This design comes from an exercise in tuning for small area on the open sky130 flow, not from production work. Where RTL was checked, it was by simulation tests only, not by an equivalence proof against the original. Not every run is shown, and edits may drop behaviour that the tests do not exercise. Function not checked in runs 2 to 6: the RTL went through the layout flow alone.

### flow/constraint.sdc
create_clock -name core_clock -period 10.0 [get_ports {clk}]
set_input_delay 2.0000 -clock core_clock [delete_from_list [all_inputs] [get_ports {clk}]]
set_output_delay 2.0000 -clock core_clock [all_outputs]
set_load 0.01 [all_outputs]
### flow/config.mk
export PLATFORM = sky130hd
export DESIGN_NAME = top_module
export DESIGN_NICKNAME = top_module
export VERILOG_FILES = /design/flow/design.v
export SDC_FILE = /design/flow/constraint.sdc
export NUM_CORES = 4
export LEC_CHECK = 0
export CAP_MARGIN = 20
export CORE_MARGIN = 2
export CORE_UTILIZATION = 40
export SLEW_MARGIN = 20
export SYNTH_MEMORY_MAX_BITS = 16384
### flow/design.v
`timescale 1ns / 1ps
module ascii_to_char_encoder(
	input [7:0] char,
	input [2:0] key,
	input [39:0] char_disp_out,
	output reg [7:0] out,
	output reg [6:0] char_rom_address );
	always@(key or char_disp_out)
		case(key)
			3'b000: out = char_disp_out[39:32];
			3'b001: out = char_disp_out[31:24];
			3'b010: out = char_disp_out[23:16];
			3'b011: out = char_disp_out[15:8];
			3'b100: out = char_disp_out[7:0];
			3'b101: out = 8'h00;
			default: out = 8'h00;
		endcase
	always@(char)
		case(char)
			8'h20: char_rom_address = 0; 
			8'h21: char_rom_address = 1;  
			8'h22: char_rom_address = 2;  
			8'h23: char_rom_address = 3;  
			8'h24: char_rom_address = 4;  
			8'h25: char_rom_address = 5;  
			8'h26: char_rom_address = 6;  
			8'h27: char_rom_address = 7;  
			8'h28: char_rom_address = 8;  
			8'h29: char_rom_address = 9;  
			8'h2a: char_rom_address = 10;  
			8'h2b: char_rom_address = 11;  
			8'h2c: char_rom_address = 12;  
			8'h2d: char_rom_address = 13;  
			8'h2e: char_rom_address = 14;  
			8'h2f: char_rom_address = 15;  
			8'h30: char_rom_address = 16;  
			8'h31: char_rom_address = 17;  
			8'h32: char_rom_address = 18;  
			8'h33: char_rom_address = 19;  
			8'h34: char_rom_address = 20;  
			8'h35: char_rom_address = 21;  
			8'h36: char_rom_address = 22;  
			8'h37: char_rom_address = 23;  
			8'h38: char_rom_address = 24;  
			8'h39: char_rom_address = 25;  
			8'h3a: char_rom_address = 26;  
			8'h3b: char_rom_address = 27;  
			8'h3c: char_rom_address = 28;  
			8'h3d: char_rom_address = 29;  
			8'h3e: char_rom_address = 30;  
			8'h3f: char_rom_address = 31;  
			8'h40: char_rom_address = 32;  
			8'h41: char_rom_address = 33;  
			8'h42: char_rom_address = 34;  
			8'h43: char_rom_address = 35;  
			8'h44: char_rom_address = 36;  
			8'h45: char_rom_address = 37;  
			8'h46: char_rom_address = 38;  
			8'h47: char_rom_address = 39;  
			8'h48: char_rom_address = 40;  
			8'h49: char_rom_address = 41;  
			8'h4a: char_rom_address = 42;  
			8'h4b: char_rom_address = 43;  
			8'h4c: char_rom_address = 44;  
			8'h4d: char_rom_address = 45;  
			8'h4e: char_rom_address = 46;  
			8'h4f: char_rom_address = 47;  
			8'h50: char_rom_address = 48;  
			8'h51: char_rom_address = 48;  
			8'h52: char_rom_address = 50;  
			8'h53: char_rom_address = 51;  
			8'h54: char_rom_address = 52;  
			8'h55: char_rom_address = 53;  
			8'h56: char_rom_address = 54;  
			8'h57: char_rom_address = 55;  
			8'h58: char_rom_address = 56;  
			8'h59: char_rom_address = 57;  
			8'h5a: char_rom_address = 58;  
			8'h5b: char_rom_address = 59;  
			8'h5c: char_rom_address = 60;  
			8'h5d: char_rom_address = 61;  
			8'h5e: char_rom_address = 62;  
			8'h5f: char_rom_address = 63;  
			8'h60: char_rom_address = 64;  
			8'h61: char_rom_address = 65;  
			8'h62: char_rom_address = 66;  
			8'h63: char_rom_address = 67;  
			8'h64: char_rom_address = 68;  
			8'h65: char_rom_address = 69;  
			8'h66: char_rom_address = 70;  
			8'h67: char_rom_address = 71;  
			8'h68: char_rom_address = 72;  
			8'h69: char_rom_address = 73;  
			8'h6a: char_rom_address = 74;  
			8'h6b: char_rom_address = 75;  
			8'h6c: char_rom_address = 76;  
			8'h6d: char_rom_address = 77;  
			8'h6e: char_rom_address = 78;  
			8'h6f: char_rom_address = 79;  
			8'h70: char_rom_address = 80;  
			8'h71: char_rom_address = 81;  
			8'h72: char_rom_address = 82;  
			8'h73: char_rom_address = 83;  
			8'h74: char_rom_address = 84;  
			8'h75: char_rom_address = 85;  
			8'h76: char_rom_address = 86;  
			8'h77: char_rom_address = 87;  
			8'h78: char_rom_address = 88;  
			8'h79: char_rom_address = 89;  
			8'h7a: char_rom_address = 90;  
			8'h7b: char_rom_address = 91;  
			8'h7c: char_rom_address = 92;  
			8'h7d: char_rom_address = 93;  
			8'h7e: char_rom_address = 94;  
			8'h7f: char_rom_address = 95;  
			default: char_rom_address = 0;  
		endcase
endmodule
`timescale 1ns / 1ps
module rom_glcd
	(
		input clk, reset,
		input [6:0] R_A,
		output reg [39:0] R_D 
	);
	always@(*)
		case(R_A)
			7'd0: R_D = {8'h00, 8'h00, 8'h00, 8'h00, 8'h00};  
			7'd1: R_D = {8'h00, 8'h00, 8'h5f, 8'h00, 8'h00};  
			7'd2: R_D = {8'h00, 8'h07, 8'h00, 8'h07, 8'h00};  
			7'd3: R_D = {8'h14, 8'h7f, 8'h14, 8'h7f, 8'h14};  
			7'd4: R_D = {8'h24, 8'h2a, 8'h7f, 8'h2a, 8'h12};  
			7'd5: R_D = {8'h23, 8'h13, 8'h08, 8'h64, 8'h62};  
			7'd6: R_D = {8'h36, 8'h49, 8'h55, 8'h22, 8'h50};  
			7'd7: R_D = {8'h00, 8'h05, 8'h03, 8'h00, 8'h00};  
			7'd8: R_D = {8'h00, 8'h1c, 8'h22, 8'h41, 8'h00};  
			7'd9: R_D = {8'h00, 8'h41, 8'h22, 8'h1c, 8'h00};  
			7'd10: R_D = {8'h14, 8'h08, 8'h3e, 8'h08, 8'h14};  
			7'd11: R_D = {8'h08, 8'h08, 8'h3e, 8'h08, 8'h08};  
			7'd12: R_D = {8'h00, 8'h50, 8'h30, 8'h00, 8'h00};  
			7'd13: R_D = {8'h08, 8'h08, 8'h08, 8'h08, 8'h08};  
			7'd14: R_D = {8'h00, 8'h60, 8'h60, 8'h00, 8'h00};  
			7'd15: R_D = {8'h20, 8'h10, 8'h08, 8'h04, 8'h02};  
			7'd16: R_D = {8'h3e, 8'h51, 8'h49, 8'h45, 8'h3e};  
			7'd17: R_D = {8'h00, 8'h42, 8'h7f, 8'h40, 8'h00};  
			7'd18: R_D = {8'h42, 8'h61, 8'h51, 8'h49, 8'h46};  
			7'd19: R_D = {8'h21, 8'h41, 8'h45, 8'h4b, 8'h31};  
			7'd20: R_D = {8'h18, 8'h14, 8'h12, 8'h7f, 8'h10};  
			7'd21: R_D = {8'h27, 8'h45, 8'h45, 8'h45, 8'h39};  
			7'd22: R_D = {8'h3c, 8'h4a, 8'h49, 8'h49, 8'h30};  
			7'd23: R_D = {8'h01, 8'h71, 8'h09, 8'h05, 8'h03};  
			7'd24: R_D = {8'h36, 8'h49, 8'h49, 8'h49, 8'h36};  
			7'd25: R_D = {8'h06, 8'h49, 8'h49, 8'h29, 8'h1e};  
			7'd26: R_D = {8'h00, 8'h36, 8'h36, 8'h00, 8'h00};  
			7'd27: R_D = {8'h00, 8'h56, 8'h36, 8'h00, 8'h00};  
			7'd28: R_D = {8'h08, 8'h14, 8'h22, 8'h41, 8'h00};  
			7'd29: R_D = {8'h14, 8'h14, 8'h14, 8'h14, 8'h14};  
			7'd30: R_D = {8'h00, 8'h41, 8'h22, 8'h14, 8'h08};  
			7'd31: R_D = {8'h02, 8'h01, 8'h51, 8'h09, 8'h06};  
			7'd32: R_D = {8'h32, 8'h49, 8'h79, 8'h41, 8'h3e};  
			7'd33: R_D = {8'h7e, 8'h11, 8'h11, 8'h11, 8'h7e};  
			7'd34: R_D = {8'h7f, 8'h49, 8'h49, 8'h49, 8'h36};  
			7'd35: R_D = {8'h3e, 8'h41, 8'h41, 8'h41, 8'h22};  
			7'd36: R_D = {8'h7f, 8'h41, 8'h41, 8'h22, 8'h1c};  
			7'd37: R_D = {8'h7f, 8'h49, 8'h49, 8'h49, 8'h41};  
			7'd38: R_D = {8'h7f, 8'h09, 8'h09, 8'h09, 8'h01};  
			7'd39: R_D = {8'h3e, 8'h41, 8'h49, 8'h49, 8'h7a};  
			7'd40: R_D = {8'h7f, 8'h08, 8'h08, 8'h08, 8'h7f};  
			7'd41: R_D = {8'h00, 8'h41, 8'h7f, 8'h41, 8'h00};  
			7'd42: R_D = {8'h20, 8'h40, 8'h41, 8'h3f, 8'h01};  
			7'd43: R_D = {8'h7f, 8'h08, 8'h14, 8'h22, 8'h41};  
			7'd44: R_D = {8'h7f, 8'h40, 8'h40, 8'h40, 8'h40};  
			7'd45: R_D = {8'h7f, 8'h02, 8'h0c, 8'h02, 8'h7f};  
			7'd46: R_D = {8'h7f, 8'h04, 8'h08, 8'h10, 8'h7f};  
			7'd47: R_D = {8'h3e, 8'h41, 8'h41, 8'h41, 8'h3e};  
			7'd48: R_D = {8'h7f, 8'h09, 8'h09, 8'h09, 8'h06};  
			7'd49: R_D = {8'h3e, 8'h41, 8'h51, 8'h21, 8'h5e};  
			7'd50: R_D = {8'h7f, 8'h09, 8'h19, 8'h29, 8'h46};  
			7'd51: R_D = {8'h46, 8'h49, 8'h49, 8'h49, 8'h31};  
			7'd52: R_D = {8'h01, 8'h01, 8'h7f, 8'h01, 8'h01};  
			7'd53: R_D = {8'h3f, 8'h40, 8'h40, 8'h40, 8'h3f};  
			7'd54: R_D = {8'h1f, 8'h20, 8'h40, 8'h20, 8'h1f};  
			7'd55: R_D = {8'h3f, 8'h40, 8'h38, 8'h40, 8'h3f};  
			7'd56: R_D = {8'h63, 8'h14, 8'h08, 8'h14, 8'h63};  
			7'd57: R_D = {8'h07, 8'h08, 8'h70, 8'h08, 8'h07};  
			7'd58: R_D = {8'h61, 8'h51, 8'h49, 8'h45, 8'h43};  
			7'd59: R_D = {8'h00, 8'h7f, 8'h41, 8'h41, 8'h00};  
			7'd60: R_D = {8'h02, 8'h04, 8'h08, 8'h10, 8'h20};  
			7'd61: R_D = {8'h00, 8'h41, 8'h41, 8'h7f, 8'h00};  
			7'd62: R_D = {8'h04, 8'h02, 8'h01, 8'h02, 8'h04};  
			7'd63: R_D = {8'h40, 8'h40, 8'h40, 8'h40, 8'h40};  
			7'd64: R_D = {8'h00, 8'h01, 8'h02, 8'h04, 8'h00};  
			7'd65: R_D = {8'h20, 8'h54, 8'h54, 8'h54, 8'h78};  
			7'd66: R_D = {8'h7f, 8'h48, 8'h44, 8'h44, 8'h38};  
			7'd67: R_D = {8'h38, 8'h44, 8'h44, 8'h44, 8'h20};  
			7'd68: R_D = {8'h38, 8'h44, 8'h44, 8'h48, 8'h7f};  
			7'd69: R_D = {8'h38, 8'h54, 8'h54, 8'h54, 8'h18};  
			7'd70: R_D = {8'h08, 8'h7e, 8'h09, 8'h01, 8'h02};  
			7'd71: R_D = {8'h0c, 8'h52, 8'h52, 8'h52, 8'h3e};  
			7'd72: R_D = {8'h7f, 8'h08, 8'h04, 8'h04, 8'h78};  
			7'd73: R_D = {8'h00, 8'h44, 8'h7d, 8'h40, 8'h00};  
			7'd74: R_D = {8'h20, 8'h40, 8'h44, 8'h3d, 8'h00};  
			7'd75: R_D = {8'h7f, 8'h10, 8'h28, 8'h44, 8'h00};  
			7'd76: R_D = {8'h00, 8'h41, 8'h7f, 8'h40, 8'h00};  
			7'd77: R_D = {8'h7c, 8'h04, 8'h18, 8'h04, 8'h78};  
			7'd78: R_D = {8'h7c, 8'h08, 8'h04, 8'h04, 8'h78};  
			7'd79: R_D = {8'h38, 8'h44, 8'h44, 8'h44, 8'h38};  
			7'd80: R_D = {8'h7c, 8'h14, 8'h14, 8'h14, 8'h08};  
			7'd81: R_D = {8'h08, 8'h14, 8'h14, 8'h18, 8'h7c};  
			7'd82: R_D = {8'h7c, 8'h08, 8'h04, 8'h04, 8'h08};  
			7'd83: R_D = {8'h48, 8'h54, 8'h54, 8'h54, 8'h20};  
			7'd84: R_D = {8'h04, 8'h3f, 8'h44, 8'h40, 8'h20};  
			7'd85: R_D = {8'h3c, 8'h40, 8'h40, 8'h20, 8'h7c};  
			7'd86: R_D = {8'h1c, 8'h20, 8'h40, 8'h20, 8'h1c};  
			7'd87: R_D = {8'h3c, 8'h40, 8'h30, 8'h40, 8'h3c};  
			7'd88: R_D = {8'h44, 8'h28, 8'h10, 8'h28, 8'h44};  
			7'd89: R_D = {8'h0c, 8'h50, 8'h50, 8'h50, 8'h3c};  
			7'd90: R_D = {8'h44, 8'h64, 8'h54, 8'h4c, 8'h44};  
			7'd91: R_D = {8'h00, 8'h08, 8'h36, 8'h41, 8'h00};  
			7'd92: R_D = {8'h00, 8'h00, 8'h7f, 8'h00, 8'h00};  
			7'd93: R_D = {8'h00, 8'h41, 8'h36, 8'h08, 8'h00};  
			7'd94: R_D = {8'h10, 8'h08, 8'h08, 8'h10, 8'h08};  
			7'd95: R_D = {8'h78, 8'h46, 8'h41, 8'h46, 8'h78};  
			default: R_D = 40'h0;
		endcase
endmodule
`timescale 1ns / 1ps
module register_8x16bit
	#(
		parameter	B = 8,  
						W = 4   
	)
	(
		input clk, clr, W_E,
		input [3:0] R_A, W_A,
		input [7:0] W_D,
		output [7:0] R_D 
	);
	reg [B-1:0] RAM [2**W-1:0];
	integer i;
	assign R_D = RAM[R_A];
	always@(posedge clk)
		if(clr==1)
			begin
				for (i = 0; i < 2**W; i = i + 1)   
					  RAM[i] <= 8'h00;
			end
		else 
			begin
				if(W_E) RAM[W_A] <= W_D;
			end
endmodule
`timescale 1ns / 1ps
module spi_sender(
	input reset, clk, slow_clk, slow_tick, gonder_komutu_posedge,
	input [7:0] gonderilecek_data,
	output reg spi_data_out, spi_ce,
	output wire spi_clk);
	reg gonder_komutu_posedge_buf, state;
	reg [7:0] gonderilecek_data_buf;
	reg [2:0] data_sayisi;
	assign spi_clk = ~slow_clk;
	always@(posedge clk) begin
		if (reset==1'b0) begin
			spi_data_out<=1'b0;
			spi_ce<=1'b1;
			state<=1'b0;
			gonder_komutu_posedge_buf<=1'b0;
			data_sayisi<=3'b111;
		end
		else if (slow_tick) begin
			gonder_komutu_posedge_buf<=gonder_komutu_posedge;
			case(state)
				1'b0: begin
					data_sayisi<=3'b111;
					spi_data_out<=1'b0;
					spi_ce<=1'b1;
					if (gonder_komutu_posedge_buf==1'b0 && gonder_komutu_posedge==1'b1) begin
						state<=1'b1;
						gonderilecek_data_buf<=gonderilecek_data;
					end
				end
				1'b1: begin
					if (data_sayisi > 0)
						data_sayisi<=data_sayisi-1;
					else begin
						data_sayisi<=3'b111;
						state<=1'b0;
					end
					spi_data_out<=gonderilecek_data_buf[data_sayisi];
					spi_ce<=1'b0;
				end
				default: state<=1'b0;
			endcase
		end
	end
endmodule
`timescale 1ns / 1ps
module spi_communicator(
	input reset, clk,
	input [7:0] encoder_out,
	output reg clk_out, reset_lcd, d_c, spi_sender, slow_clk,
	output wire slow_tick,
	output reg [2:0] encoder_key,
	output reg [3:0] ram_R_A,
	output reg [7:0] parallel_data );
	reg [3:0] counter;
	reg [3:0] state;
	reg [2:0] counter_clk;
	reg [6:0] ctr;
	always@(posedge clk)
		reset_lcd <= reset;
	assign slow_tick = counter_clk[2] & ~slow_clk;
	always@(posedge clk)
		if(reset == 0) begin
			counter_clk <= 0;
			slow_clk <= 0;
			clk_out <= 0;
		end
		else begin
			counter_clk <= counter_clk + 1;
			slow_clk <= counter_clk[2];
			clk_out <= slow_clk;
		end
	always@(posedge clk)
		if (reset == 0) begin
			ram_R_A <= 4'b0;
			ctr <= 7'b0;
			encoder_key <= 3'b000;
			state <= 0;			
			parallel_data <= 8'h00;			
			spi_sender <= 1'b0;			
			d_c <= 1'b0;					
			counter <= 4'b0000;
		end
		else if (slow_tick)
			case(state)
				0: begin
					encoder_key <= 3'b000; 
					parallel_data<=8'h21;
					spi_sender<=1'b1;					
					d_c<=1'b0;	
					if (counter< 4'b1111)
						counter<=counter+1;	
					else begin						
						counter<=4'b0000;
						state<=1;
						spi_sender<=1'b0;
						ram_R_A <= 4'b0; 
						ctr <= 7'b0;
					end
				end
				1: begin
					encoder_key <= 3'b000;
					parallel_data<=8'hb0;
					spi_sender<=1'b1;
					d_c<=1'b0;	
					if (counter< 4'b1111)
						counter<=counter+1;
					else begin
						counter<=4'b0000;
						state<=2;
						spi_sender<=1'b0;
						ram_R_A <= 4'b0;
						ctr <= 7'b0;
					end
				end
				2: begin
					encoder_key <= 3'b000;
					parallel_data<=8'h04;
					spi_sender<=1'b1;
					d_c<=1'b0;	
					if (counter< 4'b1111)
						counter<=counter+1;
					else begin
						counter<=4'b0000;
						state<=3;
						spi_sender<=1'b0;
						ram_R_A <= 4'b0;
						ctr <= 7'b0;
					end
				end
				3: begin
					encoder_key <= 3'b000;
					parallel_data<=8'h14;
					spi_sender<=1'b1;
					d_c<=1'b0;	
					if (counter< 4'b1111)
						counter<=counter+1;
					else begin
						counter<=4'b0000;
						state<=4;
						spi_sender<=1'b0;
						ram_R_A <= 4'b0;
						ctr <= 7'b0;
					end
				end
				4: begin
					encoder_key <= 3'b000;
					parallel_data<=8'h20;
					spi_sender<=1'b1;
					d_c<=1'b0;	
					if (counter< 4'b1111)
						counter<=counter+1;
					else begin
						counter<=4'b0000;
						state<=5;
						spi_sender<=1'b0;
						ram_R_A <= 4'b0;
						ctr <= 7'b0;
					end
				end
				5: begin
					ram_R_A <= 4'b0;  
					encoder_key <= 3'b000;
					parallel_data<=8'h0c;
					spi_sender<=1'b1;
					d_c<=1'b0;
					if (counter< 4'b1111)
						counter<=counter+1;
					else begin
						counter<=4'b0000;
						state<=6;
						spi_sender<=1'b0;
						ram_R_A <= 4'b0;
						ctr <= 7'b0;
					end
				end
				6: begin
					encoder_key <= 3'b000;
					parallel_data <= encoder_out;
					spi_sender <= 1'b1;
					d_c <= 1'b1;	
					if (counter < 4'b1111)
						counter <= counter+1;
					else begin
						counter <=  4'b0000;
						state <= 7;
						spi_sender <= 1'b0;
						ram_R_A <= ram_R_A;
						ctr <= ctr;
					end
				end
				7: begin
					encoder_key <= 3'b001;
					parallel_data <= encoder_out;
					spi_sender <= 1'b1;
					d_c <= 1'b1;	
					if (counter < 4'b1111)
						counter <= counter+1;
					else begin
						counter <= 4'b0000;
						state <= 8;
						spi_sender <= 1'b0;
						ram_R_A <= ram_R_A;
						ctr <= ctr;
					end
				end
				8: begin
					encoder_key <= 3'b010;
					parallel_data <= encoder_out;
					spi_sender <= 1'b1;
					d_c <= 1'b1;	
					if (counter < 4'b1111)
						counter <= counter+1;
					else begin
						counter <= 4'b0000;
						state <= 9;
						spi_sender <= 1'b0;
						ram_R_A <= ram_R_A;
						ctr <= ctr;
					end
				end
				9: begin
					encoder_key <= 3'b011;
					parallel_data <= encoder_out;
					spi_sender <= 1'b1;
					d_c <= 1'b1;	
					if (counter < 4'b1111)
						counter <= counter+1;
					else begin
						counter <= 4'b0000;
						state <= 10;
						spi_sender <= 1'b0;
						ram_R_A <= ram_R_A;
						ctr <= ctr;
					end
				end
				10: begin
					encoder_key <= 3'b100;
					parallel_data <= encoder_out;
					spi_sender <= 1'b1;
					d_c <= 1'b1;	
					if (counter < 4'b1111)
						counter <= counter+1;
					else begin
						counter <= 4'b0000;
						state <= 11;
						spi_sender <= 1'b0;
						ram_R_A <= ram_R_A;
						ctr <= ctr;
					end
				end
				11: begin
					encoder_key <= 3'b101;
					parallel_data <= encoder_out;
					spi_sender <= 1'b1;
					d_c <= 1'b1;
					if (counter < 4'b1111)
						counter <= counter+1;
					else begin
						counter <= 4'b0000;
						state <= 12;
						spi_sender <= 1'b0;
						ram_R_A <= ram_R_A;
						ctr <= ctr;
					end
				end
				12: begin
					state <= 6;
					if(ctr == 83) begin
						ram_R_A <= 0;
						ctr <= 0;
					end 
					else
						if (ctr >= 15) begin
							ram_R_A <= 15;
							ctr <= ctr + 1;
						end
						else begin
							ram_R_A <= ram_R_A + 1;
							ctr <= ctr + 1;
						end
				end
				default: state <= 0;
		endcase
endmodule
`timescale 1ns / 1ps
module glcd
	(
		input clk, reset, ram_write_en, clr_lcd_reg,
		input [3:0] ram_W_A,
		input [7:0] ram_data,
		output clk_out, reset_lcd, d_c,
		output spi_data_out, spi_clk, spi_ce 
	);
	wire slow_clk, slow_tick, spi_sender;
	wire [2:0] encoder_key;
	wire [3:0] ram_R_A; 
	wire [6:0] char_rom_address;
	wire [7:0] parallel_data, encoder_out, char_binary;
	wire [39:0] char_disp_out;
	spi_communicator spi_com( .clk(clk), .reset(reset), 
			.encoder_out(encoder_out),
			.clk_out(clk_out), .reset_lcd(reset_lcd), .d_c(d_c),
			.spi_sender(spi_sender), .slow_clk(slow_clk), .slow_tick(slow_tick),
			.encoder_key(encoder_key), .ram_R_A(ram_R_A), 
			.parallel_data(parallel_data) );
	spi_sender spi_sen( .clk(clk), .slow_clk(slow_clk), .slow_tick(slow_tick), .reset(reset), 
						.gonderilecek_data(parallel_data), .gonder_komutu_posedge(spi_sender), 
						.spi_data_out(spi_data_out), .spi_clk(spi_clk), .spi_ce(spi_ce) );
	ascii_to_char_encoder ascii_encoder( .char(char_binary), 
					.key(encoder_key), .char_disp_out(char_disp_out),
					.out(encoder_out), .char_rom_address(char_rom_address)  );
	rom_glcd rom( .clk(clk), .reset(1'b0), .R_A(char_rom_address), .R_D(char_disp_out) );
	register_8x16bit lcd_register ( .clk(clk), .clr(clr_lcd_reg), 
					.W_E(ram_write_en), .W_A(ram_W_A), .W_D(ram_data), 
					.R_A(ram_R_A), .R_D(char_binary) );
endmodule
`timescale 1ns / 1ps
module register_copier
	(
		input clk, reset,
		input [7:0] RAM_data,
		output reg tRAM_CLR, tRAM_W_EN, spi_com_reset, SU_completed, 
		output reg [3:0] RAM_WR_A,
		output reg [7:0] tRAM_data
	);
	reg [5:0] ctr;
	reg [3:0] address_ctr;
	reg [1:0] state, nstate, address_ctr_key, tRAM_data_key;
	localparam [1:0]
		s0=2'b00, 
		s1=2'b01, 
		s2=2'b10, 
		s3=2'b11;
	always@(posedge clk)
		if(reset==0) begin
			ctr <= 0;
			state <= s0;
			RAM_WR_A <= 4'b0;
			address_ctr <= 4'b0;
			tRAM_data <= 8'h00;
		end
		else begin
			ctr <= ctr + 1;
			if(ctr == 6'b010000) begin
				state <= nstate;
				RAM_WR_A <= address_ctr;
				case(address_ctr_key)
					2'b00: address_ctr <= 0;
					2'b01: address_ctr <= address_ctr;
					2'b10: address_ctr <= address_ctr + 1;
					default: address_ctr <= address_ctr;
				endcase
				case(tRAM_data_key)
					2'b00: tRAM_data <= tRAM_data;
					2'b01: tRAM_data <= RAM_data;
					default: tRAM_data <= tRAM_data;
				endcase
			end
		end
	always@(state, address_ctr) begin
		case(state)
			s0: nstate = s1;
			s1: nstate = s2;
			s2: nstate = (address_ctr < 15) ? s1 : s3; 
			s3: nstate = s3;
			default: nstate = s0;
		endcase
	end
	always@(state, RAM_data, address_ctr_key) begin
		tRAM_CLR = 0; 
		tRAM_W_EN = 1;
		address_ctr_key = 2'b01;
		case(state)
			s0: 
				begin
					tRAM_CLR = 1; 
					tRAM_W_EN = 0;
					address_ctr_key = 2'b00;
					tRAM_data_key = 2'b10;
					spi_com_reset = 0;
					SU_completed = 0;
				end
			s1: 
				begin	
					tRAM_data_key = 2'b01;
					spi_com_reset = 0;
					SU_completed = 0;
				end 
			s2: 
				begin
					tRAM_data_key = 2'b00;
					address_ctr_key = 2'b10;
					spi_com_reset = 0;
					SU_completed = 0;
				end
			s3: 
				begin
					tRAM_W_EN = 0;
					tRAM_data_key = 2'b10;
					spi_com_reset = 1;
					SU_completed = 1;
				end
			default: 
				begin
					tRAM_CLR = 1'b0; 
					tRAM_W_EN = 1'b0;
					spi_com_reset = 1'b0;
					address_ctr_key = 2'b11;
					tRAM_data_key = 2'b10;
					SU_completed = 1'b0;
				end
		endcase
	end
endmodule
`timescale 1ns / 1ps
module connector
	( 
		input [1:0] key,
		input wire [7:0] r_d1, r_d2, r_d3,
		input [3:0] r_a_in,
		output wire [3:0] r_a1, r_a2, r_a3,
		output wire [7:0] r_d_out
    );
	assign r_a1 = (key==2'b00) ? r_a_in : 4'b0;
	assign r_a2 = (key==2'b01) ? r_a_in : 4'b0;
	assign r_a3 = (key==2'b10) ? r_a_in : 4'b0;
	assign r_d_out = (key==2'b00) ? r_d1 :
							(key==2'b01) ? r_d2 :
							(key==2'b10) ? r_d3 : 4'b0;
endmodule
`timescale 1ns / 1ps
module ptext_rom_8x16bit
	#(
		parameter	B = 8,  
						W = 4   
	)
	(
		input clk, reset,
		input W_E,
		input [3:0] W_A,
		input [7:0] W_D,
		input [3:0] R_A,
		output [7:0] R_D
    );
	reg [B-1:0] ROM [2**W-1:0];
	assign R_D = ROM[R_A];
	always @(posedge clk)
		if(reset==1'b0)
			begin
				ROM[0] <= 8'h31;
				ROM[1] <= 8'h32;
				ROM[2] <= 8'h31;
				ROM[3] <= 8'h32;
				ROM[4] <= 8'h31;
				ROM[5] <= 8'h32;
				ROM[6] <= 8'h31;
				ROM[7] <= 8'h32;
				ROM[8] <= 8'h31;
				ROM[9] <= 8'h32;
				ROM[10] <= 8'h31;
				ROM[11] <= 8'h32;
				ROM[12] <= 8'h31;
				ROM[13] <= 8'h32;
				ROM[14] <= 8'h00;
				ROM[15] <= 8'h00;
			end
		else if(W_E)
			ROM[W_A] <= W_D;
endmodule
`timescale 1ns / 1ps
module key_rom_8x16bit
	#(
		parameter	B = 8,  
						W = 4   
	)
	(
		input clk, reset,
		input W_E,
		input [3:0] W_A,
		input [7:0] W_D,
		input [3:0] R_A,
		output [7:0] R_D
    );
	reg [B-1:0] ROM [2**W-1:0];
	assign R_D = ROM[R_A];
	always @(posedge clk)
		if(reset==1'b0)
			begin
				ROM[0] <= 8'h5A;   
				ROM[1] <= 8'h68;   
				ROM[2] <= 8'h5A;   
				ROM[3] <= 8'h68;  
				ROM[4] <= 8'h5A;   
				ROM[5] <= 8'h68;   
				ROM[6] <= 8'h5A;   
				ROM[7] <= 8'h68;   
				ROM[8] <= 8'h5A;   
				ROM[9] <= 8'h68;  
				ROM[10] <= 8'h5A;  
				ROM[11] <= 8'h68;  
				ROM[12] <= 8'h00;
				ROM[13] <= 8'h00;
				ROM[14] <= 8'h00;
				ROM[15] <= 8'h00;
			end
		else if(W_E)
			ROM[W_A] <= W_D;
endmodule
`timescale 1ns / 1ps
module mux2to1_4bit
	(
		input [3:0] in1, in2,
		input key,
		output reg [3:0] out 
	);
	always @(in1, in2, key)
		case(key)
			1'b0: out <= in1;
			1'b1: out <= in2;
			default: out <= 4'b0;
		endcase
endmodule
`timescale 1ns / 1ps
module encryption
	(
		input clk, en,
		input [7:0] text_data, key_data,
		output reg cipher_w_en, finished,
		output reg [3:0] text_address_ctr, key_address_ctr,
		output reg [7:0] cipher_data 
	);
	reg [2:0] state, nstate;
	reg [1:0] key;
	localparam [2:0]	
		s0=3'b000,
		s1=3'b001,
		s2=3'b010,
		s3=3'b011,
		s4=3'b100;
	always @(posedge clk)
		if(en==0)
			begin
				state <= s0;
				text_address_ctr <= 4'b0;
				key_address_ctr <= 4'b0;
			end
		else 
			begin
				state <= nstate;
				case(key)
					2'b00:
						begin
							text_address_ctr <= 4'b0;
							key_address_ctr <= 4'b0;
						end
					2'b01:
						begin
							key_address_ctr <= key_address_ctr + 1;
							text_address_ctr <= text_address_ctr + 1;
						end
					2'b10:
						begin
							text_address_ctr <= text_address_ctr;
							key_address_ctr <= 4'b0;
						end
					2'b11:
						begin
							text_address_ctr <= text_address_ctr;
							key_address_ctr <= key_address_ctr;
						end
				endcase
			end
	always @(state, key_data, text_data)
		case(state)
			s0: nstate = (key_data != 8'b0 && text_data != 8'b0) ? s1 : s4;
			s1: 
				begin
					if( key_data != 8'b0 && text_data != 8'b0 ) nstate = s3;
					else if( key_data == 8'b0 && text_data != 8'b0 ) nstate = s2;
					else if( key_data != 8'b0 && text_data == 8'b0 ) nstate = s4;
					else if( key_data == 8'b0 && text_data == 8'b0 ) nstate = s4;
					else nstate = s1;
				end
			s2, s3: nstate = s1;
			s4: nstate = s4;
			default: nstate = s0;
		endcase
	always @(state, key_data, text_data, key) 
		begin
			case(state)
				s0:
					begin
						key = 2'b00;
						cipher_w_en = 0;
						cipher_data = key_data ^ text_data;
						finished = 0;
					end
				s1:
					begin
						key = 2'b11;
						cipher_w_en = 1;
						cipher_data = key_data ^ text_data;
						finished = 0;
					end
				s2: 
					begin
						key = 2'b10;
						cipher_w_en = 0;
						cipher_data = key_data ^ text_data;
						finished = 0;
					end
				s3: 
					begin
						key = 2'b01;
						cipher_w_en = 0;
						cipher_data = key_data ^ text_data;
						finished = 0;
					end
				s4: 
					begin
						key = 2'b11;
						cipher_w_en = 0;
						finished = 1;
						cipher_data = key_data ^ text_data;
					end
				default:
					begin
						key = 2'b00;
						cipher_w_en = 1'b0;
						finished = 1'b0;
						cipher_data = key_data ^ text_data;
					end
			endcase
		end
endmodule
`timescale 1ns / 1ps
module datapath
	(
		input clk, reset,
		input wire en_encryption, clr_RAM, en_copier,
		input wire [1:0] key,
		input wire load, load_sel,
		input wire [3:0] load_addr,
		input wire [7:0] load_data,
		output wire encry_completed, copy_completed,
		output wire clk_out, reset_lcd, d_c,
		output wire spi_data_out, spi_clk, spi_ce
    );
	wire en_RAM, w_en;
	wire [3:0] rw_address, r_a1, r_a2, r_a3, c_text_ram_W_A, 
					c_key_ram_W_A, r_a_mux1, r_a_mux2;
	wire [7:0] ram_data1, ram_data2, r_d1, r_d2, r_d3, cipher_data;
	glcd lcd( .clk(clk), .reset(reset), .ram_write_en(en_RAM), .clr_lcd_reg(clr_RAM),
		.ram_W_A(rw_address), .ram_data(ram_data1), .clk_out(clk_out), 
		.reset_lcd(reset_lcd), .d_c(d_c), .spi_data_out(spi_data_out), 
		.spi_clk(spi_clk), .spi_ce(spi_ce) );
	register_copier reg_copier( .clk(clk), .reset(en_copier), .RAM_data(ram_data2), 
			.tRAM_CLR(), .tRAM_W_EN(en_RAM), .spi_com_reset(), 
			.SU_completed(copy_completed), .RAM_WR_A(rw_address), .tRAM_data(ram_data1) );
	connector connect( .key(key), .r_d1(r_d1), .r_d2(r_d2), .r_d3(r_d3), .r_a_in(rw_address),
					.r_a1(r_a1), .r_a2(r_a2), .r_a3(r_a3), .r_d_out(ram_data2) );
	ptext_rom_8x16bit plain_text( .clk(clk), .reset(reset), .W_E(load & ~load_sel),
					.W_A(load_addr), .W_D(load_data), .R_A(r_a_mux1), .R_D(r_d1) );
	key_rom_8x16bit key_text( .clk(clk), .reset(reset), .W_E(load & load_sel),
					.W_A(load_addr), .W_D(load_data), .R_A(r_a_mux2), .R_D(r_d2) );
	mux2to1_4bit mux1( .in1(r_a2), .in2(c_key_ram_W_A), .key(en_encryption), .out(r_a_mux2) );
	mux2to1_4bit mux2( .in1(r_a1), .in2(c_text_ram_W_A), .key(en_encryption), .out(r_a_mux1) );
	register_8x16bit cipher_text ( .clk(clk), .clr(clr_RAM), 
					.W_E(w_en), .W_A(c_text_ram_W_A), .W_D(cipher_data), 
					.R_A(r_a3), .R_D(r_d3) );
	encryption encrypt( .clk(clk), .en(en_encryption), .text_data(r_d1), .key_data(r_d2), 
		.cipher_w_en(w_en), .finished(encry_completed), .text_address_ctr(c_text_ram_W_A), 
		.key_address_ctr(c_key_ram_W_A), .cipher_data(cipher_data) );
endmodule
`timescale 1ns / 1ps
module controller
	(
		input clk, reset, 
		input crypt, encry_completed, b1, b2, b3,
		input copy_completed,
		output reg en_encryption, clr_RAM, en_copier,
		output reg [1:0] key,
		output reg led_init, led_wait1
    );
	reg [2:0] state, nstate;
	localparam [2:0]
		init = 3'b000,
		encryption = 3'b001,
		wait1 = 3'b010,
		text_copy = 3'b011,
		key_copy = 3'b100,
		cipher_copy = 3'b101;
	always @(posedge clk)
		if(reset == 1'b0)
			state <= init;
		else
			state <= nstate;
	always @(state, crypt, encry_completed, b1, b2, b3, copy_completed)
		case(state)
			init: nstate = (crypt) ? encryption : init;
			encryption: nstate = (encry_completed) ? wait1 : encryption;
			wait1: 
				case({b1, b2, b3})
					3'b100: nstate = text_copy;
					3'b010: nstate = key_copy;
					3'b001: nstate = cipher_copy;
					default: nstate = wait1;
				endcase
			text_copy: nstate = (copy_completed) ? wait1 : text_copy;
			key_copy: nstate = (copy_completed) ? wait1 : key_copy;
			cipher_copy: nstate = (copy_completed) ? wait1 : cipher_copy;
			default: nstate = init;
		endcase
	always @(state, crypt)
		begin
			led_init = 0;
			led_wait1 = 0;
			case(state)
				init:
					begin
						en_encryption = 0;
						clr_RAM = 1;
						key = 2'b00;
						led_init = 1;
						en_copier = 0;
					end
				encryption:
					begin
						en_encryption = 1;
						clr_RAM = 0;
						key = 2'b10;
						en_copier = 1;
					end
				wait1:
					begin
						en_encryption = 0;
						clr_RAM = 0;
						key = 2'b00;
						led_wait1 = 1;
						en_copier = 0;
					end
				text_copy:
					begin
						en_encryption = 0;
						clr_RAM = 0;
						key = 2'b00;
						en_copier = 1;
					end
				key_copy:
					begin
						en_encryption = 0;
						clr_RAM = 0;
						key = 2'b01;
						en_copier = 1;
					end
				cipher_copy:
					begin
						en_encryption = 0;
						clr_RAM = 0;
						key = 2'b10;
						en_copier = 1;
					end
				default:
					begin
						en_encryption = 1'b0;
						clr_RAM = 1'b0;
						key = 2'b00;
						en_copier = 1'b0;
					end
			endcase
		end
endmodule
`timescale 1ns / 1ps
module top_module
	(
		input clk, reset,
		input wire crypt, b1, b2, b3,
		input wire load, load_sel,
		input wire [3:0] load_addr,
		input wire [7:0] load_data,
		output wire led_init, led_wait1,
		output wire clk_out, reset_lcd, d_c,
		output wire spi_data_out, spi_clk, spi_ce
    );
	wire encry_completed, copy_completed, en_encryption, clr_RAM, en_copier;
	wire [1:0] key;
	controller cont( .clk(clk), .reset(reset), .crypt(crypt), .encry_completed(encry_completed), 
					.b1(b1), .b2(b2), .b3(b3), .copy_completed(copy_completed),
					.en_encryption(en_encryption), .clr_RAM(clr_RAM), .key(key), 
					.led_init(led_init), .led_wait1(led_wait1), .en_copier(en_copier) );
	datapath data ( .clk(clk), .reset(reset), .en_encryption(en_encryption), 
				.clr_RAM(clr_RAM), .key(key), .encry_completed(encry_completed), 
				.load(load), .load_sel(load_sel), .load_addr(load_addr), .load_data(load_data),
				.copy_completed(copy_completed), .en_copier(en_copier), .clk_out(clk_out), .reset_lcd(reset_lcd), 
				.d_c(d_c), .spi_data_out(spi_data_out), .spi_clk(spi_clk), .spi_ce(spi_ce) );
endmodule
### flow/run.sh
#!/bin/bash
# synth_recipe.tcl (not shown) runs the flow's synth.tcl, then flattens the netlist and writes it again
# the make line also repeats each setting of config.mk as NAME=value (left out here)
make -C /OpenROAD-flow-scripts/flow DESIGN_CONFIG=/design/flow/config.mk WORK_HOME=/design/flow/orfs CLKGATE_MAP_FILE= SYNTH_SCRIPT=/design/flow/synth_recipe.tcl finish
==> impl_metrics.toml, run 1 <==
[status]
status = "no timing/DRC/antenna violations"

[clock_network]
postCtsSetupBuffers = 0
clk_pin_slew_worst_paths_ns = 0.07
cts_resized = 0
cts_tree = "built"

[sta]
fmax_mhz = 148.7
fin_crit_sh = 0.6724
worst_slack_ns = 3.276

[finish]
multiInputGateArea_um2 = 14300
most-common-layout-cells = "edfxtp_1 (520), and2_1 (319), nor2_1 (288)"
area_delta_synth_final_pct = 10.19

[logic_synthesis]
ys_ff_latch = 607
synth_top_family_by_area = "simple AND/OR/NAND/NOR gates"
yosysWarnings = 11
synth-seq-area-share = 0.5291
synth_top_area_share = 0.4760
synthXorXnorAreaFrac = 0.006674
ys_top_cells_by_area = "edfxtp_1 (48%), and2_1 (6.1%), dfxtp_1 (5.3%), mux4_2 (4.7%), mux2i_1 (3.4%)"

[detailed_routing]
wire_per_inst_um = 25.42
firstDrtPassIters = 6
antenna_left = 0

[placement]
portBuffers = 27
place_inst = 3984
hpwlAfterDp_mm = 68.97
placed_cell_area_um2 = 34140

[setup_path]
endpoint = "data.lcd.spi_com.parallel_data[2]$_SDFFE_PN0P_"
startpoint_type = "flop"
path_cells = "buf_4, mux4_1, mux2i_1, nand2_1, nand2_1, buf_4, nor2_1, a31oi_1, inv_1, ha_1, buf_4, nor2_1, nand2_1, nand3_1, o21a_1, a211oi_1, or4_1, o311a_1"
critPathKind = "flop to flop"
cp-end-kind = "flop"

[global_route]
grt_max_degree = 77
grt_pass1_vias = 24530
grt_use_met1 = 0.3209
grt_pass1_wl_mm = 157.0

[floorplanning]
row_count = 105
## run 1: registers in the layout, indices dropped and copies added, names as in the netlist, 4 cells and up, named ones only
signal and flops:
data.cipher_text.RAM 128, data.key_text.ROM 128, data.lcd.lcd_register.RAM 128, data.plain_text.ROM 128
data.lcd.spi_com.parallel_data 8, data.lcd.spi_sen.gonderilecek_data_buf 8, data.reg_copier.tRAM_data 8, data.lcd.spi_com.ctr 7
data.reg_copier.ctr 6, data.encrypt.key_address_ctr 4, data.encrypt.text_address_ctr 4, data.lcd.spi_com.counter 4
data.lcd.spi_com.ram_R_A 4, data.lcd.spi_com.state 4, data.reg_copier.RAM_WR_A 4, data.reg_copier.address_ctr 4
## run 1: final cells by class
class | instances | area share
repair buffers | 121 | 0.02679
inverters | 48 | 0.004984
multi-input cells | 2139 | 0.3955
clock buffers | 82 | 0.04877
clock inverters | 29 | 0.006749
well taps | 1070 | 0.03703
flip-flops and latches | 607 | 0.4802
## run 1: cells by family after synthesis
group                    Yosys count
buffers and inverters            306
multiplexers                     191
AO/OA/AOI/OAI                    651
XOR/XNOR                          25
adder cells (fa/ha/maj)           36
AND/OR/NAND/NOR                 1236
flip-flops                       607
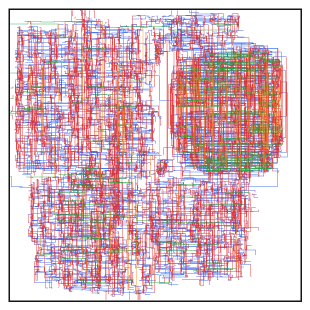
Figure 1: run 1, metal layers overlaid.
Scale: 1 px per um.
color	layer	wire length
red	met2	48.1 mm
orange	met4	5580 um
blue	met1	43.3 mm
green	met3	7180 um
gr usage total: 0.2427
DR vias: 24710
DRT Wirelength: 104.1 mm

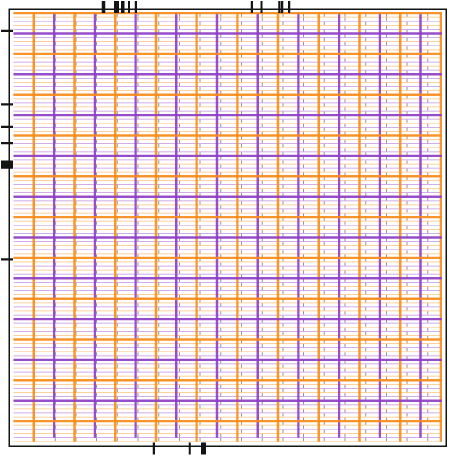
Figure 2: run 1, floorplan with the power grid.
Scale: 1.5 px per um. Pins as bars on the die edge. Tap cells in gray.
color	net
purple	VDD
orange	VSS
signal pins	28
met5 straps	21
die width: 290.4 um
core area: 81580 um2
Die H: 290.4 um

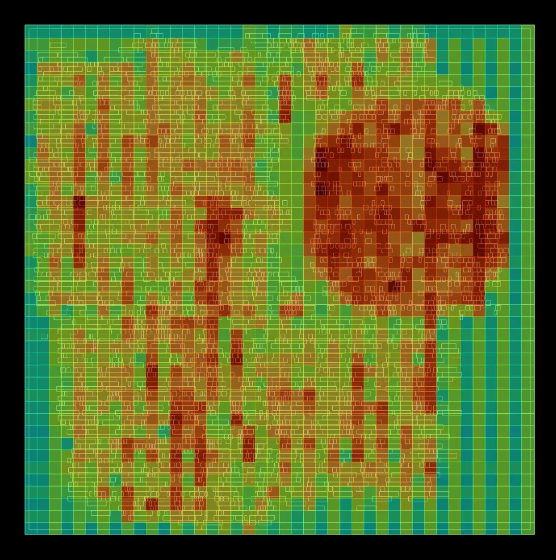
Figure 3: run 1, track usage over the die.
Most Crowded Layer GR: met2
Core Util, Final: 0.4431
GR Util met2: 0.3914

## Run 2: files that changed since run 1, shown whole
==> flow/design.v <==
module rom_glcd (
	input [7:0] ch,
	input [2:0] col,
	output reg [6:0] R_D
);
	reg [34:0] g;
	always @(*) begin
		case (ch)
			8'h20: g = 35'h000000000;
			8'h21: g = 35'h00017c000;
			8'h22: g = 35'h000e00380;
			8'h23: g = 35'h14fe53f94;
			8'h24: g = 35'h2455fd512;
			8'h25: g = 35'h232623262;
			8'h26: g = 35'h369355150;
			8'h27: g = 35'h000a0c000;
			8'h28: g = 35'h00388a080;
			8'h29: g = 35'h008288e00;
			8'h2a: g = 35'h1410f8414;
			8'h2b: g = 35'h0810f8408;
			8'h2c: g = 35'h00a0c0000;
			8'h2d: g = 35'h081020408;
			8'h2e: g = 35'h00c180000;
			8'h2f: g = 35'h202020202;
			8'h30: g = 35'h3ea3262be;
			8'h31: g = 35'h0085fe000;
			8'h32: g = 35'h42c3464c6;
			8'h33: g = 35'h2183165b1;
			8'h34: g = 35'h18284bf90;
			8'h35: g = 35'h278b162b9;
			8'h36: g = 35'h3c95264b0;
			8'h37: g = 35'h01e224283;
			8'h38: g = 35'h3693264b6;
			8'h39: g = 35'h06932549e;
			8'h3a: g = 35'h006cd8000;
			8'h3b: g = 35'h00acd8000;
			8'h3c: g = 35'h08288a080;
			8'h3d: g = 35'h142850a14;
			8'h3e: g = 35'h008288a08;
			8'h3f: g = 35'h020344486;
			8'h40: g = 35'h3293e60be;
			8'h41: g = 35'h7e22448fe;
			8'h42: g = 35'h7f93264b6;
			8'h43: g = 35'h3e83060a2;
			8'h44: g = 35'h7f830511c;
			8'h45: g = 35'h7f93264c1;
			8'h46: g = 35'h7f1224481;
			8'h47: g = 35'h3e83264fa;
			8'h48: g = 35'h7f102047f;
			8'h49: g = 35'h0083fe080;
			8'h4a: g = 35'h208105f81;
			8'h4b: g = 35'h7f1051141;
			8'h4c: g = 35'h7f8102040;
			8'h4d: g = 35'h7f043017f;
			8'h4e: g = 35'h7f082087f;
			8'h4f: g = 35'h3e83060be;
			8'h50: g = 35'h7f1224486;
			8'h51: g = 35'h7f1224486;
			8'h52: g = 35'h7f12654c6;
			8'h53: g = 35'h4693264b1;
			8'h54: g = 35'h0103fc081;
			8'h55: g = 35'h3f810203f;
			8'h56: g = 35'h1f410101f;
			8'h57: g = 35'h3f80e203f;
			8'h58: g = 35'h632820a63;
			8'h59: g = 35'h0711c0407;
			8'h5a: g = 35'h61a3262c3;
			8'h5b: g = 35'h00ff06080;
			8'h5c: g = 35'h020820820;
			8'h5d: g = 35'h008307f80;
			8'h5e: g = 35'h040404104;
			8'h5f: g = 35'h408102040;
			8'h60: g = 35'h000208200;
			8'h61: g = 35'h20a952a78;
			8'h62: g = 35'h7f9112238;
			8'h63: g = 35'h388912220;
			8'h64: g = 35'h38891247f;
			8'h65: g = 35'h38a952a18;
			8'h66: g = 35'h08fc24082;
			8'h67: g = 35'h0ca54a93e;
			8'h68: g = 35'h7f1010278;
			8'h69: g = 35'h0089f6000;
			8'h6a: g = 35'h208111e80;
			8'h6b: g = 35'h7f20a2200;
			8'h6c: g = 35'h0083fe000;
			8'h6d: g = 35'h7c0860278;
			8'h6e: g = 35'h7c1010278;
			8'h6f: g = 35'h388912238;
			8'h70: g = 35'h7c2850a08;
			8'h71: g = 35'h082850c7c;
			8'h72: g = 35'h7c1010208;
			8'h73: g = 35'h48a952a20;
			8'h74: g = 35'h047f12020;
			8'h75: g = 35'h3c810107c;
			8'h76: g = 35'h1c410101c;
			8'h77: g = 35'h3c80c203c;
			8'h78: g = 35'h445041444;
			8'h79: g = 35'h0ca14283c;
			8'h7a: g = 35'h44c952644;
			8'h7b: g = 35'h0010da080;
			8'h7c: g = 35'h0001fc000;
			8'h7d: g = 35'h0082d8400;
			8'h7e: g = 35'h101020808;
			8'h7f: g = 35'h788d06378;
			default: g = 35'h0;
		endcase
		case (col)
			3'd0: R_D = g[34:28];
			3'd1: R_D = g[27:21];
			3'd2: R_D = g[20:14];
			3'd3: R_D = g[13:7];
			3'd4: R_D = g[6:0];
			default: R_D = 7'h0;
		endcase
	end
endmodule
`timescale 1ns / 1ps
module register_8x16bit
	(
		input clk, clr, W_E,
		input [3:0] R_A, W_A,
		input [7:0] W_D,
		output [7:0] R_D
	);
	wire [7:0] d = W_D & {8{~clr}};
	wire [127:0] flat;
	genvar i;
	generate
		for (i = 0; i < 16; i = i + 1) begin : e
			wire we = clr | (W_E & (W_A == i));
			reg [7:0] q;
			assign flat[8*i +: 8] = q;
			always @(posedge clk)
				if (we) q <= d;
		end
	endgenerate
	mux16x8 rd( .sel(R_A), .in(flat), .out(R_D) );
endmodule
`timescale 1ns / 1ps
module glcd
	(
		input clk, reset, ram_write_en, clr_lcd_reg,
		input [3:0] ram_W_A,
		input [7:0] ram_data,
		output clk_out, reset_lcd, d_c,
		output spi_data_out, spi_clk, spi_ce
	);
	localparam [3:0]
		PF   = 4'd6,
		PC0  = 4'd7,
		PGAP = 4'd13;
	reg [2:0] cdiv;
	reg [3:0] bcnt;
	reg [3:0] phase;
	reg [6:0] chr;
	reg [7:0] sbuf;
	reg rst_d;
	wire tick = (cdiv == 3'd4);
	wire first = (phase == 4'd0) & (bcnt == 4'd5);
	wire [7:0] ch;
	wire [3:0] ram_R_A = chr[3:0] | {4{chr[6] | chr[5] | chr[4]}};
	register_8x16bit lcd_register ( .clk(clk), .clr(clr_lcd_reg),
					.W_E(ram_write_en), .W_A(ram_W_A), .W_D(ram_data),
					.R_A(ram_R_A), .R_D(ch) );
	wire [6:0] glyph;
	wire [2:0] col = (phase == PF) ? 3'd0 : ((phase == PC0) ? 3'd7 : phase[2:0]);
	rom_glcd rom( .ch(ch), .col(col), .R_D(glyph) );
	reg [7:0] next_byte;
	always @(*)
		case (phase)
			4'd0: next_byte = 8'h21;
			4'd1: next_byte = 8'hb0;
			4'd2: next_byte = 8'h04;
			4'd3: next_byte = 8'h14;
			4'd4: next_byte = 8'h20;
			4'd5: next_byte = 8'h0c;
			default: next_byte = {1'b0, glyph};
		endcase
	always @(posedge clk)
		rst_d <= reset;
	always @(posedge clk)
		if (reset == 1'b0) begin
			cdiv <= 3'd0;
			bcnt <= 4'd5;
			phase <= 4'd0;
			chr <= 7'd0;
		end
		else begin
			cdiv <= cdiv + 1'b1;
			if (tick) begin
				if (phase == PGAP) begin
					phase <= PC0;
					chr <= (chr == 7'd83) ? 7'd0 : chr + 1'b1;
				end
				else begin
					bcnt <= bcnt + 1'b1;
					if ((bcnt == 4'd4) | (phase == PF))
						phase <= phase + 1'b1;
				end
			end
		end
	always @(posedge clk)
		if (tick & (bcnt == 4'd5))
			sbuf <= next_byte;
	wire slow_clk = (cdiv[2] & (cdiv[1] | cdiv[0])) | ((cdiv == 3'd0) & ~first);
	assign clk_out = (cdiv[2] & cdiv[1]) | ((cdiv[2:1] == 2'b00) & ~first);
	assign spi_clk = ~slow_clk;
	assign reset_lcd = rst_d;
	assign d_c = phase[3] | (phase == PC0);
	assign spi_ce = ~bcnt[3];
	assign spi_data_out = bcnt[3] & sbuf[~bcnt[2:0]];
endmodule
`timescale 1ns / 1ps
module register_copier
	(
		input clk, en,
		input [7:0] RAM_data,
		output tRAM_W_EN, SU_completed,
		output reg [3:0] RAM_WR_A,
		output reg [7:0] tRAM_data
	);
	localparam [2:0]
		S0  = 3'd0,
		S1A = 3'd1,
		S2  = 3'd2,
		S1  = 3'd3,
		S3  = 3'd4;
	reg [5:0] ctr;
	reg [2:0] state;
	wire tick = (ctr == 6'd16);
	always @(posedge clk)
		if (en == 1'b0) begin
			ctr <= 6'd0;
			state <= S0;
			RAM_WR_A <= 4'd0;
			tRAM_data <= 8'h00;
		end
		else begin
			ctr <= ctr + 1'b1;
			if (tick)
				case (state)
					S0: state <= S1A;
					S1A: begin
						state <= S2;
						tRAM_data <= RAM_data;
					end
					S2: state <= (RAM_WR_A == 4'd15) ? S3 : S1;
					S1: begin
						state <= S2;
						tRAM_data <= RAM_data;
						RAM_WR_A <= RAM_WR_A + 1'b1;
					end
					default: state <= state;
				endcase
		end
	assign tRAM_W_EN = (state == S1A) | (state == S2) | (state == S1);
	assign SU_completed = (state == S3);
endmodule
`timescale 1ns / 1ps
module ptext_rom_8x16bit
	(
		input clk, reset,
		input W_E,
		input [3:0] W_A,
		input [7:0] W_D,
		input [3:0] R_A,
		output [7:0] R_D
    );
	wire [7:0] d31 = (W_D & {8{reset}}) | (8'h31 & {8{~reset}});
	wire [7:0] d32 = (W_D & {8{reset}}) | (8'h32 & {8{~reset}});
	wire [7:0] d00 = W_D & {8{reset}};
	wire [127:0] flat;
	genvar i;
	generate
		for (i = 0; i < 16; i = i + 1) begin : e
			wire we = ~reset | (W_E & (W_A == i));
			reg [7:0] q;
			assign flat[8*i +: 8] = q;
			always @(posedge clk)
				if (we) q <= (i >= 14) ? d00 : ((i % 2) ? d32 : d31);
		end
	endgenerate
	mux16x8 rd( .sel(R_A), .in(flat), .out(R_D) );
endmodule
`timescale 1ns / 1ps
module key_rom_8x16bit
	(
		input clk, reset,
		input W_E,
		input [3:0] W_A,
		input [7:0] W_D,
		input [3:0] R_A,
		output [7:0] R_D
    );
	wire [7:0] d5a = (W_D & {8{reset}}) | (8'h5A & {8{~reset}});
	wire [7:0] d68 = (W_D & {8{reset}}) | (8'h68 & {8{~reset}});
	wire [7:0] d00 = W_D & {8{reset}};
	wire [127:0] flat;
	genvar i;
	generate
		for (i = 0; i < 16; i = i + 1) begin : e
			wire we = ~reset | (W_E & (W_A == i));
			reg [7:0] q;
			assign flat[8*i +: 8] = q;
			always @(posedge clk)
				if (we) q <= (i >= 12) ? d00 : ((i % 2) ? d68 : d5a);
		end
	endgenerate
	mux16x8 rd( .sel(R_A), .in(flat), .out(R_D) );
endmodule
`timescale 1ns / 1ps
module mux16x8
	(
		input [3:0] sel,
		input [127:0] in,
		output reg [7:0] out
	);
	integer k;
	always @(*) begin
		out = 8'h00;
		for (k = 0; k < 16; k = k + 1)
			out = out | (in[8*k +: 8] & {8{sel == k}});
	end
endmodule
`timescale 1ns / 1ps
module encryption
	(
		input clk, en,
		input [7:0] text_data, key_data,
		output cipher_w_en, finished,
		output reg [3:0] text_address_ctr, key_address_ctr,
		output [7:0] cipher_data
	);
	localparam [2:0]
		S0 = 3'd0,
		S1 = 3'd1,
		S2 = 3'd2,
		S3 = 3'd3,
		S4 = 3'd4;
	reg [2:0] state, nstate;
	wire tz = (text_data == 8'h00);
	wire kz = (key_data == 8'h00);
	always @(posedge clk)
		if (en == 1'b0) begin
			state <= S0;
			text_address_ctr <= 4'b0;
			key_address_ctr <= 4'b0;
		end
		else begin
			state <= nstate;
			if (state == S3) begin
				text_address_ctr <= text_address_ctr + 1'b1;
				key_address_ctr <= key_address_ctr + 1'b1;
			end
			else if (state == S2)
				key_address_ctr <= 4'b0;
		end
	always @(*)
		case (state)
			S0: nstate = (tz | kz) ? S4 : S1;
			S1: nstate = tz ? S4 : (kz ? S2 : S3);
			S2, S3: nstate = S1;
			S4: nstate = S4;
			default: nstate = S0;
		endcase
	assign cipher_w_en = (state == S1);
	assign finished = (state == S4);
	assign cipher_data = key_data ^ text_data;
endmodule
`timescale 1ns / 1ps
module datapath
	(
		input clk, reset,
		input wire en_encryption, clr_RAM, en_copier,
		input wire [1:0] key,
		input wire load, load_sel,
		input wire [3:0] load_addr,
		input wire [7:0] load_data,
		output wire encry_completed, copy_completed,
		output wire clk_out, reset_lcd, d_c,
		output wire spi_data_out, spi_clk, spi_ce
    );
	wire en_RAM, w_en;
	wire [3:0] rw_address, c_text_ram_W_A, c_key_ram_W_A;
	wire [7:0] r_d1, r_d2, r_d3, ram_data1, cipher_data;
	wire [7:0] ram_data2 = key[1] ? r_d3 : (key[0] ? r_d2 : r_d1);
	glcd lcd( .clk(clk), .reset(reset), .ram_write_en(en_RAM), .clr_lcd_reg(clr_RAM),
		.ram_W_A(rw_address), .ram_data(ram_data1), .clk_out(clk_out),
		.reset_lcd(reset_lcd), .d_c(d_c), .spi_data_out(spi_data_out),
		.spi_clk(spi_clk), .spi_ce(spi_ce) );
	register_copier reg_copier( .clk(clk), .en(en_copier), .RAM_data(ram_data2),
			.tRAM_W_EN(en_RAM), .SU_completed(copy_completed), .RAM_WR_A(rw_address),
			.tRAM_data(ram_data1) );
	ptext_rom_8x16bit plain_text( .clk(clk), .reset(reset), .W_E(load & ~load_sel),
					.W_A(load_addr), .W_D(load_data),
					.R_A(en_encryption ? c_text_ram_W_A : rw_address), .R_D(r_d1) );
	key_rom_8x16bit key_text( .clk(clk), .reset(reset), .W_E(load & load_sel),
					.W_A(load_addr), .W_D(load_data),
					.R_A(en_encryption ? c_key_ram_W_A : rw_address), .R_D(r_d2) );
	register_8x16bit cipher_text ( .clk(clk), .clr(clr_RAM),
					.W_E(w_en), .W_A(c_text_ram_W_A), .W_D(cipher_data),
					.R_A(rw_address), .R_D(r_d3) );
	encryption encrypt( .clk(clk), .en(en_encryption), .text_data(r_d1), .key_data(r_d2),
		.cipher_w_en(w_en), .finished(encry_completed), .text_address_ctr(c_text_ram_W_A),
		.key_address_ctr(c_key_ram_W_A), .cipher_data(cipher_data) );
endmodule
`timescale 1ns / 1ps
module controller
	(
		input clk, reset,
		input crypt, encry_completed, b1, b2, b3,
		input copy_completed,
		output en_encryption, clr_RAM, en_copier,
		output [1:0] key,
		output led_init, led_wait1
    );
	localparam [2:0]
		INIT = 3'b000,
		WAIT = 3'b001,
		ENC  = 3'b100,
		CCPY = 3'b101,
		TCPY = 3'b110,
		KCPY = 3'b111;
	reg [2:0] state, nstate;
	always @(posedge clk)
		if (reset == 1'b0)
			state <= INIT;
		else
			state <= nstate;
	always @(*)
		case (state)
			INIT: nstate = crypt ? ENC : INIT;
			ENC:  nstate = encry_completed ? WAIT : ENC;
			WAIT:
				case ({b1, b2, b3})
					3'b100: nstate = TCPY;
					3'b010: nstate = KCPY;
					3'b001: nstate = CCPY;
					default: nstate = WAIT;
				endcase
			CCPY, TCPY, KCPY: nstate = copy_completed ? WAIT : state;
			default: nstate = INIT;
		endcase
	assign led_init = (state == INIT);
	assign led_wait1 = (state == WAIT);
	assign clr_RAM = led_init;
	assign en_copier = state[2];
	assign en_encryption = (state == ENC);
	assign key = {~state[1], state[0]};
endmodule
`timescale 1ns / 1ps
module top_module
	(
		input clk, reset,
		input wire crypt, b1, b2, b3,
		input wire load, load_sel,
		input wire [3:0] load_addr,
		input wire [7:0] load_data,
		output wire led_init, led_wait1,
		output wire clk_out, reset_lcd, d_c,
		output wire spi_data_out, spi_clk, spi_ce
    );
	wire encry_completed, copy_completed, en_encryption, clr_RAM, en_copier;
	wire [1:0] key;
	controller cont( .clk(clk), .reset(reset), .crypt(crypt), .encry_completed(encry_completed),
					.b1(b1), .b2(b2), .b3(b3), .copy_completed(copy_completed),
					.en_encryption(en_encryption), .clr_RAM(clr_RAM), .key(key),
					.led_init(led_init), .led_wait1(led_wait1), .en_copier(en_copier) );
	datapath data ( .clk(clk), .reset(reset), .en_encryption(en_encryption),
				.clr_RAM(clr_RAM), .key(key), .encry_completed(encry_completed),
				.load(load), .load_sel(load_sel), .load_addr(load_addr), .load_data(load_data),
				.copy_completed(copy_completed), .en_copier(en_copier), .clk_out(clk_out), .reset_lcd(reset_lcd),
				.d_c(d_c), .spi_data_out(spi_data_out), .spi_clk(spi_clk), .spi_ce(spi_ce) );
endmodule
==> flow/config.mk <==
export PLATFORM = sky130hd
export DESIGN_NAME = top_module
export DESIGN_NICKNAME = top_module
export VERILOG_FILES = /design/flow/design.v
export SDC_FILE = /design/flow/constraint.sdc
export NUM_CORES = 4
export LEC_CHECK = 0
export ABC_AREA = 1
export CAP_MARGIN = 20
export CORE_MARGIN = 2
export CORE_UTILIZATION = 60
export CTS_BUF_LIST = sky130_fd_sc_hd__clkbuf_4
export SLEW_MARGIN = 20
export SYNTH_MEMORY_MAX_BITS = 16384
==> run 2 against run 1 <==
Against the previous run: critical endpoint is now led_wait1; cell area fell by 16%; global-route usage rose by 18 points.
==> impl_metrics.toml, run 2 <==
[logic_synthesis]
yosysWarnings = 9
ys_top_cells_by_area = "edfxtp_1 (57%), nand2_1 (12%), nand3_1 (5.3%), dfxtp_1 (4.0%), inv_1 (3.4%)"
synth_most_common_cell = "nand2_1"
synth_edf_count = 520
synth_top_area_share = 0.5715
ys_ff_latch = 574
synth-seq-area-share = 0.6110

[setup_path]
cp-end-kind = "output pin"
startpoint_type = "flop"
path_cells = "clkinv_1, nor3_1, clkdlybuf4s50_1"
critPathMaxFanout = 11
critPathKind = "flop to output pin"
crit_family = "buffers and inverters"
cp.required_ns = 8.00
reg2regPathDepth = 14
slowest_stage = "nor3_1"
endpoint = "led_wait1"

[global_route]
grt_pass1_wl_mm = 145.0
grt-busiest-layer = "met2"
grt_use_met2 = 0.6398
grt_remaining_overflow = 0
grt_max_degree = 67
grt_pass1_vias = 23170

[finish]
multiInputGateArea_um2 = 9417
most-common-layout-cells = "nand2_1 (908), edfxtp_1 (520), nand3_1 (285)"
area_delta_synth_final_pct = 11.54

[floorplanning]
placeableCoreArea_um2 = 45190
row_count = 78
boundaryPins = 28
dieWidth_um = 217.4
die-height_um = 217.4

[clock_network]
cts_tree = "built"
h-tree-depth = 4
clk_pin_slew_worst_paths_ns = 0.08
cts_resized = 0
postCtsSetupBuffers = 0
cts.sinks = 574

[sta]
fmax_mhz = 185.9
fin_crit_sh = 0.5379
worst_slack_ns = 4.621
worstMarginPinSlew_ns = 1.226

[placement]
hpwlAfterDp_mm = 66.15
portBuffers = 27

[detailed_routing]
num_vias = 24130
firstDrtPassIters = 8
antenna_left = 0
drc_errors = 0
wire_per_inst_um = 26.22
routed_wl_mm = 98.45

[status]
status = "no timing/DRC/antenna violations"
==> run 2: metrics by stage <==
step           cell area [um2]  cells  utilization  hold WS, ns
6_report                 30480   3755       0.6745       0.4540
3_5_place_dp             28560   3503       0.6321       0.4399
2_1_floorplan            27330   2880            -       0.4173
4_1_cts                  30420   3750       0.6731       0.4571
3_3_place_gp             28540   3501       0.6316       0.4281
5_1_grt                  30480   3754       0.6745       0.4912
==> run 2: cells by family (layout without fill, tap and decap cells) <==
kind of cell             count (synthesis)  count (layout)  share of synthesized area
adder cells (fa/ha/maj)                 39              39                    0.01786
other                                    0               3                          0
flip-flops                             574             574                     0.6110
XOR/XNOR                                 2               2                  0.0006412
AO/OA/AOI/OAI                          363             363                    0.08050
buffers and inverters                  332             604                    0.04835
AND/OR/NAND/NOR                       1570            1570                     0.2416
==> run 2: layout make-up <==
cell class	count	share of cell area
antenna	3	0.0002463
clock inverter	37	0.009072
multi-input combinational	1974	0.3089
clock buffer	210	0.05172
sequential	574	0.5478
tap	600	0.02463
timing repair buffer	94	0.02521
inverter	263	0.03239
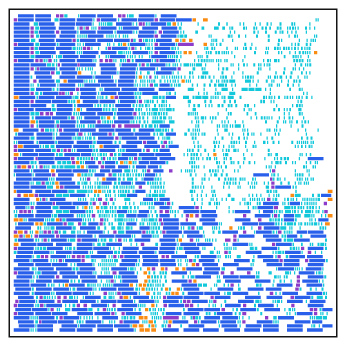
Figure 4: run 2, placement by cell class.
Scale: 1.5 px per um.
color	class	cells
cyan	all other logic	2237
blue	flip-flops	574
orange	other buffers and delay cells	94
purple	clock drivers and dummy loads	247

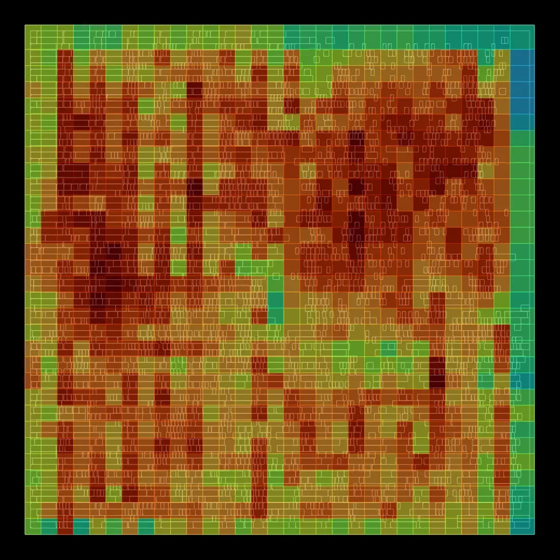
Figure 5: run 2, track usage over the die.
Core Util, Final: 0.6745
met1 GRT Util: 0.5571
gr usage total: 0.4219

==> inputs of run 3 (changes only) <==
--- a/flow/config.mk
+++ b/flow/config.mk
@@ -9,6 +9,6 @@
 export CAP_MARGIN = 20
 export CORE_MARGIN = 2
-export CORE_UTILIZATION = 60
-export CTS_BUF_LIST = sky130_fd_sc_hd__clkbuf_4
+export CORE_UTILIZATION = 40
+export CTS_BUF_LIST = sky130_fd_sc_hd__clkbuf_8
 export SLEW_MARGIN = 20
 export SYNTH_MEMORY_MAX_BITS = 16384
==> run 3 against run 2 <==
Against the previous run: highest routed layer unchanged; maximum frequency rose by 6.6%; synthesized area did not move; still clean on timing, DRC and antenna; count of clock-buffer cells in the layout fell by 113; utilization fell by 22 points; flip-flop and latch count did not move; final cell count rose by 5.6%.
==> impl_metrics.toml, run 3 <==
[finish]
num_antenna_cells = 0
multi_input_area_share = 0.3034
multiInputGateArea_um2 = 9354
finish.utilization = 0.4574
top_area_cell_class = "sequential cells"
num-clock-buffers = 97
numSequentialCells = 574

[setup_path]
slowest_stage = "nor3_1"

[sta]
worst_slack_ns = 4.953
whs_ns = 0.4495

[clock_network]
cts_resized = 0
clk_pin_slew_worst_paths_ns = 0.06
cts.sinks = 574
cts_tree = "built"

[global_route]
grt_pass1_wl_mm = 140.3
grt_use_met1 = 0.3561
grt_pass1_vias = 21900
grt_use_met2 = 0.4219

[detailed_routing]
firstDrtPassIters = 6
routed_wl_mm = 94.67
drc_errors = 0

[status]
status = "no timing/DRC/antenna violations"

[floorplanning]
row_count = 95

[placement]
portBuffers = 27

[logic_synthesis]
synth_top_area_share = 0.5715
synth-seq-area-share = 0.6110
synth_edf_count = 520
[run 3: kinds of logic (layout without fill, tap and decap cells)]
| family | count (synthesis) | after routing | share of synthesized area |
|---|---|---|---|
| xor+xnor | 2 | 2 | 0.0006412 |
| fa+ha+maj | 39 | 39 | 0.01786 |
| compound gates | 363 | 363 | 0.08050 |
| flops | 574 | 574 | 0.6110 |
| simple gates | 1570 | 1570 | 0.2416 |
| buf+inv | 332 | 545 | 0.04835 |
[run 3: worst max-delay path by stage]
stage	end	cells after the start
finish	led_wait1	3
global route	led_wait1	3
CTS	led_wait1	3
detailed placement	data.cipher_text.e[12].q[5]$_DFFE_PP_	12
global placement	data.cipher_text.e[12].q[5]$_DFFE_PP_	12
floorplan	data.plain_text.e[0].q[0]$_DFFE_PP_	4
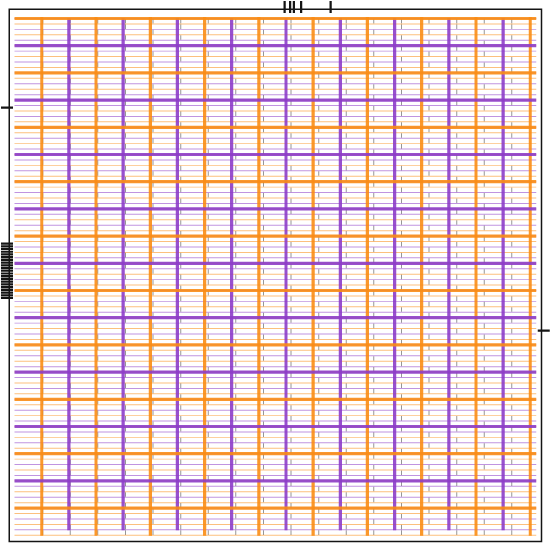
Figure 6: run 3, floorplan with the power grid.
Scale: 2 px per um. Pins as bars on the die edge. Tap cells in gray.
color	net
purple	VDD
orange	VSS
rows	95
met5 straps	19
tap cells	873
met1 rails	96
core area: 67400 um2
die width: 265.4 um
Die H: 265.4 um

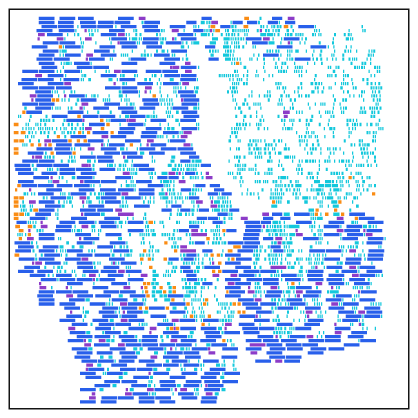
Figure 7: run 3, placement by cell class.
Scale: 1.5 px per um.
color	class	cells
purple	clock drivers and dummy loads	175
blue	flip-flops	574
orange	other buffers and delay cells	107
cyan	all other logic	2237

Figure 8. Track usage over the die (run 3).
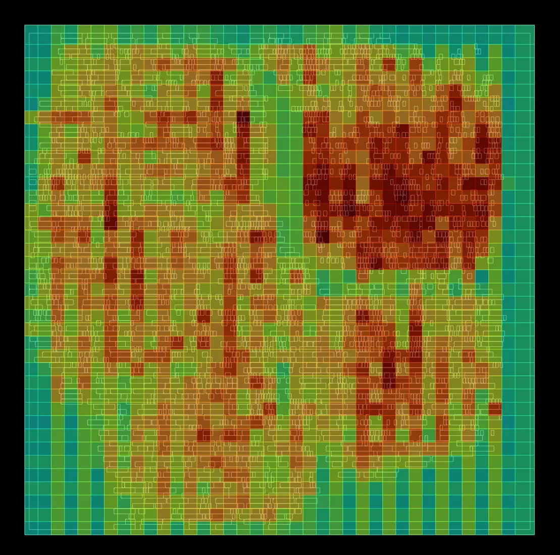

==> run 4: a larger rewrite; changed files in full <==
removed: flow/run.sh
==> flow/design.v <==
module rom_glcd (
	input [6:0] ch,
	input [2:0] col,
	output reg [6:0] R_D
);
	always @(*)
		case ({ch, col})
			10'h10a: R_D = 7'h5f;
			10'h111: R_D = 7'h07;
			10'h113: R_D = 7'h07;
			10'h118: R_D = 7'h14;
			10'h119: R_D = 7'h7f;
			10'h11a: R_D = 7'h14;
			10'h11b: R_D = 7'h7f;
			10'h11c: R_D = 7'h14;
			10'h120: R_D = 7'h24;
			10'h121: R_D = 7'h2a;
			10'h122: R_D = 7'h7f;
			10'h123: R_D = 7'h2a;
			10'h124: R_D = 7'h12;
			10'h128: R_D = 7'h23;
			10'h129: R_D = 7'h13;
			10'h12a: R_D = 7'h08;
			10'h12b: R_D = 7'h64;
			10'h12c: R_D = 7'h62;
			10'h130: R_D = 7'h36;
			10'h131: R_D = 7'h49;
			10'h132: R_D = 7'h55;
			10'h133: R_D = 7'h22;
			10'h134: R_D = 7'h50;
			10'h139: R_D = 7'h05;
			10'h13a: R_D = 7'h03;
			10'h141: R_D = 7'h1c;
			10'h142: R_D = 7'h22;
			10'h143: R_D = 7'h41;
			10'h149: R_D = 7'h41;
			10'h14a: R_D = 7'h22;
			10'h14b: R_D = 7'h1c;
			10'h150: R_D = 7'h14;
			10'h151: R_D = 7'h08;
			10'h152: R_D = 7'h3e;
			10'h153: R_D = 7'h08;
			10'h154: R_D = 7'h14;
			10'h158: R_D = 7'h08;
			10'h159: R_D = 7'h08;
			10'h15a: R_D = 7'h3e;
			10'h15b: R_D = 7'h08;
			10'h15c: R_D = 7'h08;
			10'h161: R_D = 7'h50;
			10'h162: R_D = 7'h30;
			10'h168: R_D = 7'h08;
			10'h169: R_D = 7'h08;
			10'h16a: R_D = 7'h08;
			10'h16b: R_D = 7'h08;
			10'h16c: R_D = 7'h08;
			10'h171: R_D = 7'h60;
			10'h172: R_D = 7'h60;
			10'h178: R_D = 7'h20;
			10'h179: R_D = 7'h10;
			10'h17a: R_D = 7'h08;
			10'h17b: R_D = 7'h04;
			10'h17c: R_D = 7'h02;
			10'h180: R_D = 7'h3e;
			10'h181: R_D = 7'h51;
			10'h182: R_D = 7'h49;
			10'h183: R_D = 7'h45;
			10'h184: R_D = 7'h3e;
			10'h189: R_D = 7'h42;
			10'h18a: R_D = 7'h7f;
			10'h18b: R_D = 7'h40;
			10'h190: R_D = 7'h42;
			10'h191: R_D = 7'h61;
			10'h192: R_D = 7'h51;
			10'h193: R_D = 7'h49;
			10'h194: R_D = 7'h46;
			10'h198: R_D = 7'h21;
			10'h199: R_D = 7'h41;
			10'h19a: R_D = 7'h45;
			10'h19b: R_D = 7'h4b;
			10'h19c: R_D = 7'h31;
			10'h1a0: R_D = 7'h18;
			10'h1a1: R_D = 7'h14;
			10'h1a2: R_D = 7'h12;
			10'h1a3: R_D = 7'h7f;
			10'h1a4: R_D = 7'h10;
			10'h1a8: R_D = 7'h27;
			10'h1a9: R_D = 7'h45;
			10'h1aa: R_D = 7'h45;
			10'h1ab: R_D = 7'h45;
			10'h1ac: R_D = 7'h39;
			10'h1b0: R_D = 7'h3c;
			10'h1b1: R_D = 7'h4a;
			10'h1b2: R_D = 7'h49;
			10'h1b3: R_D = 7'h49;
			10'h1b4: R_D = 7'h30;
			10'h1b8: R_D = 7'h01;
			10'h1b9: R_D = 7'h71;
			10'h1ba: R_D = 7'h09;
			10'h1bb: R_D = 7'h05;
			10'h1bc: R_D = 7'h03;
			10'h1c0: R_D = 7'h36;
			10'h1c1: R_D = 7'h49;
			10'h1c2: R_D = 7'h49;
			10'h1c3: R_D = 7'h49;
			10'h1c4: R_D = 7'h36;
			10'h1c8: R_D = 7'h06;
			10'h1c9: R_D = 7'h49;
			10'h1ca: R_D = 7'h49;
			10'h1cb: R_D = 7'h29;
			10'h1cc: R_D = 7'h1e;
			10'h1d1: R_D = 7'h36;
			10'h1d2: R_D = 7'h36;
			10'h1d9: R_D = 7'h56;
			10'h1da: R_D = 7'h36;
			10'h1e0: R_D = 7'h08;
			10'h1e1: R_D = 7'h14;
			10'h1e2: R_D = 7'h22;
			10'h1e3: R_D = 7'h41;
			10'h1e8: R_D = 7'h14;
			10'h1e9: R_D = 7'h14;
			10'h1ea: R_D = 7'h14;
			10'h1eb: R_D = 7'h14;
			10'h1ec: R_D = 7'h14;
			10'h1f1: R_D = 7'h41;
			10'h1f2: R_D = 7'h22;
			10'h1f3: R_D = 7'h14;
			10'h1f4: R_D = 7'h08;
			10'h1f8: R_D = 7'h02;
			10'h1f9: R_D = 7'h01;
			10'h1fa: R_D = 7'h51;
			10'h1fb: R_D = 7'h09;
			10'h1fc: R_D = 7'h06;
			10'h200: R_D = 7'h32;
			10'h201: R_D = 7'h49;
			10'h202: R_D = 7'h79;
			10'h203: R_D = 7'h41;
			10'h204: R_D = 7'h3e;
			10'h208: R_D = 7'h7e;
			10'h209: R_D = 7'h11;
			10'h20a: R_D = 7'h11;
			10'h20b: R_D = 7'h11;
			10'h20c: R_D = 7'h7e;
			10'h210: R_D = 7'h7f;
			10'h211: R_D = 7'h49;
			10'h212: R_D = 7'h49;
			10'h213: R_D = 7'h49;
			10'h214: R_D = 7'h36;
			10'h218: R_D = 7'h3e;
			10'h219: R_D = 7'h41;
			10'h21a: R_D = 7'h41;
			10'h21b: R_D = 7'h41;
			10'h21c: R_D = 7'h22;
			10'h220: R_D = 7'h7f;
			10'h221: R_D = 7'h41;
			10'h222: R_D = 7'h41;
			10'h223: R_D = 7'h22;
			10'h224: R_D = 7'h1c;
			10'h228: R_D = 7'h7f;
			10'h229: R_D = 7'h49;
			10'h22a: R_D = 7'h49;
			10'h22b: R_D = 7'h49;
			10'h22c: R_D = 7'h41;
			10'h230: R_D = 7'h7f;
			10'h231: R_D = 7'h09;
			10'h232: R_D = 7'h09;
			10'h233: R_D = 7'h09;
			10'h234: R_D = 7'h01;
			10'h238: R_D = 7'h3e;
			10'h239: R_D = 7'h41;
			10'h23a: R_D = 7'h49;
			10'h23b: R_D = 7'h49;
			10'h23c: R_D = 7'h7a;
			10'h240: R_D = 7'h7f;
			10'h241: R_D = 7'h08;
			10'h242: R_D = 7'h08;
			10'h243: R_D = 7'h08;
			10'h244: R_D = 7'h7f;
			10'h249: R_D = 7'h41;
			10'h24a: R_D = 7'h7f;
			10'h24b: R_D = 7'h41;
			10'h250: R_D = 7'h20;
			10'h251: R_D = 7'h40;
			10'h252: R_D = 7'h41;
			10'h253: R_D = 7'h3f;
			10'h254: R_D = 7'h01;
			10'h258: R_D = 7'h7f;
			10'h259: R_D = 7'h08;
			10'h25a: R_D = 7'h14;
			10'h25b: R_D = 7'h22;
			10'h25c: R_D = 7'h41;
			10'h260: R_D = 7'h7f;
			10'h261: R_D = 7'h40;
			10'h262: R_D = 7'h40;
			10'h263: R_D = 7'h40;
			10'h264: R_D = 7'h40;
			10'h268: R_D = 7'h7f;
			10'h269: R_D = 7'h02;
			10'h26a: R_D = 7'h0c;
			10'h26b: R_D = 7'h02;
			10'h26c: R_D = 7'h7f;
			10'h270: R_D = 7'h7f;
			10'h271: R_D = 7'h04;
			10'h272: R_D = 7'h08;
			10'h273: R_D = 7'h10;
			10'h274: R_D = 7'h7f;
			10'h278: R_D = 7'h3e;
			10'h279: R_D = 7'h41;
			10'h27a: R_D = 7'h41;
			10'h27b: R_D = 7'h41;
			10'h27c: R_D = 7'h3e;
			10'h280: R_D = 7'h7f;
			10'h281: R_D = 7'h09;
			10'h282: R_D = 7'h09;
			10'h283: R_D = 7'h09;
			10'h284: R_D = 7'h06;
			10'h288: R_D = 7'h7f;
			10'h289: R_D = 7'h09;
			10'h28a: R_D = 7'h09;
			10'h28b: R_D = 7'h09;
			10'h28c: R_D = 7'h06;
			10'h290: R_D = 7'h7f;
			10'h291: R_D = 7'h09;
			10'h292: R_D = 7'h19;
			10'h293: R_D = 7'h29;
			10'h294: R_D = 7'h46;
			10'h298: R_D = 7'h46;
			10'h299: R_D = 7'h49;
			10'h29a: R_D = 7'h49;
			10'h29b: R_D = 7'h49;
			10'h29c: R_D = 7'h31;
			10'h2a0: R_D = 7'h01;
			10'h2a1: R_D = 7'h01;
			10'h2a2: R_D = 7'h7f;
			10'h2a3: R_D = 7'h01;
			10'h2a4: R_D = 7'h01;
			10'h2a8: R_D = 7'h3f;
			10'h2a9: R_D = 7'h40;
			10'h2aa: R_D = 7'h40;
			10'h2ab: R_D = 7'h40;
			10'h2ac: R_D = 7'h3f;
			10'h2b0: R_D = 7'h1f;
			10'h2b1: R_D = 7'h20;
			10'h2b2: R_D = 7'h40;
			10'h2b3: R_D = 7'h20;
			10'h2b4: R_D = 7'h1f;
			10'h2b8: R_D = 7'h3f;
			10'h2b9: R_D = 7'h40;
			10'h2ba: R_D = 7'h38;
			10'h2bb: R_D = 7'h40;
			10'h2bc: R_D = 7'h3f;
			10'h2c0: R_D = 7'h63;
			10'h2c1: R_D = 7'h14;
			10'h2c2: R_D = 7'h08;
			10'h2c3: R_D = 7'h14;
			10'h2c4: R_D = 7'h63;
			10'h2c8: R_D = 7'h07;
			10'h2c9: R_D = 7'h08;
			10'h2ca: R_D = 7'h70;
			10'h2cb: R_D = 7'h08;
			10'h2cc: R_D = 7'h07;
			10'h2d0: R_D = 7'h61;
			10'h2d1: R_D = 7'h51;
			10'h2d2: R_D = 7'h49;
			10'h2d3: R_D = 7'h45;
			10'h2d4: R_D = 7'h43;
			10'h2d9: R_D = 7'h7f;
			10'h2da: R_D = 7'h41;
			10'h2db: R_D = 7'h41;
			10'h2e0: R_D = 7'h02;
			10'h2e1: R_D = 7'h04;
			10'h2e2: R_D = 7'h08;
			10'h2e3: R_D = 7'h10;
			10'h2e4: R_D = 7'h20;
			10'h2e9: R_D = 7'h41;
			10'h2ea: R_D = 7'h41;
			10'h2eb: R_D = 7'h7f;
			10'h2f0: R_D = 7'h04;
			10'h2f1: R_D = 7'h02;
			10'h2f2: R_D = 7'h01;
			10'h2f3: R_D = 7'h02;
			10'h2f4: R_D = 7'h04;
			10'h2f8: R_D = 7'h40;
			10'h2f9: R_D = 7'h40;
			10'h2fa: R_D = 7'h40;
			10'h2fb: R_D = 7'h40;
			10'h2fc: R_D = 7'h40;
			10'h301: R_D = 7'h01;
			10'h302: R_D = 7'h02;
			10'h303: R_D = 7'h04;
			10'h308: R_D = 7'h20;
			10'h309: R_D = 7'h54;
			10'h30a: R_D = 7'h54;
			10'h30b: R_D = 7'h54;
			10'h30c: R_D = 7'h78;
			10'h310: R_D = 7'h7f;
			10'h311: R_D = 7'h48;
			10'h312: R_D = 7'h44;
			10'h313: R_D = 7'h44;
			10'h314: R_D = 7'h38;
			10'h318: R_D = 7'h38;
			10'h319: R_D = 7'h44;
			10'h31a: R_D = 7'h44;
			10'h31b: R_D = 7'h44;
			10'h31c: R_D = 7'h20;
			10'h320: R_D = 7'h38;
			10'h321: R_D = 7'h44;
			10'h322: R_D = 7'h44;
			10'h323: R_D = 7'h48;
			10'h324: R_D = 7'h7f;
			10'h328: R_D = 7'h38;
			10'h329: R_D = 7'h54;
			10'h32a: R_D = 7'h54;
			10'h32b: R_D = 7'h54;
			10'h32c: R_D = 7'h18;
			10'h330: R_D = 7'h08;
			10'h331: R_D = 7'h7e;
			10'h332: R_D = 7'h09;
			10'h333: R_D = 7'h01;
			10'h334: R_D = 7'h02;
			10'h338: R_D = 7'h0c;
			10'h339: R_D = 7'h52;
			10'h33a: R_D = 7'h52;
			10'h33b: R_D = 7'h52;
			10'h33c: R_D = 7'h3e;
			10'h340: R_D = 7'h7f;
			10'h341: R_D = 7'h08;
			10'h342: R_D = 7'h04;
			10'h343: R_D = 7'h04;
			10'h344: R_D = 7'h78;
			10'h349: R_D = 7'h44;
			10'h34a: R_D = 7'h7d;
			10'h34b: R_D = 7'h40;
			10'h350: R_D = 7'h20;
			10'h351: R_D = 7'h40;
			10'h352: R_D = 7'h44;
			10'h353: R_D = 7'h3d;
			10'h358: R_D = 7'h7f;
			10'h359: R_D = 7'h10;
			10'h35a: R_D = 7'h28;
			10'h35b: R_D = 7'h44;
			10'h361: R_D = 7'h41;
			10'h362: R_D = 7'h7f;
			10'h363: R_D = 7'h40;
			10'h368: R_D = 7'h7c;
			10'h369: R_D = 7'h04;
			10'h36a: R_D = 7'h18;
			10'h36b: R_D = 7'h04;
			10'h36c: R_D = 7'h78;
			10'h370: R_D = 7'h7c;
			10'h371: R_D = 7'h08;
			10'h372: R_D = 7'h04;
			10'h373: R_D = 7'h04;
			10'h374: R_D = 7'h78;
			10'h378: R_D = 7'h38;
			10'h379: R_D = 7'h44;
			10'h37a: R_D = 7'h44;
			10'h37b: R_D = 7'h44;
			10'h37c: R_D = 7'h38;
			10'h380: R_D = 7'h7c;
			10'h381: R_D = 7'h14;
			10'h382: R_D = 7'h14;
			10'h383: R_D = 7'h14;
			10'h384: R_D = 7'h08;
			10'h388: R_D = 7'h08;
			10'h389: R_D = 7'h14;
			10'h38a: R_D = 7'h14;
			10'h38b: R_D = 7'h18;
			10'h38c: R_D = 7'h7c;
			10'h390: R_D = 7'h7c;
			10'h391: R_D = 7'h08;
			10'h392: R_D = 7'h04;
			10'h393: R_D = 7'h04;
			10'h394: R_D = 7'h08;
			10'h398: R_D = 7'h48;
			10'h399: R_D = 7'h54;
			10'h39a: R_D = 7'h54;
			10'h39b: R_D = 7'h54;
			10'h39c: R_D = 7'h20;
			10'h3a0: R_D = 7'h04;
			10'h3a1: R_D = 7'h3f;
			10'h3a2: R_D = 7'h44;
			10'h3a3: R_D = 7'h40;
			10'h3a4: R_D = 7'h20;
			10'h3a8: R_D = 7'h3c;
			10'h3a9: R_D = 7'h40;
			10'h3aa: R_D = 7'h40;
			10'h3ab: R_D = 7'h20;
			10'h3ac: R_D = 7'h7c;
			10'h3b0: R_D = 7'h1c;
			10'h3b1: R_D = 7'h20;
			10'h3b2: R_D = 7'h40;
			10'h3b3: R_D = 7'h20;
			10'h3b4: R_D = 7'h1c;
			10'h3b8: R_D = 7'h3c;
			10'h3b9: R_D = 7'h40;
			10'h3ba: R_D = 7'h30;
			10'h3bb: R_D = 7'h40;
			10'h3bc: R_D = 7'h3c;
			10'h3c0: R_D = 7'h44;
			10'h3c1: R_D = 7'h28;
			10'h3c2: R_D = 7'h10;
			10'h3c3: R_D = 7'h28;
			10'h3c4: R_D = 7'h44;
			10'h3c8: R_D = 7'h0c;
			10'h3c9: R_D = 7'h50;
			10'h3ca: R_D = 7'h50;
			10'h3cb: R_D = 7'h50;
			10'h3cc: R_D = 7'h3c;
			10'h3d0: R_D = 7'h44;
			10'h3d1: R_D = 7'h64;
			10'h3d2: R_D = 7'h54;
			10'h3d3: R_D = 7'h4c;
			10'h3d4: R_D = 7'h44;
			10'h3d9: R_D = 7'h08;
			10'h3da: R_D = 7'h36;
			10'h3db: R_D = 7'h41;
			10'h3e2: R_D = 7'h7f;
			10'h3e9: R_D = 7'h41;
			10'h3ea: R_D = 7'h36;
			10'h3eb: R_D = 7'h08;
			10'h3f0: R_D = 7'h10;
			10'h3f1: R_D = 7'h08;
			10'h3f2: R_D = 7'h08;
			10'h3f3: R_D = 7'h10;
			10'h3f4: R_D = 7'h08;
			10'h3f8: R_D = 7'h78;
			10'h3f9: R_D = 7'h46;
			10'h3fa: R_D = 7'h41;
			10'h3fb: R_D = 7'h46;
			10'h3fc: R_D = 7'h78;
			default: R_D = 7'h0;
		endcase
endmodule
`timescale 1ns / 1ps
module register_8x16bit
	#(
		parameter B = 8
	)
	(
		input clk, clr, W_E,
		input [3:0] R_A, W_A,
		input [B-1:0] W_D,
		output [B-1:0] R_D
	);
	wire [B-1:0] d = W_D & {B{~clr}};
	wire [16*B-1:0] flat;
	genvar i;
	generate
		for (i = 0; i < 16; i = i + 1) begin : e
			wire we = clr | (W_E & (W_A == i));
			reg [B-1:0] q;
			assign flat[B*i +: B] = q;
			always @(posedge clk)
				if (we) q <= d;
		end
	endgenerate
	mux16x8 #(.B(B)) rd( .sel(R_A), .in(flat), .out(R_D) );
endmodule
`timescale 1ns / 1ps
module glcd
	(
		input clk, reset, ram_write_en, clr_lcd_reg,
		input [3:0] ram_W_A,
		input [6:0] ram_data,
		output clk_out, reset_lcd, d_c,
		output spi_data_out, spi_clk, spi_ce
	);
	localparam [3:0]
		PF   = 4'd6,
		PC0  = 4'd7,
		PGAP = 4'd13;
	reg [2:0] cdiv;
	reg [3:0] bcnt;
	reg [3:0] phase;
	reg [6:0] chr;
	reg [7:0] sbuf;
	reg rst_d;
	wire tick = (cdiv == 3'd4);
	wire first = (phase == 4'd0) & (bcnt == 4'd5);
	wire [6:0] ch;
	wire [3:0] ram_R_A = chr[3:0] | {4{chr[6] | chr[5] | chr[4]}};
	register_8x16bit #(.B(7)) lcd_register ( .clk(clk), .clr(clr_lcd_reg),
					.W_E(ram_write_en), .W_A(ram_W_A), .W_D(ram_data),
					.R_A(ram_R_A), .R_D(ch) );
	wire [6:0] glyph;
	wire [2:0] col = (phase == PF) ? 3'd0 : ((phase == PC0) ? 3'd7 : phase[2:0]);
	rom_glcd rom( .ch(ch), .col(col), .R_D(glyph) );
	reg [7:0] next_byte;
	always @(*)
		case (phase)
			4'd0: next_byte = 8'h21;
			4'd1: next_byte = 8'hb0;
			4'd2: next_byte = 8'h04;
			4'd3: next_byte = 8'h14;
			4'd4: next_byte = 8'h20;
			4'd5: next_byte = 8'h0c;
			default: next_byte = {1'b0, glyph};
		endcase
	always @(posedge clk)
		rst_d <= reset;
	always @(posedge clk)
		if (reset == 1'b0) begin
			cdiv <= 3'd0;
			bcnt <= 4'd5;
			phase <= 4'd0;
			chr <= 7'd0;
		end
		else begin
			cdiv <= cdiv + 1'b1;
			if (tick) begin
				if (phase == PGAP) begin
					phase <= PC0;
					chr <= (chr == 7'd83) ? 7'd0 : chr + 1'b1;
				end
				else begin
					bcnt <= bcnt + 1'b1;
					if ((bcnt == 4'd4) | (phase == PF))
						phase <= phase + 1'b1;
				end
			end
		end
	always @(posedge clk)
		if (tick & (bcnt == 4'd5))
			sbuf <= next_byte;
	wire slow_clk = (cdiv[2] & (cdiv[1] | cdiv[0])) | ((cdiv == 3'd0) & ~first);
	assign clk_out = (cdiv[2] & cdiv[1]) | ((cdiv[2:1] == 2'b00) & ~first);
	assign spi_clk = ~slow_clk;
	assign reset_lcd = rst_d;
	assign d_c = phase[3] | (phase == PC0);
	assign spi_ce = ~bcnt[3];
	assign spi_data_out = bcnt[3] & sbuf[~bcnt[2:0]];
endmodule
`timescale 1ns / 1ps
module register_copier
	(
		input clk, en,
		input [6:0] RAM_data,
		output tRAM_W_EN, SU_completed,
		output reg [3:0] RAM_WR_A,
		output reg [6:0] tRAM_data
	);
	localparam [2:0]
		S0  = 3'd0,
		S1A = 3'd1,
		S2  = 3'd2,
		S1  = 3'd3,
		S3  = 3'd4;
	reg [5:0] ctr;
	reg [2:0] state;
	wire tick = (ctr == 6'd16);
	always @(posedge clk)
		if (en == 1'b0) begin
			ctr <= 6'd0;
			state <= S0;
			RAM_WR_A <= 4'd0;
			tRAM_data <= 7'h00;
		end
		else begin
			ctr <= ctr + 1'b1;
			if (tick)
				case (state)
					S0: state <= S1A;
					S1A: begin
						state <= S2;
						tRAM_data <= RAM_data;
					end
					S2: state <= (RAM_WR_A == 4'd15) ? S3 : S1;
					S1: begin
						state <= S2;
						tRAM_data <= RAM_data;
						RAM_WR_A <= RAM_WR_A + 1'b1;
					end
					default: state <= state;
				endcase
		end
	assign tRAM_W_EN = (state == S1A) | (state == S2) | (state == S1);
	assign SU_completed = (state == S3);
endmodule
`timescale 1ns / 1ps
module ptext_rom_8x16bit
	(
		input clk, reset,
		input W_E,
		input [3:0] W_A,
		input [7:0] W_D,
		input [3:0] R_A,
		output [7:0] R_D
    );
	wire [7:0] d31 = (W_D & {8{reset}}) | (8'h31 & {8{~reset}});
	wire [7:0] d32 = (W_D & {8{reset}}) | (8'h32 & {8{~reset}});
	wire [7:0] d00 = W_D & {8{reset}};
	wire [127:0] flat;
	genvar i;
	generate
		for (i = 0; i < 16; i = i + 1) begin : e
			wire we = ~reset | (W_E & (W_A == i));
			reg [7:0] q;
			assign flat[8*i +: 8] = q;
			always @(posedge clk)
				if (we) q <= (i >= 14) ? d00 : ((i % 2) ? d32 : d31);
		end
	endgenerate
	mux16x8 rd( .sel(R_A), .in(flat), .out(R_D) );
endmodule
`timescale 1ns / 1ps
module key_rom_8x16bit
	(
		input clk, reset,
		input W_E,
		input [3:0] W_A,
		input [7:0] W_D,
		input [3:0] R_A,
		output [7:0] R_D
    );
	wire [7:0] d5a = (W_D & {8{reset}}) | (8'h5A & {8{~reset}});
	wire [7:0] d68 = (W_D & {8{reset}}) | (8'h68 & {8{~reset}});
	wire [7:0] d00 = W_D & {8{reset}};
	wire [127:0] flat;
	genvar i;
	generate
		for (i = 0; i < 16; i = i + 1) begin : e
			wire we = ~reset | (W_E & (W_A == i));
			reg [7:0] q;
			assign flat[8*i +: 8] = q;
			always @(posedge clk)
				if (we) q <= (i >= 12) ? d00 : ((i % 2) ? d68 : d5a);
		end
	endgenerate
	mux16x8 rd( .sel(R_A), .in(flat), .out(R_D) );
endmodule
`timescale 1ns / 1ps
module mux16x8
	#(
		parameter B = 8
	)
	(
		input [3:0] sel,
		input [16*B-1:0] in,
		output [B-1:0] out
	);
	assign out = in[sel*B +: B];
endmodule
`timescale 1ns / 1ps
module encryption
	(
		input clk, en,
		input [7:0] text_data, key_data,
		output cipher_w_en, finished,
		output reg [3:0] text_address_ctr, key_address_ctr,
		output [7:0] cipher_data
	);
	localparam [2:0]
		S0 = 3'd0,
		S1 = 3'd1,
		S2 = 3'd2,
		S3 = 3'd3,
		S4 = 3'd4;
	reg [2:0] state, nstate;
	wire tz = (text_data == 8'h00);
	wire kz = (key_data == 8'h00);
	always @(posedge clk)
		if (en == 1'b0) begin
			state <= S0;
			text_address_ctr <= 4'b0;
			key_address_ctr <= 4'b0;
		end
		else begin
			state <= nstate;
			if (state == S3) begin
				text_address_ctr <= text_address_ctr + 1'b1;
				key_address_ctr <= key_address_ctr + 1'b1;
			end
			else if (state == S2)
				key_address_ctr <= 4'b0;
		end
	always @(*)
		case (state)
			S0: nstate = (tz | kz) ? S4 : S1;
			S1: nstate = tz ? S4 : (kz ? S2 : S3);
			S2, S3: nstate = S1;
			S4: nstate = S4;
			default: nstate = S0;
		endcase
	assign cipher_w_en = (state == S1);
	assign finished = (state == S4);
	assign cipher_data = key_data ^ text_data;
endmodule
`timescale 1ns / 1ps
module datapath
	(
		input clk, reset,
		input wire en_encryption, clr_RAM, en_copier,
		input wire [1:0] key,
		input wire load, load_sel,
		input wire [3:0] load_addr,
		input wire [7:0] load_data,
		output wire encry_completed, copy_completed,
		output wire clk_out, reset_lcd, d_c,
		output wire spi_data_out, spi_clk, spi_ce
    );
	wire en_RAM, w_en;
	wire [3:0] rw_address, c_text_ram_W_A, c_key_ram_W_A;
	wire [7:0] r_d1, r_d2, cipher_data;
	wire [6:0] r_d3, ram_data1;
	wire [7:0] plain_or_key = key[0] ? r_d2 : r_d1;
	wire [6:0] ram_data2 = key[1] ? r_d3 : (plain_or_key[6:0] & {7{~plain_or_key[7]}});
	wire [6:0] cipher_code = cipher_data[6:0] & {7{~cipher_data[7]}};
	glcd lcd( .clk(clk), .reset(reset), .ram_write_en(en_RAM), .clr_lcd_reg(clr_RAM),
		.ram_W_A(rw_address), .ram_data(ram_data1), .clk_out(clk_out),
		.reset_lcd(reset_lcd), .d_c(d_c), .spi_data_out(spi_data_out),
		.spi_clk(spi_clk), .spi_ce(spi_ce) );
	register_copier reg_copier( .clk(clk), .en(en_copier), .RAM_data(ram_data2),
			.tRAM_W_EN(en_RAM), .SU_completed(copy_completed), .RAM_WR_A(rw_address),
			.tRAM_data(ram_data1) );
	ptext_rom_8x16bit plain_text( .clk(clk), .reset(reset), .W_E(load & ~load_sel),
					.W_A(load_addr), .W_D(load_data),
					.R_A(en_encryption ? c_text_ram_W_A : rw_address), .R_D(r_d1) );
	key_rom_8x16bit key_text( .clk(clk), .reset(reset), .W_E(load & load_sel),
					.W_A(load_addr), .W_D(load_data),
					.R_A(en_encryption ? c_key_ram_W_A : rw_address), .R_D(r_d2) );
	register_8x16bit #(.B(7)) cipher_text ( .clk(clk), .clr(clr_RAM),
					.W_E(w_en), .W_A(c_text_ram_W_A), .W_D(cipher_code),
					.R_A(rw_address), .R_D(r_d3) );
	encryption encrypt( .clk(clk), .en(en_encryption), .text_data(r_d1), .key_data(r_d2),
		.cipher_w_en(w_en), .finished(encry_completed), .text_address_ctr(c_text_ram_W_A),
		.key_address_ctr(c_key_ram_W_A), .cipher_data(cipher_data) );
endmodule
`timescale 1ns / 1ps
module controller
	(
		input clk, reset,
		input crypt, encry_completed, b1, b2, b3,
		input copy_completed,
		output en_encryption, clr_RAM, en_copier,
		output [1:0] key,
		output led_init, led_wait1
    );
	localparam [2:0]
		INIT = 3'b000,
		WAIT = 3'b001,
		ENC  = 3'b100,
		CCPY = 3'b101,
		TCPY = 3'b110,
		KCPY = 3'b111;
	reg [2:0] state, nstate;
	always @(posedge clk)
		if (reset == 1'b0)
			state <= INIT;
		else
			state <= nstate;
	always @(*)
		case (state)
			INIT: nstate = crypt ? ENC : INIT;
			ENC:  nstate = encry_completed ? WAIT : ENC;
			WAIT:
				case ({b1, b2, b3})
					3'b100: nstate = TCPY;
					3'b010: nstate = KCPY;
					3'b001: nstate = CCPY;
					default: nstate = WAIT;
				endcase
			CCPY, TCPY, KCPY: nstate = copy_completed ? WAIT : state;
			default: nstate = INIT;
		endcase
	assign led_init = (state == INIT);
	assign led_wait1 = (state == WAIT);
	assign clr_RAM = led_init;
	assign en_copier = state[2];
	assign en_encryption = (state == ENC);
	assign key = {~state[1], state[0]};
endmodule
`timescale 1ns / 1ps
module top_module
	(
		input clk, reset,
		input wire crypt, b1, b2, b3,
		input wire load, load_sel,
		input wire [3:0] load_addr,
		input wire [7:0] load_data,
		output wire led_init, led_wait1,
		output wire clk_out, reset_lcd, d_c,
		output wire spi_data_out, spi_clk, spi_ce
    );
	wire encry_completed, copy_completed, en_encryption, clr_RAM, en_copier;
	wire [1:0] key;
	controller cont( .clk(clk), .reset(reset), .crypt(crypt), .encry_completed(encry_completed),
					.b1(b1), .b2(b2), .b3(b3), .copy_completed(copy_completed),
					.en_encryption(en_encryption), .clr_RAM(clr_RAM), .key(key),
					.led_init(led_init), .led_wait1(led_wait1), .en_copier(en_copier) );
	datapath data ( .clk(clk), .reset(reset), .en_encryption(en_encryption),
				.clr_RAM(clr_RAM), .key(key), .encry_completed(encry_completed),
				.load(load), .load_sel(load_sel), .load_addr(load_addr), .load_data(load_data),
				.copy_completed(copy_completed), .en_copier(en_copier), .clk_out(clk_out), .reset_lcd(reset_lcd),
				.d_c(d_c), .spi_data_out(spi_data_out), .spi_clk(spi_clk), .spi_ce(spi_ce) );
endmodule
==> flow/flow/run.sh <==
#!/bin/bash
# Layout flow: the standard ORFS flow with two changes:
#  1. synthesis maps the combinational logic with a stronger area-oriented ABC
#     script (abc_deep.script); everything else in synthesis (including register
#     mapping and naming) is the standard synthesis script unchanged;
#  2. clock tree synthesis uses CTS_ARGS from cts_args.txt.
# Each tool's output goes to the ORFS logs (orfs/logs/...) and to flow.log here.
set -euo pipefail
W=$PWD
mkdir -p mysynth
# standard synthesis, with only the abc call replaced
sed "s#source \$::env(SCRIPTS_DIR)/synth.tcl#source $W/mysynth/synth.tcl#" synth_recipe.tcl > mysynth/synth_recipe.tcl
sed "s#log_cmd abc {\*}\$abc_args#log_cmd abc -script $W/flow/abc_deep.script {*}\$lib_args {*}\$lib_dont_use_args#" \
    "$FLOW_HOME/scripts/synth.tcl" > mysynth/synth.tcl
grep -q "abc_deep.script" mysynth/synth.tcl
grep -q "mysynth/synth.tcl" mysynth/synth_recipe.tcl
sed "s#SYNTH_SCRIPT=[^ ]*#SYNTH_SCRIPT=$W/mysynth/synth_recipe.tcl#" standard.sh > mystandard.sh
grep -q "mysynth/synth_recipe.tcl" mystandard.sh
export CTS_ARGS="$(cat flow/cts_args.txt)"
bash mystandard.sh finish > flow.log 2>&1
==> flow/flow/abc_deep.script <==
strash
&get -n
&deepsyn -T 120
&put
dch
map -a
==> flow/flow/cts_args.txt <==
-sink_clustering_enable -repair_clock_nets -buf_list sky130_fd_sc_hd__clkbuf_8 -sink_clustering_size 12 -sink_clustering_max_diameter 40 -dont_use_dummy_load
==> flow/standard.sh <==
#!/bin/bash
# synth_recipe.tcl (not shown) runs the flow's synth.tcl, then flattens the netlist and writes it again
# the make line also repeats each setting of config.mk as NAME=value (left out here)
make -C /OpenROAD-flow-scripts/flow DESIGN_CONFIG=/design/flow/config.mk WORK_HOME=/design/flow/orfs CLKGATE_MAP_FILE= SYNTH_SCRIPT=/design/flow/synth_recipe.tcl "${@:-finish}"
==> flow/config.mk <==
export PLATFORM = sky130hd
export DESIGN_NAME = top_module
export DESIGN_NICKNAME = top_module
export VERILOG_FILES = /design/flow/design.v
export SDC_FILE = /design/flow/constraint.sdc
export NUM_CORES = 4
export LEC_CHECK = 0
export ABC_AREA = 1
export CAP_MARGIN = 20
export CORE_MARGIN = 2
export CORE_UTILIZATION = 40
export SLEW_MARGIN = 20
export SYNTH_MEMORY_MAX_BITS = 16384
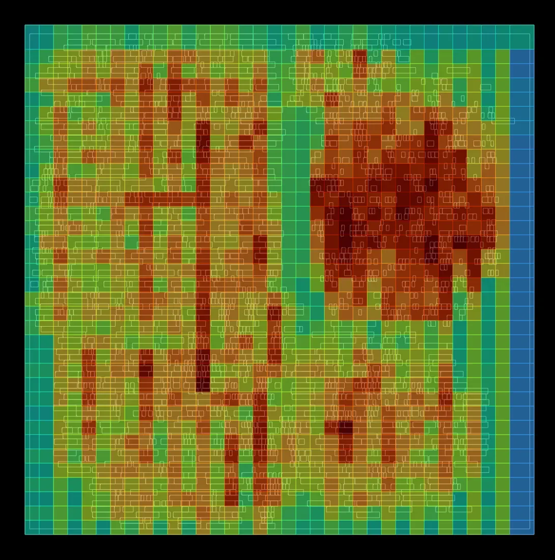
Figure 9: run 4, track usage over the die.
gr usage total: 0.2613
GR Util met2: 0.4058
met1 GRT Util: 0.3527
Core Util, Final: 0.4570
met3 GRT Util: 0.04586

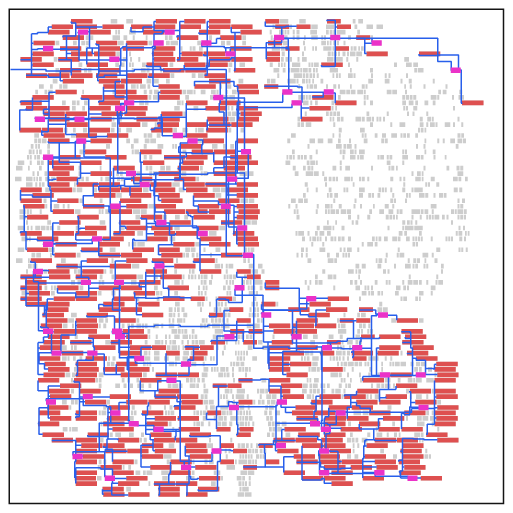
Figure 10: run 4, routed clock nets over the placement.
Scale: 2 px per um.
[red] flip-flops | count: 541
[blue] clock wires | length: 6480 um
[magenta] cells driving clock nets | count: 77
routed clock nets	78
worst skew pair latency: 0.68 ns

==> run 4 against run 3 <==
Against the previous run: final cell count shrank 25%; still clean on timing, DRC and antenna; non-clock buffer count grew 7; flip-flop and latch count shrank 33; sequential share of layout area grew 5.2 points; die area shrank 14%.
==> impl_metrics.toml, run 4 <==
[detailed_routing]
routed_wl_mm = 79.16
wire_per_inst_um = 26.62
antenna_left = 0
firstDrtPassIters = 5

[setup_path]
endpoint = "data.lcd.sbuf[2]$_DFFE_PP_"
critPathMaxFanout = 19

[floorplanning]
die-height_um = 246.4
tap_cells = 765
dieWidth_um = 246.4

[finish]
num_antenna_cells = 0
area_delta_synth_final_pct = 12.66
instances_no_fill = 2973
stdcell_area_um2 = 26470
final-clk-cell-share = 0.04004
multi_input_area_share = 0.2657
numSequentialCells = 541

[logic_synthesis]
ys_ff_latch = 541
muxShareOfSynthArea = 0
synth-seq-area-share = 0.6689
ys_top_cells_by_area = "edfxtp_1 (62%), nor2_1 (4.6%), dfxtp_1 (4.5%), o21ai_0 (3.4%), clkinv_1 (3.3%)"
synth_most_common_cell = "edfxtp_1"
synth_compound_area_frac = 0.1695

[clock_network]
cts.sinks = 541
cts_resized = 0
h-tree-depth = 3

[sta]
fin_crit_sh = 0.6980
fmax_mhz = 143.3

[placement]
place_inst = 2896

[status]
status = "no timing/DRC/antenna violations"

[global_route]
grt_remaining_overflow = 0
grt_pass1_vias = 18070
-- run 4: cell count changes after synthesis, moves of 33 or more --
cell,change
nand2_1,-750
inv_1,-250
clkinv_1,+205
nand3_1,-201
o22ai_1,+81
a22oi_1,+46
o221ai_1,+46
nor2_1,+38
o21ai_0,+36
nor3_1,+33
-- run 4: critical path: stages, from the launching register on --
cell      delay (ns)
dfxtp_1         0.42
clkinv_1        0.14
nor2_1          0.43
clkinv_1        0.56
nor2_1          0.34
nor2_1          0.12
nor2_1          0.25
clkinv_1        0.18
nor2_1          0.13
a31oi_1         0.06
nand2_1         0.66
clkinv_1        0.20
nor2_1          0.64
clkinv_1        0.54
buf_4           0.33
nor2_1          0.23
clkinv_1        0.15
nor2_1          0.29
nor2_1          0.11
o221a_2         0.27
a21oi_1         0.16
o32ai_1         0.13
a32oi_1         0.19
o21ai_0         0.11
-- run 4: kinds of logic (layout without fill, tap and decap cells) --
group,Yosys count,in the layout
AO/OA/AOI/OAI,611,611
flip-flops,541,541
AND/OR/NAND/NOR,621,621
buffers and inverters,209,400
XOR/XNOR,7,7
adder cells (fa/ha/maj),28,28
Figure 11. Placement by cell class (run 4).
Scale: 1.5 px per um.
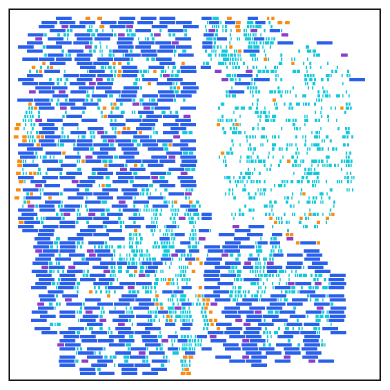

==> inputs of run 5 (changes only) <==
==> flow/flow/cts_args.txt (replaced) <==
-sink_clustering_enable -repair_clock_nets -buf_list sky130_fd_sc_hd__clkbuf_16 -sink_clustering_size 24 -sink_clustering_max_diameter 60 -dont_use_dummy_load
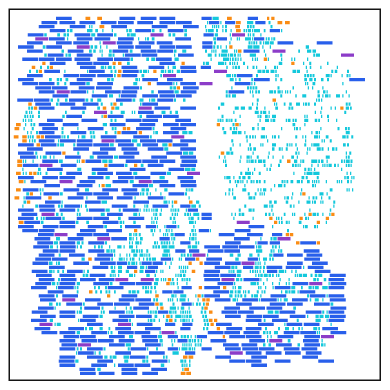
Figure 12: run 5, placement by cell class.
Scale: 1.5 px per um.
color	class	cells
cyan	all other logic	1476
orange	other buffers and delay cells	117
blue	flip-flops	541
purple	cells driving clock nets	38
core area: 57920 um2
Core Util, Final: 0.4555
Seq area share: 0.5957
row count: 88
fin area: 26380 um2

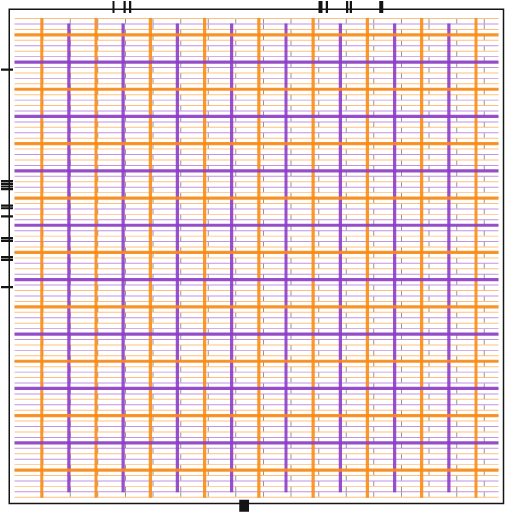
Figure 13: run 5, floorplan with the power grid.
Scale: 2 px per um. Pins as bars on the die edge. Tap cells in gray.
color	net
purple	VDD
orange	VSS
met5 straps	17
met4 straps	17
rows	88
signal pins	28

==> run 5 against run 4 <==
Against the previous run: worst setup slack got worse by 0.010 ns; synthesized cell count unchanged; critical path type unchanged; utilization decreased by 0.15 points; routed wire length decreased by 0.85%; sequential share of layout area increased by 0.20 points; synthesized area unchanged; still clean; worst hold slack got worse by 0.00076 ns.
==> impl_metrics.toml, run 5 <==
[status]
status = "no timing/DRC/antenna violations"

[logic_synthesis]
synthXorXnorAreaFrac = 0.002610
synth_top_family_by_area = "compound AO/OA/AOI/OAI gates"
synth_top_area_share = 0.6237
synth_compound_area_frac = 0.1695
ys_top_cells_by_area = "edfxtp_1 (62%), nor2_1 (4.6%), dfxtp_1 (4.5%), o21ai_0 (3.4%), clkinv_1 (3.3%)"
synth_most_common_cell = "edfxtp_1"
muxShareOfSynthArea = 0
synth_edf_count = 488
yosysWarnings = 8
synth-seq-area-share = 0.6689

[clock_network]
cts_tree = "built"
postCtsSetupBuffers = 0
clk_pin_slew_worst_paths_ns = 0.09

[floorplanning]
tap_cells = 765
dieWidth_um = 246.4

[placement]
placed_cell_area_um2 = 25400
hpwlAfterDp_mm = 54.78
portBuffers = 27

[detailed_routing]
drc_errors = 0
firstDrtPassIters = 6
routed_wl_mm = 78.48
num_vias = 18040

[finish]
reg_top3 = "data.key_text.e.q x128, data.plain_text.e.q x128"
num-clock-buffers = 38
multi_input_cells = 1267
top_area_cell_class = "sequential cells"
final-clk-cell-share = 0.03605
multiInputGateArea_um2 = 7033
buffers = 117
num_antenna_cells = 0
numSequentialCells = 541

[setup_path]
critPathMaxFanout = 19
cpMostUsedCell = "nor2_1"
cpPeakStageDelay_ns = 0.67
startpoint_type = "flop"
path_cells = "clkinv_1, nor2_1, clkinv_1, nor2_1, nor2_1, nor2_1, clkinv_1, nor2_1, a31oi_1, nand2_1, clkinv_1, nor2_1, clkinv_1, buf_4, nor2_1, clkinv_1, nor2_1, nor2_1, o221a_2, a21oi_1, o32ai_1, a32oi_1, o21ai_0"

[global_route]
grt_pass1_wl_mm = 115.8
grt_util_met3 = 0.03627
grt-busiest-layer = "met2"
grt_pass1_vias = 17690
grt_remaining_overflow = 0
grt_max_degree = 48
track_usage = 0.2581

[sta]
worst_slack_ns = 3.010
whs_ns = 0.4505
worstMarginPinSlew_ns = 1.066
## run 5: metrics by stage
stage          instances    util
3_5_place_dp        2896  0.4386
4_1_cts             2934  0.4550
3_3_place_gp        2896  0.4384
5_1_grt             2937  0.4555
6_report            2937  0.4555
2_1_floorplan       2017       -
## run 5: final timing paths
kind                           startpoint                           to  slack (ns)  cells past startpoint
max reg2reg  data.lcd.chr[2]$_SDFFE_PN0P_   data.lcd.sbuf[2]$_DFFE_PP_        3.01                     23
min reg2reg   data.lcd.cdiv[0]$_SDFF_PN0_  data.lcd.cdiv[0]$_SDFF_PN0_        0.45                      1
min           data.lcd.cdiv[0]$_SDFF_PN0_  data.lcd.cdiv[0]$_SDFF_PN0_        0.45                      1
max          data.lcd.chr[2]$_SDFFE_PN0P_   data.lcd.sbuf[2]$_DFFE_PP_        3.01                     23
## run 5: critical path: cells and delay by family, from the launching register on
kind	cells	cell delay [ns]
AND/OR/NAND/NOR	10	3.17
AO/OA/AOI/OAI	6	0.92
flip-flops	1	0.42
buffers and inverters	7	2.10
==> inputs of run 6 (changes only) <==
--- a/flow/design.v
+++ b/flow/design.v
@@ -538,5 +538,5 @@
 		output tRAM_W_EN, SU_completed,
 		output reg [3:0] RAM_WR_A,
-		output reg [6:0] tRAM_data
+		output [6:0] tRAM_data
 	);
 	localparam [2:0]
@@ -548,4 +548,5 @@
 	reg [5:0] ctr;
 	reg [2:0] state;
+	reg [6:0] data;
 	wire tick = (ctr == 6'd16);
 	always @(posedge clk)
@@ -554,5 +555,4 @@
 			state <= S0;
 			RAM_WR_A <= 4'd0;
-			tRAM_data <= 7'h00;
 		end
 		else begin
@@ -563,10 +563,10 @@
 					S1A: begin
 						state <= S2;
-						tRAM_data <= RAM_data;
+						data <= RAM_data;
 					end
 					S2: state <= (RAM_WR_A == 4'd15) ? S3 : S1;
 					S1: begin
 						state <= S2;
-						tRAM_data <= RAM_data;
+						data <= RAM_data;
 						RAM_WR_A <= RAM_WR_A + 1'b1;
 					end
@@ -576,4 +576,5 @@
 	assign tRAM_W_EN = (state == S1A) | (state == S2) | (state == S1);
 	assign SU_completed = (state == S3);
+	assign tRAM_data = data & {7{state != S1A}};
 endmodule
 `timescale 1ns / 1ps
==> flow/flow/cts_args.txt (replaced) <==
-sink_clustering_enable -repair_clock_nets -buf_list sky130_fd_sc_hd__clkbuf_16 -sink_clustering_size 30 -sink_clustering_max_diameter 120 -dont_use_dummy_load
--- a/flow/config.mk
+++ b/flow/config.mk
@@ -7,7 +7,7 @@
 export LEC_CHECK = 0
 export ABC_AREA = 1
-export CAP_MARGIN = 20
+export CAP_MARGIN = 0
 export CORE_MARGIN = 2
 export CORE_UTILIZATION = 40
-export SLEW_MARGIN = 20
+export SLEW_MARGIN = 0
 export SYNTH_MEMORY_MAX_BITS = 16384
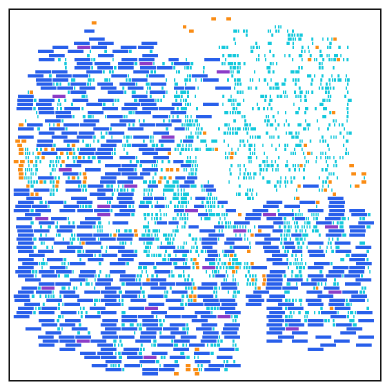
Figure 14: run 6, placement by cell class.
Scale: 1.5 px per um.
color	class	cells
orange	other buffers and delay cells	103
blue	flip-flops	541
purple	cells driving clock nets	22
cyan	all other logic	1530

==> run 6 against run 5 <==
Against the previous run: maximum frequency about the same; highest routed layer is now met5; clock skew rose by 0.078 ns; non-clock buffer count is 14 lower; largest cell class unchanged; via count is 0.68% lower; cell area fell by 1.6%; register-to-register slack hardly changed; worst setup slack better by 0.0045 ns; utilization down 0.72 points; critical path type unchanged; critical path depth is 8 lower; final cell count is 0.85% higher; count of clock-buffer cells in the layout shrank 16.
==> impl_metrics.toml, run 6 <==
[status]
status = "no timing/DRC/antenna violations"

[global_route]
track_usage = 0.2601
grt_remaining_overflow = 0
grt_max_degree = 42

[floorplanning]
row_count = 88
boundaryPins = 28
placeableCoreArea_um2 = 57920

[clock_network]
cts_tree = "built"
cts.sinks = 541
clk_latency_ns = 0.62
postCtsSetupBuffers = 0

[logic_synthesis]
synth_edf_count = 495

[detailed_routing]
firstDrtPassIters = 8
drc_errors = 0
routed_wl_mm = 79.31
wire_per_inst_um = 26.78

[finish]
finish.utilization = 0.4483
area_delta_synth_final_pct = 10.29
reg_top3 = "data.key_text.e.q x128, data.plain_text.e.q x128"
most-common-layout-cells = "edfxtp_1 (495), nor2_1 (316), clkinv_1 (210)"

[setup_path]
worst-r2r-setup-slack_ns = 3.01
rr_startpoint = "cont.state[2]$_SDFFE_PN0P_"
path_cells = "clkinv_1, nor2_2, nor2_1, a31oi_4, buf_4, clkinv_1, nor3_1, clkinv_1, o21ai_0, o311ai_0, o21ai_0, clkinv_1, a21oi_1, o21ai_0, nor2_1"
r2r-end = "data.cipher_text.e[3].q[1]$_DFFE_PP_"
cp-end-kind = "flop"

[sta]
worstMarginPinSlew_ns = 1.387
fmax_mhz = 143.2
worst_slack_ns = 3.014

[placement]
portBuffers = 27
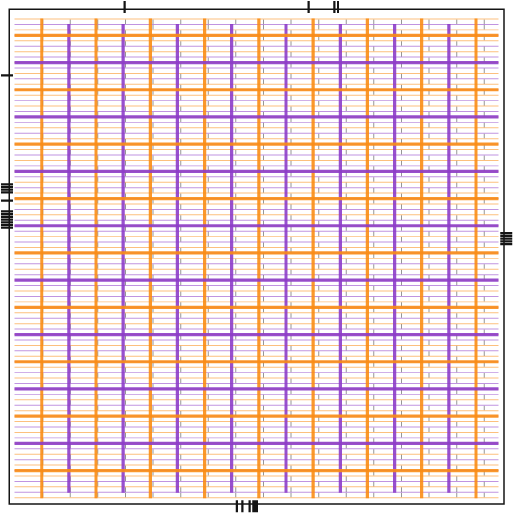
Figure 15: run 6, floorplan with the power grid.
Scale: 2 px per um. Pins as bars on the die edge. Tap cells in gray.
color	net
purple	VDD
orange	VSS
met5 straps	17
met4 straps	17
rows	88
Die H: 246.6 um
die width: 246.6 um

==> run 6: cell count changes in the layout (fill, tap and decap cells not counted), sizes merged, moves of 8 or more <==
cell	change
nor2	+41
o211ai	-8
o21ai	+60
o22ai	-19
o221a	-10
clkbuf	-16
a21oi	+18
o221ai	-30
buf	-15
nand3	-13
nor3	+15
==> run 6: layout make-up <==
cell class,count,area (um2)
fill,5447,31950
sequential,541,15790
multi-input combinational,1320,7039
tap,765,957.2
timing repair buffer,103,838.3
inverter,210,788.3
clock buffer,22,550.5
antenna,1,2.502
==> run 6: logic make-up (layout without fill, tap and decap cells) <==
group	Yosys count	count (layout)	synth area share
xor+xnor	11	11	0.004093
compound gates	629	629	0.1637
flops	541	541	0.6706
other cells	0	1	0
buf+inv	210	335	0.03349
simple gates	657	657	0.1159
fa+ha+maj	23	23	0.01223
==> run 6: critical path: cells and delay by family (launching register included) <==
kind	cells	cell delay (ns)
compound gates	6	1.81
simple gates	4	2.30
flops	1	0.61
buf+inv	5	1.89
==> run 6: layer usage <==
metal	global-route usage	vias up	wire length (um)
met4	0.09231	2	3383
met3	0.03366	185	5583
met1	0.3545	8891	33050
met5	0	-	13
met2	0.4275	798	37280
li1	-	8041	-
Figure 16. Routed clock nets over the placement (run 6).
Scale: 2 px per um.
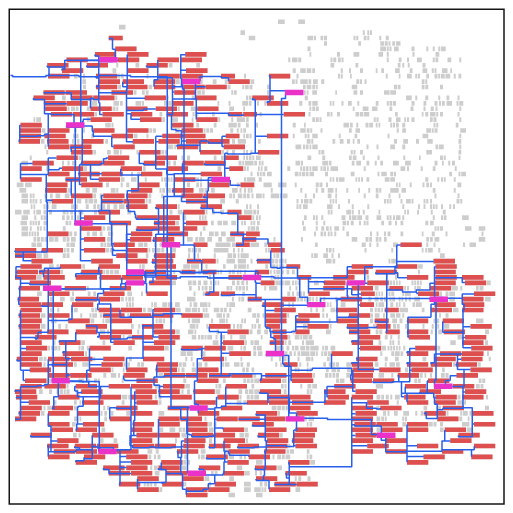

==> inputs of run 7 (changes only) <==
--- a/flow/design.v
+++ b/flow/design.v
@@ -460,5 +460,5 @@
 module glcd
 	(
-		input clk, reset, ram_write_en, clr_lcd_reg,
+		input clk, reset, ram_write_en, ram_upd, clr_lcd_reg,
 		input [3:0] ram_W_A,
 		input [6:0] ram_data,
@@ -469,6 +469,8 @@
 		PF   = 4'd6,
 		PC0  = 4'd7,
+		PC1  = 4'd8,
 		PGAP = 4'd13;
 	reg [2:0] cdiv;
+	reg ph3;
 	reg [3:0] bcnt;
 	reg [3:0] phase;
@@ -476,13 +478,33 @@
 	reg [7:0] sbuf;
 	reg rst_d;
+	reg pend, waiting;
 	wire tick = (cdiv == 3'd4);
 	wire first = (phase == 4'd0) & (bcnt == 4'd5);
-	wire [6:0] ch;
+	wire [3:0] ph = {ph3, cdiv};
+	reg [6:0] slot [0:15];
+	wire [6:0] v15 = ~slot[15];
+	wire hit_w = (~ph == ram_W_A);
+	wire commit = (ram_write_en | pend) & hit_w;
+	always @(posedge clk)
+		slot[0] <= clr_lcd_reg ? 7'h00 : (commit ? ram_data : v15);
+	genvar j;
+	generate
+		for (j = 1; j < 16; j = j + 1) begin : ring
+			if (j % 2)
+				always @(posedge clk) slot[j] <= ~(slot[j-1] & {7{~clr_lcd_reg}});
+			else
+				always @(posedge clk) slot[j] <= ~(slot[j-1] | {7{clr_lcd_reg}});
+		end
+	endgenerate
+	always @(posedge clk)
+		pend <= ~clr_lcd_reg & ~ram_upd & (ram_write_en | pend) & ~hit_w;
 	wire [3:0] ram_R_A = chr[3:0] | {4{chr[6] | chr[5] | chr[4]}};
-	register_8x16bit #(.B(7)) lcd_register ( .clk(clk), .clr(clr_lcd_reg),
-					.W_E(ram_write_en), .W_A(ram_W_A), .W_D(ram_data),
-					.R_A(ram_R_A), .R_D(ch) );
+	wire sample = tick & (bcnt == 4'd5) & (phase != PGAP);
+	wire bypass = pend & (ram_W_A == ram_R_A);
+	wire hit_r = (~ph == ram_R_A);
+	wire direct = (phase < PF) | (phase == PC0) | bypass;
+	wire [6:0] ch = (sample & bypass) ? ram_data : v15;
 	wire [6:0] glyph;
-	wire [2:0] col = (phase == PF) ? 3'd0 : ((phase == PC0) ? 3'd7 : phase[2:0]);
+	wire [2:0] col = (phase == PF) ? 3'd0 : phase[2:0];
 	rom_glcd rom( .ch(ch), .col(col), .R_D(glyph) );
 	reg [7:0] next_byte;
@@ -495,4 +517,5 @@
 			4'd4: next_byte = 8'h20;
 			4'd5: next_byte = 8'h0c;
+			PC0: next_byte = 8'h00;
 			default: next_byte = {1'b0, glyph};
 		endcase
@@ -502,10 +525,14 @@
 		if (reset == 1'b0) begin
 			cdiv <= 3'd0;
+			ph3 <= 1'b0;
 			bcnt <= 4'd5;
 			phase <= 4'd0;
 			chr <= 7'd0;
+			waiting <= 1'b0;
 		end
 		else begin
 			cdiv <= cdiv + 1'b1;
+			if (cdiv == 3'd7)
+				ph3 <= ~ph3;
 			if (tick) begin
 				if (phase == PGAP) begin
@@ -515,11 +542,15 @@
 				else begin
 					bcnt <= bcnt + 1'b1;
-					if ((bcnt == 4'd4) | (phase == PF))
-						phase <= phase + 1'b1;
+					if (bcnt == 4'd4)
+						phase <= (phase == PF) ? PC1 : phase + 1'b1;
 				end
 			end
+			if (sample & ~direct & ~hit_r)
+				waiting <= 1'b1;
+			else if (hit_r)
+				waiting <= 1'b0;
 		end
 	always @(posedge clk)
-		if (tick & (bcnt == 4'd5))
+		if ((sample & (direct | hit_r)) | (waiting & hit_r))
 			sbuf <= next_byte;
 	wire slow_clk = (cdiv[2] & (cdiv[1] | cdiv[0])) | ((cdiv == 3'd0) & ~first);
@@ -527,5 +558,5 @@
 	assign spi_clk = ~slow_clk;
 	assign reset_lcd = rst_d;
-	assign d_c = phase[3] | (phase == PC0);
+	assign d_c = phase[3] | (phase == PC0) | ((phase == PF) & (bcnt != 4'd5));
 	assign spi_ce = ~bcnt[3];
 	assign spi_data_out = bcnt[3] & sbuf[~bcnt[2:0]];
@@ -536,5 +567,5 @@
 		input clk, en,
 		input [6:0] RAM_data,
-		output tRAM_W_EN, SU_completed,
+		output tRAM_W_EN, SU_completed, upd,
 		output reg [3:0] RAM_WR_A,
 		output [6:0] tRAM_data
@@ -554,5 +585,4 @@
 			ctr <= 6'd0;
 			state <= S0;
-			RAM_WR_A <= 4'd0;
 		end
 		else begin
@@ -560,5 +590,9 @@
 			if (tick)
 				case (state)
-					S0: state <= S1A;
+					S0: begin
+						state <= S1A;
+						RAM_WR_A <= 4'd0;
+						data <= 7'h00;
+					end
 					S1A: begin
 						state <= S2;
@@ -576,5 +610,6 @@
 	assign tRAM_W_EN = (state == S1A) | (state == S2) | (state == S1);
 	assign SU_completed = (state == S3);
-	assign tRAM_data = data & {7{state != S1A}};
+	assign upd = en & tick & ((state == S0) | (state == S1A) | (state == S1));
+	assign tRAM_data = data;
 endmodule
 `timescale 1ns / 1ps
@@ -700,5 +735,5 @@
 		output wire spi_data_out, spi_clk, spi_ce
     );
-	wire en_RAM, w_en;
+	wire en_RAM, w_en, copier_upd;
 	wire [3:0] rw_address, c_text_ram_W_A, c_key_ram_W_A;
 	wire [7:0] r_d1, r_d2, cipher_data;
@@ -707,10 +742,10 @@
 	wire [6:0] ram_data2 = key[1] ? r_d3 : (plain_or_key[6:0] & {7{~plain_or_key[7]}});
 	wire [6:0] cipher_code = cipher_data[6:0] & {7{~cipher_data[7]}};
-	glcd lcd( .clk(clk), .reset(reset), .ram_write_en(en_RAM), .clr_lcd_reg(clr_RAM),
+	glcd lcd( .clk(clk), .reset(reset), .ram_write_en(en_RAM), .ram_upd(copier_upd), .clr_lcd_reg(clr_RAM),
 		.ram_W_A(rw_address), .ram_data(ram_data1), .clk_out(clk_out),
 		.reset_lcd(reset_lcd), .d_c(d_c), .spi_data_out(spi_data_out),
 		.spi_clk(spi_clk), .spi_ce(spi_ce) );
 	register_copier reg_copier( .clk(clk), .en(en_copier), .RAM_data(ram_data2),
-			.tRAM_W_EN(en_RAM), .SU_completed(copy_completed), .RAM_WR_A(rw_address),
+			.tRAM_W_EN(en_RAM), .SU_completed(copy_completed), .upd(copier_upd), .RAM_WR_A(rw_address),
 			.tRAM_data(ram_data1) );
 	ptext_rom_8x16bit plain_text( .clk(clk), .reset(reset), .W_E(load & ~load_sel),
==> flow/flow/abc_deep.script (replaced) <==
strash
&get -n
&deepsyn -T 150
&put
&get -n
&dch
&nf -R 2000 -F 20 -A 20
&put
==> flow/flow/cts_args.txt (replaced) <==
-sink_clustering_enable -repair_clock_nets -buf_list sky130_fd_sc_hd__clkbuf_16 -sink_clustering_size 26 -sink_clustering_max_diameter 90 -dont_use_dummy_load
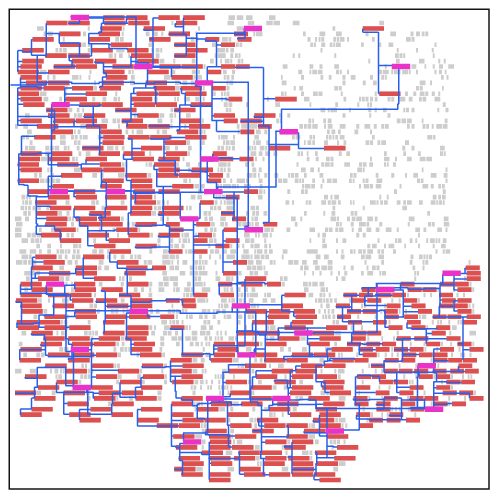
Figure 17: run 7, routed clock nets over the placement.
Scale: 2 px per um.
[magenta] cells driving clock nets | count: 28
[blue] clock wires | length: 5650 um
[red] flip-flops | count: 544
flops lie	spread over the die
routed clock nets	29
final clock skew: 0.08633 ns
worst skew pair latency: 0.61 ns

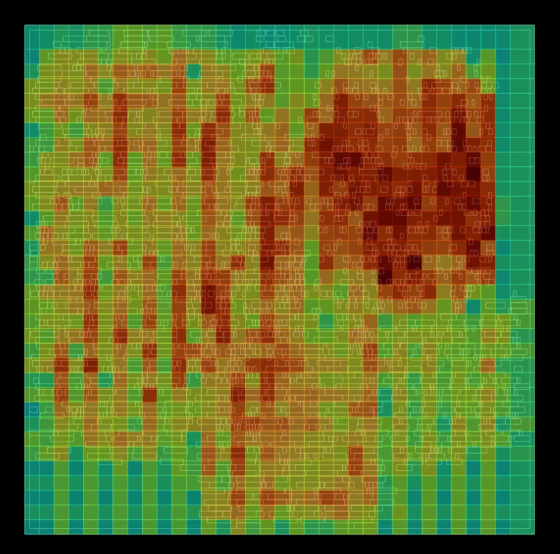
Figure 18: run 7, track usage over the die.
Core Util, Final: 0.4481
GR Util met2: 0.4158
gr usage total: 0.2556
Wirelength per Cell: 26.59 um

==> run 7 against run 6 <==
Against the previous run: flip-flop and latch count is 3 higher; first-iteration DRC count decreased by 15%; sequential share of layout area fell by 0.76 points; cell area down 5.3%; final cell count fell by 6.7%; synthesized cell count fell by 7.0%.
==> impl_metrics.toml, run 7 <==
[global_route]
grt_util_met3 = 0.03441
grt_pass1_vias = 16560
grt_use_met1 = 0.3425
grt-busiest-layer = "met2"

[floorplanning]
die-height_um = 239.1
dieWidth_um = 239.1
placeableCoreArea_um2 = 54880
boundaryPins = 28

[setup_path]
cp-end-kind = "flop"
cp.required_ns = 10.38
path_cells = "and2_0, a21oi_1, and3_1, and2_0, nor2_1, a21o_1, buf_4, nor2_1, nor3_1, nor3_1, o21ai_0, a31oi_1, o21ai_0, a21oi_1, nor3_1, nor3_1"
critPathBufInv = 1
cpMostUsedCell = "nor3_1"

[finish]
area_delta_synth_final_pct = 11.26
instances_no_fill = 2764
multi_input_area_share = 0.2970
multi_input_cells = 1360
reg_top3 = "data.key_text.e.q x128, data.plain_text.e.q x128"
num-clock-buffers = 28
num_antenna_cells = 0
buffers = 107
top_area_cell_class = "sequential cells"
sh_seq_area = 0.6004
fillCellCount = 5203
nonClockInverterCount = 21
ff_latch_area_um2 = 14760

[detailed_routing]
routed_wl_mm = 73.49
antenna_left = 0

[logic_synthesis]
synth_most_common_cell = "edfxtp_1"
synth_edf_count = 387
ys_ff_latch = 544
ys_top_cells_by_area = "edfxtp_1 (53%), dfxtp_1 (14%), nor2_1 (4.4%), nand2_1 (4.1%), o21ai_0 (3.8%)"
synth-seq-area-share = 0.6680

[clock_network]
clk_pin_slew_worst_paths_ns = 0.09
cts_tree = "built"
postCtsSetupBuffers = 0

[status]
status = "no timing/DRC/antenna violations"

[sta]
fmax_mhz = 164.8
worst_slack_ns = 3.933

[placement]
hpwlAfterDp_mm = 50.32
place_inst = 2735
==> run 7: changes by cell type after synthesis, sizes merged, moves of 26 or more <==
| cell | change |
|---|---|
| nor2 | -67 |
| nor4 | +26 |
| o21ai | -51 |
| clkinv | -189 |
| nand3 | -32 |
| dfxtp | +111 |
| nand2 | +84 |
| a22oi | -29 |
| edfxtp | -108 |
==> run 7: final timing paths <==
path | cells past startpoint | end
setup / recovery | 16 | data.lcd.sbuf[3]$_DFFE_PP_
setup reg to reg | 16 | data.lcd.sbuf[3]$_DFFE_PP_
hold reg to reg | 1 | data.lcd.slot[7][6]$_DFF_P_
hold / removal | 1 | data.lcd.slot[7][6]$_DFF_P_
==> run 7: routing by layer <==
layer,part of all wire,up-vias
met5,0,-
met1,0.42,8456
met4,0.048,0
met3,0.070,175
li1,-,7680
met2,0.47,736
==> run 7: cells by family (layout without fill, tap and decap cells) <==
kind of cell             Yosys count  after routing  share of synthesized area
adder cells (fa/ha/maj)           15             15                   0.008491
AND/OR/NAND/NOR                  761            761                     0.1532
flip-flops                       544            544                     0.6680
buffers and inverters             21            156                   0.003567
multiplexers                       2              2                   0.001472
XOR/XNOR                          20             20                   0.007925
AO/OA/AOI/OAI                    562            562                     0.1573
==> inputs of run 8 (changes only) <==
--- a/flow/design.v
+++ b/flow/design.v
@@ -476,5 +476,5 @@
 	reg [3:0] phase;
 	reg [6:0] chr;
-	reg [7:0] sbuf;
+	reg [6:0] sbuf;
 	reg rst_d;
 	reg pend, waiting;
@@ -483,16 +483,14 @@
 	wire [3:0] ph = {ph3, cdiv};
 	reg [6:0] slot [0:15];
-	wire [6:0] v15 = ~slot[15];
+	wire [6:0] v15 = slot[15];
 	wire hit_w = (~ph == ram_W_A);
 	wire commit = (ram_write_en | pend) & hit_w;
+	wire zeroing = clr_lcd_reg | ((phase == 4'd0) & ((bcnt == 4'd5) | (bcnt == 4'd6) | ((bcnt == 4'd7) & ph3)));
 	always @(posedge clk)
-		slot[0] <= clr_lcd_reg ? 7'h00 : (commit ? ram_data : v15);
+		slot[0] <= zeroing ? 7'h00 : (commit ? ram_data : v15);
 	genvar j;
 	generate
 		for (j = 1; j < 16; j = j + 1) begin : ring
-			if (j % 2)
-				always @(posedge clk) slot[j] <= ~(slot[j-1] & {7{~clr_lcd_reg}});
-			else
-				always @(posedge clk) slot[j] <= ~(slot[j-1] | {7{clr_lcd_reg}});
+			always @(posedge clk) slot[j] <= slot[j-1];
 		end
 	endgenerate
@@ -500,23 +498,21 @@
 		pend <= ~clr_lcd_reg & ~ram_upd & (ram_write_en | pend) & ~hit_w;
 	wire [3:0] ram_R_A = chr[3:0] | {4{chr[6] | chr[5] | chr[4]}};
-	wire sample = tick & (bcnt == 4'd5) & (phase != PGAP);
+	wire glyph_phase = (phase == PF) | (phase[3] & (phase != PGAP));
+	wire sample = tick & (bcnt == 4'd5) & glyph_phase;
 	wire bypass = pend & (ram_W_A == ram_R_A);
 	wire hit_r = (~ph == ram_R_A);
-	wire direct = (phase < PF) | (phase == PC0) | bypass;
 	wire [6:0] ch = (sample & bypass) ? ram_data : v15;
 	wire [6:0] glyph;
 	wire [2:0] col = (phase == PF) ? 3'd0 : phase[2:0];
 	rom_glcd rom( .ch(ch), .col(col), .R_D(glyph) );
-	reg [7:0] next_byte;
+	reg [7:0] setup_byte;
 	always @(*)
-		case (phase)
-			4'd0: next_byte = 8'h21;
-			4'd1: next_byte = 8'hb0;
-			4'd2: next_byte = 8'h04;
-			4'd3: next_byte = 8'h14;
-			4'd4: next_byte = 8'h20;
-			4'd5: next_byte = 8'h0c;
-			PC0: next_byte = 8'h00;
-			default: next_byte = {1'b0, glyph};
+		case (phase[2:0])
+			3'd0: setup_byte = 8'h21;
+			3'd1: setup_byte = 8'hb0;
+			3'd2: setup_byte = 8'h04;
+			3'd3: setup_byte = 8'h14;
+			3'd4: setup_byte = 8'h20;
+			default: setup_byte = 8'h0c;
 		endcase
 	always @(posedge clk)
@@ -546,5 +542,5 @@
 				end
 			end
-			if (sample & ~direct & ~hit_r)
+			if (sample & ~bypass & ~hit_r)
 				waiting <= 1'b1;
 			else if (hit_r)
@@ -552,6 +548,6 @@
 		end
 	always @(posedge clk)
-		if ((sample & (direct | hit_r)) | (waiting & hit_r))
-			sbuf <= next_byte;
+		if ((sample & (bypass | hit_r)) | (waiting & hit_r))
+			sbuf <= glyph;
 	wire slow_clk = (cdiv[2] & (cdiv[1] | cdiv[0])) | ((cdiv == 3'd0) & ~first);
 	assign clk_out = (cdiv[2] & cdiv[1]) | ((cdiv[2:1] == 2'b00) & ~first);
@@ -560,5 +556,7 @@
 	assign d_c = phase[3] | (phase == PC0) | ((phase == PF) & (bcnt != 4'd5));
 	assign spi_ce = ~bcnt[3];
-	assign spi_data_out = bcnt[3] & sbuf[~bcnt[2:0]];
+	wire [2:0] bidx = ~bcnt[2:0];
+	wire [7:0] sbuf8 = {1'b0, sbuf};
+	assign spi_data_out = bcnt[3] & ((phase < PF) ? setup_byte[bidx] : (glyph_phase & sbuf8[bidx]));
 endmodule
 `timescale 1ns / 1ps
--- a/flow/config.mk
+++ b/flow/config.mk
@@ -10,4 +10,5 @@
 export CORE_MARGIN = 2
 export CORE_UTILIZATION = 40
+export GPL_TIMING_DRIVEN = 0
 export SLEW_MARGIN = 0
 export SYNTH_MEMORY_MAX_BITS = 16384
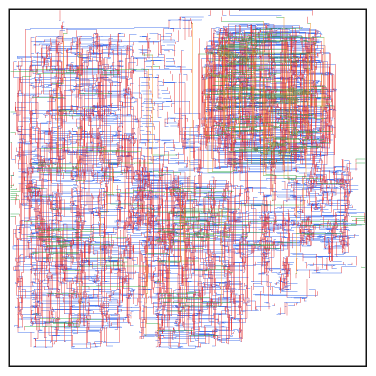
Figure 19: run 8, metal layers overlaid.
Scale: 1.5 px per um.
color	layer	wire length
orange	met4	2740 um
red	met2	30.2 mm
blue	met1	28.2 mm
green	met3	5340 um

==> run 8 against run 7 <==
Against the previous run: utilization down 0.14 points; still clean; final cell count fell by 8.6%; global-route usage fell by 2.2 points; register-to-register slack got worse by 1.1 ns; count of clock-buffer cells in the layout stayed put; cell area is 2.4% lower; critical path depth unchanged; die area decreased by 1.7%; non-clock buffer count down 58; routed wire length fell by 9.5%; synthesized cell count fell by 8.9%.
==> impl_metrics.toml, run 8 <==
[setup_path]
crit_path_start = "data.reg_copier.RAM_WR_A[3]$_SDFFCE_PP0P_"
path_cells = "nand2_1, o21ai_0, nand2_1, a21oi_1, clkinv_1, nor2_2, mux2_1, nor2_1, nor2_1, nor3_1, a2111oi_0, a21oi_1, nor2_1, o21ai_0, a311oi_1, a21oi_1"
cpPeakStageDelay_ns = 1.13
cp.required_ns = 10.25
path_depth = 16
critPathMaxFanout = 29
crit_family = "simple AND/OR/NAND/NOR gates"
reg2regPathDepth = 16
critPathKind = "flop to flop"

[min_path]
hold_path_end = "data.lcd.slot[14][4]$_DFF_P_"
whs_path_depth = 0

[finish]
num_antenna_cells = 0
ff_latch_area_um2 = 14730
most-common-layout-cells = "edfxtp_1 (386), nor2_1 (178), dfxtp_1 (157)"
instances_no_fill = 2527
area_delta_synth_final_pct = 10.44
sh_seq_area = 0.6142
finish.utilization = 0.4467
reg_top3 = "data.key_text.e.q x128, data.plain_text.e.q x128"
multi_input_cells = 1183

[sta]
fin_skew_ns = 0.1469
fmax_mhz = 139.2
worstMarginPinSlew_ns = 1.380

[global_route]
grt_use_met1 = 0.3231
grt_remaining_overflow = 0
grt-busiest-layer = "met2"
grt_pass1_vias = 15080
grt_use_met2 = 0.3738
track_usage = 0.2339
grt_max_degree = 61
grt_pass1_wl_mm = 99.55

[clock_network]
cts_tree = "built"
cts_resized = 0
postCtsSetupBuffers = 0

[placement]
hpwlAfterDp_mm = 45.76
place_inst = 2498

[detailed_routing]
drc_errors = 0
antenna_left = 0
wl_met3_mm = 5.336
routed_wl_mm = 66.48
routed.top_layer = "met4"
wl_met1_mm = 28.18
dr_wl_met2_mm = 30.23

[status]
status = "no timing/DRC/antenna violations"

[logic_synthesis]
ys_ff_latch = 543
synth_most_common_cell = "edfxtp_1"

[floorplanning]
tap_cells = 696
row_count = 85
die-height_um = 237.0
placeableCoreArea_um2 = 53710
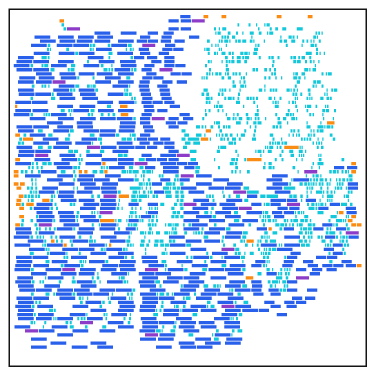
Figure 20: run 8, placement by cell class.
Scale: 1.5 px per um.
color	class	cells
blue	flip-flops	543
cyan	all other logic	1211
orange	other buffers and delay cells	49
purple	cells driving clock nets	28

## run 8: changes by cell type in the layout (fill, tap and decap cells not counted), moves of 14 or more
cell | previous run | this run
nand2_1 | 239 | 143
nor2_1 | 259 | 178
buf_4 | 79 | 7
o21ai_0 | 164 | 129
o221ai_1 | 11 | 35
a21oi_1 | 118 | 99
a221oi_1 | 9 | 27
o21ai_1 | 3 | 20
o22ai_1 | 83 | 66
nor4_1 | 32 | 16
o211ai_1 | 20 | 6
## run 8: metrics by stage
stage	worst slack, ns	area [um2]
2_1_floorplan	4.646	21720
3_3_place_gp	0.6467	22860
3_5_place_dp	3.021	23280
4_1_cts	2.994	23980
5_1_grt	2.344	23990
6_report	2.817	23990
## run 8: logic make-up after synthesis
kind of cell,share of synthesized area
buffers and inverters,0.004838
adders and majority gates,0.01210
DFF,0.6783
and+or+nand+nor,0.1187
AOI/OAI and AO/OA,0.1712
muxes,0.007315
xor gates and xnor gates,0.007660
==> inputs of run 9 (changes only) <==
--- a/flow/config.mk
+++ b/flow/config.mk
@@ -10,5 +10,4 @@
 export CORE_MARGIN = 2
 export CORE_UTILIZATION = 40
-export GPL_TIMING_DRIVEN = 0
 export SLEW_MARGIN = 0
 export SYNTH_MEMORY_MAX_BITS = 16384
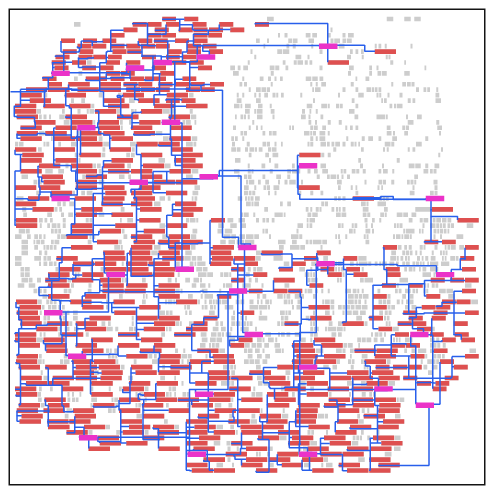
Figure 21: run 9, routed clock nets over the placement.
Scale: 2 px per um.
[blue] clock wires | length: 5680 um
[magenta] cells driving clock nets | count: 29
[red] flip-flops | count: 543
flops lie	spread over the die
routed clock nets	30

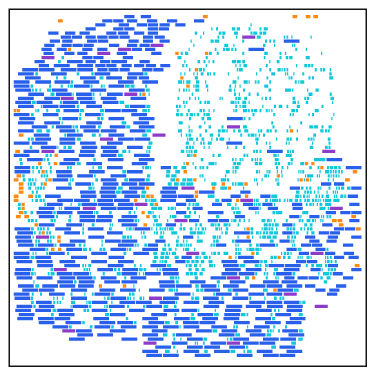
Figure 22: run 9, placement by cell class.
Scale: 1.5 px per um.
color	class	cells
blue	flip-flops	543
purple	cells driving clock nets	29
orange	other buffers and delay cells	86
cyan	all other logic	1211
Seq area share: 0.6119
core area: 53710 um2

==> run 9 against run 8 <==
Against the previous run: first-iteration DRC count fell by 7.7%; count of clock-buffer cells in the layout grew 1; largest cell class unchanged; via count grew 2.8%; critical path depth grew 3; still clean on timing, DRC and antenna; synthesized cell count did not move; non-clock buffer count grew 37.
==> impl_metrics.toml, run 9 <==
[status]
status = "no timing/DRC/antenna violations"

[setup_path]
rr_startpoint = "data.lcd.phase[1]$_SDFFE_PN0P_"
critPathKind = "flop to flop"
cpMostUsedCell = "nor2_1"
r2r-end = "data.lcd.sbuf[1]$_DFFE_PP_"
worst-r2r-setup-slack_ns = 4.09
endpoint = "data.lcd.sbuf[1]$_DFFE_PP_"
critPathBufInv = 2

[clock_network]
clk_pin_slew_worst_paths_ns = 0.10
postCtsSetupBuffers = 0
cts.sinks = 543
h-tree-depth = 1
clk_latency_ns = 0.63

[finish]
most-common-layout-cells = "edfxtp_1 (386), nor2_1 (182), dfxtp_1 (157)"
multiInputGateArea_um2 = 6932
reg_top3 = "data.key_text.e.q x128, data.plain_text.e.q x128"
ff_latch_area_um2 = 14730
finish.utilization = 0.4483
fillCellCount = 4872

[floorplanning]
die-height_um = 237.0
boundaryPins = 28
dieWidth_um = 237.0
row_count = 85

[detailed_routing]
num_vias = 16330
wl_met3_mm = 4.989
firstDrtPassIters = 6
wl_met1_mm = 31.91
dr_wl_met2_mm = 32.92
drc_errors = 0

[logic_synthesis]
ys_top_cells_by_area = "edfxtp_1 (53%), dfxtp_1 (14%), o21ai_0 (3.4%), nor2_1 (3.1%), nand2_1 (2.5%)"
synth_edf_count = 386

[global_route]
grt_pass1_wl_mm = 106.7
grt_remaining_overflow = 0
track_usage = 0.2548
grt_pass1_vias = 15800

[sta]
fin_crit_sh = 0.5914

[min_path]
whs_path_depth = 0
hold_path_end = "data.lcd.slot[14][5]$_DFF_P_"

[placement]
hpwlAfterDp_mm = 49.45
==> run 9: cell counts after synthesis <==
No cell type changed its count.
==> run 9: kinds of logic after synthesis <==
logic type | share of synthesized area
fa+ha+maj | 0.01210
buf+inv | 0.004838
simple gates | 0.1187
xor+xnor | 0.007660
compound gates | 0.1712
flops | 0.6783
mux | 0.007315
==> run 9: area by class of cell <==
type                    count  share of cell area
multi-input cells        1183              0.2879
inverters                  28            0.004365
clock buffers              29             0.03014
repair buffers             86             0.02941
well taps                 696             0.03617
flip-flops and latches    543              0.6119
diodes                      1           0.0001039
==> run 9: stage by stage <==
stage               std cells  setup WS (ns)  instance area (um2)
finish                   2566          4.086                24080
global route             2565          3.707                24080
CTS                      2565          4.261                24080
detailed placement       2536          4.389                23350
global placement         2536          4.391                23350
floorplan                1754          4.646                21720
==> run 9: metal layers <==
layer / up-vias / global-route usage
li1: 7172 / -
met1: 8267 / 0.3650
met2: 723 / 0.4027
met3: 163 / 0.03322
met4: 0 / 0.08324
met5: - / 0
==> inputs of run 10 (changes only) <==
--- a/flow/design.v
+++ b/flow/design.v
@@ -6,4 +6,129 @@
 	always @(*)
 		case ({ch, col})
+			10'h00a: R_D = 7'h5f;
+			10'h011: R_D = 7'h07;
+			10'h013: R_D = 7'h07;
+			10'h018: R_D = 7'h14;
+			10'h019: R_D = 7'h7f;
+			10'h01a: R_D = 7'h14;
+			10'h01b: R_D = 7'h7f;
+			10'h01c: R_D = 7'h14;
+			10'h020: R_D = 7'h24;
+			10'h021: R_D = 7'h2a;
+			10'h022: R_D = 7'h7f;
+			10'h023: R_D = 7'h2a;
+			10'h024: R_D = 7'h12;
+			10'h028: R_D = 7'h23;
+			10'h029: R_D = 7'h13;
+			10'h02a: R_D = 7'h08;
+			10'h02b: R_D = 7'h64;
+			10'h02c: R_D = 7'h62;
+			10'h030: R_D = 7'h36;
+			10'h031: R_D = 7'h49;
+			10'h032: R_D = 7'h55;
+			10'h033: R_D = 7'h22;
+			10'h034: R_D = 7'h50;
+			10'h039: R_D = 7'h05;
+			10'h03a: R_D = 7'h03;
+			10'h041: R_D = 7'h1c;
+			10'h042: R_D = 7'h22;
+			10'h043: R_D = 7'h41;
+			10'h049: R_D = 7'h41;
+			10'h04a: R_D = 7'h22;
+			10'h04b: R_D = 7'h1c;
+			10'h050: R_D = 7'h14;
+			10'h051: R_D = 7'h08;
+			10'h052: R_D = 7'h3e;
+			10'h053: R_D = 7'h08;
+			10'h054: R_D = 7'h14;
+			10'h058: R_D = 7'h08;
+			10'h059: R_D = 7'h08;
+			10'h05a: R_D = 7'h3e;
+			10'h05b: R_D = 7'h08;
+			10'h05c: R_D = 7'h08;
+			10'h061: R_D = 7'h50;
+			10'h062: R_D = 7'h30;
+			10'h068: R_D = 7'h08;
+			10'h069: R_D = 7'h08;
+			10'h06a: R_D = 7'h08;
+			10'h06b: R_D = 7'h08;
+			10'h06c: R_D = 7'h08;
+			10'h071: R_D = 7'h60;
+			10'h072: R_D = 7'h60;
+			10'h078: R_D = 7'h20;
+			10'h079: R_D = 7'h10;
+			10'h07a: R_D = 7'h08;
+			10'h07b: R_D = 7'h04;
+			10'h07c: R_D = 7'h02;
+			10'h080: R_D = 7'h3e;
+			10'h081: R_D = 7'h51;
+			10'h082: R_D = 7'h49;
+			10'h083: R_D = 7'h45;
+			10'h084: R_D = 7'h3e;
+			10'h089: R_D = 7'h42;
+			10'h08a: R_D = 7'h7f;
+			10'h08b: R_D = 7'h40;
+			10'h090: R_D = 7'h42;
+			10'h091: R_D = 7'h61;
+			10'h092: R_D = 7'h51;
+			10'h093: R_D = 7'h49;
+			10'h094: R_D = 7'h46;
+			10'h098: R_D = 7'h21;
+			10'h099: R_D = 7'h41;
+			10'h09a: R_D = 7'h45;
+			10'h09b: R_D = 7'h4b;
+			10'h09c: R_D = 7'h31;
+			10'h0a0: R_D = 7'h18;
+			10'h0a1: R_D = 7'h14;
+			10'h0a2: R_D = 7'h12;
+			10'h0a3: R_D = 7'h7f;
+			10'h0a4: R_D = 7'h10;
+			10'h0a8: R_D = 7'h27;
+			10'h0a9: R_D = 7'h45;
+			10'h0aa: R_D = 7'h45;
+			10'h0ab: R_D = 7'h45;
+			10'h0ac: R_D = 7'h39;
+			10'h0b0: R_D = 7'h3c;
+			10'h0b1: R_D = 7'h4a;
+			10'h0b2: R_D = 7'h49;
+			10'h0b3: R_D = 7'h49;
+			10'h0b4: R_D = 7'h30;
+			10'h0b8: R_D = 7'h01;
+			10'h0b9: R_D = 7'h71;
+			10'h0ba: R_D = 7'h09;
+			10'h0bb: R_D = 7'h05;
+			10'h0bc: R_D = 7'h03;
+			10'h0c0: R_D = 7'h36;
+			10'h0c1: R_D = 7'h49;
+			10'h0c2: R_D = 7'h49;
+			10'h0c3: R_D = 7'h49;
+			10'h0c4: R_D = 7'h36;
+			10'h0c8: R_D = 7'h06;
+			10'h0c9: R_D = 7'h49;
+			10'h0ca: R_D = 7'h49;
+			10'h0cb: R_D = 7'h29;
+			10'h0cc: R_D = 7'h1e;
+			10'h0d1: R_D = 7'h36;
+			10'h0d2: R_D = 7'h36;
+			10'h0d9: R_D = 7'h56;
+			10'h0da: R_D = 7'h36;
+			10'h0e0: R_D = 7'h08;
+			10'h0e1: R_D = 7'h14;
+			10'h0e2: R_D = 7'h22;
+			10'h0e3: R_D = 7'h41;
+			10'h0e8: R_D = 7'h14;
+			10'h0e9: R_D = 7'h14;
+			10'h0ea: R_D = 7'h14;
+			10'h0eb: R_D = 7'h14;
+			10'h0ec: R_D = 7'h14;
+			10'h0f1: R_D = 7'h41;
+			10'h0f2: R_D = 7'h22;
+			10'h0f3: R_D = 7'h14;
+			10'h0f4: R_D = 7'h08;
+			10'h0f8: R_D = 7'h02;
+			10'h0f9: R_D = 7'h01;
+			10'h0fa: R_D = 7'h51;
+			10'h0fb: R_D = 7'h09;
+			10'h0fc: R_D = 7'h06;
 			10'h10a: R_D = 7'h5f;
 			10'h111: R_D = 7'h07;
@@ -738,6 +863,9 @@
 	wire [6:0] r_d3, ram_data1;
 	wire [7:0] plain_or_key = key[0] ? r_d2 : r_d1;
-	wire [6:0] ram_data2 = key[1] ? r_d3 : (plain_or_key[6:0] & {7{~plain_or_key[7]}});
-	wire [6:0] cipher_code = cipher_data[6:0] & {7{~cipher_data[7]}};
+	wire [6:0] ram_data2 = key[1] ? r_d3 : code(plain_or_key);
+	wire [6:0] cipher_code = code(cipher_data);
+	function [6:0] code(input [7:0] b);
+		code = b[6:0] & {7{~b[7] & (b[6] | b[5])}};
+	endfunction
 	glcd lcd( .clk(clk), .reset(reset), .ram_write_en(en_RAM), .ram_upd(copier_upd), .clr_lcd_reg(clr_RAM),
 		.ram_W_A(rw_address), .ram_data(ram_data1), .clk_out(clk_out),
==> flow/flow/abc_deep.script (replaced) <==
strash
&get -n
&deepsyn -T 100
&put
&get -n
&dch
&nf -R 2000 -F 20 -A 20
&put
==> flow/flow/cts_args.txt (replaced) <==
-sink_clustering_enable -repair_clock_nets -buf_list sky130_fd_sc_hd__clkbuf_8 -sink_clustering_size 16 -sink_clustering_max_diameter 80 -dont_use_dummy_load
--- a/flow/config.mk
+++ b/flow/config.mk
@@ -7,7 +7,8 @@
 export LEC_CHECK = 0
 export ABC_AREA = 1
-export CAP_MARGIN = 0
+export CAP_MARGIN = 20
 export CORE_MARGIN = 2
 export CORE_UTILIZATION = 40
-export SLEW_MARGIN = 0
+export GPL_TIMING_DRIVEN = 0
+export SLEW_MARGIN = 20
 export SYNTH_MEMORY_MAX_BITS = 16384
==> run 10 against run 9 <==
Against the previous run: worst hold slack lost 0.024 ns; still clean; non-clock buffer count shrank 44; via count shrank 1.5%; register-to-register slack lost 1.5 ns; worst setup slack lost 1.5 ns; flip-flop and latch count is the same; largest cell class unchanged; synthesized area grew 0.45%; clock skew grew 0.0059 ns; global-route usage shrank 1.4 points.
==> impl_metrics.toml, run 10 <==
[logic_synthesis]
synth_compound_area_frac = 0.1611
synth_most_common_cell = "edfxtp_1"
ys_top_cells_by_area = "edfxtp_1 (53%), dfxtp_1 (14%), nor2_1 (3.6%), nand2_1 (3.1%), o21ai_0 (3.1%)"
synthXorXnorAreaFrac = 0.007626
yosysWarnings = 10
muxShareOfSynthArea = 0.006250
ys_ff_latch = 543
synth_top_family_by_area = "compound AO/OA/AOI/OAI gates"
synth-seq-area-share = 0.6752

[global_route]
grt_remaining_overflow = 0
grt_pass1_vias = 15360

[finish]
num_antenna_cells = 2
buffer_area_frac = 0.01954
stdcell_area_um2 = 23950
instances_no_fill = 2583
fillCellCount = 4979
multi_input_area_share = 0.3014
multi_input_cells = 1236
multiInputGateArea_um2 = 7218
top_area_cell_class = "sequential cells"
buffers = 42
sh_seq_area = 0.6153
numSequentialCells = 543

[setup_path]
slowest_stage = "mux2_1"
startpoint_type = "flop"
path_cells = "nand2_1, nor2_1, o21ai_0, a21oi_1, clkinv_1, nor2_2, mux2_1, nand2_1, nor2_1, a21oi_1, nand2_1, nand2_1, o2111ai_1, nor3_1, o32ai_1, a221oi_1, o32ai_1"
reg2regPathDepth = 17
cp-end-kind = "flop"
cp.required_ns = 10.42

[floorplanning]
dieWidth_um = 237.6
row_count = 85

[sta]
worstMarginPinSlew_ns = 1.198
whs_ns = 0.2752

[placement]
place_inst = 2540
placed_cell_area_um2 = 23370
place_ws_ns = 2.681
portBuffers = 27

[detailed_routing]
firstDrtPassIters = 6
routed_wl_mm = 68.70
wire_per_inst_um = 26.60
num_vias = 16090

[clock_network]
cts.sinks = 543
cts_tree = "built"

[min_path]
whs_path_depth = 0

[status]
status = "no timing/DRC/antenna violations"
## run 10: routing by layer
metal / track usage / part of all wire
met1: 0.3280 / 0.42
met2: 0.3872 / 0.46
met3: 0.03646 / 0.077
met4: 0.09453 / 0.042
met5: 0 / 0.00019
## run 10: worst max-delay path by stage
stage	start	end	slack, ns
floorplan	cont.state[0]$_SDFFE_PN0P_	data.cipher_text.e[0].q[0]$_DFFE_PP_	4.93
global placement	data.reg_copier.RAM_WR_A[0]$_SDFFCE_PP0P_	data.lcd.sbuf[4]$_DFFE_PP_	1.18
finish	data.reg_copier.RAM_WR_A[1]$_SDFFCE_PP0P_	data.lcd.sbuf[3]$_DFFE_PP_	2.54
CTS	cont.state[2]$_SDFFE_PN0P_	data.cipher_text.e[14].q[1]$_DFFE_PP_	2.72
global route	data.reg_copier.RAM_WR_A[1]$_SDFFCE_PP0P_	data.lcd.sbuf[3]$_DFFE_PP_	2.20
detailed placement	data.reg_copier.RAM_WR_A[0]$_SDFFCE_PP0P_	data.lcd.sbuf[3]$_DFFE_PP_	2.68
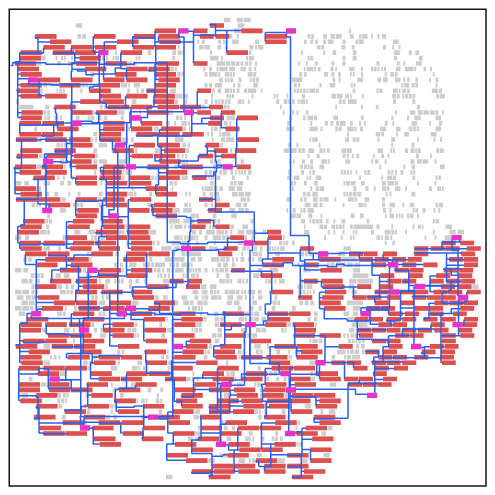
Figure 23: run 10, routed clock nets over the placement.
Scale: 2 px per um.
[blue] clock wires | length: 5830 um
[magenta] cells driving clock nets | count: 41
[red] flip-flops | count: 543
routed clock nets	42
flops lie	spread over the die
final clock skew: 0.09921 ns
worst skew pair latency: 0.66 ns

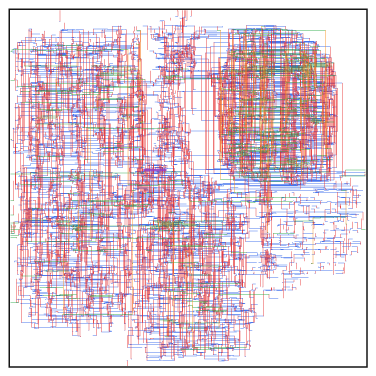
Figure 24: run 10, metal layers overlaid.
Scale: 1.5 px per um.
color	layer	wire length
purple	met5	13.8 um
blue	met1	28.9 mm
green	met3	5300 um
red	met2	31.6 mm
orange	met4	2890 um

==> inputs of run 11 (changes only) <==
==> flow/flow/cts_args.txt (replaced) <==
-sink_clustering_enable -repair_clock_nets -buf_list sky130_fd_sc_hd__clkbuf_16 -sink_clustering_size 32 -sink_clustering_max_diameter 100 -dont_use_dummy_load
==> run 11 against run 10 <==
Against the previous run: maximum frequency is 1.2% lower; final cell count decreased by 0.70%; die area stayed put; clock skew shrank 0.022 ns; critical endpoint unchanged.
==> impl_metrics.toml, run 11 <==
[status]
status = "no timing/DRC/antenna violations"

[clock_network]
postCtsSetupBuffers = 0
cts_tree = "built"
cts_resized = 0
h-tree-depth = 1
clk_pin_slew_worst_paths_ns = 0.12

[logic_synthesis]
ys_ff_latch = 543
synth_most_common_cell = "edfxtp_1"
synth_edf_count = 386
ys_top_cells_by_area = "edfxtp_1 (53%), dfxtp_1 (14%), nor2_1 (3.6%), nand2_1 (3.1%), o21ai_0 (3.1%)"
yosysWarnings = 10
synth-seq-area-share = 0.6752

[setup_path]
cp.required_ns = 10.26
endpoint = "data.lcd.sbuf[3]$_DFFE_PP_"
path_cells = "nand2_1, nor2_1, o21ai_0, a21oi_1, clkinv_1, nor2_2, mux2_1, nand2_1, nor2_1, a21oi_1, nand2_1, nand2_1, o2111ai_1, nor3_1, o32ai_1, a221oi_1, o32ai_1"
r2r-end = "data.lcd.sbuf[3]$_DFFE_PP_"
cp-end-kind = "flop"
cpMostUsedCell = "nand2_1"
crit_family = "simple AND/OR/NAND/NOR gates"
rr_startpoint = "data.reg_copier.RAM_WR_A[0]$_SDFFCE_PP0P_"
crit_path_start = "data.reg_copier.RAM_WR_A[0]$_SDFFCE_PP0P_"

[finish]
instances_no_fill = 2565
most-common-layout-cells = "edfxtp_1 (386), nor2_1 (204), nand2_1 (181)"
num_antenna_cells = 0
area_delta_synth_final_pct = 10.00

[placement]
place_ws_ns = 2.681
hpwlAfterDp_mm = 46.96
place_inst = 2540
portBuffers = 27
placed_cell_area_um2 = 23370

[floorplanning]
row_count = 85
placeableCoreArea_um2 = 53920

[detailed_routing]
num_vias = 16050
routed_wl_mm = 68.11
drc_errors = 0
firstDrtPassIters = 8

[global_route]
grt_pass1_wl_mm = 101.2
track_usage = 0.2381
grt_pass1_vias = 15210

[sta]
fin_skew_ns = 0.07725
==> run 11: changes by cell type in the layout (fill, tap and decap cells not counted) <==
cell,before,now
diode_2,2,0
clkbuf_8,41,0
clkbuf_16,0,25
==> run 11: cells by family after synthesis <==
kind of cell,Yosys count,share of synthesized area
simple gates,640,0.1338
fa+ha+maj,21,0.01204
compound gates,543,0.1611
xor+xnor,19,0.007626
buf+inv,23,0.003956
mux,13,0.006250
flops,543,0.6752
==> run 11: per-stage QoR <==
step           hold WS (ns)
2_1_floorplan        0.3096
3_3_place_gp         0.3098
3_5_place_dp         0.3121
4_1_cts              0.2848
5_1_grt              0.2878
6_report             0.2850
==> run 11: metal layers <==
metal  up-vias  wire, um  GRT usage  share of wire
li1       7175         -          -              -
met1      7890     28360     0.3277           0.42
met2       823     31560     0.3883           0.46
met4         2      2844    0.08348          0.042
met3       163      5329    0.03194          0.078
met5         -        13          0        0.00019
==> run 11: layout make-up <==
type	instances	area [um2]
multi-input cells	1236	7218
flip-flops and latches	543	14730
fillers	4960	29920
repair buffers	42	467.9
inverters	23	86.33
clock buffers	25	625.6
well taps	696	870.8
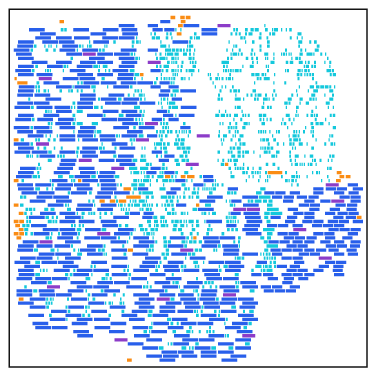
Figure 25: run 11, placement by cell class.
Scale: 1.5 px per um.
color	class	cells
cyan	all other logic	1259
blue	flip-flops	543
orange	other buffers and delay cells	42
purple	cells driving clock nets	25

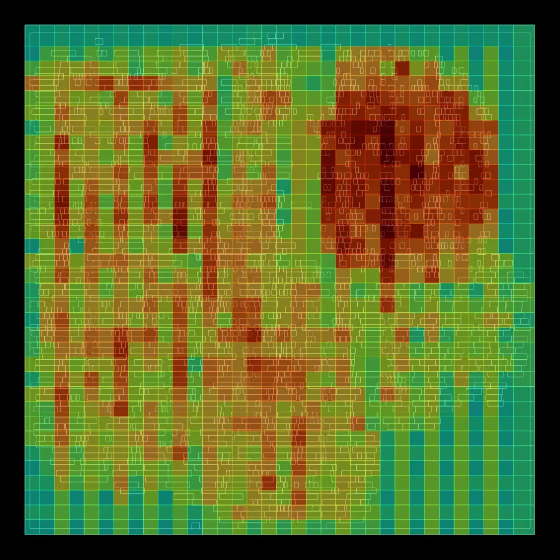
Figure 26: run 11, track usage over the die.
Wirelength per Cell: 26.55 um
met1 GRT Util: 0.3277
met3 GRT Util: 0.03194
Core Util, Final: 0.4452
GR Util met2: 0.3883

==> inputs of run 12 (changes only) <==
==> flow/flow/abc_deep.script (replaced) <==
strash
&get -n
&deepsyn -T 300
&put
&get -n
&dch
&nf -R 2000 -F 20 -A 20
&put
==> flow/flow/cts_args.txt (replaced) <==
-sink_clustering_enable -repair_clock_nets -buf_list sky130_fd_sc_hd__clkbuf_16 -sink_clustering_size 26 -sink_clustering_max_diameter 90 -dont_use_dummy_load
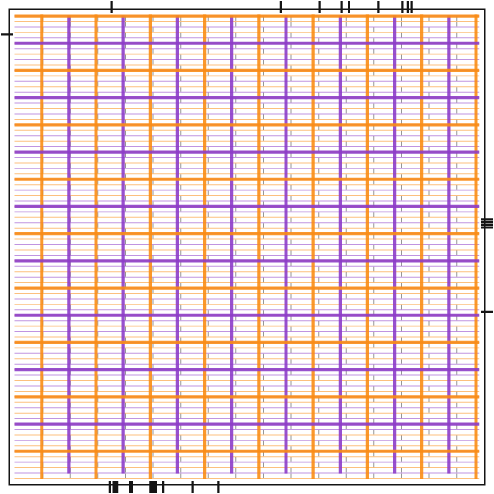
Figure 27: run 12, floorplan with the power grid.
Scale: 2 px per um. Pins as bars on the die edge. Tap cells in gray.
color	net
orange	VSS
purple	VDD
met5 straps	17
met4 straps	17
rows	85

==> run 12 against run 11 <==
Against the previous run: cell area about the same; first-iteration DRC count increased by 1.5%; flip-flop and latch count unchanged; final cell count decreased by 0.70%; worst hold slack improved by 0.033 ns; count of clock-buffer cells in the layout increased by 2; critical path type unchanged.
==> impl_metrics.toml, run 12 <==
[finish]
multiInputGateArea_um2 = 7072
most-common-layout-cells = "edfxtp_1 (386), nor2_1 (195), dfxtp_1 (157)"
num-clock-buffers = 27
instances_no_fill = 2547
buffers = 55
numSequentialCells = 543
stdcell_area_um2 = 24020
multi_input_area_share = 0.2944

[logic_synthesis]
synth_edf_count = 386

[placement]
place_inst = 2518

[setup_path]
cp-end-kind = "flop"
cpMostUsedCell = "nand2_1"
path_cells = "nand2_1, nor3_1, o21ai_0, nand2b_1, mux2_1, nand2_1, nor2_2, nor2_1, nand2_1, nor3_1, o21ai_0, o2111ai_1, a31oi_1, a311oi_1, o22ai_1"

[floorplanning]
row_count = 85
boundaryPins = 28
die-height_um = 236.9

[sta]
worst_slack_ns = 2.602
fin_crit_sh = 0.7398

[clock_network]
clk_pin_slew_worst_paths_ns = 0.09
h-tree-depth = 1
cts_tree = "built"

[status]
status = "no timing/DRC/antenna violations"

[detailed_routing]
routed_wl_mm = 70.21
routed.top_layer = "met4"

[global_route]
grt_pass1_vias = 15170
grt_use_met1 = 0.3537
grt_pass1_wl_mm = 103.0

[power]
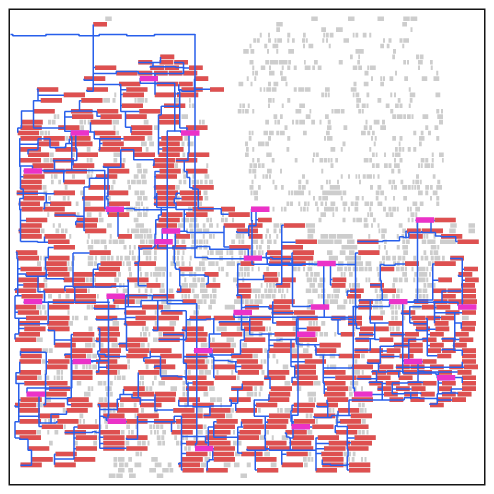
Figure 28: run 12, routed clock nets over the placement.
Scale: 2 px per um.
[magenta] cells driving clock nets | count: 27
[blue] clock wires | length: 5410 um
[red] flip-flops | count: 543
routed clock nets	28

-- run 12: cells by family (layout without fill, tap and decap cells) --
group | after synthesis | count (layout) | synth area share
simple gates | 610 | 610 | 0.1299
compound gates | 533 | 533 | 0.1589
fa+ha+maj | 21 | 21 | 0.01211
flops | 543 | 543 | 0.6788
buf+inv | 26 | 108 | 0.004496
xor+xnor | 21 | 21 | 0.008474
other cells | 0 | 1 | 0
mux | 14 | 14 | 0.007321
-- run 12: path summary, 6_finish.rpt --
path,slack (ns),to,cells past startpoint,from
hold reg to reg,0.32,data.lcd.slot[3][5]$_DFF_P_,0,data.lcd.slot[2][5]$_DFF_P_
setup / recovery,2.60,data.lcd.sbuf[4]$_DFFE_PP_,15,data.reg_copier.RAM_WR_A[0]$_SDFFCE_PP0P_
hold / removal,0.32,data.lcd.slot[3][5]$_DFF_P_,0,data.lcd.slot[2][5]$_DFF_P_
setup reg to reg,2.60,data.lcd.sbuf[4]$_DFFE_PP_,15,data.reg_copier.RAM_WR_A[0]$_SDFFCE_PP0P_
Figure 29. Metal layers overlaid (run 12).
Scale: 1.5 px per um.
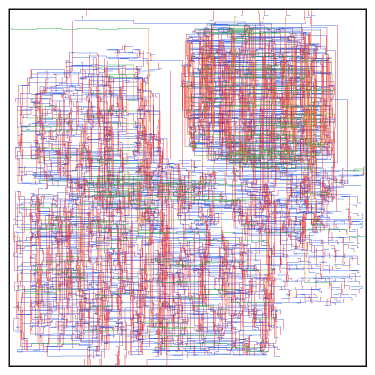

==> inputs of run 13 (changes only) <==
--- a/flow/config.mk
+++ b/flow/config.mk
@@ -10,5 +10,5 @@
 export CORE_MARGIN = 2
 export CORE_UTILIZATION = 40
-export GPL_TIMING_DRIVEN = 0
+export GPL_TIMING_DRIVEN = 1
 export SLEW_MARGIN = 20
 export SYNTH_MEMORY_MAX_BITS = 16384
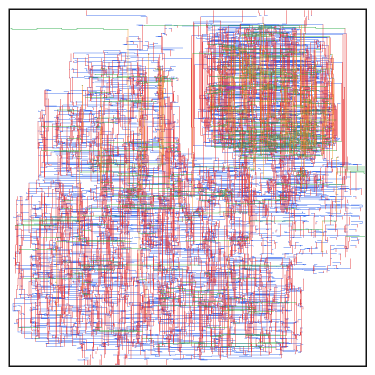
Figure 30: run 13, metal layers overlaid.
Scale: 1.5 px per um.
color	layer	wire length
green	met3	5970 um
red	met2	32.4 mm
blue	met1	30.2 mm
orange	met4	3510 um
purple	met5	8.50 um
DR vias: 16470
DRT Wirelength: 72.03 mm
gr usage total: 0.2529
Wirelength per Cell: 27.86 um

==> run 13 against run 12 <==
Against the previous run: count of clock-buffer cells in the layout unchanged; final cell count is 1.5% higher; utilization rose by 0.074 points; worst hold slack gained 0.011 ns; synthesized cell count stayed put; routed wire length rose by 2.6%; synthesized area unchanged; first-iteration DRC count is 17% higher; global-route usage rose by 0.52 points; register-to-register slack better by 1.3 ns.
==> impl_metrics.toml, run 13 <==
[placement]
place_ws_ns = 3.969
hpwlAfterDp_mm = 49.15

[setup_path]
startpoint_type = "flop"
crit_path_start = "cont.state[2]$_SDFFE_PN0P_"
endpoint = "data.cipher_text.e[14].q[1]$_DFFE_PP_"
worst-r2r-setup-slack_ns = 3.91
reg2regPathDepth = 14
rr_startpoint = "cont.state[2]$_SDFFE_PN0P_"
r2r-end = "data.cipher_text.e[14].q[1]$_DFFE_PP_"

[sta]
fin_skew_ns = 0.07489
worst_slack_ns = 3.908
fin_crit_sh = 0.6092

[finish]
num_antenna_cells = 0
area_delta_synth_final_pct = 10.87
instances_no_fill = 2585
stdcell_area_um2 = 24060
fillCellCount = 4923

[clock_network]
cts_resized = 0
cts.sinks = 543
h-tree-depth = 1

[logic_synthesis]
synth-seq-area-share = 0.6788

[detailed_routing]
wl_met1_mm = 30.18
drc_errors = 0

[floorplanning]
row_count = 85

[status]
status = "no timing/DRC/antenna violations"

[global_route]
grt_max_degree = 59
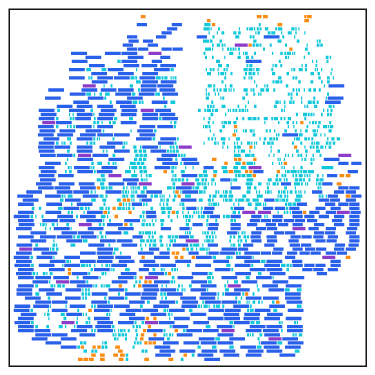
Figure 31: run 13, placement by cell class.
Scale: 1.5 px per um.
color	class	cells
orange	other buffers and delay cells	94
purple	cells driving clock nets	27
cyan	all other logic	1225
blue	flip-flops	543

run 13: kinds of logic (layout without fill, tap and decap cells):
| family | Yosys count | count (layout) | synth area share |
|---|---|---|---|
| AO/OA/AOI/OAI | 533 | 533 | 0.1589 |
| flip-flops | 543 | 543 | 0.6788 |
| XOR/XNOR | 21 | 21 | 0.008474 |
| buffers and inverters | 26 | 147 | 0.004496 |
| AND/OR/NAND/NOR | 610 | 610 | 0.1299 |
| multiplexers | 14 | 14 | 0.007321 |
| adder cells (fa/ha/maj) | 21 | 21 | 0.01211 |
run 13: critical path: cells and delay by family (launching register included):
kind                      cells  cell delay, ns
xor gates and xnor gates      1            0.20
and+or+nand+nor               9            3.40
buffers and inverters         2            0.44
DFF                           1            0.72
AOI/OAI and AO/OA             2            0.98
run 13: cell type report:
type | instances | area (um2) | share of cell area
sequential | 543 | 14730 | 0.6123
inverter | 26 | 97.59 | 0.004056
multi-input combinational | 1199 | 6917 | 0.2874
tap | 696 | 870.8 | 0.03619
clock buffer | 27 | 675.6 | 0.02808
timing repair buffer | 94 | 768.2 | 0.03193
==> inputs of run 14 (changes only) <==
--- a/flow/design.v
+++ b/flow/design.v
@@ -605,4 +605,5 @@
 	reg pend, waiting;
 	wire tick = (cdiv == 3'd4);
+	wire gap_tick = tick & (phase == PGAP);
 	wire first = (phase == 4'd0) & (bcnt == 4'd5);
 	wire [3:0] ph = {ph3, cdiv};
@@ -656,14 +657,11 @@
 			if (cdiv == 3'd7)
 				ph3 <= ~ph3;
+			bcnt <= bcnt + (tick & (phase != PGAP));
+			chr <= (gap_tick & (chr == 7'd83)) ? 7'd0 : chr + gap_tick;
 			if (tick) begin
-				if (phase == PGAP) begin
+				if (phase == PGAP)
 					phase <= PC0;
-					chr <= (chr == 7'd83) ? 7'd0 : chr + 1'b1;
-				end
-				else begin
-					bcnt <= bcnt + 1'b1;
-					if (bcnt == 4'd4)
-						phase <= (phase == PF) ? PC1 : phase + 1'b1;
-				end
+				else if (bcnt == 4'd4)
+					phase <= (phase == PF) ? PC1 : phase + 1'b1;
 			end
 			if (sample & ~bypass & ~hit_r)
@@ -715,5 +713,4 @@
 					S0: begin
 						state <= S1A;
-						RAM_WR_A <= 4'd0;
 						data <= 7'h00;
 					end
@@ -726,9 +723,12 @@
 						state <= S2;
 						data <= RAM_data;
-						RAM_WR_A <= RAM_WR_A + 1'b1;
 					end
 					default: state <= state;
 				endcase
 		end
+	wire s0_tick = en & tick & (state == S0);
+	wire s1_tick = en & tick & (state == S1);
+	always @(posedge clk)
+		RAM_WR_A <= s0_tick ? 4'd0 : RAM_WR_A + s1_tick;
 	assign tRAM_W_EN = (state == S1A) | (state == S2) | (state == S1);
 	assign SU_completed = (state == S3);
@@ -819,18 +819,13 @@
 	wire kz = (key_data == 8'h00);
 	always @(posedge clk)
-		if (en == 1'b0) begin
+		if (en == 1'b0)
 			state <= S0;
-			text_address_ctr <= 4'b0;
-			key_address_ctr <= 4'b0;
-		end
-		else begin
+		else
 			state <= nstate;
-			if (state == S3) begin
-				text_address_ctr <= text_address_ctr + 1'b1;
-				key_address_ctr <= key_address_ctr + 1'b1;
-			end
-			else if (state == S2)
-				key_address_ctr <= 4'b0;
-		end
+	wire adv = (state == S3);
+	always @(posedge clk) begin
+		text_address_ctr <= {4{en}} & (text_address_ctr + adv);
+		key_address_ctr <= {4{en & (state != S2)}} & (key_address_ctr + adv);
+	end
 	always @(*)
 		case (state)
==> flow/flow/abc_deep.script (replaced) <==
strash
&get -n
&deepsyn -T 100
&put
&get -n
&dch
&nf -R 2000 -F 20 -A 20
&put
==> flow/flow/cts_args.txt (replaced) <==
-sink_clustering_enable -repair_clock_nets -buf_list sky130_fd_sc_hd__clkbuf_4 -sink_clustering_size 8 -sink_clustering_max_diameter 50 -dont_use_dummy_load
--- a/flow/config.mk
+++ b/flow/config.mk
@@ -10,5 +10,5 @@
 export CORE_MARGIN = 2
 export CORE_UTILIZATION = 40
-export GPL_TIMING_DRIVEN = 1
+export GPL_TIMING_DRIVEN = 0
 export SLEW_MARGIN = 20
 export SYNTH_MEMORY_MAX_BITS = 16384
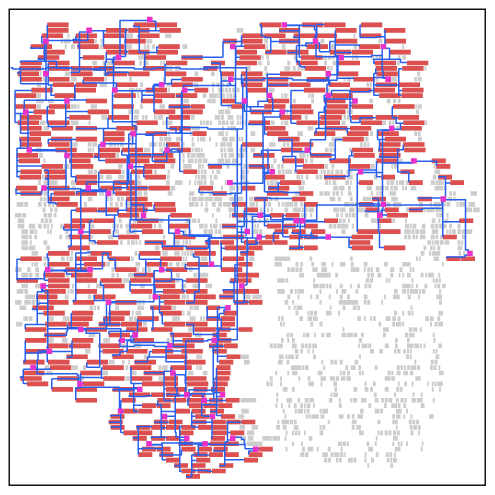
Figure 32: run 14, routed clock nets over the placement.
Scale: 2 px per um.
[red] flip-flops | count: 543
[magenta] cells driving clock nets | count: 81
[blue] clock wires | length: 6300 um
flops lie	spread over the die

==> run 14 against run 13 <==
Against the previous run: critical endpoint is now spi_data_out; worst setup slack got worse by 1.9 ns; synthesized area rose by 0.29%; flip-flop and latch count did not move.
==> impl_metrics.toml, run 14 <==
[detailed_routing]
wl_met3_mm = 6.256
drc_errors = 0
wire_per_inst_um = 26.76
dr_wl_met2_mm = 31.31
antenna_left = 0
firstDrtPassIters = 8

[finish]
most-common-layout-cells = "edfxtp_1 (382), nor2_1 (172), dfxtp_1 (161)"
buffers = 58
multi_input_area_share = 0.2961
buffer_area_frac = 0.02510
sh_seq_area = 0.6128
num-clock-buffers = 81
final-clk-cell-share = 0.02536
top_area_cell_class = "sequential cells"
num_antenna_cells = 3
numSequentialCells = 543
fillCellCount = 5034

[clock_network]
cts_resized = 0
h-tree-depth = 3
postCtsSetupBuffers = 0
cts.sinks = 543
cts_tree = "built"

[setup_path]
reg2regPathDepth = 16
cp-end-kind = "output pin"
critPathKind = "flop to output pin"
critPathMaxFanout = 17

[logic_synthesis]
yosys.area_share.simple = 0.1207
yosysWarnings = 10
synth_edf_count = 382
ys_top_cells_by_area = "edfxtp_1 (53%), dfxtp_1 (15%), o21ai_0 (4.0%), nor2_1 (3.1%), nand2_1 (2.6%)"
synth_compound_area_frac = 0.1718
synth_top_area_share = 0.5270

[placement]
placed_cell_area_um2 = 23360
place_ws_ns = 2.605

[global_route]
grt_pass1_vias = 15890
grt-busiest-layer = "met2"
grt_use_met2 = 0.3795
grt_remaining_overflow = 0

[floorplanning]
row_count = 85
die-height_um = 237.3

[min_path]
min_from = "data.lcd.slot[0][6]$_SDFF_PP0_"

[status]
status = "no timing/DRC/antenna violations"

[sta]
fin_skew_ns = 0.1166
fin_crit_sh = 0.7981
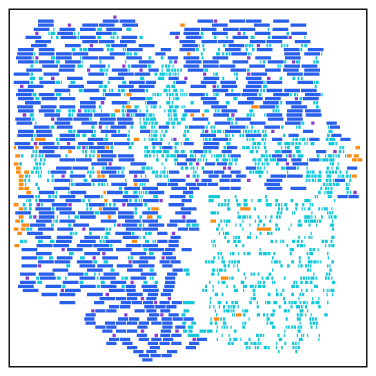
Figure 33: run 14, placement by cell class.
Scale: 1.5 px per um.
color	class	cells
blue	flip-flops	543
orange	other buffers and delay cells	58
cyan	all other logic	1227
purple	cells driving clock nets	81

-- run 14: metrics by stage --
step | std cells | hold slack (ns)
3_5_place_dp | 2523 | 0.3121
4_1_cts | 2604 | 0.2633
3_3_place_gp | 2493 | 0.3105
6_report | 2608 | 0.2923
5_1_grt | 2608 | 0.2750
2_1_floorplan | 1770 | 0.3096
-- run 14: kinds of logic (layout without fill, tap and decap cells) --
| kind of cell | Yosys count | count (layout) |
|---|---|---|
| compound gates | 578 | 578 |
| other cells | 0 | 3 |
| xor+xnor | 24 | 24 |
| flops | 543 | 543 |
| fa+ha+maj | 20 | 20 |
| simple gates | 565 | 565 |
| mux | 14 | 14 |
| buf+inv | 26 | 165 |
-- run 14: worst max-delay path: stages (launching register included) --
cell and delay [ns]:
dfxtp_1 0.72, clkinv_1 0.38, a21oi_2 0.68, nor2_1 0.45, nor2_1 0.59, or2_0 0.61
clkinv_1 0.57, a211o_1 0.39, a32oi_1 0.27, nor2_1 0.07, clkdlybuf4s50_1 0.48
==> inputs of run 15 (changes only) <==
==> flow/flow/abc_deep.script (replaced) <==
strash
&get -n
&deepsyn -T 100
&put
&get -n
&dch
&nf -R 2000 -F 20 -A 20
&put
strash
&get -n
&dch
&nf -R 2000 -F 20 -A 20
&put
strash
&get -n
&dch
&nf -R 2000 -F 20 -A 20
&put
strash
&get -n
&dch
&nf -R 2000 -F 20 -A 20
&put
strash
&get -n
&dch
&nf -R 2000 -F 20 -A 20
&put
strash
&get -n
&dch
&nf -R 2000 -F 20 -A 20
&put
==> flow/flow/cts_args.txt (replaced) <==
-sink_clustering_enable -repair_clock_nets -buf_list sky130_fd_sc_hd__clkbuf_8 -sink_clustering_size 16 -sink_clustering_max_diameter 80 -dont_use_dummy_load
--- a/flow/config.mk
+++ b/flow/config.mk
@@ -9,5 +9,5 @@
 export CAP_MARGIN = 20
 export CORE_MARGIN = 2
-export CORE_UTILIZATION = 40
+export CORE_UTILIZATION = 55
 export GPL_TIMING_DRIVEN = 0
 export SLEW_MARGIN = 20
==> run 15 against run 14 <==
Against the previous run: maximum frequency rose by 8.0%; die area decreased by 27%; cell area is 1.7% lower; via count grew 0.64%; largest cell class unchanged; utilization rose by 16 points; flip-flop and latch count unchanged; routed wire length decreased by 5.0%; synthesized cell count is 0.90% lower; non-clock buffer count fell by 5; sequential share of layout area grew 1.1 points; final cell count down 9.3%.
==> impl_metrics.toml, run 15 <==
[finish]
buffers = 53
num-clock-buffers = 41
fillCellCount = 3120
multi_input_cells = 1183
buffer_area_frac = 0.02602
multiInputGateArea_um2 = 6935

[setup_path]
worst-r2r-setup-slack_ns = 2.61
cpPeakStageDelay_ns = 0.89
cpMostUsedCell = "nand2_1"
cp-end-kind = "flop"
startpoint_type = "flop"
crit_family = "simple AND/OR/NAND/NOR gates"

[logic_synthesis]
synth_top_family_by_area = "compound AO/OA/AOI/OAI gates"
synth-seq-area-share = 0.6797
yosys.area_share.adder = 0.01158
ys_ff_latch = 543
ys_top_cells_by_area = "edfxtp_1 (53%), dfxtp_1 (15%), o22ai_1 (3.5%), o21ai_0 (3.1%), nor2_1 (2.6%)"
synth_compound_area_frac = 0.1684
yosysWarnings = 10

[status]
status = "no timing/DRC/antenna violations"

[floorplanning]
dieWidth_um = 202.3

[clock_network]
cts_tree = "built"
clk_pin_slew_worst_paths_ns = 0.10
postCtsSetupBuffers = 0

[detailed_routing]
antenna_left = 0

[sta]
fmax_mhz = 135.4

[min_path]
min_from = "data.lcd.slot[11][4]$_DFF_P_"
-- run 15: worst max path at each step --
stage	slack, ns	to	cells past startpoint
finish	2.61	data.lcd.sbuf[3]$_DFFE_PP_	16
floorplan	4.33	data.lcd.sbuf[5]$_DFFE_PP_	15
global route	2.40	data.lcd.sbuf[3]$_DFFE_PP_	16
CTS	3.02	data.lcd.sbuf[3]$_DFFE_PP_	16
global placement	0.31	data.lcd.sbuf[5]$_DFFE_PP_	15
detailed placement	3.06	data.lcd.sbuf[3]$_DFFE_PP_	16
-- run 15: layer usage --
metal / vias up / routed length [um] / track usage
met4: 0 / 2922 / 0.1382
met2: 1028 / 30480 / 0.5119
li1: 7143 / - / -
met3: 210 / 6575 / 0.05160
met5: - / 0 / 0
met1: 8094 / 26330 / 0.4599
-- run 15: worst register-to-register path, cell delays in order (launching register included) --
cell and delay, ns:
dfxtp_1 0.64, nand2b_2 0.53, o21ai_0 0.24, o22ai_1 0.11, o21bai_1 0.16, o2111ai_1 0.23
nor2_2 0.89, mux2_1 0.91, nand2_1 0.74, nand2_1 0.61, nand2_1 0.17, nor2_1 0.12
a21oi_1 0.07, o311ai_0 0.82, o311ai_0 0.34, a31oi_1 0.43, a211oi_1 0.12
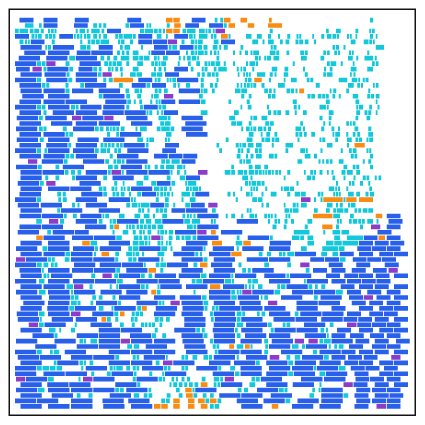
Figure 34: run 15, placement by cell class.
Scale: 2 px per um.
color	class	cells
orange	other buffers and delay cells	53
cyan	all other logic	1211
purple	cells driving clock nets	41
blue	flip-flops	543
Core Util, Final: 0.6082
core area: 38740 um2
fin area: 23560 um2
row count: 72
Seq area share: 0.6237

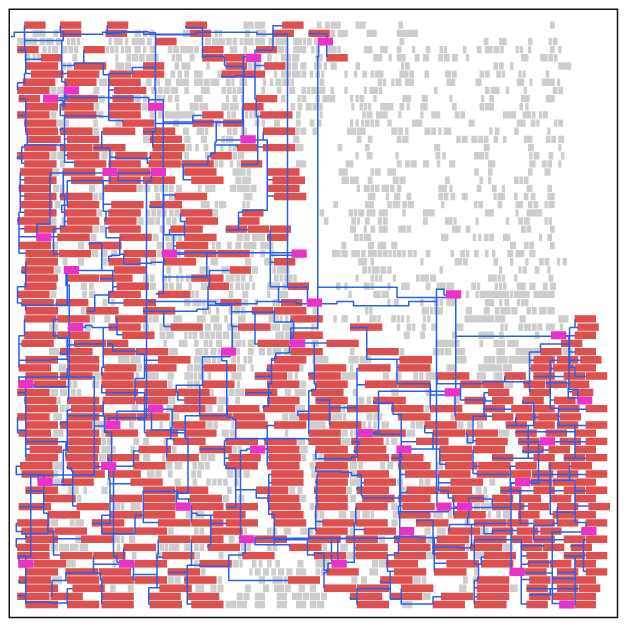
Figure 35: run 15, routed clock nets over the placement.
Scale: 3 px per um.
[magenta] cells driving clock nets | count: 41
[red] flip-flops | count: 543
[blue] clock wires | length: 5390 um
routed clock nets	42
final clock skew: 0.08323 ns
worst skew pair latency: 0.65 ns

Figure 36. Floorplan with the power grid (run 15).
Scale: 2 px per um. Pins as bars on the die edge. Tap cells in gray.
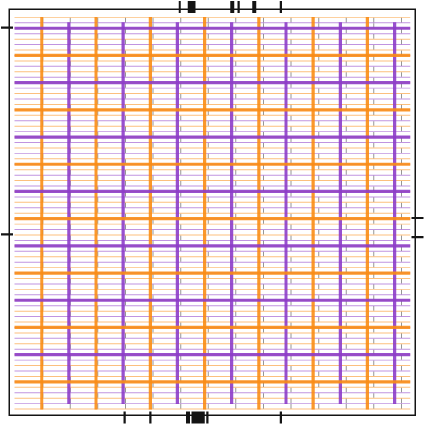

==> inputs of run 16 (changes only) <==
==> flow/flow/abc_deep.script (replaced) <==
strash
&get -n
&deepsyn -T 300
&put
&get -n
&dch
&nf -R 2000 -F 20 -A 20
&put
--- a/flow/config.mk
+++ b/flow/config.mk
@@ -9,5 +9,5 @@
 export CAP_MARGIN = 20
 export CORE_MARGIN = 2
-export CORE_UTILIZATION = 55
+export CORE_UTILIZATION = 40
 export GPL_TIMING_DRIVEN = 0
 export SLEW_MARGIN = 20
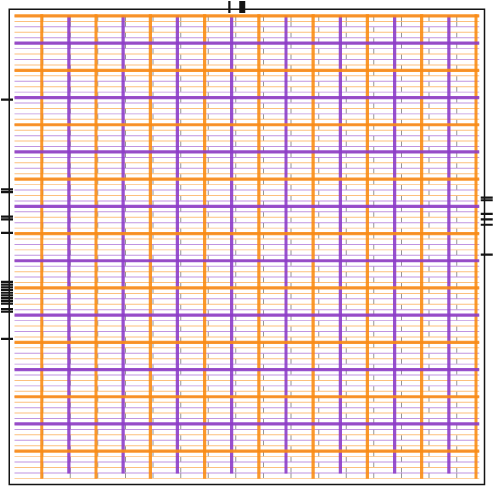
Figure 37: run 16, floorplan with the power grid.
Scale: 2 px per um. Pins as bars on the die edge. Tap cells in gray.
color	net
purple	VDD
orange	VSS
met5 straps	17
met1 rails	86
rows	85
signal pins	28
core area: 53710 um2
Die H: 236.9 um
die width: 236.9 um

==> run 16 against run 15 <==
Against the previous run: still clean; via count decreased by 3.7%; worst setup slack improved by 0.089 ns; cell area increased by 1.3%; maximum frequency increased by 1.2%; first-iteration DRC count decreased by 19%; sequential share of layout area decreased by 0.80 points; synthesized cell count increased by 0.91%; synthesized area increased by 0.37%.
==> impl_metrics.toml, run 16 <==
[placement]
place_ws_ns = 2.993
hpwlAfterDp_mm = 45.50
portBuffers = 27
place_inst = 2534
placed_cell_area_um2 = 23300

[setup_path]
crit_family = "simple AND/OR/NAND/NOR gates"
crit_path_start = "data.reg_copier.RAM_WR_A[2]$_SDFF_PP0_"
critPathMaxFanout = 23
path_depth = 15
critPathBufInv = 0
cp-end-kind = "flop"
reg2regPathDepth = 15
r2r-end = "data.lcd.sbuf[6]$_DFFE_PP_"
worst-r2r-setup-slack_ns = 2.70
path_cells = "nand2_1, nor2_1, o21ai_0, a21oi_1, nand2_1, mux2_1, nand2_1, nand2_1, nor2_1, nor2_1, a311oi_1, a21oi_1, nor3b_1, a2111oi_0, nor3_1"
cpMostUsedCell = "nand2_1"

[detailed_routing]
dr_wl_met2_mm = 30.71
wl_met3_mm = 5.156
num_vias = 15870
antenna_left = 0
routed.top_layer = "met4"
routed_wl_mm = 66.27
drc_errors = 0

[finish]
num_antenna_cells = 0
instances_no_fill = 2575
area_delta_synth_final_pct = 9.999
finish.utilization = 0.4444

[min_path]
whs_path_depth = 0
min_from = "data.lcd.slot[14][1]$_DFF_P_"

[logic_synthesis]
ys_ff_latch = 543
yosysWarnings = 10
synth-seq-area-share = 0.6772

[global_route]
grt_remaining_overflow = 0
grt_max_degree = 45
track_usage = 0.2340
grt_pass1_wl_mm = 99.10
grt_use_met2 = 0.3750

[sta]
fin_crit_sh = 0.7298
fin_skew_ns = 0.08633

[clock_network]
cts.sinks = 543
postCtsSetupBuffers = 0
clk_latency_ns = 0.64

[status]
status = "no timing/DRC/antenna violations"
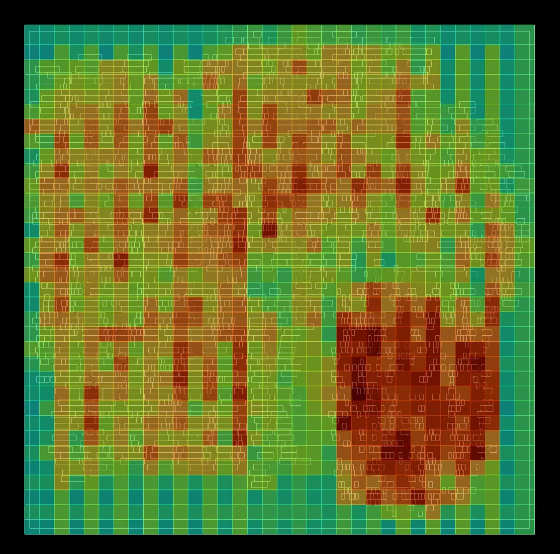
Figure 38: run 16, track usage over the die.
met1 GRT Util: 0.3177
met3 GRT Util: 0.04232
Wirelength per Cell: 25.74 um

## run 16: cell count changes in the layout (fill, tap and decap cells not counted), sizes merged, moves of 9 or more
cell    delta
nand3     -17
a31oi     -15
o211ai     -9
buf       +16
o21ai     +51
o221ai    +16
nand2b     +9
a22oi     -17
nand2      +9
nor3      -33
o22ai     -60
nor2      +45
## run 16: final cells by class
class,count,area (um2),area share
flip-flops and latches,543,14690,0.6156
multi-input cells,1203,7010,0.2937
well taps,696,870.8,0.03649
repair buffers,69,651.9,0.02731
clock buffers,40,550.5,0.02307
inverters,24,90.09,0.003774
## run 16: kinds of logic (layout without fill, tap and decap cells)
family          count (synthesis)  count (layout)  share of synthesized area
simple gates                  589             589                     0.1263
buf+inv                        24             133                   0.004152
xor+xnor                       23              23                   0.009284
compound gates                558             558                     0.1653
mux                            13              13                   0.006228
flops                         543             543                     0.6772
fa+ha+maj                      20              20                    0.01153
==> inputs of run 17 (changes only) <==
==> flow/flow/abc_deep.script (replaced) <==
strash
&get -n
&deepsyn -T 300
&put
&get -n
&dch
&nf -R 2000 -F 20 -A 20
&put
strash
&get -n
&dch
&nf -R 2000 -F 20 -A 20
&put
strash
&get -n
&dch
&nf -R 2000 -F 20 -A 20
&put
strash
&get -n
&dch
&nf -R 2000 -F 20 -A 20
&put
strash
&get -n
&dch
&nf -R 2000 -F 20 -A 20
&put
strash
&get -n
&dch
&nf -R 2000 -F 20 -A 20
&put
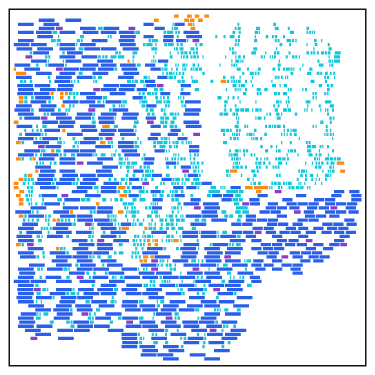
Figure 39: run 17, placement by cell class.
Scale: 1.5 px per um.
color	class	cells
purple	cells driving clock nets	41
orange	other buffers and delay cells	65
cyan	all other logic	1200
blue	flip-flops	543

==> run 17 against run 16 <==
Against the previous run: still clean; maximum frequency shrank 3.6%; count of clock-buffer cells in the layout grew 1; final cell count shrank 1.2%; register-to-register slack lost 0.28 ns; routed wire length grew 3.5%; first-iteration DRC count grew 1.3%; flip-flop and latch count is the same; sequential share of layout area is essentially flat; critical endpoint is now data.lcd.sbuf[2]$_DFFE_PP_; largest cell class unchanged.
==> impl_metrics.toml, run 17 <==
[status]
status = "no timing/DRC/antenna violations"

[setup_path]
critPathMaxFanout = 21
cp-end-kind = "flop"
rr_startpoint = "data.reg_copier.RAM_WR_A[3]$_SDFF_PP0_"
critPathBufInv = 1
worst-r2r-setup-slack_ns = 2.43
critPathKind = "flop to flop"
slowest_stage = "o311ai_0"
cpPeakStageDelay_ns = 1.02

[finish]
finish.utilization = 0.4444
area_delta_synth_final_pct = 10.22
num_antenna_cells = 0

[placement]
placed_cell_area_um2 = 23300
place_ws_ns = 2.728
place_inst = 2504

[global_route]
grt_pass1_wl_mm = 101.6
grt_remaining_overflow = 0

[detailed_routing]
drc_errors = 0
routed_wl_mm = 68.62

[clock_network]
cts_tree = "built"
postCtsSetupBuffers = 0
h-tree-depth = 2
clk_pin_slew_worst_paths_ns = 0.10

[floorplanning]
placeableCoreArea_um2 = 53710

[logic_synthesis]
yosysWarnings = 10
synth_top_area_share = 0.5298

[sta]
fin_skew_ns = 0.09321
whs_ns = 0.2893
worstMarginPinSlew_ns = 1.162
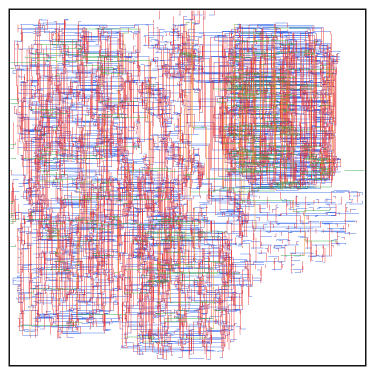
Figure 40: run 17, metal layers overlaid.
Scale: 1.5 px per um.
color	layer	wire length
green	met3	4400 um
blue	met1	28.4 mm
orange	met4	2760 um
red	met2	33.0 mm
gr usage total: 0.2409
Wirelength per Cell: 26.96 um
DR vias: 16060

[run 17: changes by cell type in the layout (fill, tap and decap cells not counted), moves of 8 or more]
cell      delta
a222oi_1     +8
a31oi_1     +13
nand4_1     -10
nor2_1      -53
a221oi_1    +14
o221ai_1    -10
o211ai_1     +9
nand2_1      +8
nor3_1      +11
o22ai_1     +34
o21ai_0     -36
buf_4        -9
[run 17: cell type report]
cell class	count	area, um2
clock buffers	41	564.3
inverters	24	90.09
well taps	696	870.8
multi-input cells	1176	6992
flip-flops and latches	543	14690
repair buffers	65	655.6
fillers	4887	29840
[run 17: worst paths after layout]
kind,endpoint
hold reg to reg,data.lcd.slot[7][3]$_DFF_P_
setup / recovery,data.lcd.sbuf[2]$_DFFE_PP_
hold / removal,data.lcd.slot[7][3]$_DFF_P_
setup reg to reg,data.lcd.sbuf[2]$_DFFE_PP_
[run 17: routing by layer]
metal | vias to the layer above | wire (um) | global-route usage
li1 | 7117 | - | -
met5 | - | 0 | 0
met4 | 0 | 2764 | 0.09321
met1 | 7986 | 28440 | 0.3163
met2 | 768 | 33010 | 0.4045
met3 | 190 | 4404 | 0.03474
==> inputs of run 18 (changes only) <==
--- a/flow/flow/run.sh
+++ b/flow/flow/run.sh
@@ -18,3 +18,4 @@
 grep -q "mysynth/synth_recipe.tcl" mystandard.sh
 export CTS_ARGS="$(cat flow/cts_args.txt)"
+if [[ -f flow/buffer_ports_args.txt ]]; then export BUFFER_PORTS_ARGS="$(cat flow/buffer_ports_args.txt)"; fi
 bash mystandard.sh finish > flow.log 2>&1
--- a/flow/flow/abc_deep.script
+++ b/flow/flow/abc_deep.script
@@ -1,5 +1,5 @@
 strash
 &get -n
-&deepsyn -T 300
+&deepsyn -T 100
 &put
 &get -n
==> flow/flow/buffer_ports_args.txt (new file) <==
-buffer_cell sky130_fd_sc_hd__buf_2
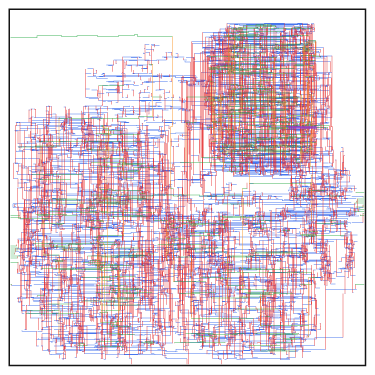
Figure 41: run 18, metal layers overlaid.
Scale: 1.5 px per um.
color	layer	wire length
red	met2	30.1 mm
orange	met4	2120 um
green	met3	5710 um
purple	met5	17.5 um
blue	met1	29.3 mm

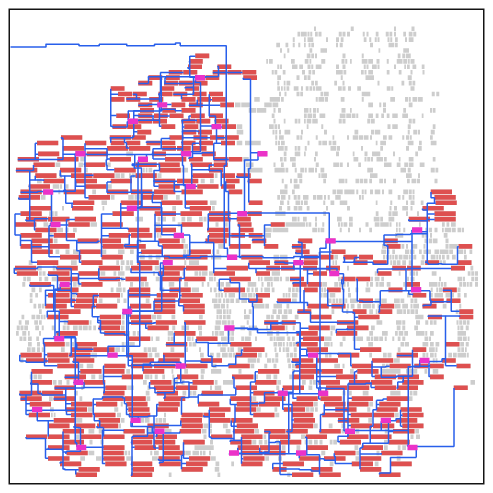
Figure 42: run 18, routed clock nets over the placement.
Scale: 2 px per um.
[magenta] cells driving clock nets | count: 41
[blue] clock wires | length: 5960 um
[red] flip-flops | count: 543
flops lie	spread over the die

==> run 18 against run 17 <==
Against the previous run: still clean on timing, DRC and antenna; global-route usage fell by 0.36 points; via count rose by 0.19%; synthesized area fell by 0.16%.
==> impl_metrics.toml, run 18 <==
[status]
status = "no timing/DRC/antenna violations"

[clock_network]
cts_tree = "built"
cts.sinks = 543
clk_latency_ns = 0.62
h-tree-depth = 2
clk_pin_slew_worst_paths_ns = 0.11

[logic_synthesis]
muxShareOfSynthArea = 0.006309
ys_ff_latch = 543
synth_top_family_by_area = "compound AO/OA/AOI/OAI gates"
synth_most_common_cell = "edfxtp_1"

[detailed_routing]
routed.top_layer = "met5"
drc_errors = 0
wl_met1_mm = 29.29
firstDrtPassIters = 6
wl_met3_mm = 5.705
antenna_left = 0
num_vias = 16090

[global_route]
grt_use_met2 = 0.3629
grt_util_met3 = 0.03765
track_usage = 0.2373
grt_remaining_overflow = 0
grt-busiest-layer = "met2"

[sta]
worstMarginPinSlew_ns = 1.183
whs_ns = 0.2340
fin_skew_ns = 0.09779
fmax_mhz = 145.3

[finish]
ff_latch_area_um2 = 14690
num-clock-buffers = 41
numSequentialCells = 543
num_antenna_cells = 0
final-clk-cell-share = 0.02384
multi_input_area_share = 0.2938
finish.utilization = 0.4417
stdcell_area_um2 = 23670
fillCellCount = 4981
multiInputGateArea_um2 = 6955

[min_path]
hold_path_end = "data.lcd.slot[15][3]$_DFF_P_"
min_from = "data.lcd.slot[14][3]$_DFF_P_"

[setup_path]
cp.required_ns = 10.29
reg2regPathDepth = 16
critPathMaxFanout = 27
startpoint_type = "flop"
cpPeakStageDelay_ns = 0.88
rr_startpoint = "data.reg_copier.RAM_WR_A[0]$_SDFF_PP0_"
crit_family = "simple AND/OR/NAND/NOR gates"
cp-end-kind = "flop"
r2r-end = "data.lcd.sbuf[3]$_DFFE_PP_"
worst-r2r-setup-slack_ns = 3.12

[placement]
place_ws_ns = 2.930
placed_cell_area_um2 = 23060

[floorplanning]
tap_cells = 696
placeableCoreArea_um2 = 53600
row_count = 85
run 18: cell types whose count changed after synthesis, moves of 9 or more:
cell / before / now
a22oi_1: 25 / 36
a221oi_1: 32 / 22
o21ai_0: 153 / 134
nand2_1: 163 / 146
nand3_1: 52 / 62
o22ai_1: 95 / 121
nor3_1: 53 / 74
a222oi_1: 26 / 17
run 18: how the worst max path moves through the flow:
stage,startpoint,cells past startpoint,slack (ns),end
finish,data.reg_copier.RAM_WR_A[0]$_SDFF_PP0_,16,3.12,data.lcd.sbuf[3]$_DFFE_PP_
global route,cont.state[0]$_SDFFE_PN0P_,13,2.79,data.cipher_text.e[0].q[0]$_DFFE_PP_
CTS,cont.state[0]$_SDFFE_PN0P_,13,2.89,data.cipher_text.e[7].q[4]$_DFFE_PP_
detailed placement,cont.state[0]$_SDFFE_PN0P_,13,2.93,data.cipher_text.e[9].q[4]$_DFFE_PP_
global placement,data.reg_copier.RAM_WR_A[0]$_SDFF_PP0_,15,0.41,data.lcd.sbuf[5]$_DFFE_PP_
floorplan,data.reg_copier.RAM_WR_A[1]$_SDFF_PP0_,15,4.33,data.lcd.sbuf[5]$_DFFE_PP_
==> inputs of run 19 (changes only) <==
--- a/flow/flow/run.sh
+++ b/flow/flow/run.sh
@@ -4,5 +4,7 @@
 #     script (abc_deep.script); everything else in synthesis (including register
 #     mapping and naming) is the standard synthesis script unchanged;
-#  2. clock tree synthesis uses CTS_ARGS from cts_args.txt.
+#  2. clock tree synthesis uses CTS_ARGS from cts_args.txt;
+#  3. port buffering uses BUFFER_PORTS_ARGS from buffer_ports_args.txt (every
+#     input and output port still gets a buffer).
 # Each tool's output goes to the ORFS logs (orfs/logs/...) and to flow.log here.
 set -euo pipefail
--- a/flow/flow/abc_deep.script
+++ b/flow/flow/abc_deep.script
@@ -1,5 +1,5 @@
 strash
 &get -n
-&deepsyn -T 100
+&deepsyn -T 300
 &put
 &get -n
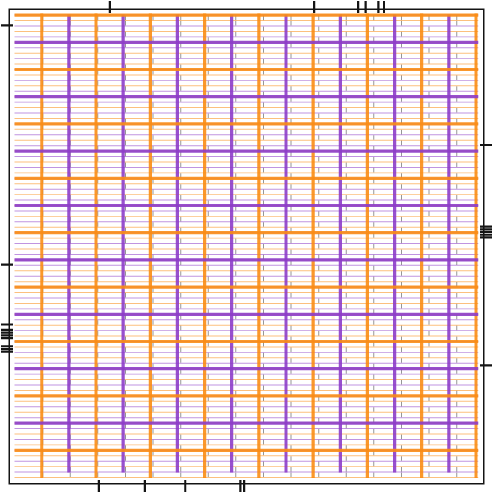
Figure 43: run 19, floorplan with the power grid.
Scale: 2 px per um. Pins as bars on the die edge. Tap cells in gray.
color	net
purple	VDD
orange	VSS
signal pins	28
met5 straps	17
rows	85
met4 straps	17
Die H: 236.5 um
die width: 236.5 um
core area: 53600 um2

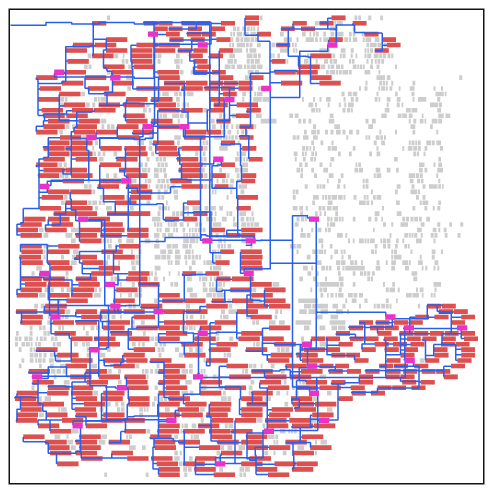
Figure 44: run 19, routed clock nets over the placement.
Scale: 2 px per um.
[blue] clock wires | length: 5950 um
[red] flip-flops | count: 543
[magenta] cells driving clock nets | count: 40
routed clock nets	41
final clock skew: 0.05807 ns

==> run 19 against run 18 <==
Against the previous run: count of clock-buffer cells in the layout is 1 lower; critical endpoint is now data.lcd.sbuf[5]$_DFFE_PP_; highest routed layer is now met4; maximum frequency is 13% lower; routed wire length is 3.2% higher.
==> impl_metrics.toml, run 19 <==
[status]
status = "no timing/DRC/antenna violations"

[finish]
sh_seq_area = 0.6224
multiInputGateArea_um2 = 6962
most-common-layout-cells = "edfxtp_1 (382), nand2_1 (164), dfxtp_1 (161)"
nonClockInverterCount = 23
ff_latch_area_um2 = 14690
instances_no_fill = 2555
multi_input_area_share = 0.2949
final-clk-cell-share = 0.02332
finish.utilization = 0.4404
buffer_area_frac = 0.01871
numSequentialCells = 543

[floorplanning]
boundaryPins = 28
tap_cells = 696

[detailed_routing]
wire_per_inst_um = 27.16
routed.top_layer = "met4"
wl_met1_mm = 29.30
drc_errors = 0
dr_wl_met2_mm = 32.03
firstDrtPassIters = 7
num_vias = 16050

[setup_path]
critPathMaxFanout = 23
worst-r2r-setup-slack_ns = 2.09
reg2regPathDepth = 17
rr_startpoint = "data.reg_copier.RAM_WR_A[2]$_SDFF_PP0_"
startpoint_type = "flop"

[logic_synthesis]
synth_compound_area_frac = 0.1600
synth-seq-area-share = 0.6797
synth_most_common_cell = "edfxtp_1"
synth_top_area_share = 0.5306
yosysWarnings = 10

[placement]
place_inst = 2514

[sta]
whs_ns = 0.3254
worst_slack_ns = 2.093
worstMarginPinSlew_ns = 1.154

[clock_network]
h-tree-depth = 2
clk_latency_ns = 0.65
cts_tree = "built"

[min_path]
min_from = "data.lcd.slot[3][6]$_DFF_P_"
whs_path_depth = 0

[global_route]
grt_util_met3 = 0.03451
track_usage = 0.2465
==> run 19: changes by cell type in the layout (fill, tap and decap cells not counted), moves of 10 or more <==
cell | previous run | this run
o21ai_0 | 86 | 107
o22ai_1 | 119 | 98
nand2_1 | 146 | 164
nor2_1 | 137 | 153
a21oi_1 | 107 | 94
a22oi_1 | 36 | 26
==> run 19: worst max-delay path, cell delays in order (launching register included) <==
cell and delay (ns):
dfxtp_1 0.80, nand2_1 0.81, o21ai_0 0.39, nand2_1 0.08, a21oi_1 0.24, nand4_1 0.40, buf_8 0.31, mux2_1 0.93
nand2_1 0.68, nor2_1 0.75, nand2_1 0.32, o21ai_0 0.29, nor2_1 0.14, nand4_1 0.20, o211ai_1 0.19, a31oi_1 0.22
nor4_1 0.08, nor3_1 0.69
==> inputs of run 20 (changes only) <==
==> flow/flow/cts_args.txt (replaced) <==
-sink_clustering_enable -repair_clock_nets -buf_list sky130_fd_sc_hd__clkbuf_8 -sink_clustering_size 14 -sink_clustering_max_diameter 70 -dont_use_dummy_load
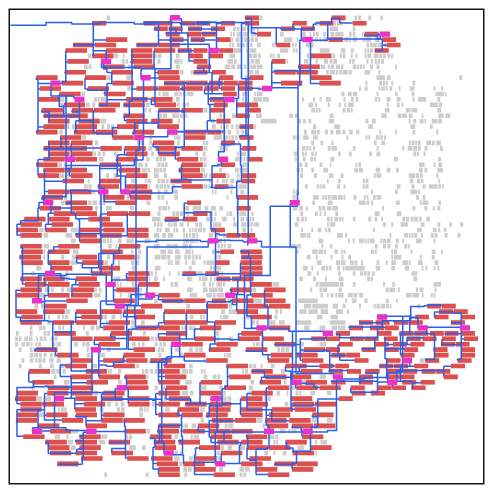
Figure 45: run 20, routed clock nets over the placement.
Scale: 2 px per um.
[red] flip-flops | count: 543
[blue] clock wires | length: 5990 um
[magenta] cells driving clock nets | count: 46
routed clock nets	47
flops lie	spread over the die

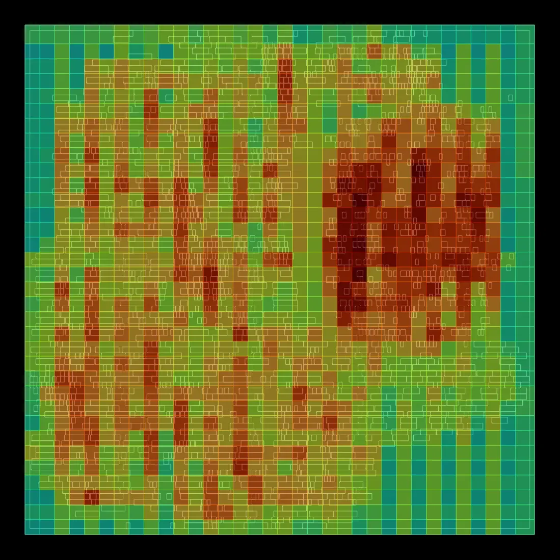
Figure 46: run 20, track usage over the die.
Core Util, Final: 0.4420
met1 GRT Util: 0.3351
gr usage total: 0.2461

==> run 20 against run 19 <==
Against the previous run: synthesized cell count unchanged; worst setup slack better by 0.16 ns; non-clock buffer count stayed put; via count down 0.25%; critical endpoint unchanged; clock skew grew 0.048 ns; worst hold slack got worse by 0.0036 ns.
==> impl_metrics.toml, run 20 <==
[detailed_routing]
routed_wl_mm = 69.11
firstDrtPassIters = 5
num_vias = 16010
wl_met3_mm = 5.474
drc_errors = 0
antenna_left = 0
dr_wl_met2_mm = 31.87

[setup_path]
path_cells = "nand2_1, o21ai_0, nand2_1, a21oi_1, nand4_1, buf_8, mux2_1, nand2_1, nor2_1, nand2_1, o21ai_0, nor2_1, nand4_1, o211ai_1, a31oi_1, nor4_1, nor3_1"
slowest_stage = "mux2_1"
cpPeakStageDelay_ns = 0.90
endpoint = "data.lcd.sbuf[5]$_DFFE_PP_"
rr_startpoint = "data.reg_copier.RAM_WR_A[2]$_SDFF_PP0_"
r2r-end = "data.lcd.sbuf[5]$_DFFE_PP_"
worst-r2r-setup-slack_ns = 2.25
cp.required_ns = 10.29
critPathKind = "flop to flop"
startpoint_type = "flop"

[min_path]
hold_path_end = "data.lcd.slot[12][3]$_DFF_P_"
min_from = "data.lcd.slot[11][3]$_DFF_P_"
whs_path_depth = 0

[logic_synthesis]
synth_most_common_cell = "edfxtp_1"
synth-seq-area-share = 0.6797
ys_top_cells_by_area = "edfxtp_1 (53%), dfxtp_1 (15%), o21ai_0 (3.6%), o22ai_1 (2.9%), nand2_1 (2.8%)"
synth_compound_area_frac = 0.1600
yosys.area_share.simple = 0.1291
muxShareOfSynthArea = 0.005788
synth_edf_count = 382
yosys.area_share.adder = 0.01158

[finish]
multiInputGateArea_um2 = 6962
multi_input_cells = 1198
most-common-layout-cells = "edfxtp_1 (382), nand2_1 (164), dfxtp_1 (161)"
reg_top3 = "data.key_text.e.q x128, data.plain_text.e.q x128"
numSequentialCells = 543
ff_latch_area_um2 = 14690
num_antenna_cells = 2
final-clk-cell-share = 0.02672
area_delta_synth_final_pct = 9.602
instances_no_fill = 2562
multi_input_area_share = 0.2938

[sta]
worstMarginPinSlew_ns = 1.176
fin_crit_sh = 0.7749

[floorplanning]
dieWidth_um = 236.5
die-height_um = 236.5
placeableCoreArea_um2 = 53600

[clock_network]
h-tree-depth = 2
postCtsSetupBuffers = 0
clk_latency_ns = 0.68
cts_tree = "built"
cts.sinks = 543

[global_route]
grt_util_met3 = 0.03591
grt-busiest-layer = "met2"
grt_use_met2 = 0.3922
grt_max_degree = 66
grt_pass1_wl_mm = 102.7

[status]
status = "no timing/DRC/antenna violations"
[run 20: metrics by stage]
stage | area, um2 | setup TNS (ns) | hold slack [ns]
after CTS | 23680 | 0 | 0.3276
after global routing | 23690 | 0 | 0.3326
after floorplan | 21620 | 0 | 0.3096
after detailed placement | 23050 | 0 | 0.3121
after global placement | 22620 | -2.167 | 0.3101
final | 23690 | 0 | 0.3218
[run 20: cell families after synthesis]
logic type,after synthesis
AND/OR/NAND/NOR,597
XOR/XNOR,24
buffers and inverters,23
flip-flops,543
AO/OA/AOI/OAI,545
adder cells (fa/ha/maj),20
multiplexers,12
[run 20: critical path: cells and delay by family, from the launching register on]
family | cells | cell delay [ns]
AND/OR/NAND/NOR | 10 | 4.06
AO/OA/AOI/OAI | 5 | 1.29
multiplexers | 1 | 0.90
flip-flops | 1 | 0.78
buffers and inverters | 1 | 0.31
==> inputs of run 21 (changes only) <==
--- a/flow/flow/run.sh
+++ b/flow/flow/run.sh
@@ -1,7 +1,9 @@
 #!/bin/bash
-# Layout flow: the standard ORFS flow with two changes:
+# Layout flow: the standard ORFS flow with these changes:
 #  1. synthesis maps the combinational logic with a stronger area-oriented ABC
 #     script (abc_deep.script); everything else in synthesis (including register
-#     mapping and naming) is the standard synthesis script unchanged;
+#     mapping and naming) is the standard synthesis script unchanged, except
+#     that the adder extraction step is skipped (ABC maps the adders with the
+#     rest of the logic, which comes out smaller here);
 #  2. clock tree synthesis uses CTS_ARGS from cts_args.txt;
 #  3. port buffering uses BUFFER_PORTS_ARGS from buffer_ports_args.txt (every
@@ -16,4 +18,6 @@
     "$FLOW_HOME/scripts/synth.tcl" > mysynth/synth.tcl
 grep -q "abc_deep.script" mysynth/synth.tcl
+sed -i "s#\[env_var_exists_and_non_empty ADDER_MAP_FILE\] \&\&#0 \&\& [env_var_exists_and_non_empty ADDER_MAP_FILE] \&\&#" mysynth/synth.tcl
+grep -q "0 && \[env_var_exists_and_non_empty ADDER_MAP_FILE\]" mysynth/synth.tcl
 grep -q "mysynth/synth.tcl" mysynth/synth_recipe.tcl
 sed "s#SYNTH_SCRIPT=[^ ]*#SYNTH_SCRIPT=$W/mysynth/synth_recipe.tcl#" standard.sh > mystandard.sh
==> flow/flow/cts_args.txt (replaced) <==
-sink_clustering_enable -repair_clock_nets -buf_list sky130_fd_sc_hd__clkbuf_8 -sink_clustering_size 16 -sink_clustering_max_diameter 80 -dont_use_dummy_load
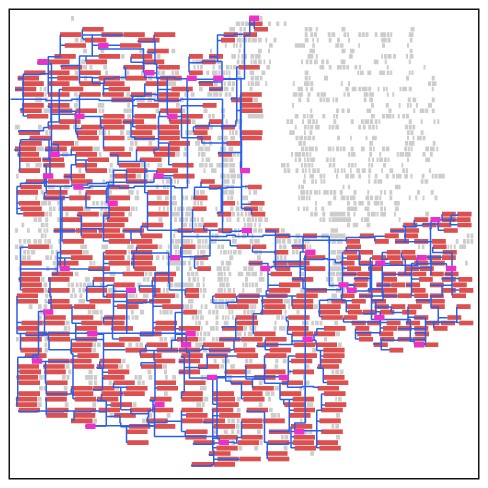
Figure 47: run 21, routed clock nets over the placement.
Scale: 2 px per um.
[blue] clock wires | length: 5580 um
[red] flip-flops | count: 543
[magenta] cells driving clock nets | count: 40
routed clock nets	41
flops lie	spread over the die

==> run 21 against run 20 <==
Against the previous run: still clean; critical path depth did not move; final cell count fell by 3.3%; flip-flop and latch count did not move; cell area fell by 2.4%; non-clock buffer count fell by 2; worst hold slack improved by 0.0054 ns; register-to-register slack improved by 0.81 ns; global-route usage fell by 1.2 points; synthesized cell count fell by 3.8%; count of clock-buffer cells in the layout fell by 6.
==> impl_metrics.toml, run 21 <==
[setup_path]
cp-end-kind = "flop"
critPathKind = "flop to flop"
r2r-end = "data.lcd.sbuf[3]$_DFFE_PP_"
rr_startpoint = "data.reg_copier.RAM_WR_A[2]$_SDFF_PP0_"
cp.required_ns = 10.24
critPathBufInv = 2

[clock_network]
clk_latency_ns = 0.64
postCtsSetupBuffers = 0
cts.sinks = 543

[sta]
whs_ns = 0.3272
worstMarginPinSlew_ns = 1.194

[min_path]
hold_path_end = "data.lcd.slot[12][2]$_DFF_P_"

[finish]
num_antenna_cells = 0
reg_top3 = "data.key_text.e.q x128, data.plain_text.e.q x128"
finish.utilization = 0.4410
most-common-layout-cells = "edfxtp_1 (382), dfxtp_1 (161), nand2_1 (143)"

[global_route]
grt_max_degree = 68
grt_pass1_vias = 14980

[floorplanning]
placeableCoreArea_um2 = 52450
die-height_um = 234
row_count = 84

[placement]
placed_cell_area_um2 = 22570
hpwlAfterDp_mm = 43.85
place_inst = 2437

[status]
status = "no timing/DRC/antenna violations"

[logic_synthesis]
ys_ff_latch = 543
ys_top_cells_by_area = "edfxtp_1 (54%), dfxtp_1 (15%), o22ai_1 (3.9%), o21ai_0 (3.5%), a21oi_1 (3.1%)"
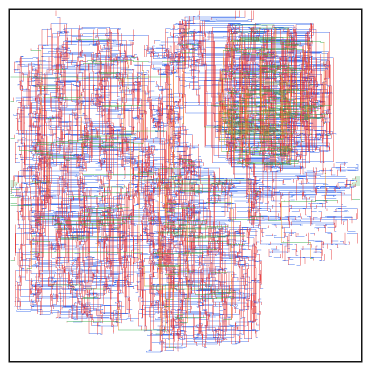
Figure 48: run 21, metal layers overlaid.
Scale: 1.5 px per um.
color	layer	wire length
red	met2	29.9 mm
green	met3	4740 um
orange	met4	2440 um
blue	met1	27.2 mm
Wirelength per Cell: 25.94 um
gr usage total: 0.2345
DRT Wirelength: 64.24 mm

-- run 21: kinds of logic after synthesis --
group                     count (synthesis)  synth area share
xor gates and xnor gates                 25           0.01035
buffers and inverters                    14          0.002483
muxes                                    12          0.006622
DFF                                     543            0.6944
and+or+nand+nor                         529            0.1177
AOI/OAI and AO/OA                       574            0.1684
-- run 21: cell type report --
cell class	count	area [um2]	share of cell area
multi-input combinational	1140	6550	0.2832
inverter	14	52.55	0.002272
sequential	543	14690	0.6354
timing repair buffer	52	419.2	0.01812
tap	688	860.8	0.03722
clock buffer	40	550.5	0.02380
-- run 21: metal layers --
layer,GRT usage,share of wire,up-vias
li1,-,-,6892
met4,0.08406,0.038,0
met3,0.03928,0.074,168
met1,0.3186,0.42,7601
met5,0,0,-
met2,0.3796,0.47,712

## static timing again, ports no longer ideal
How much do the figures lean on ideal ports? The routed layouts below were timed once more, with nothing changed but the port constraints.
Step 1, drivers: a clkbuf_16 drives clk and a buf_2 each remaining input, both assumed.
Step 2, shift: input delay + t, output delay - t, t = (earliest + latest rising clock arrival at the registers) / 2. This alone moves slack from input paths to output paths.
Slacks: no drivers / after step 1 / after step 2; pairs: no drivers / after step 1.
run	t (ns)	setup slack, ns	worst setup path after step 2	pins driven straight from the clock port
run 1	0.680	3.276 / 3.276 / 3.276	register to register	1
run 2	1.065	4.621 / 4.561 / 5.056	register to register	1
run 3	0.739	4.953 / 4.899 / 5.367	register to register	1
run 4	0.678	3.020 / 3.020 / 3.020	register to register	1
run 5	0.601	3.010 / 3.010 / 3.010	register to register	1
run 6	0.605	3.014 / 3.014 / 3.014	register to register	1
run 7	0.623	3.933 / 3.933 / 3.933	register to register	1
run 8	0.614	2.817 / 2.817 / 2.817	register to register	1
run 9	0.637	4.086 / 4.086 / 4.086	register to register	1
run 10	0.671	2.539 / 2.539 / 2.539	register to register	1
run 11	0.610	2.451 / 2.451 / 2.451	register to register	1
run 12	0.619	2.602 / 2.602 / 2.602	register to register	1
run 13	0.627	3.908 / 3.908 / 3.908	register to register	1
run 14	0.843	2.019 / 1.965 / 2.216	register to register	1
run 15	0.649	2.613 / 2.613 / 2.613	register to register	1
run 16	0.647	2.702 / 2.702 / 2.702	register to register	1
run 17	0.652	2.425 / 2.425 / 2.425	register to register	1
run 18	0.630	3.119 / 3.119 / 3.119	register to register	1
run 19	0.676	2.093 / 2.093 / 2.093	register to register	1
run 20	0.673	2.251 / 2.251 / 2.251	register to register	1
run 21	0.628	3.065 / 3.065 / 3.065	register to register	1
After both steps every run listed still meets setup and hold.
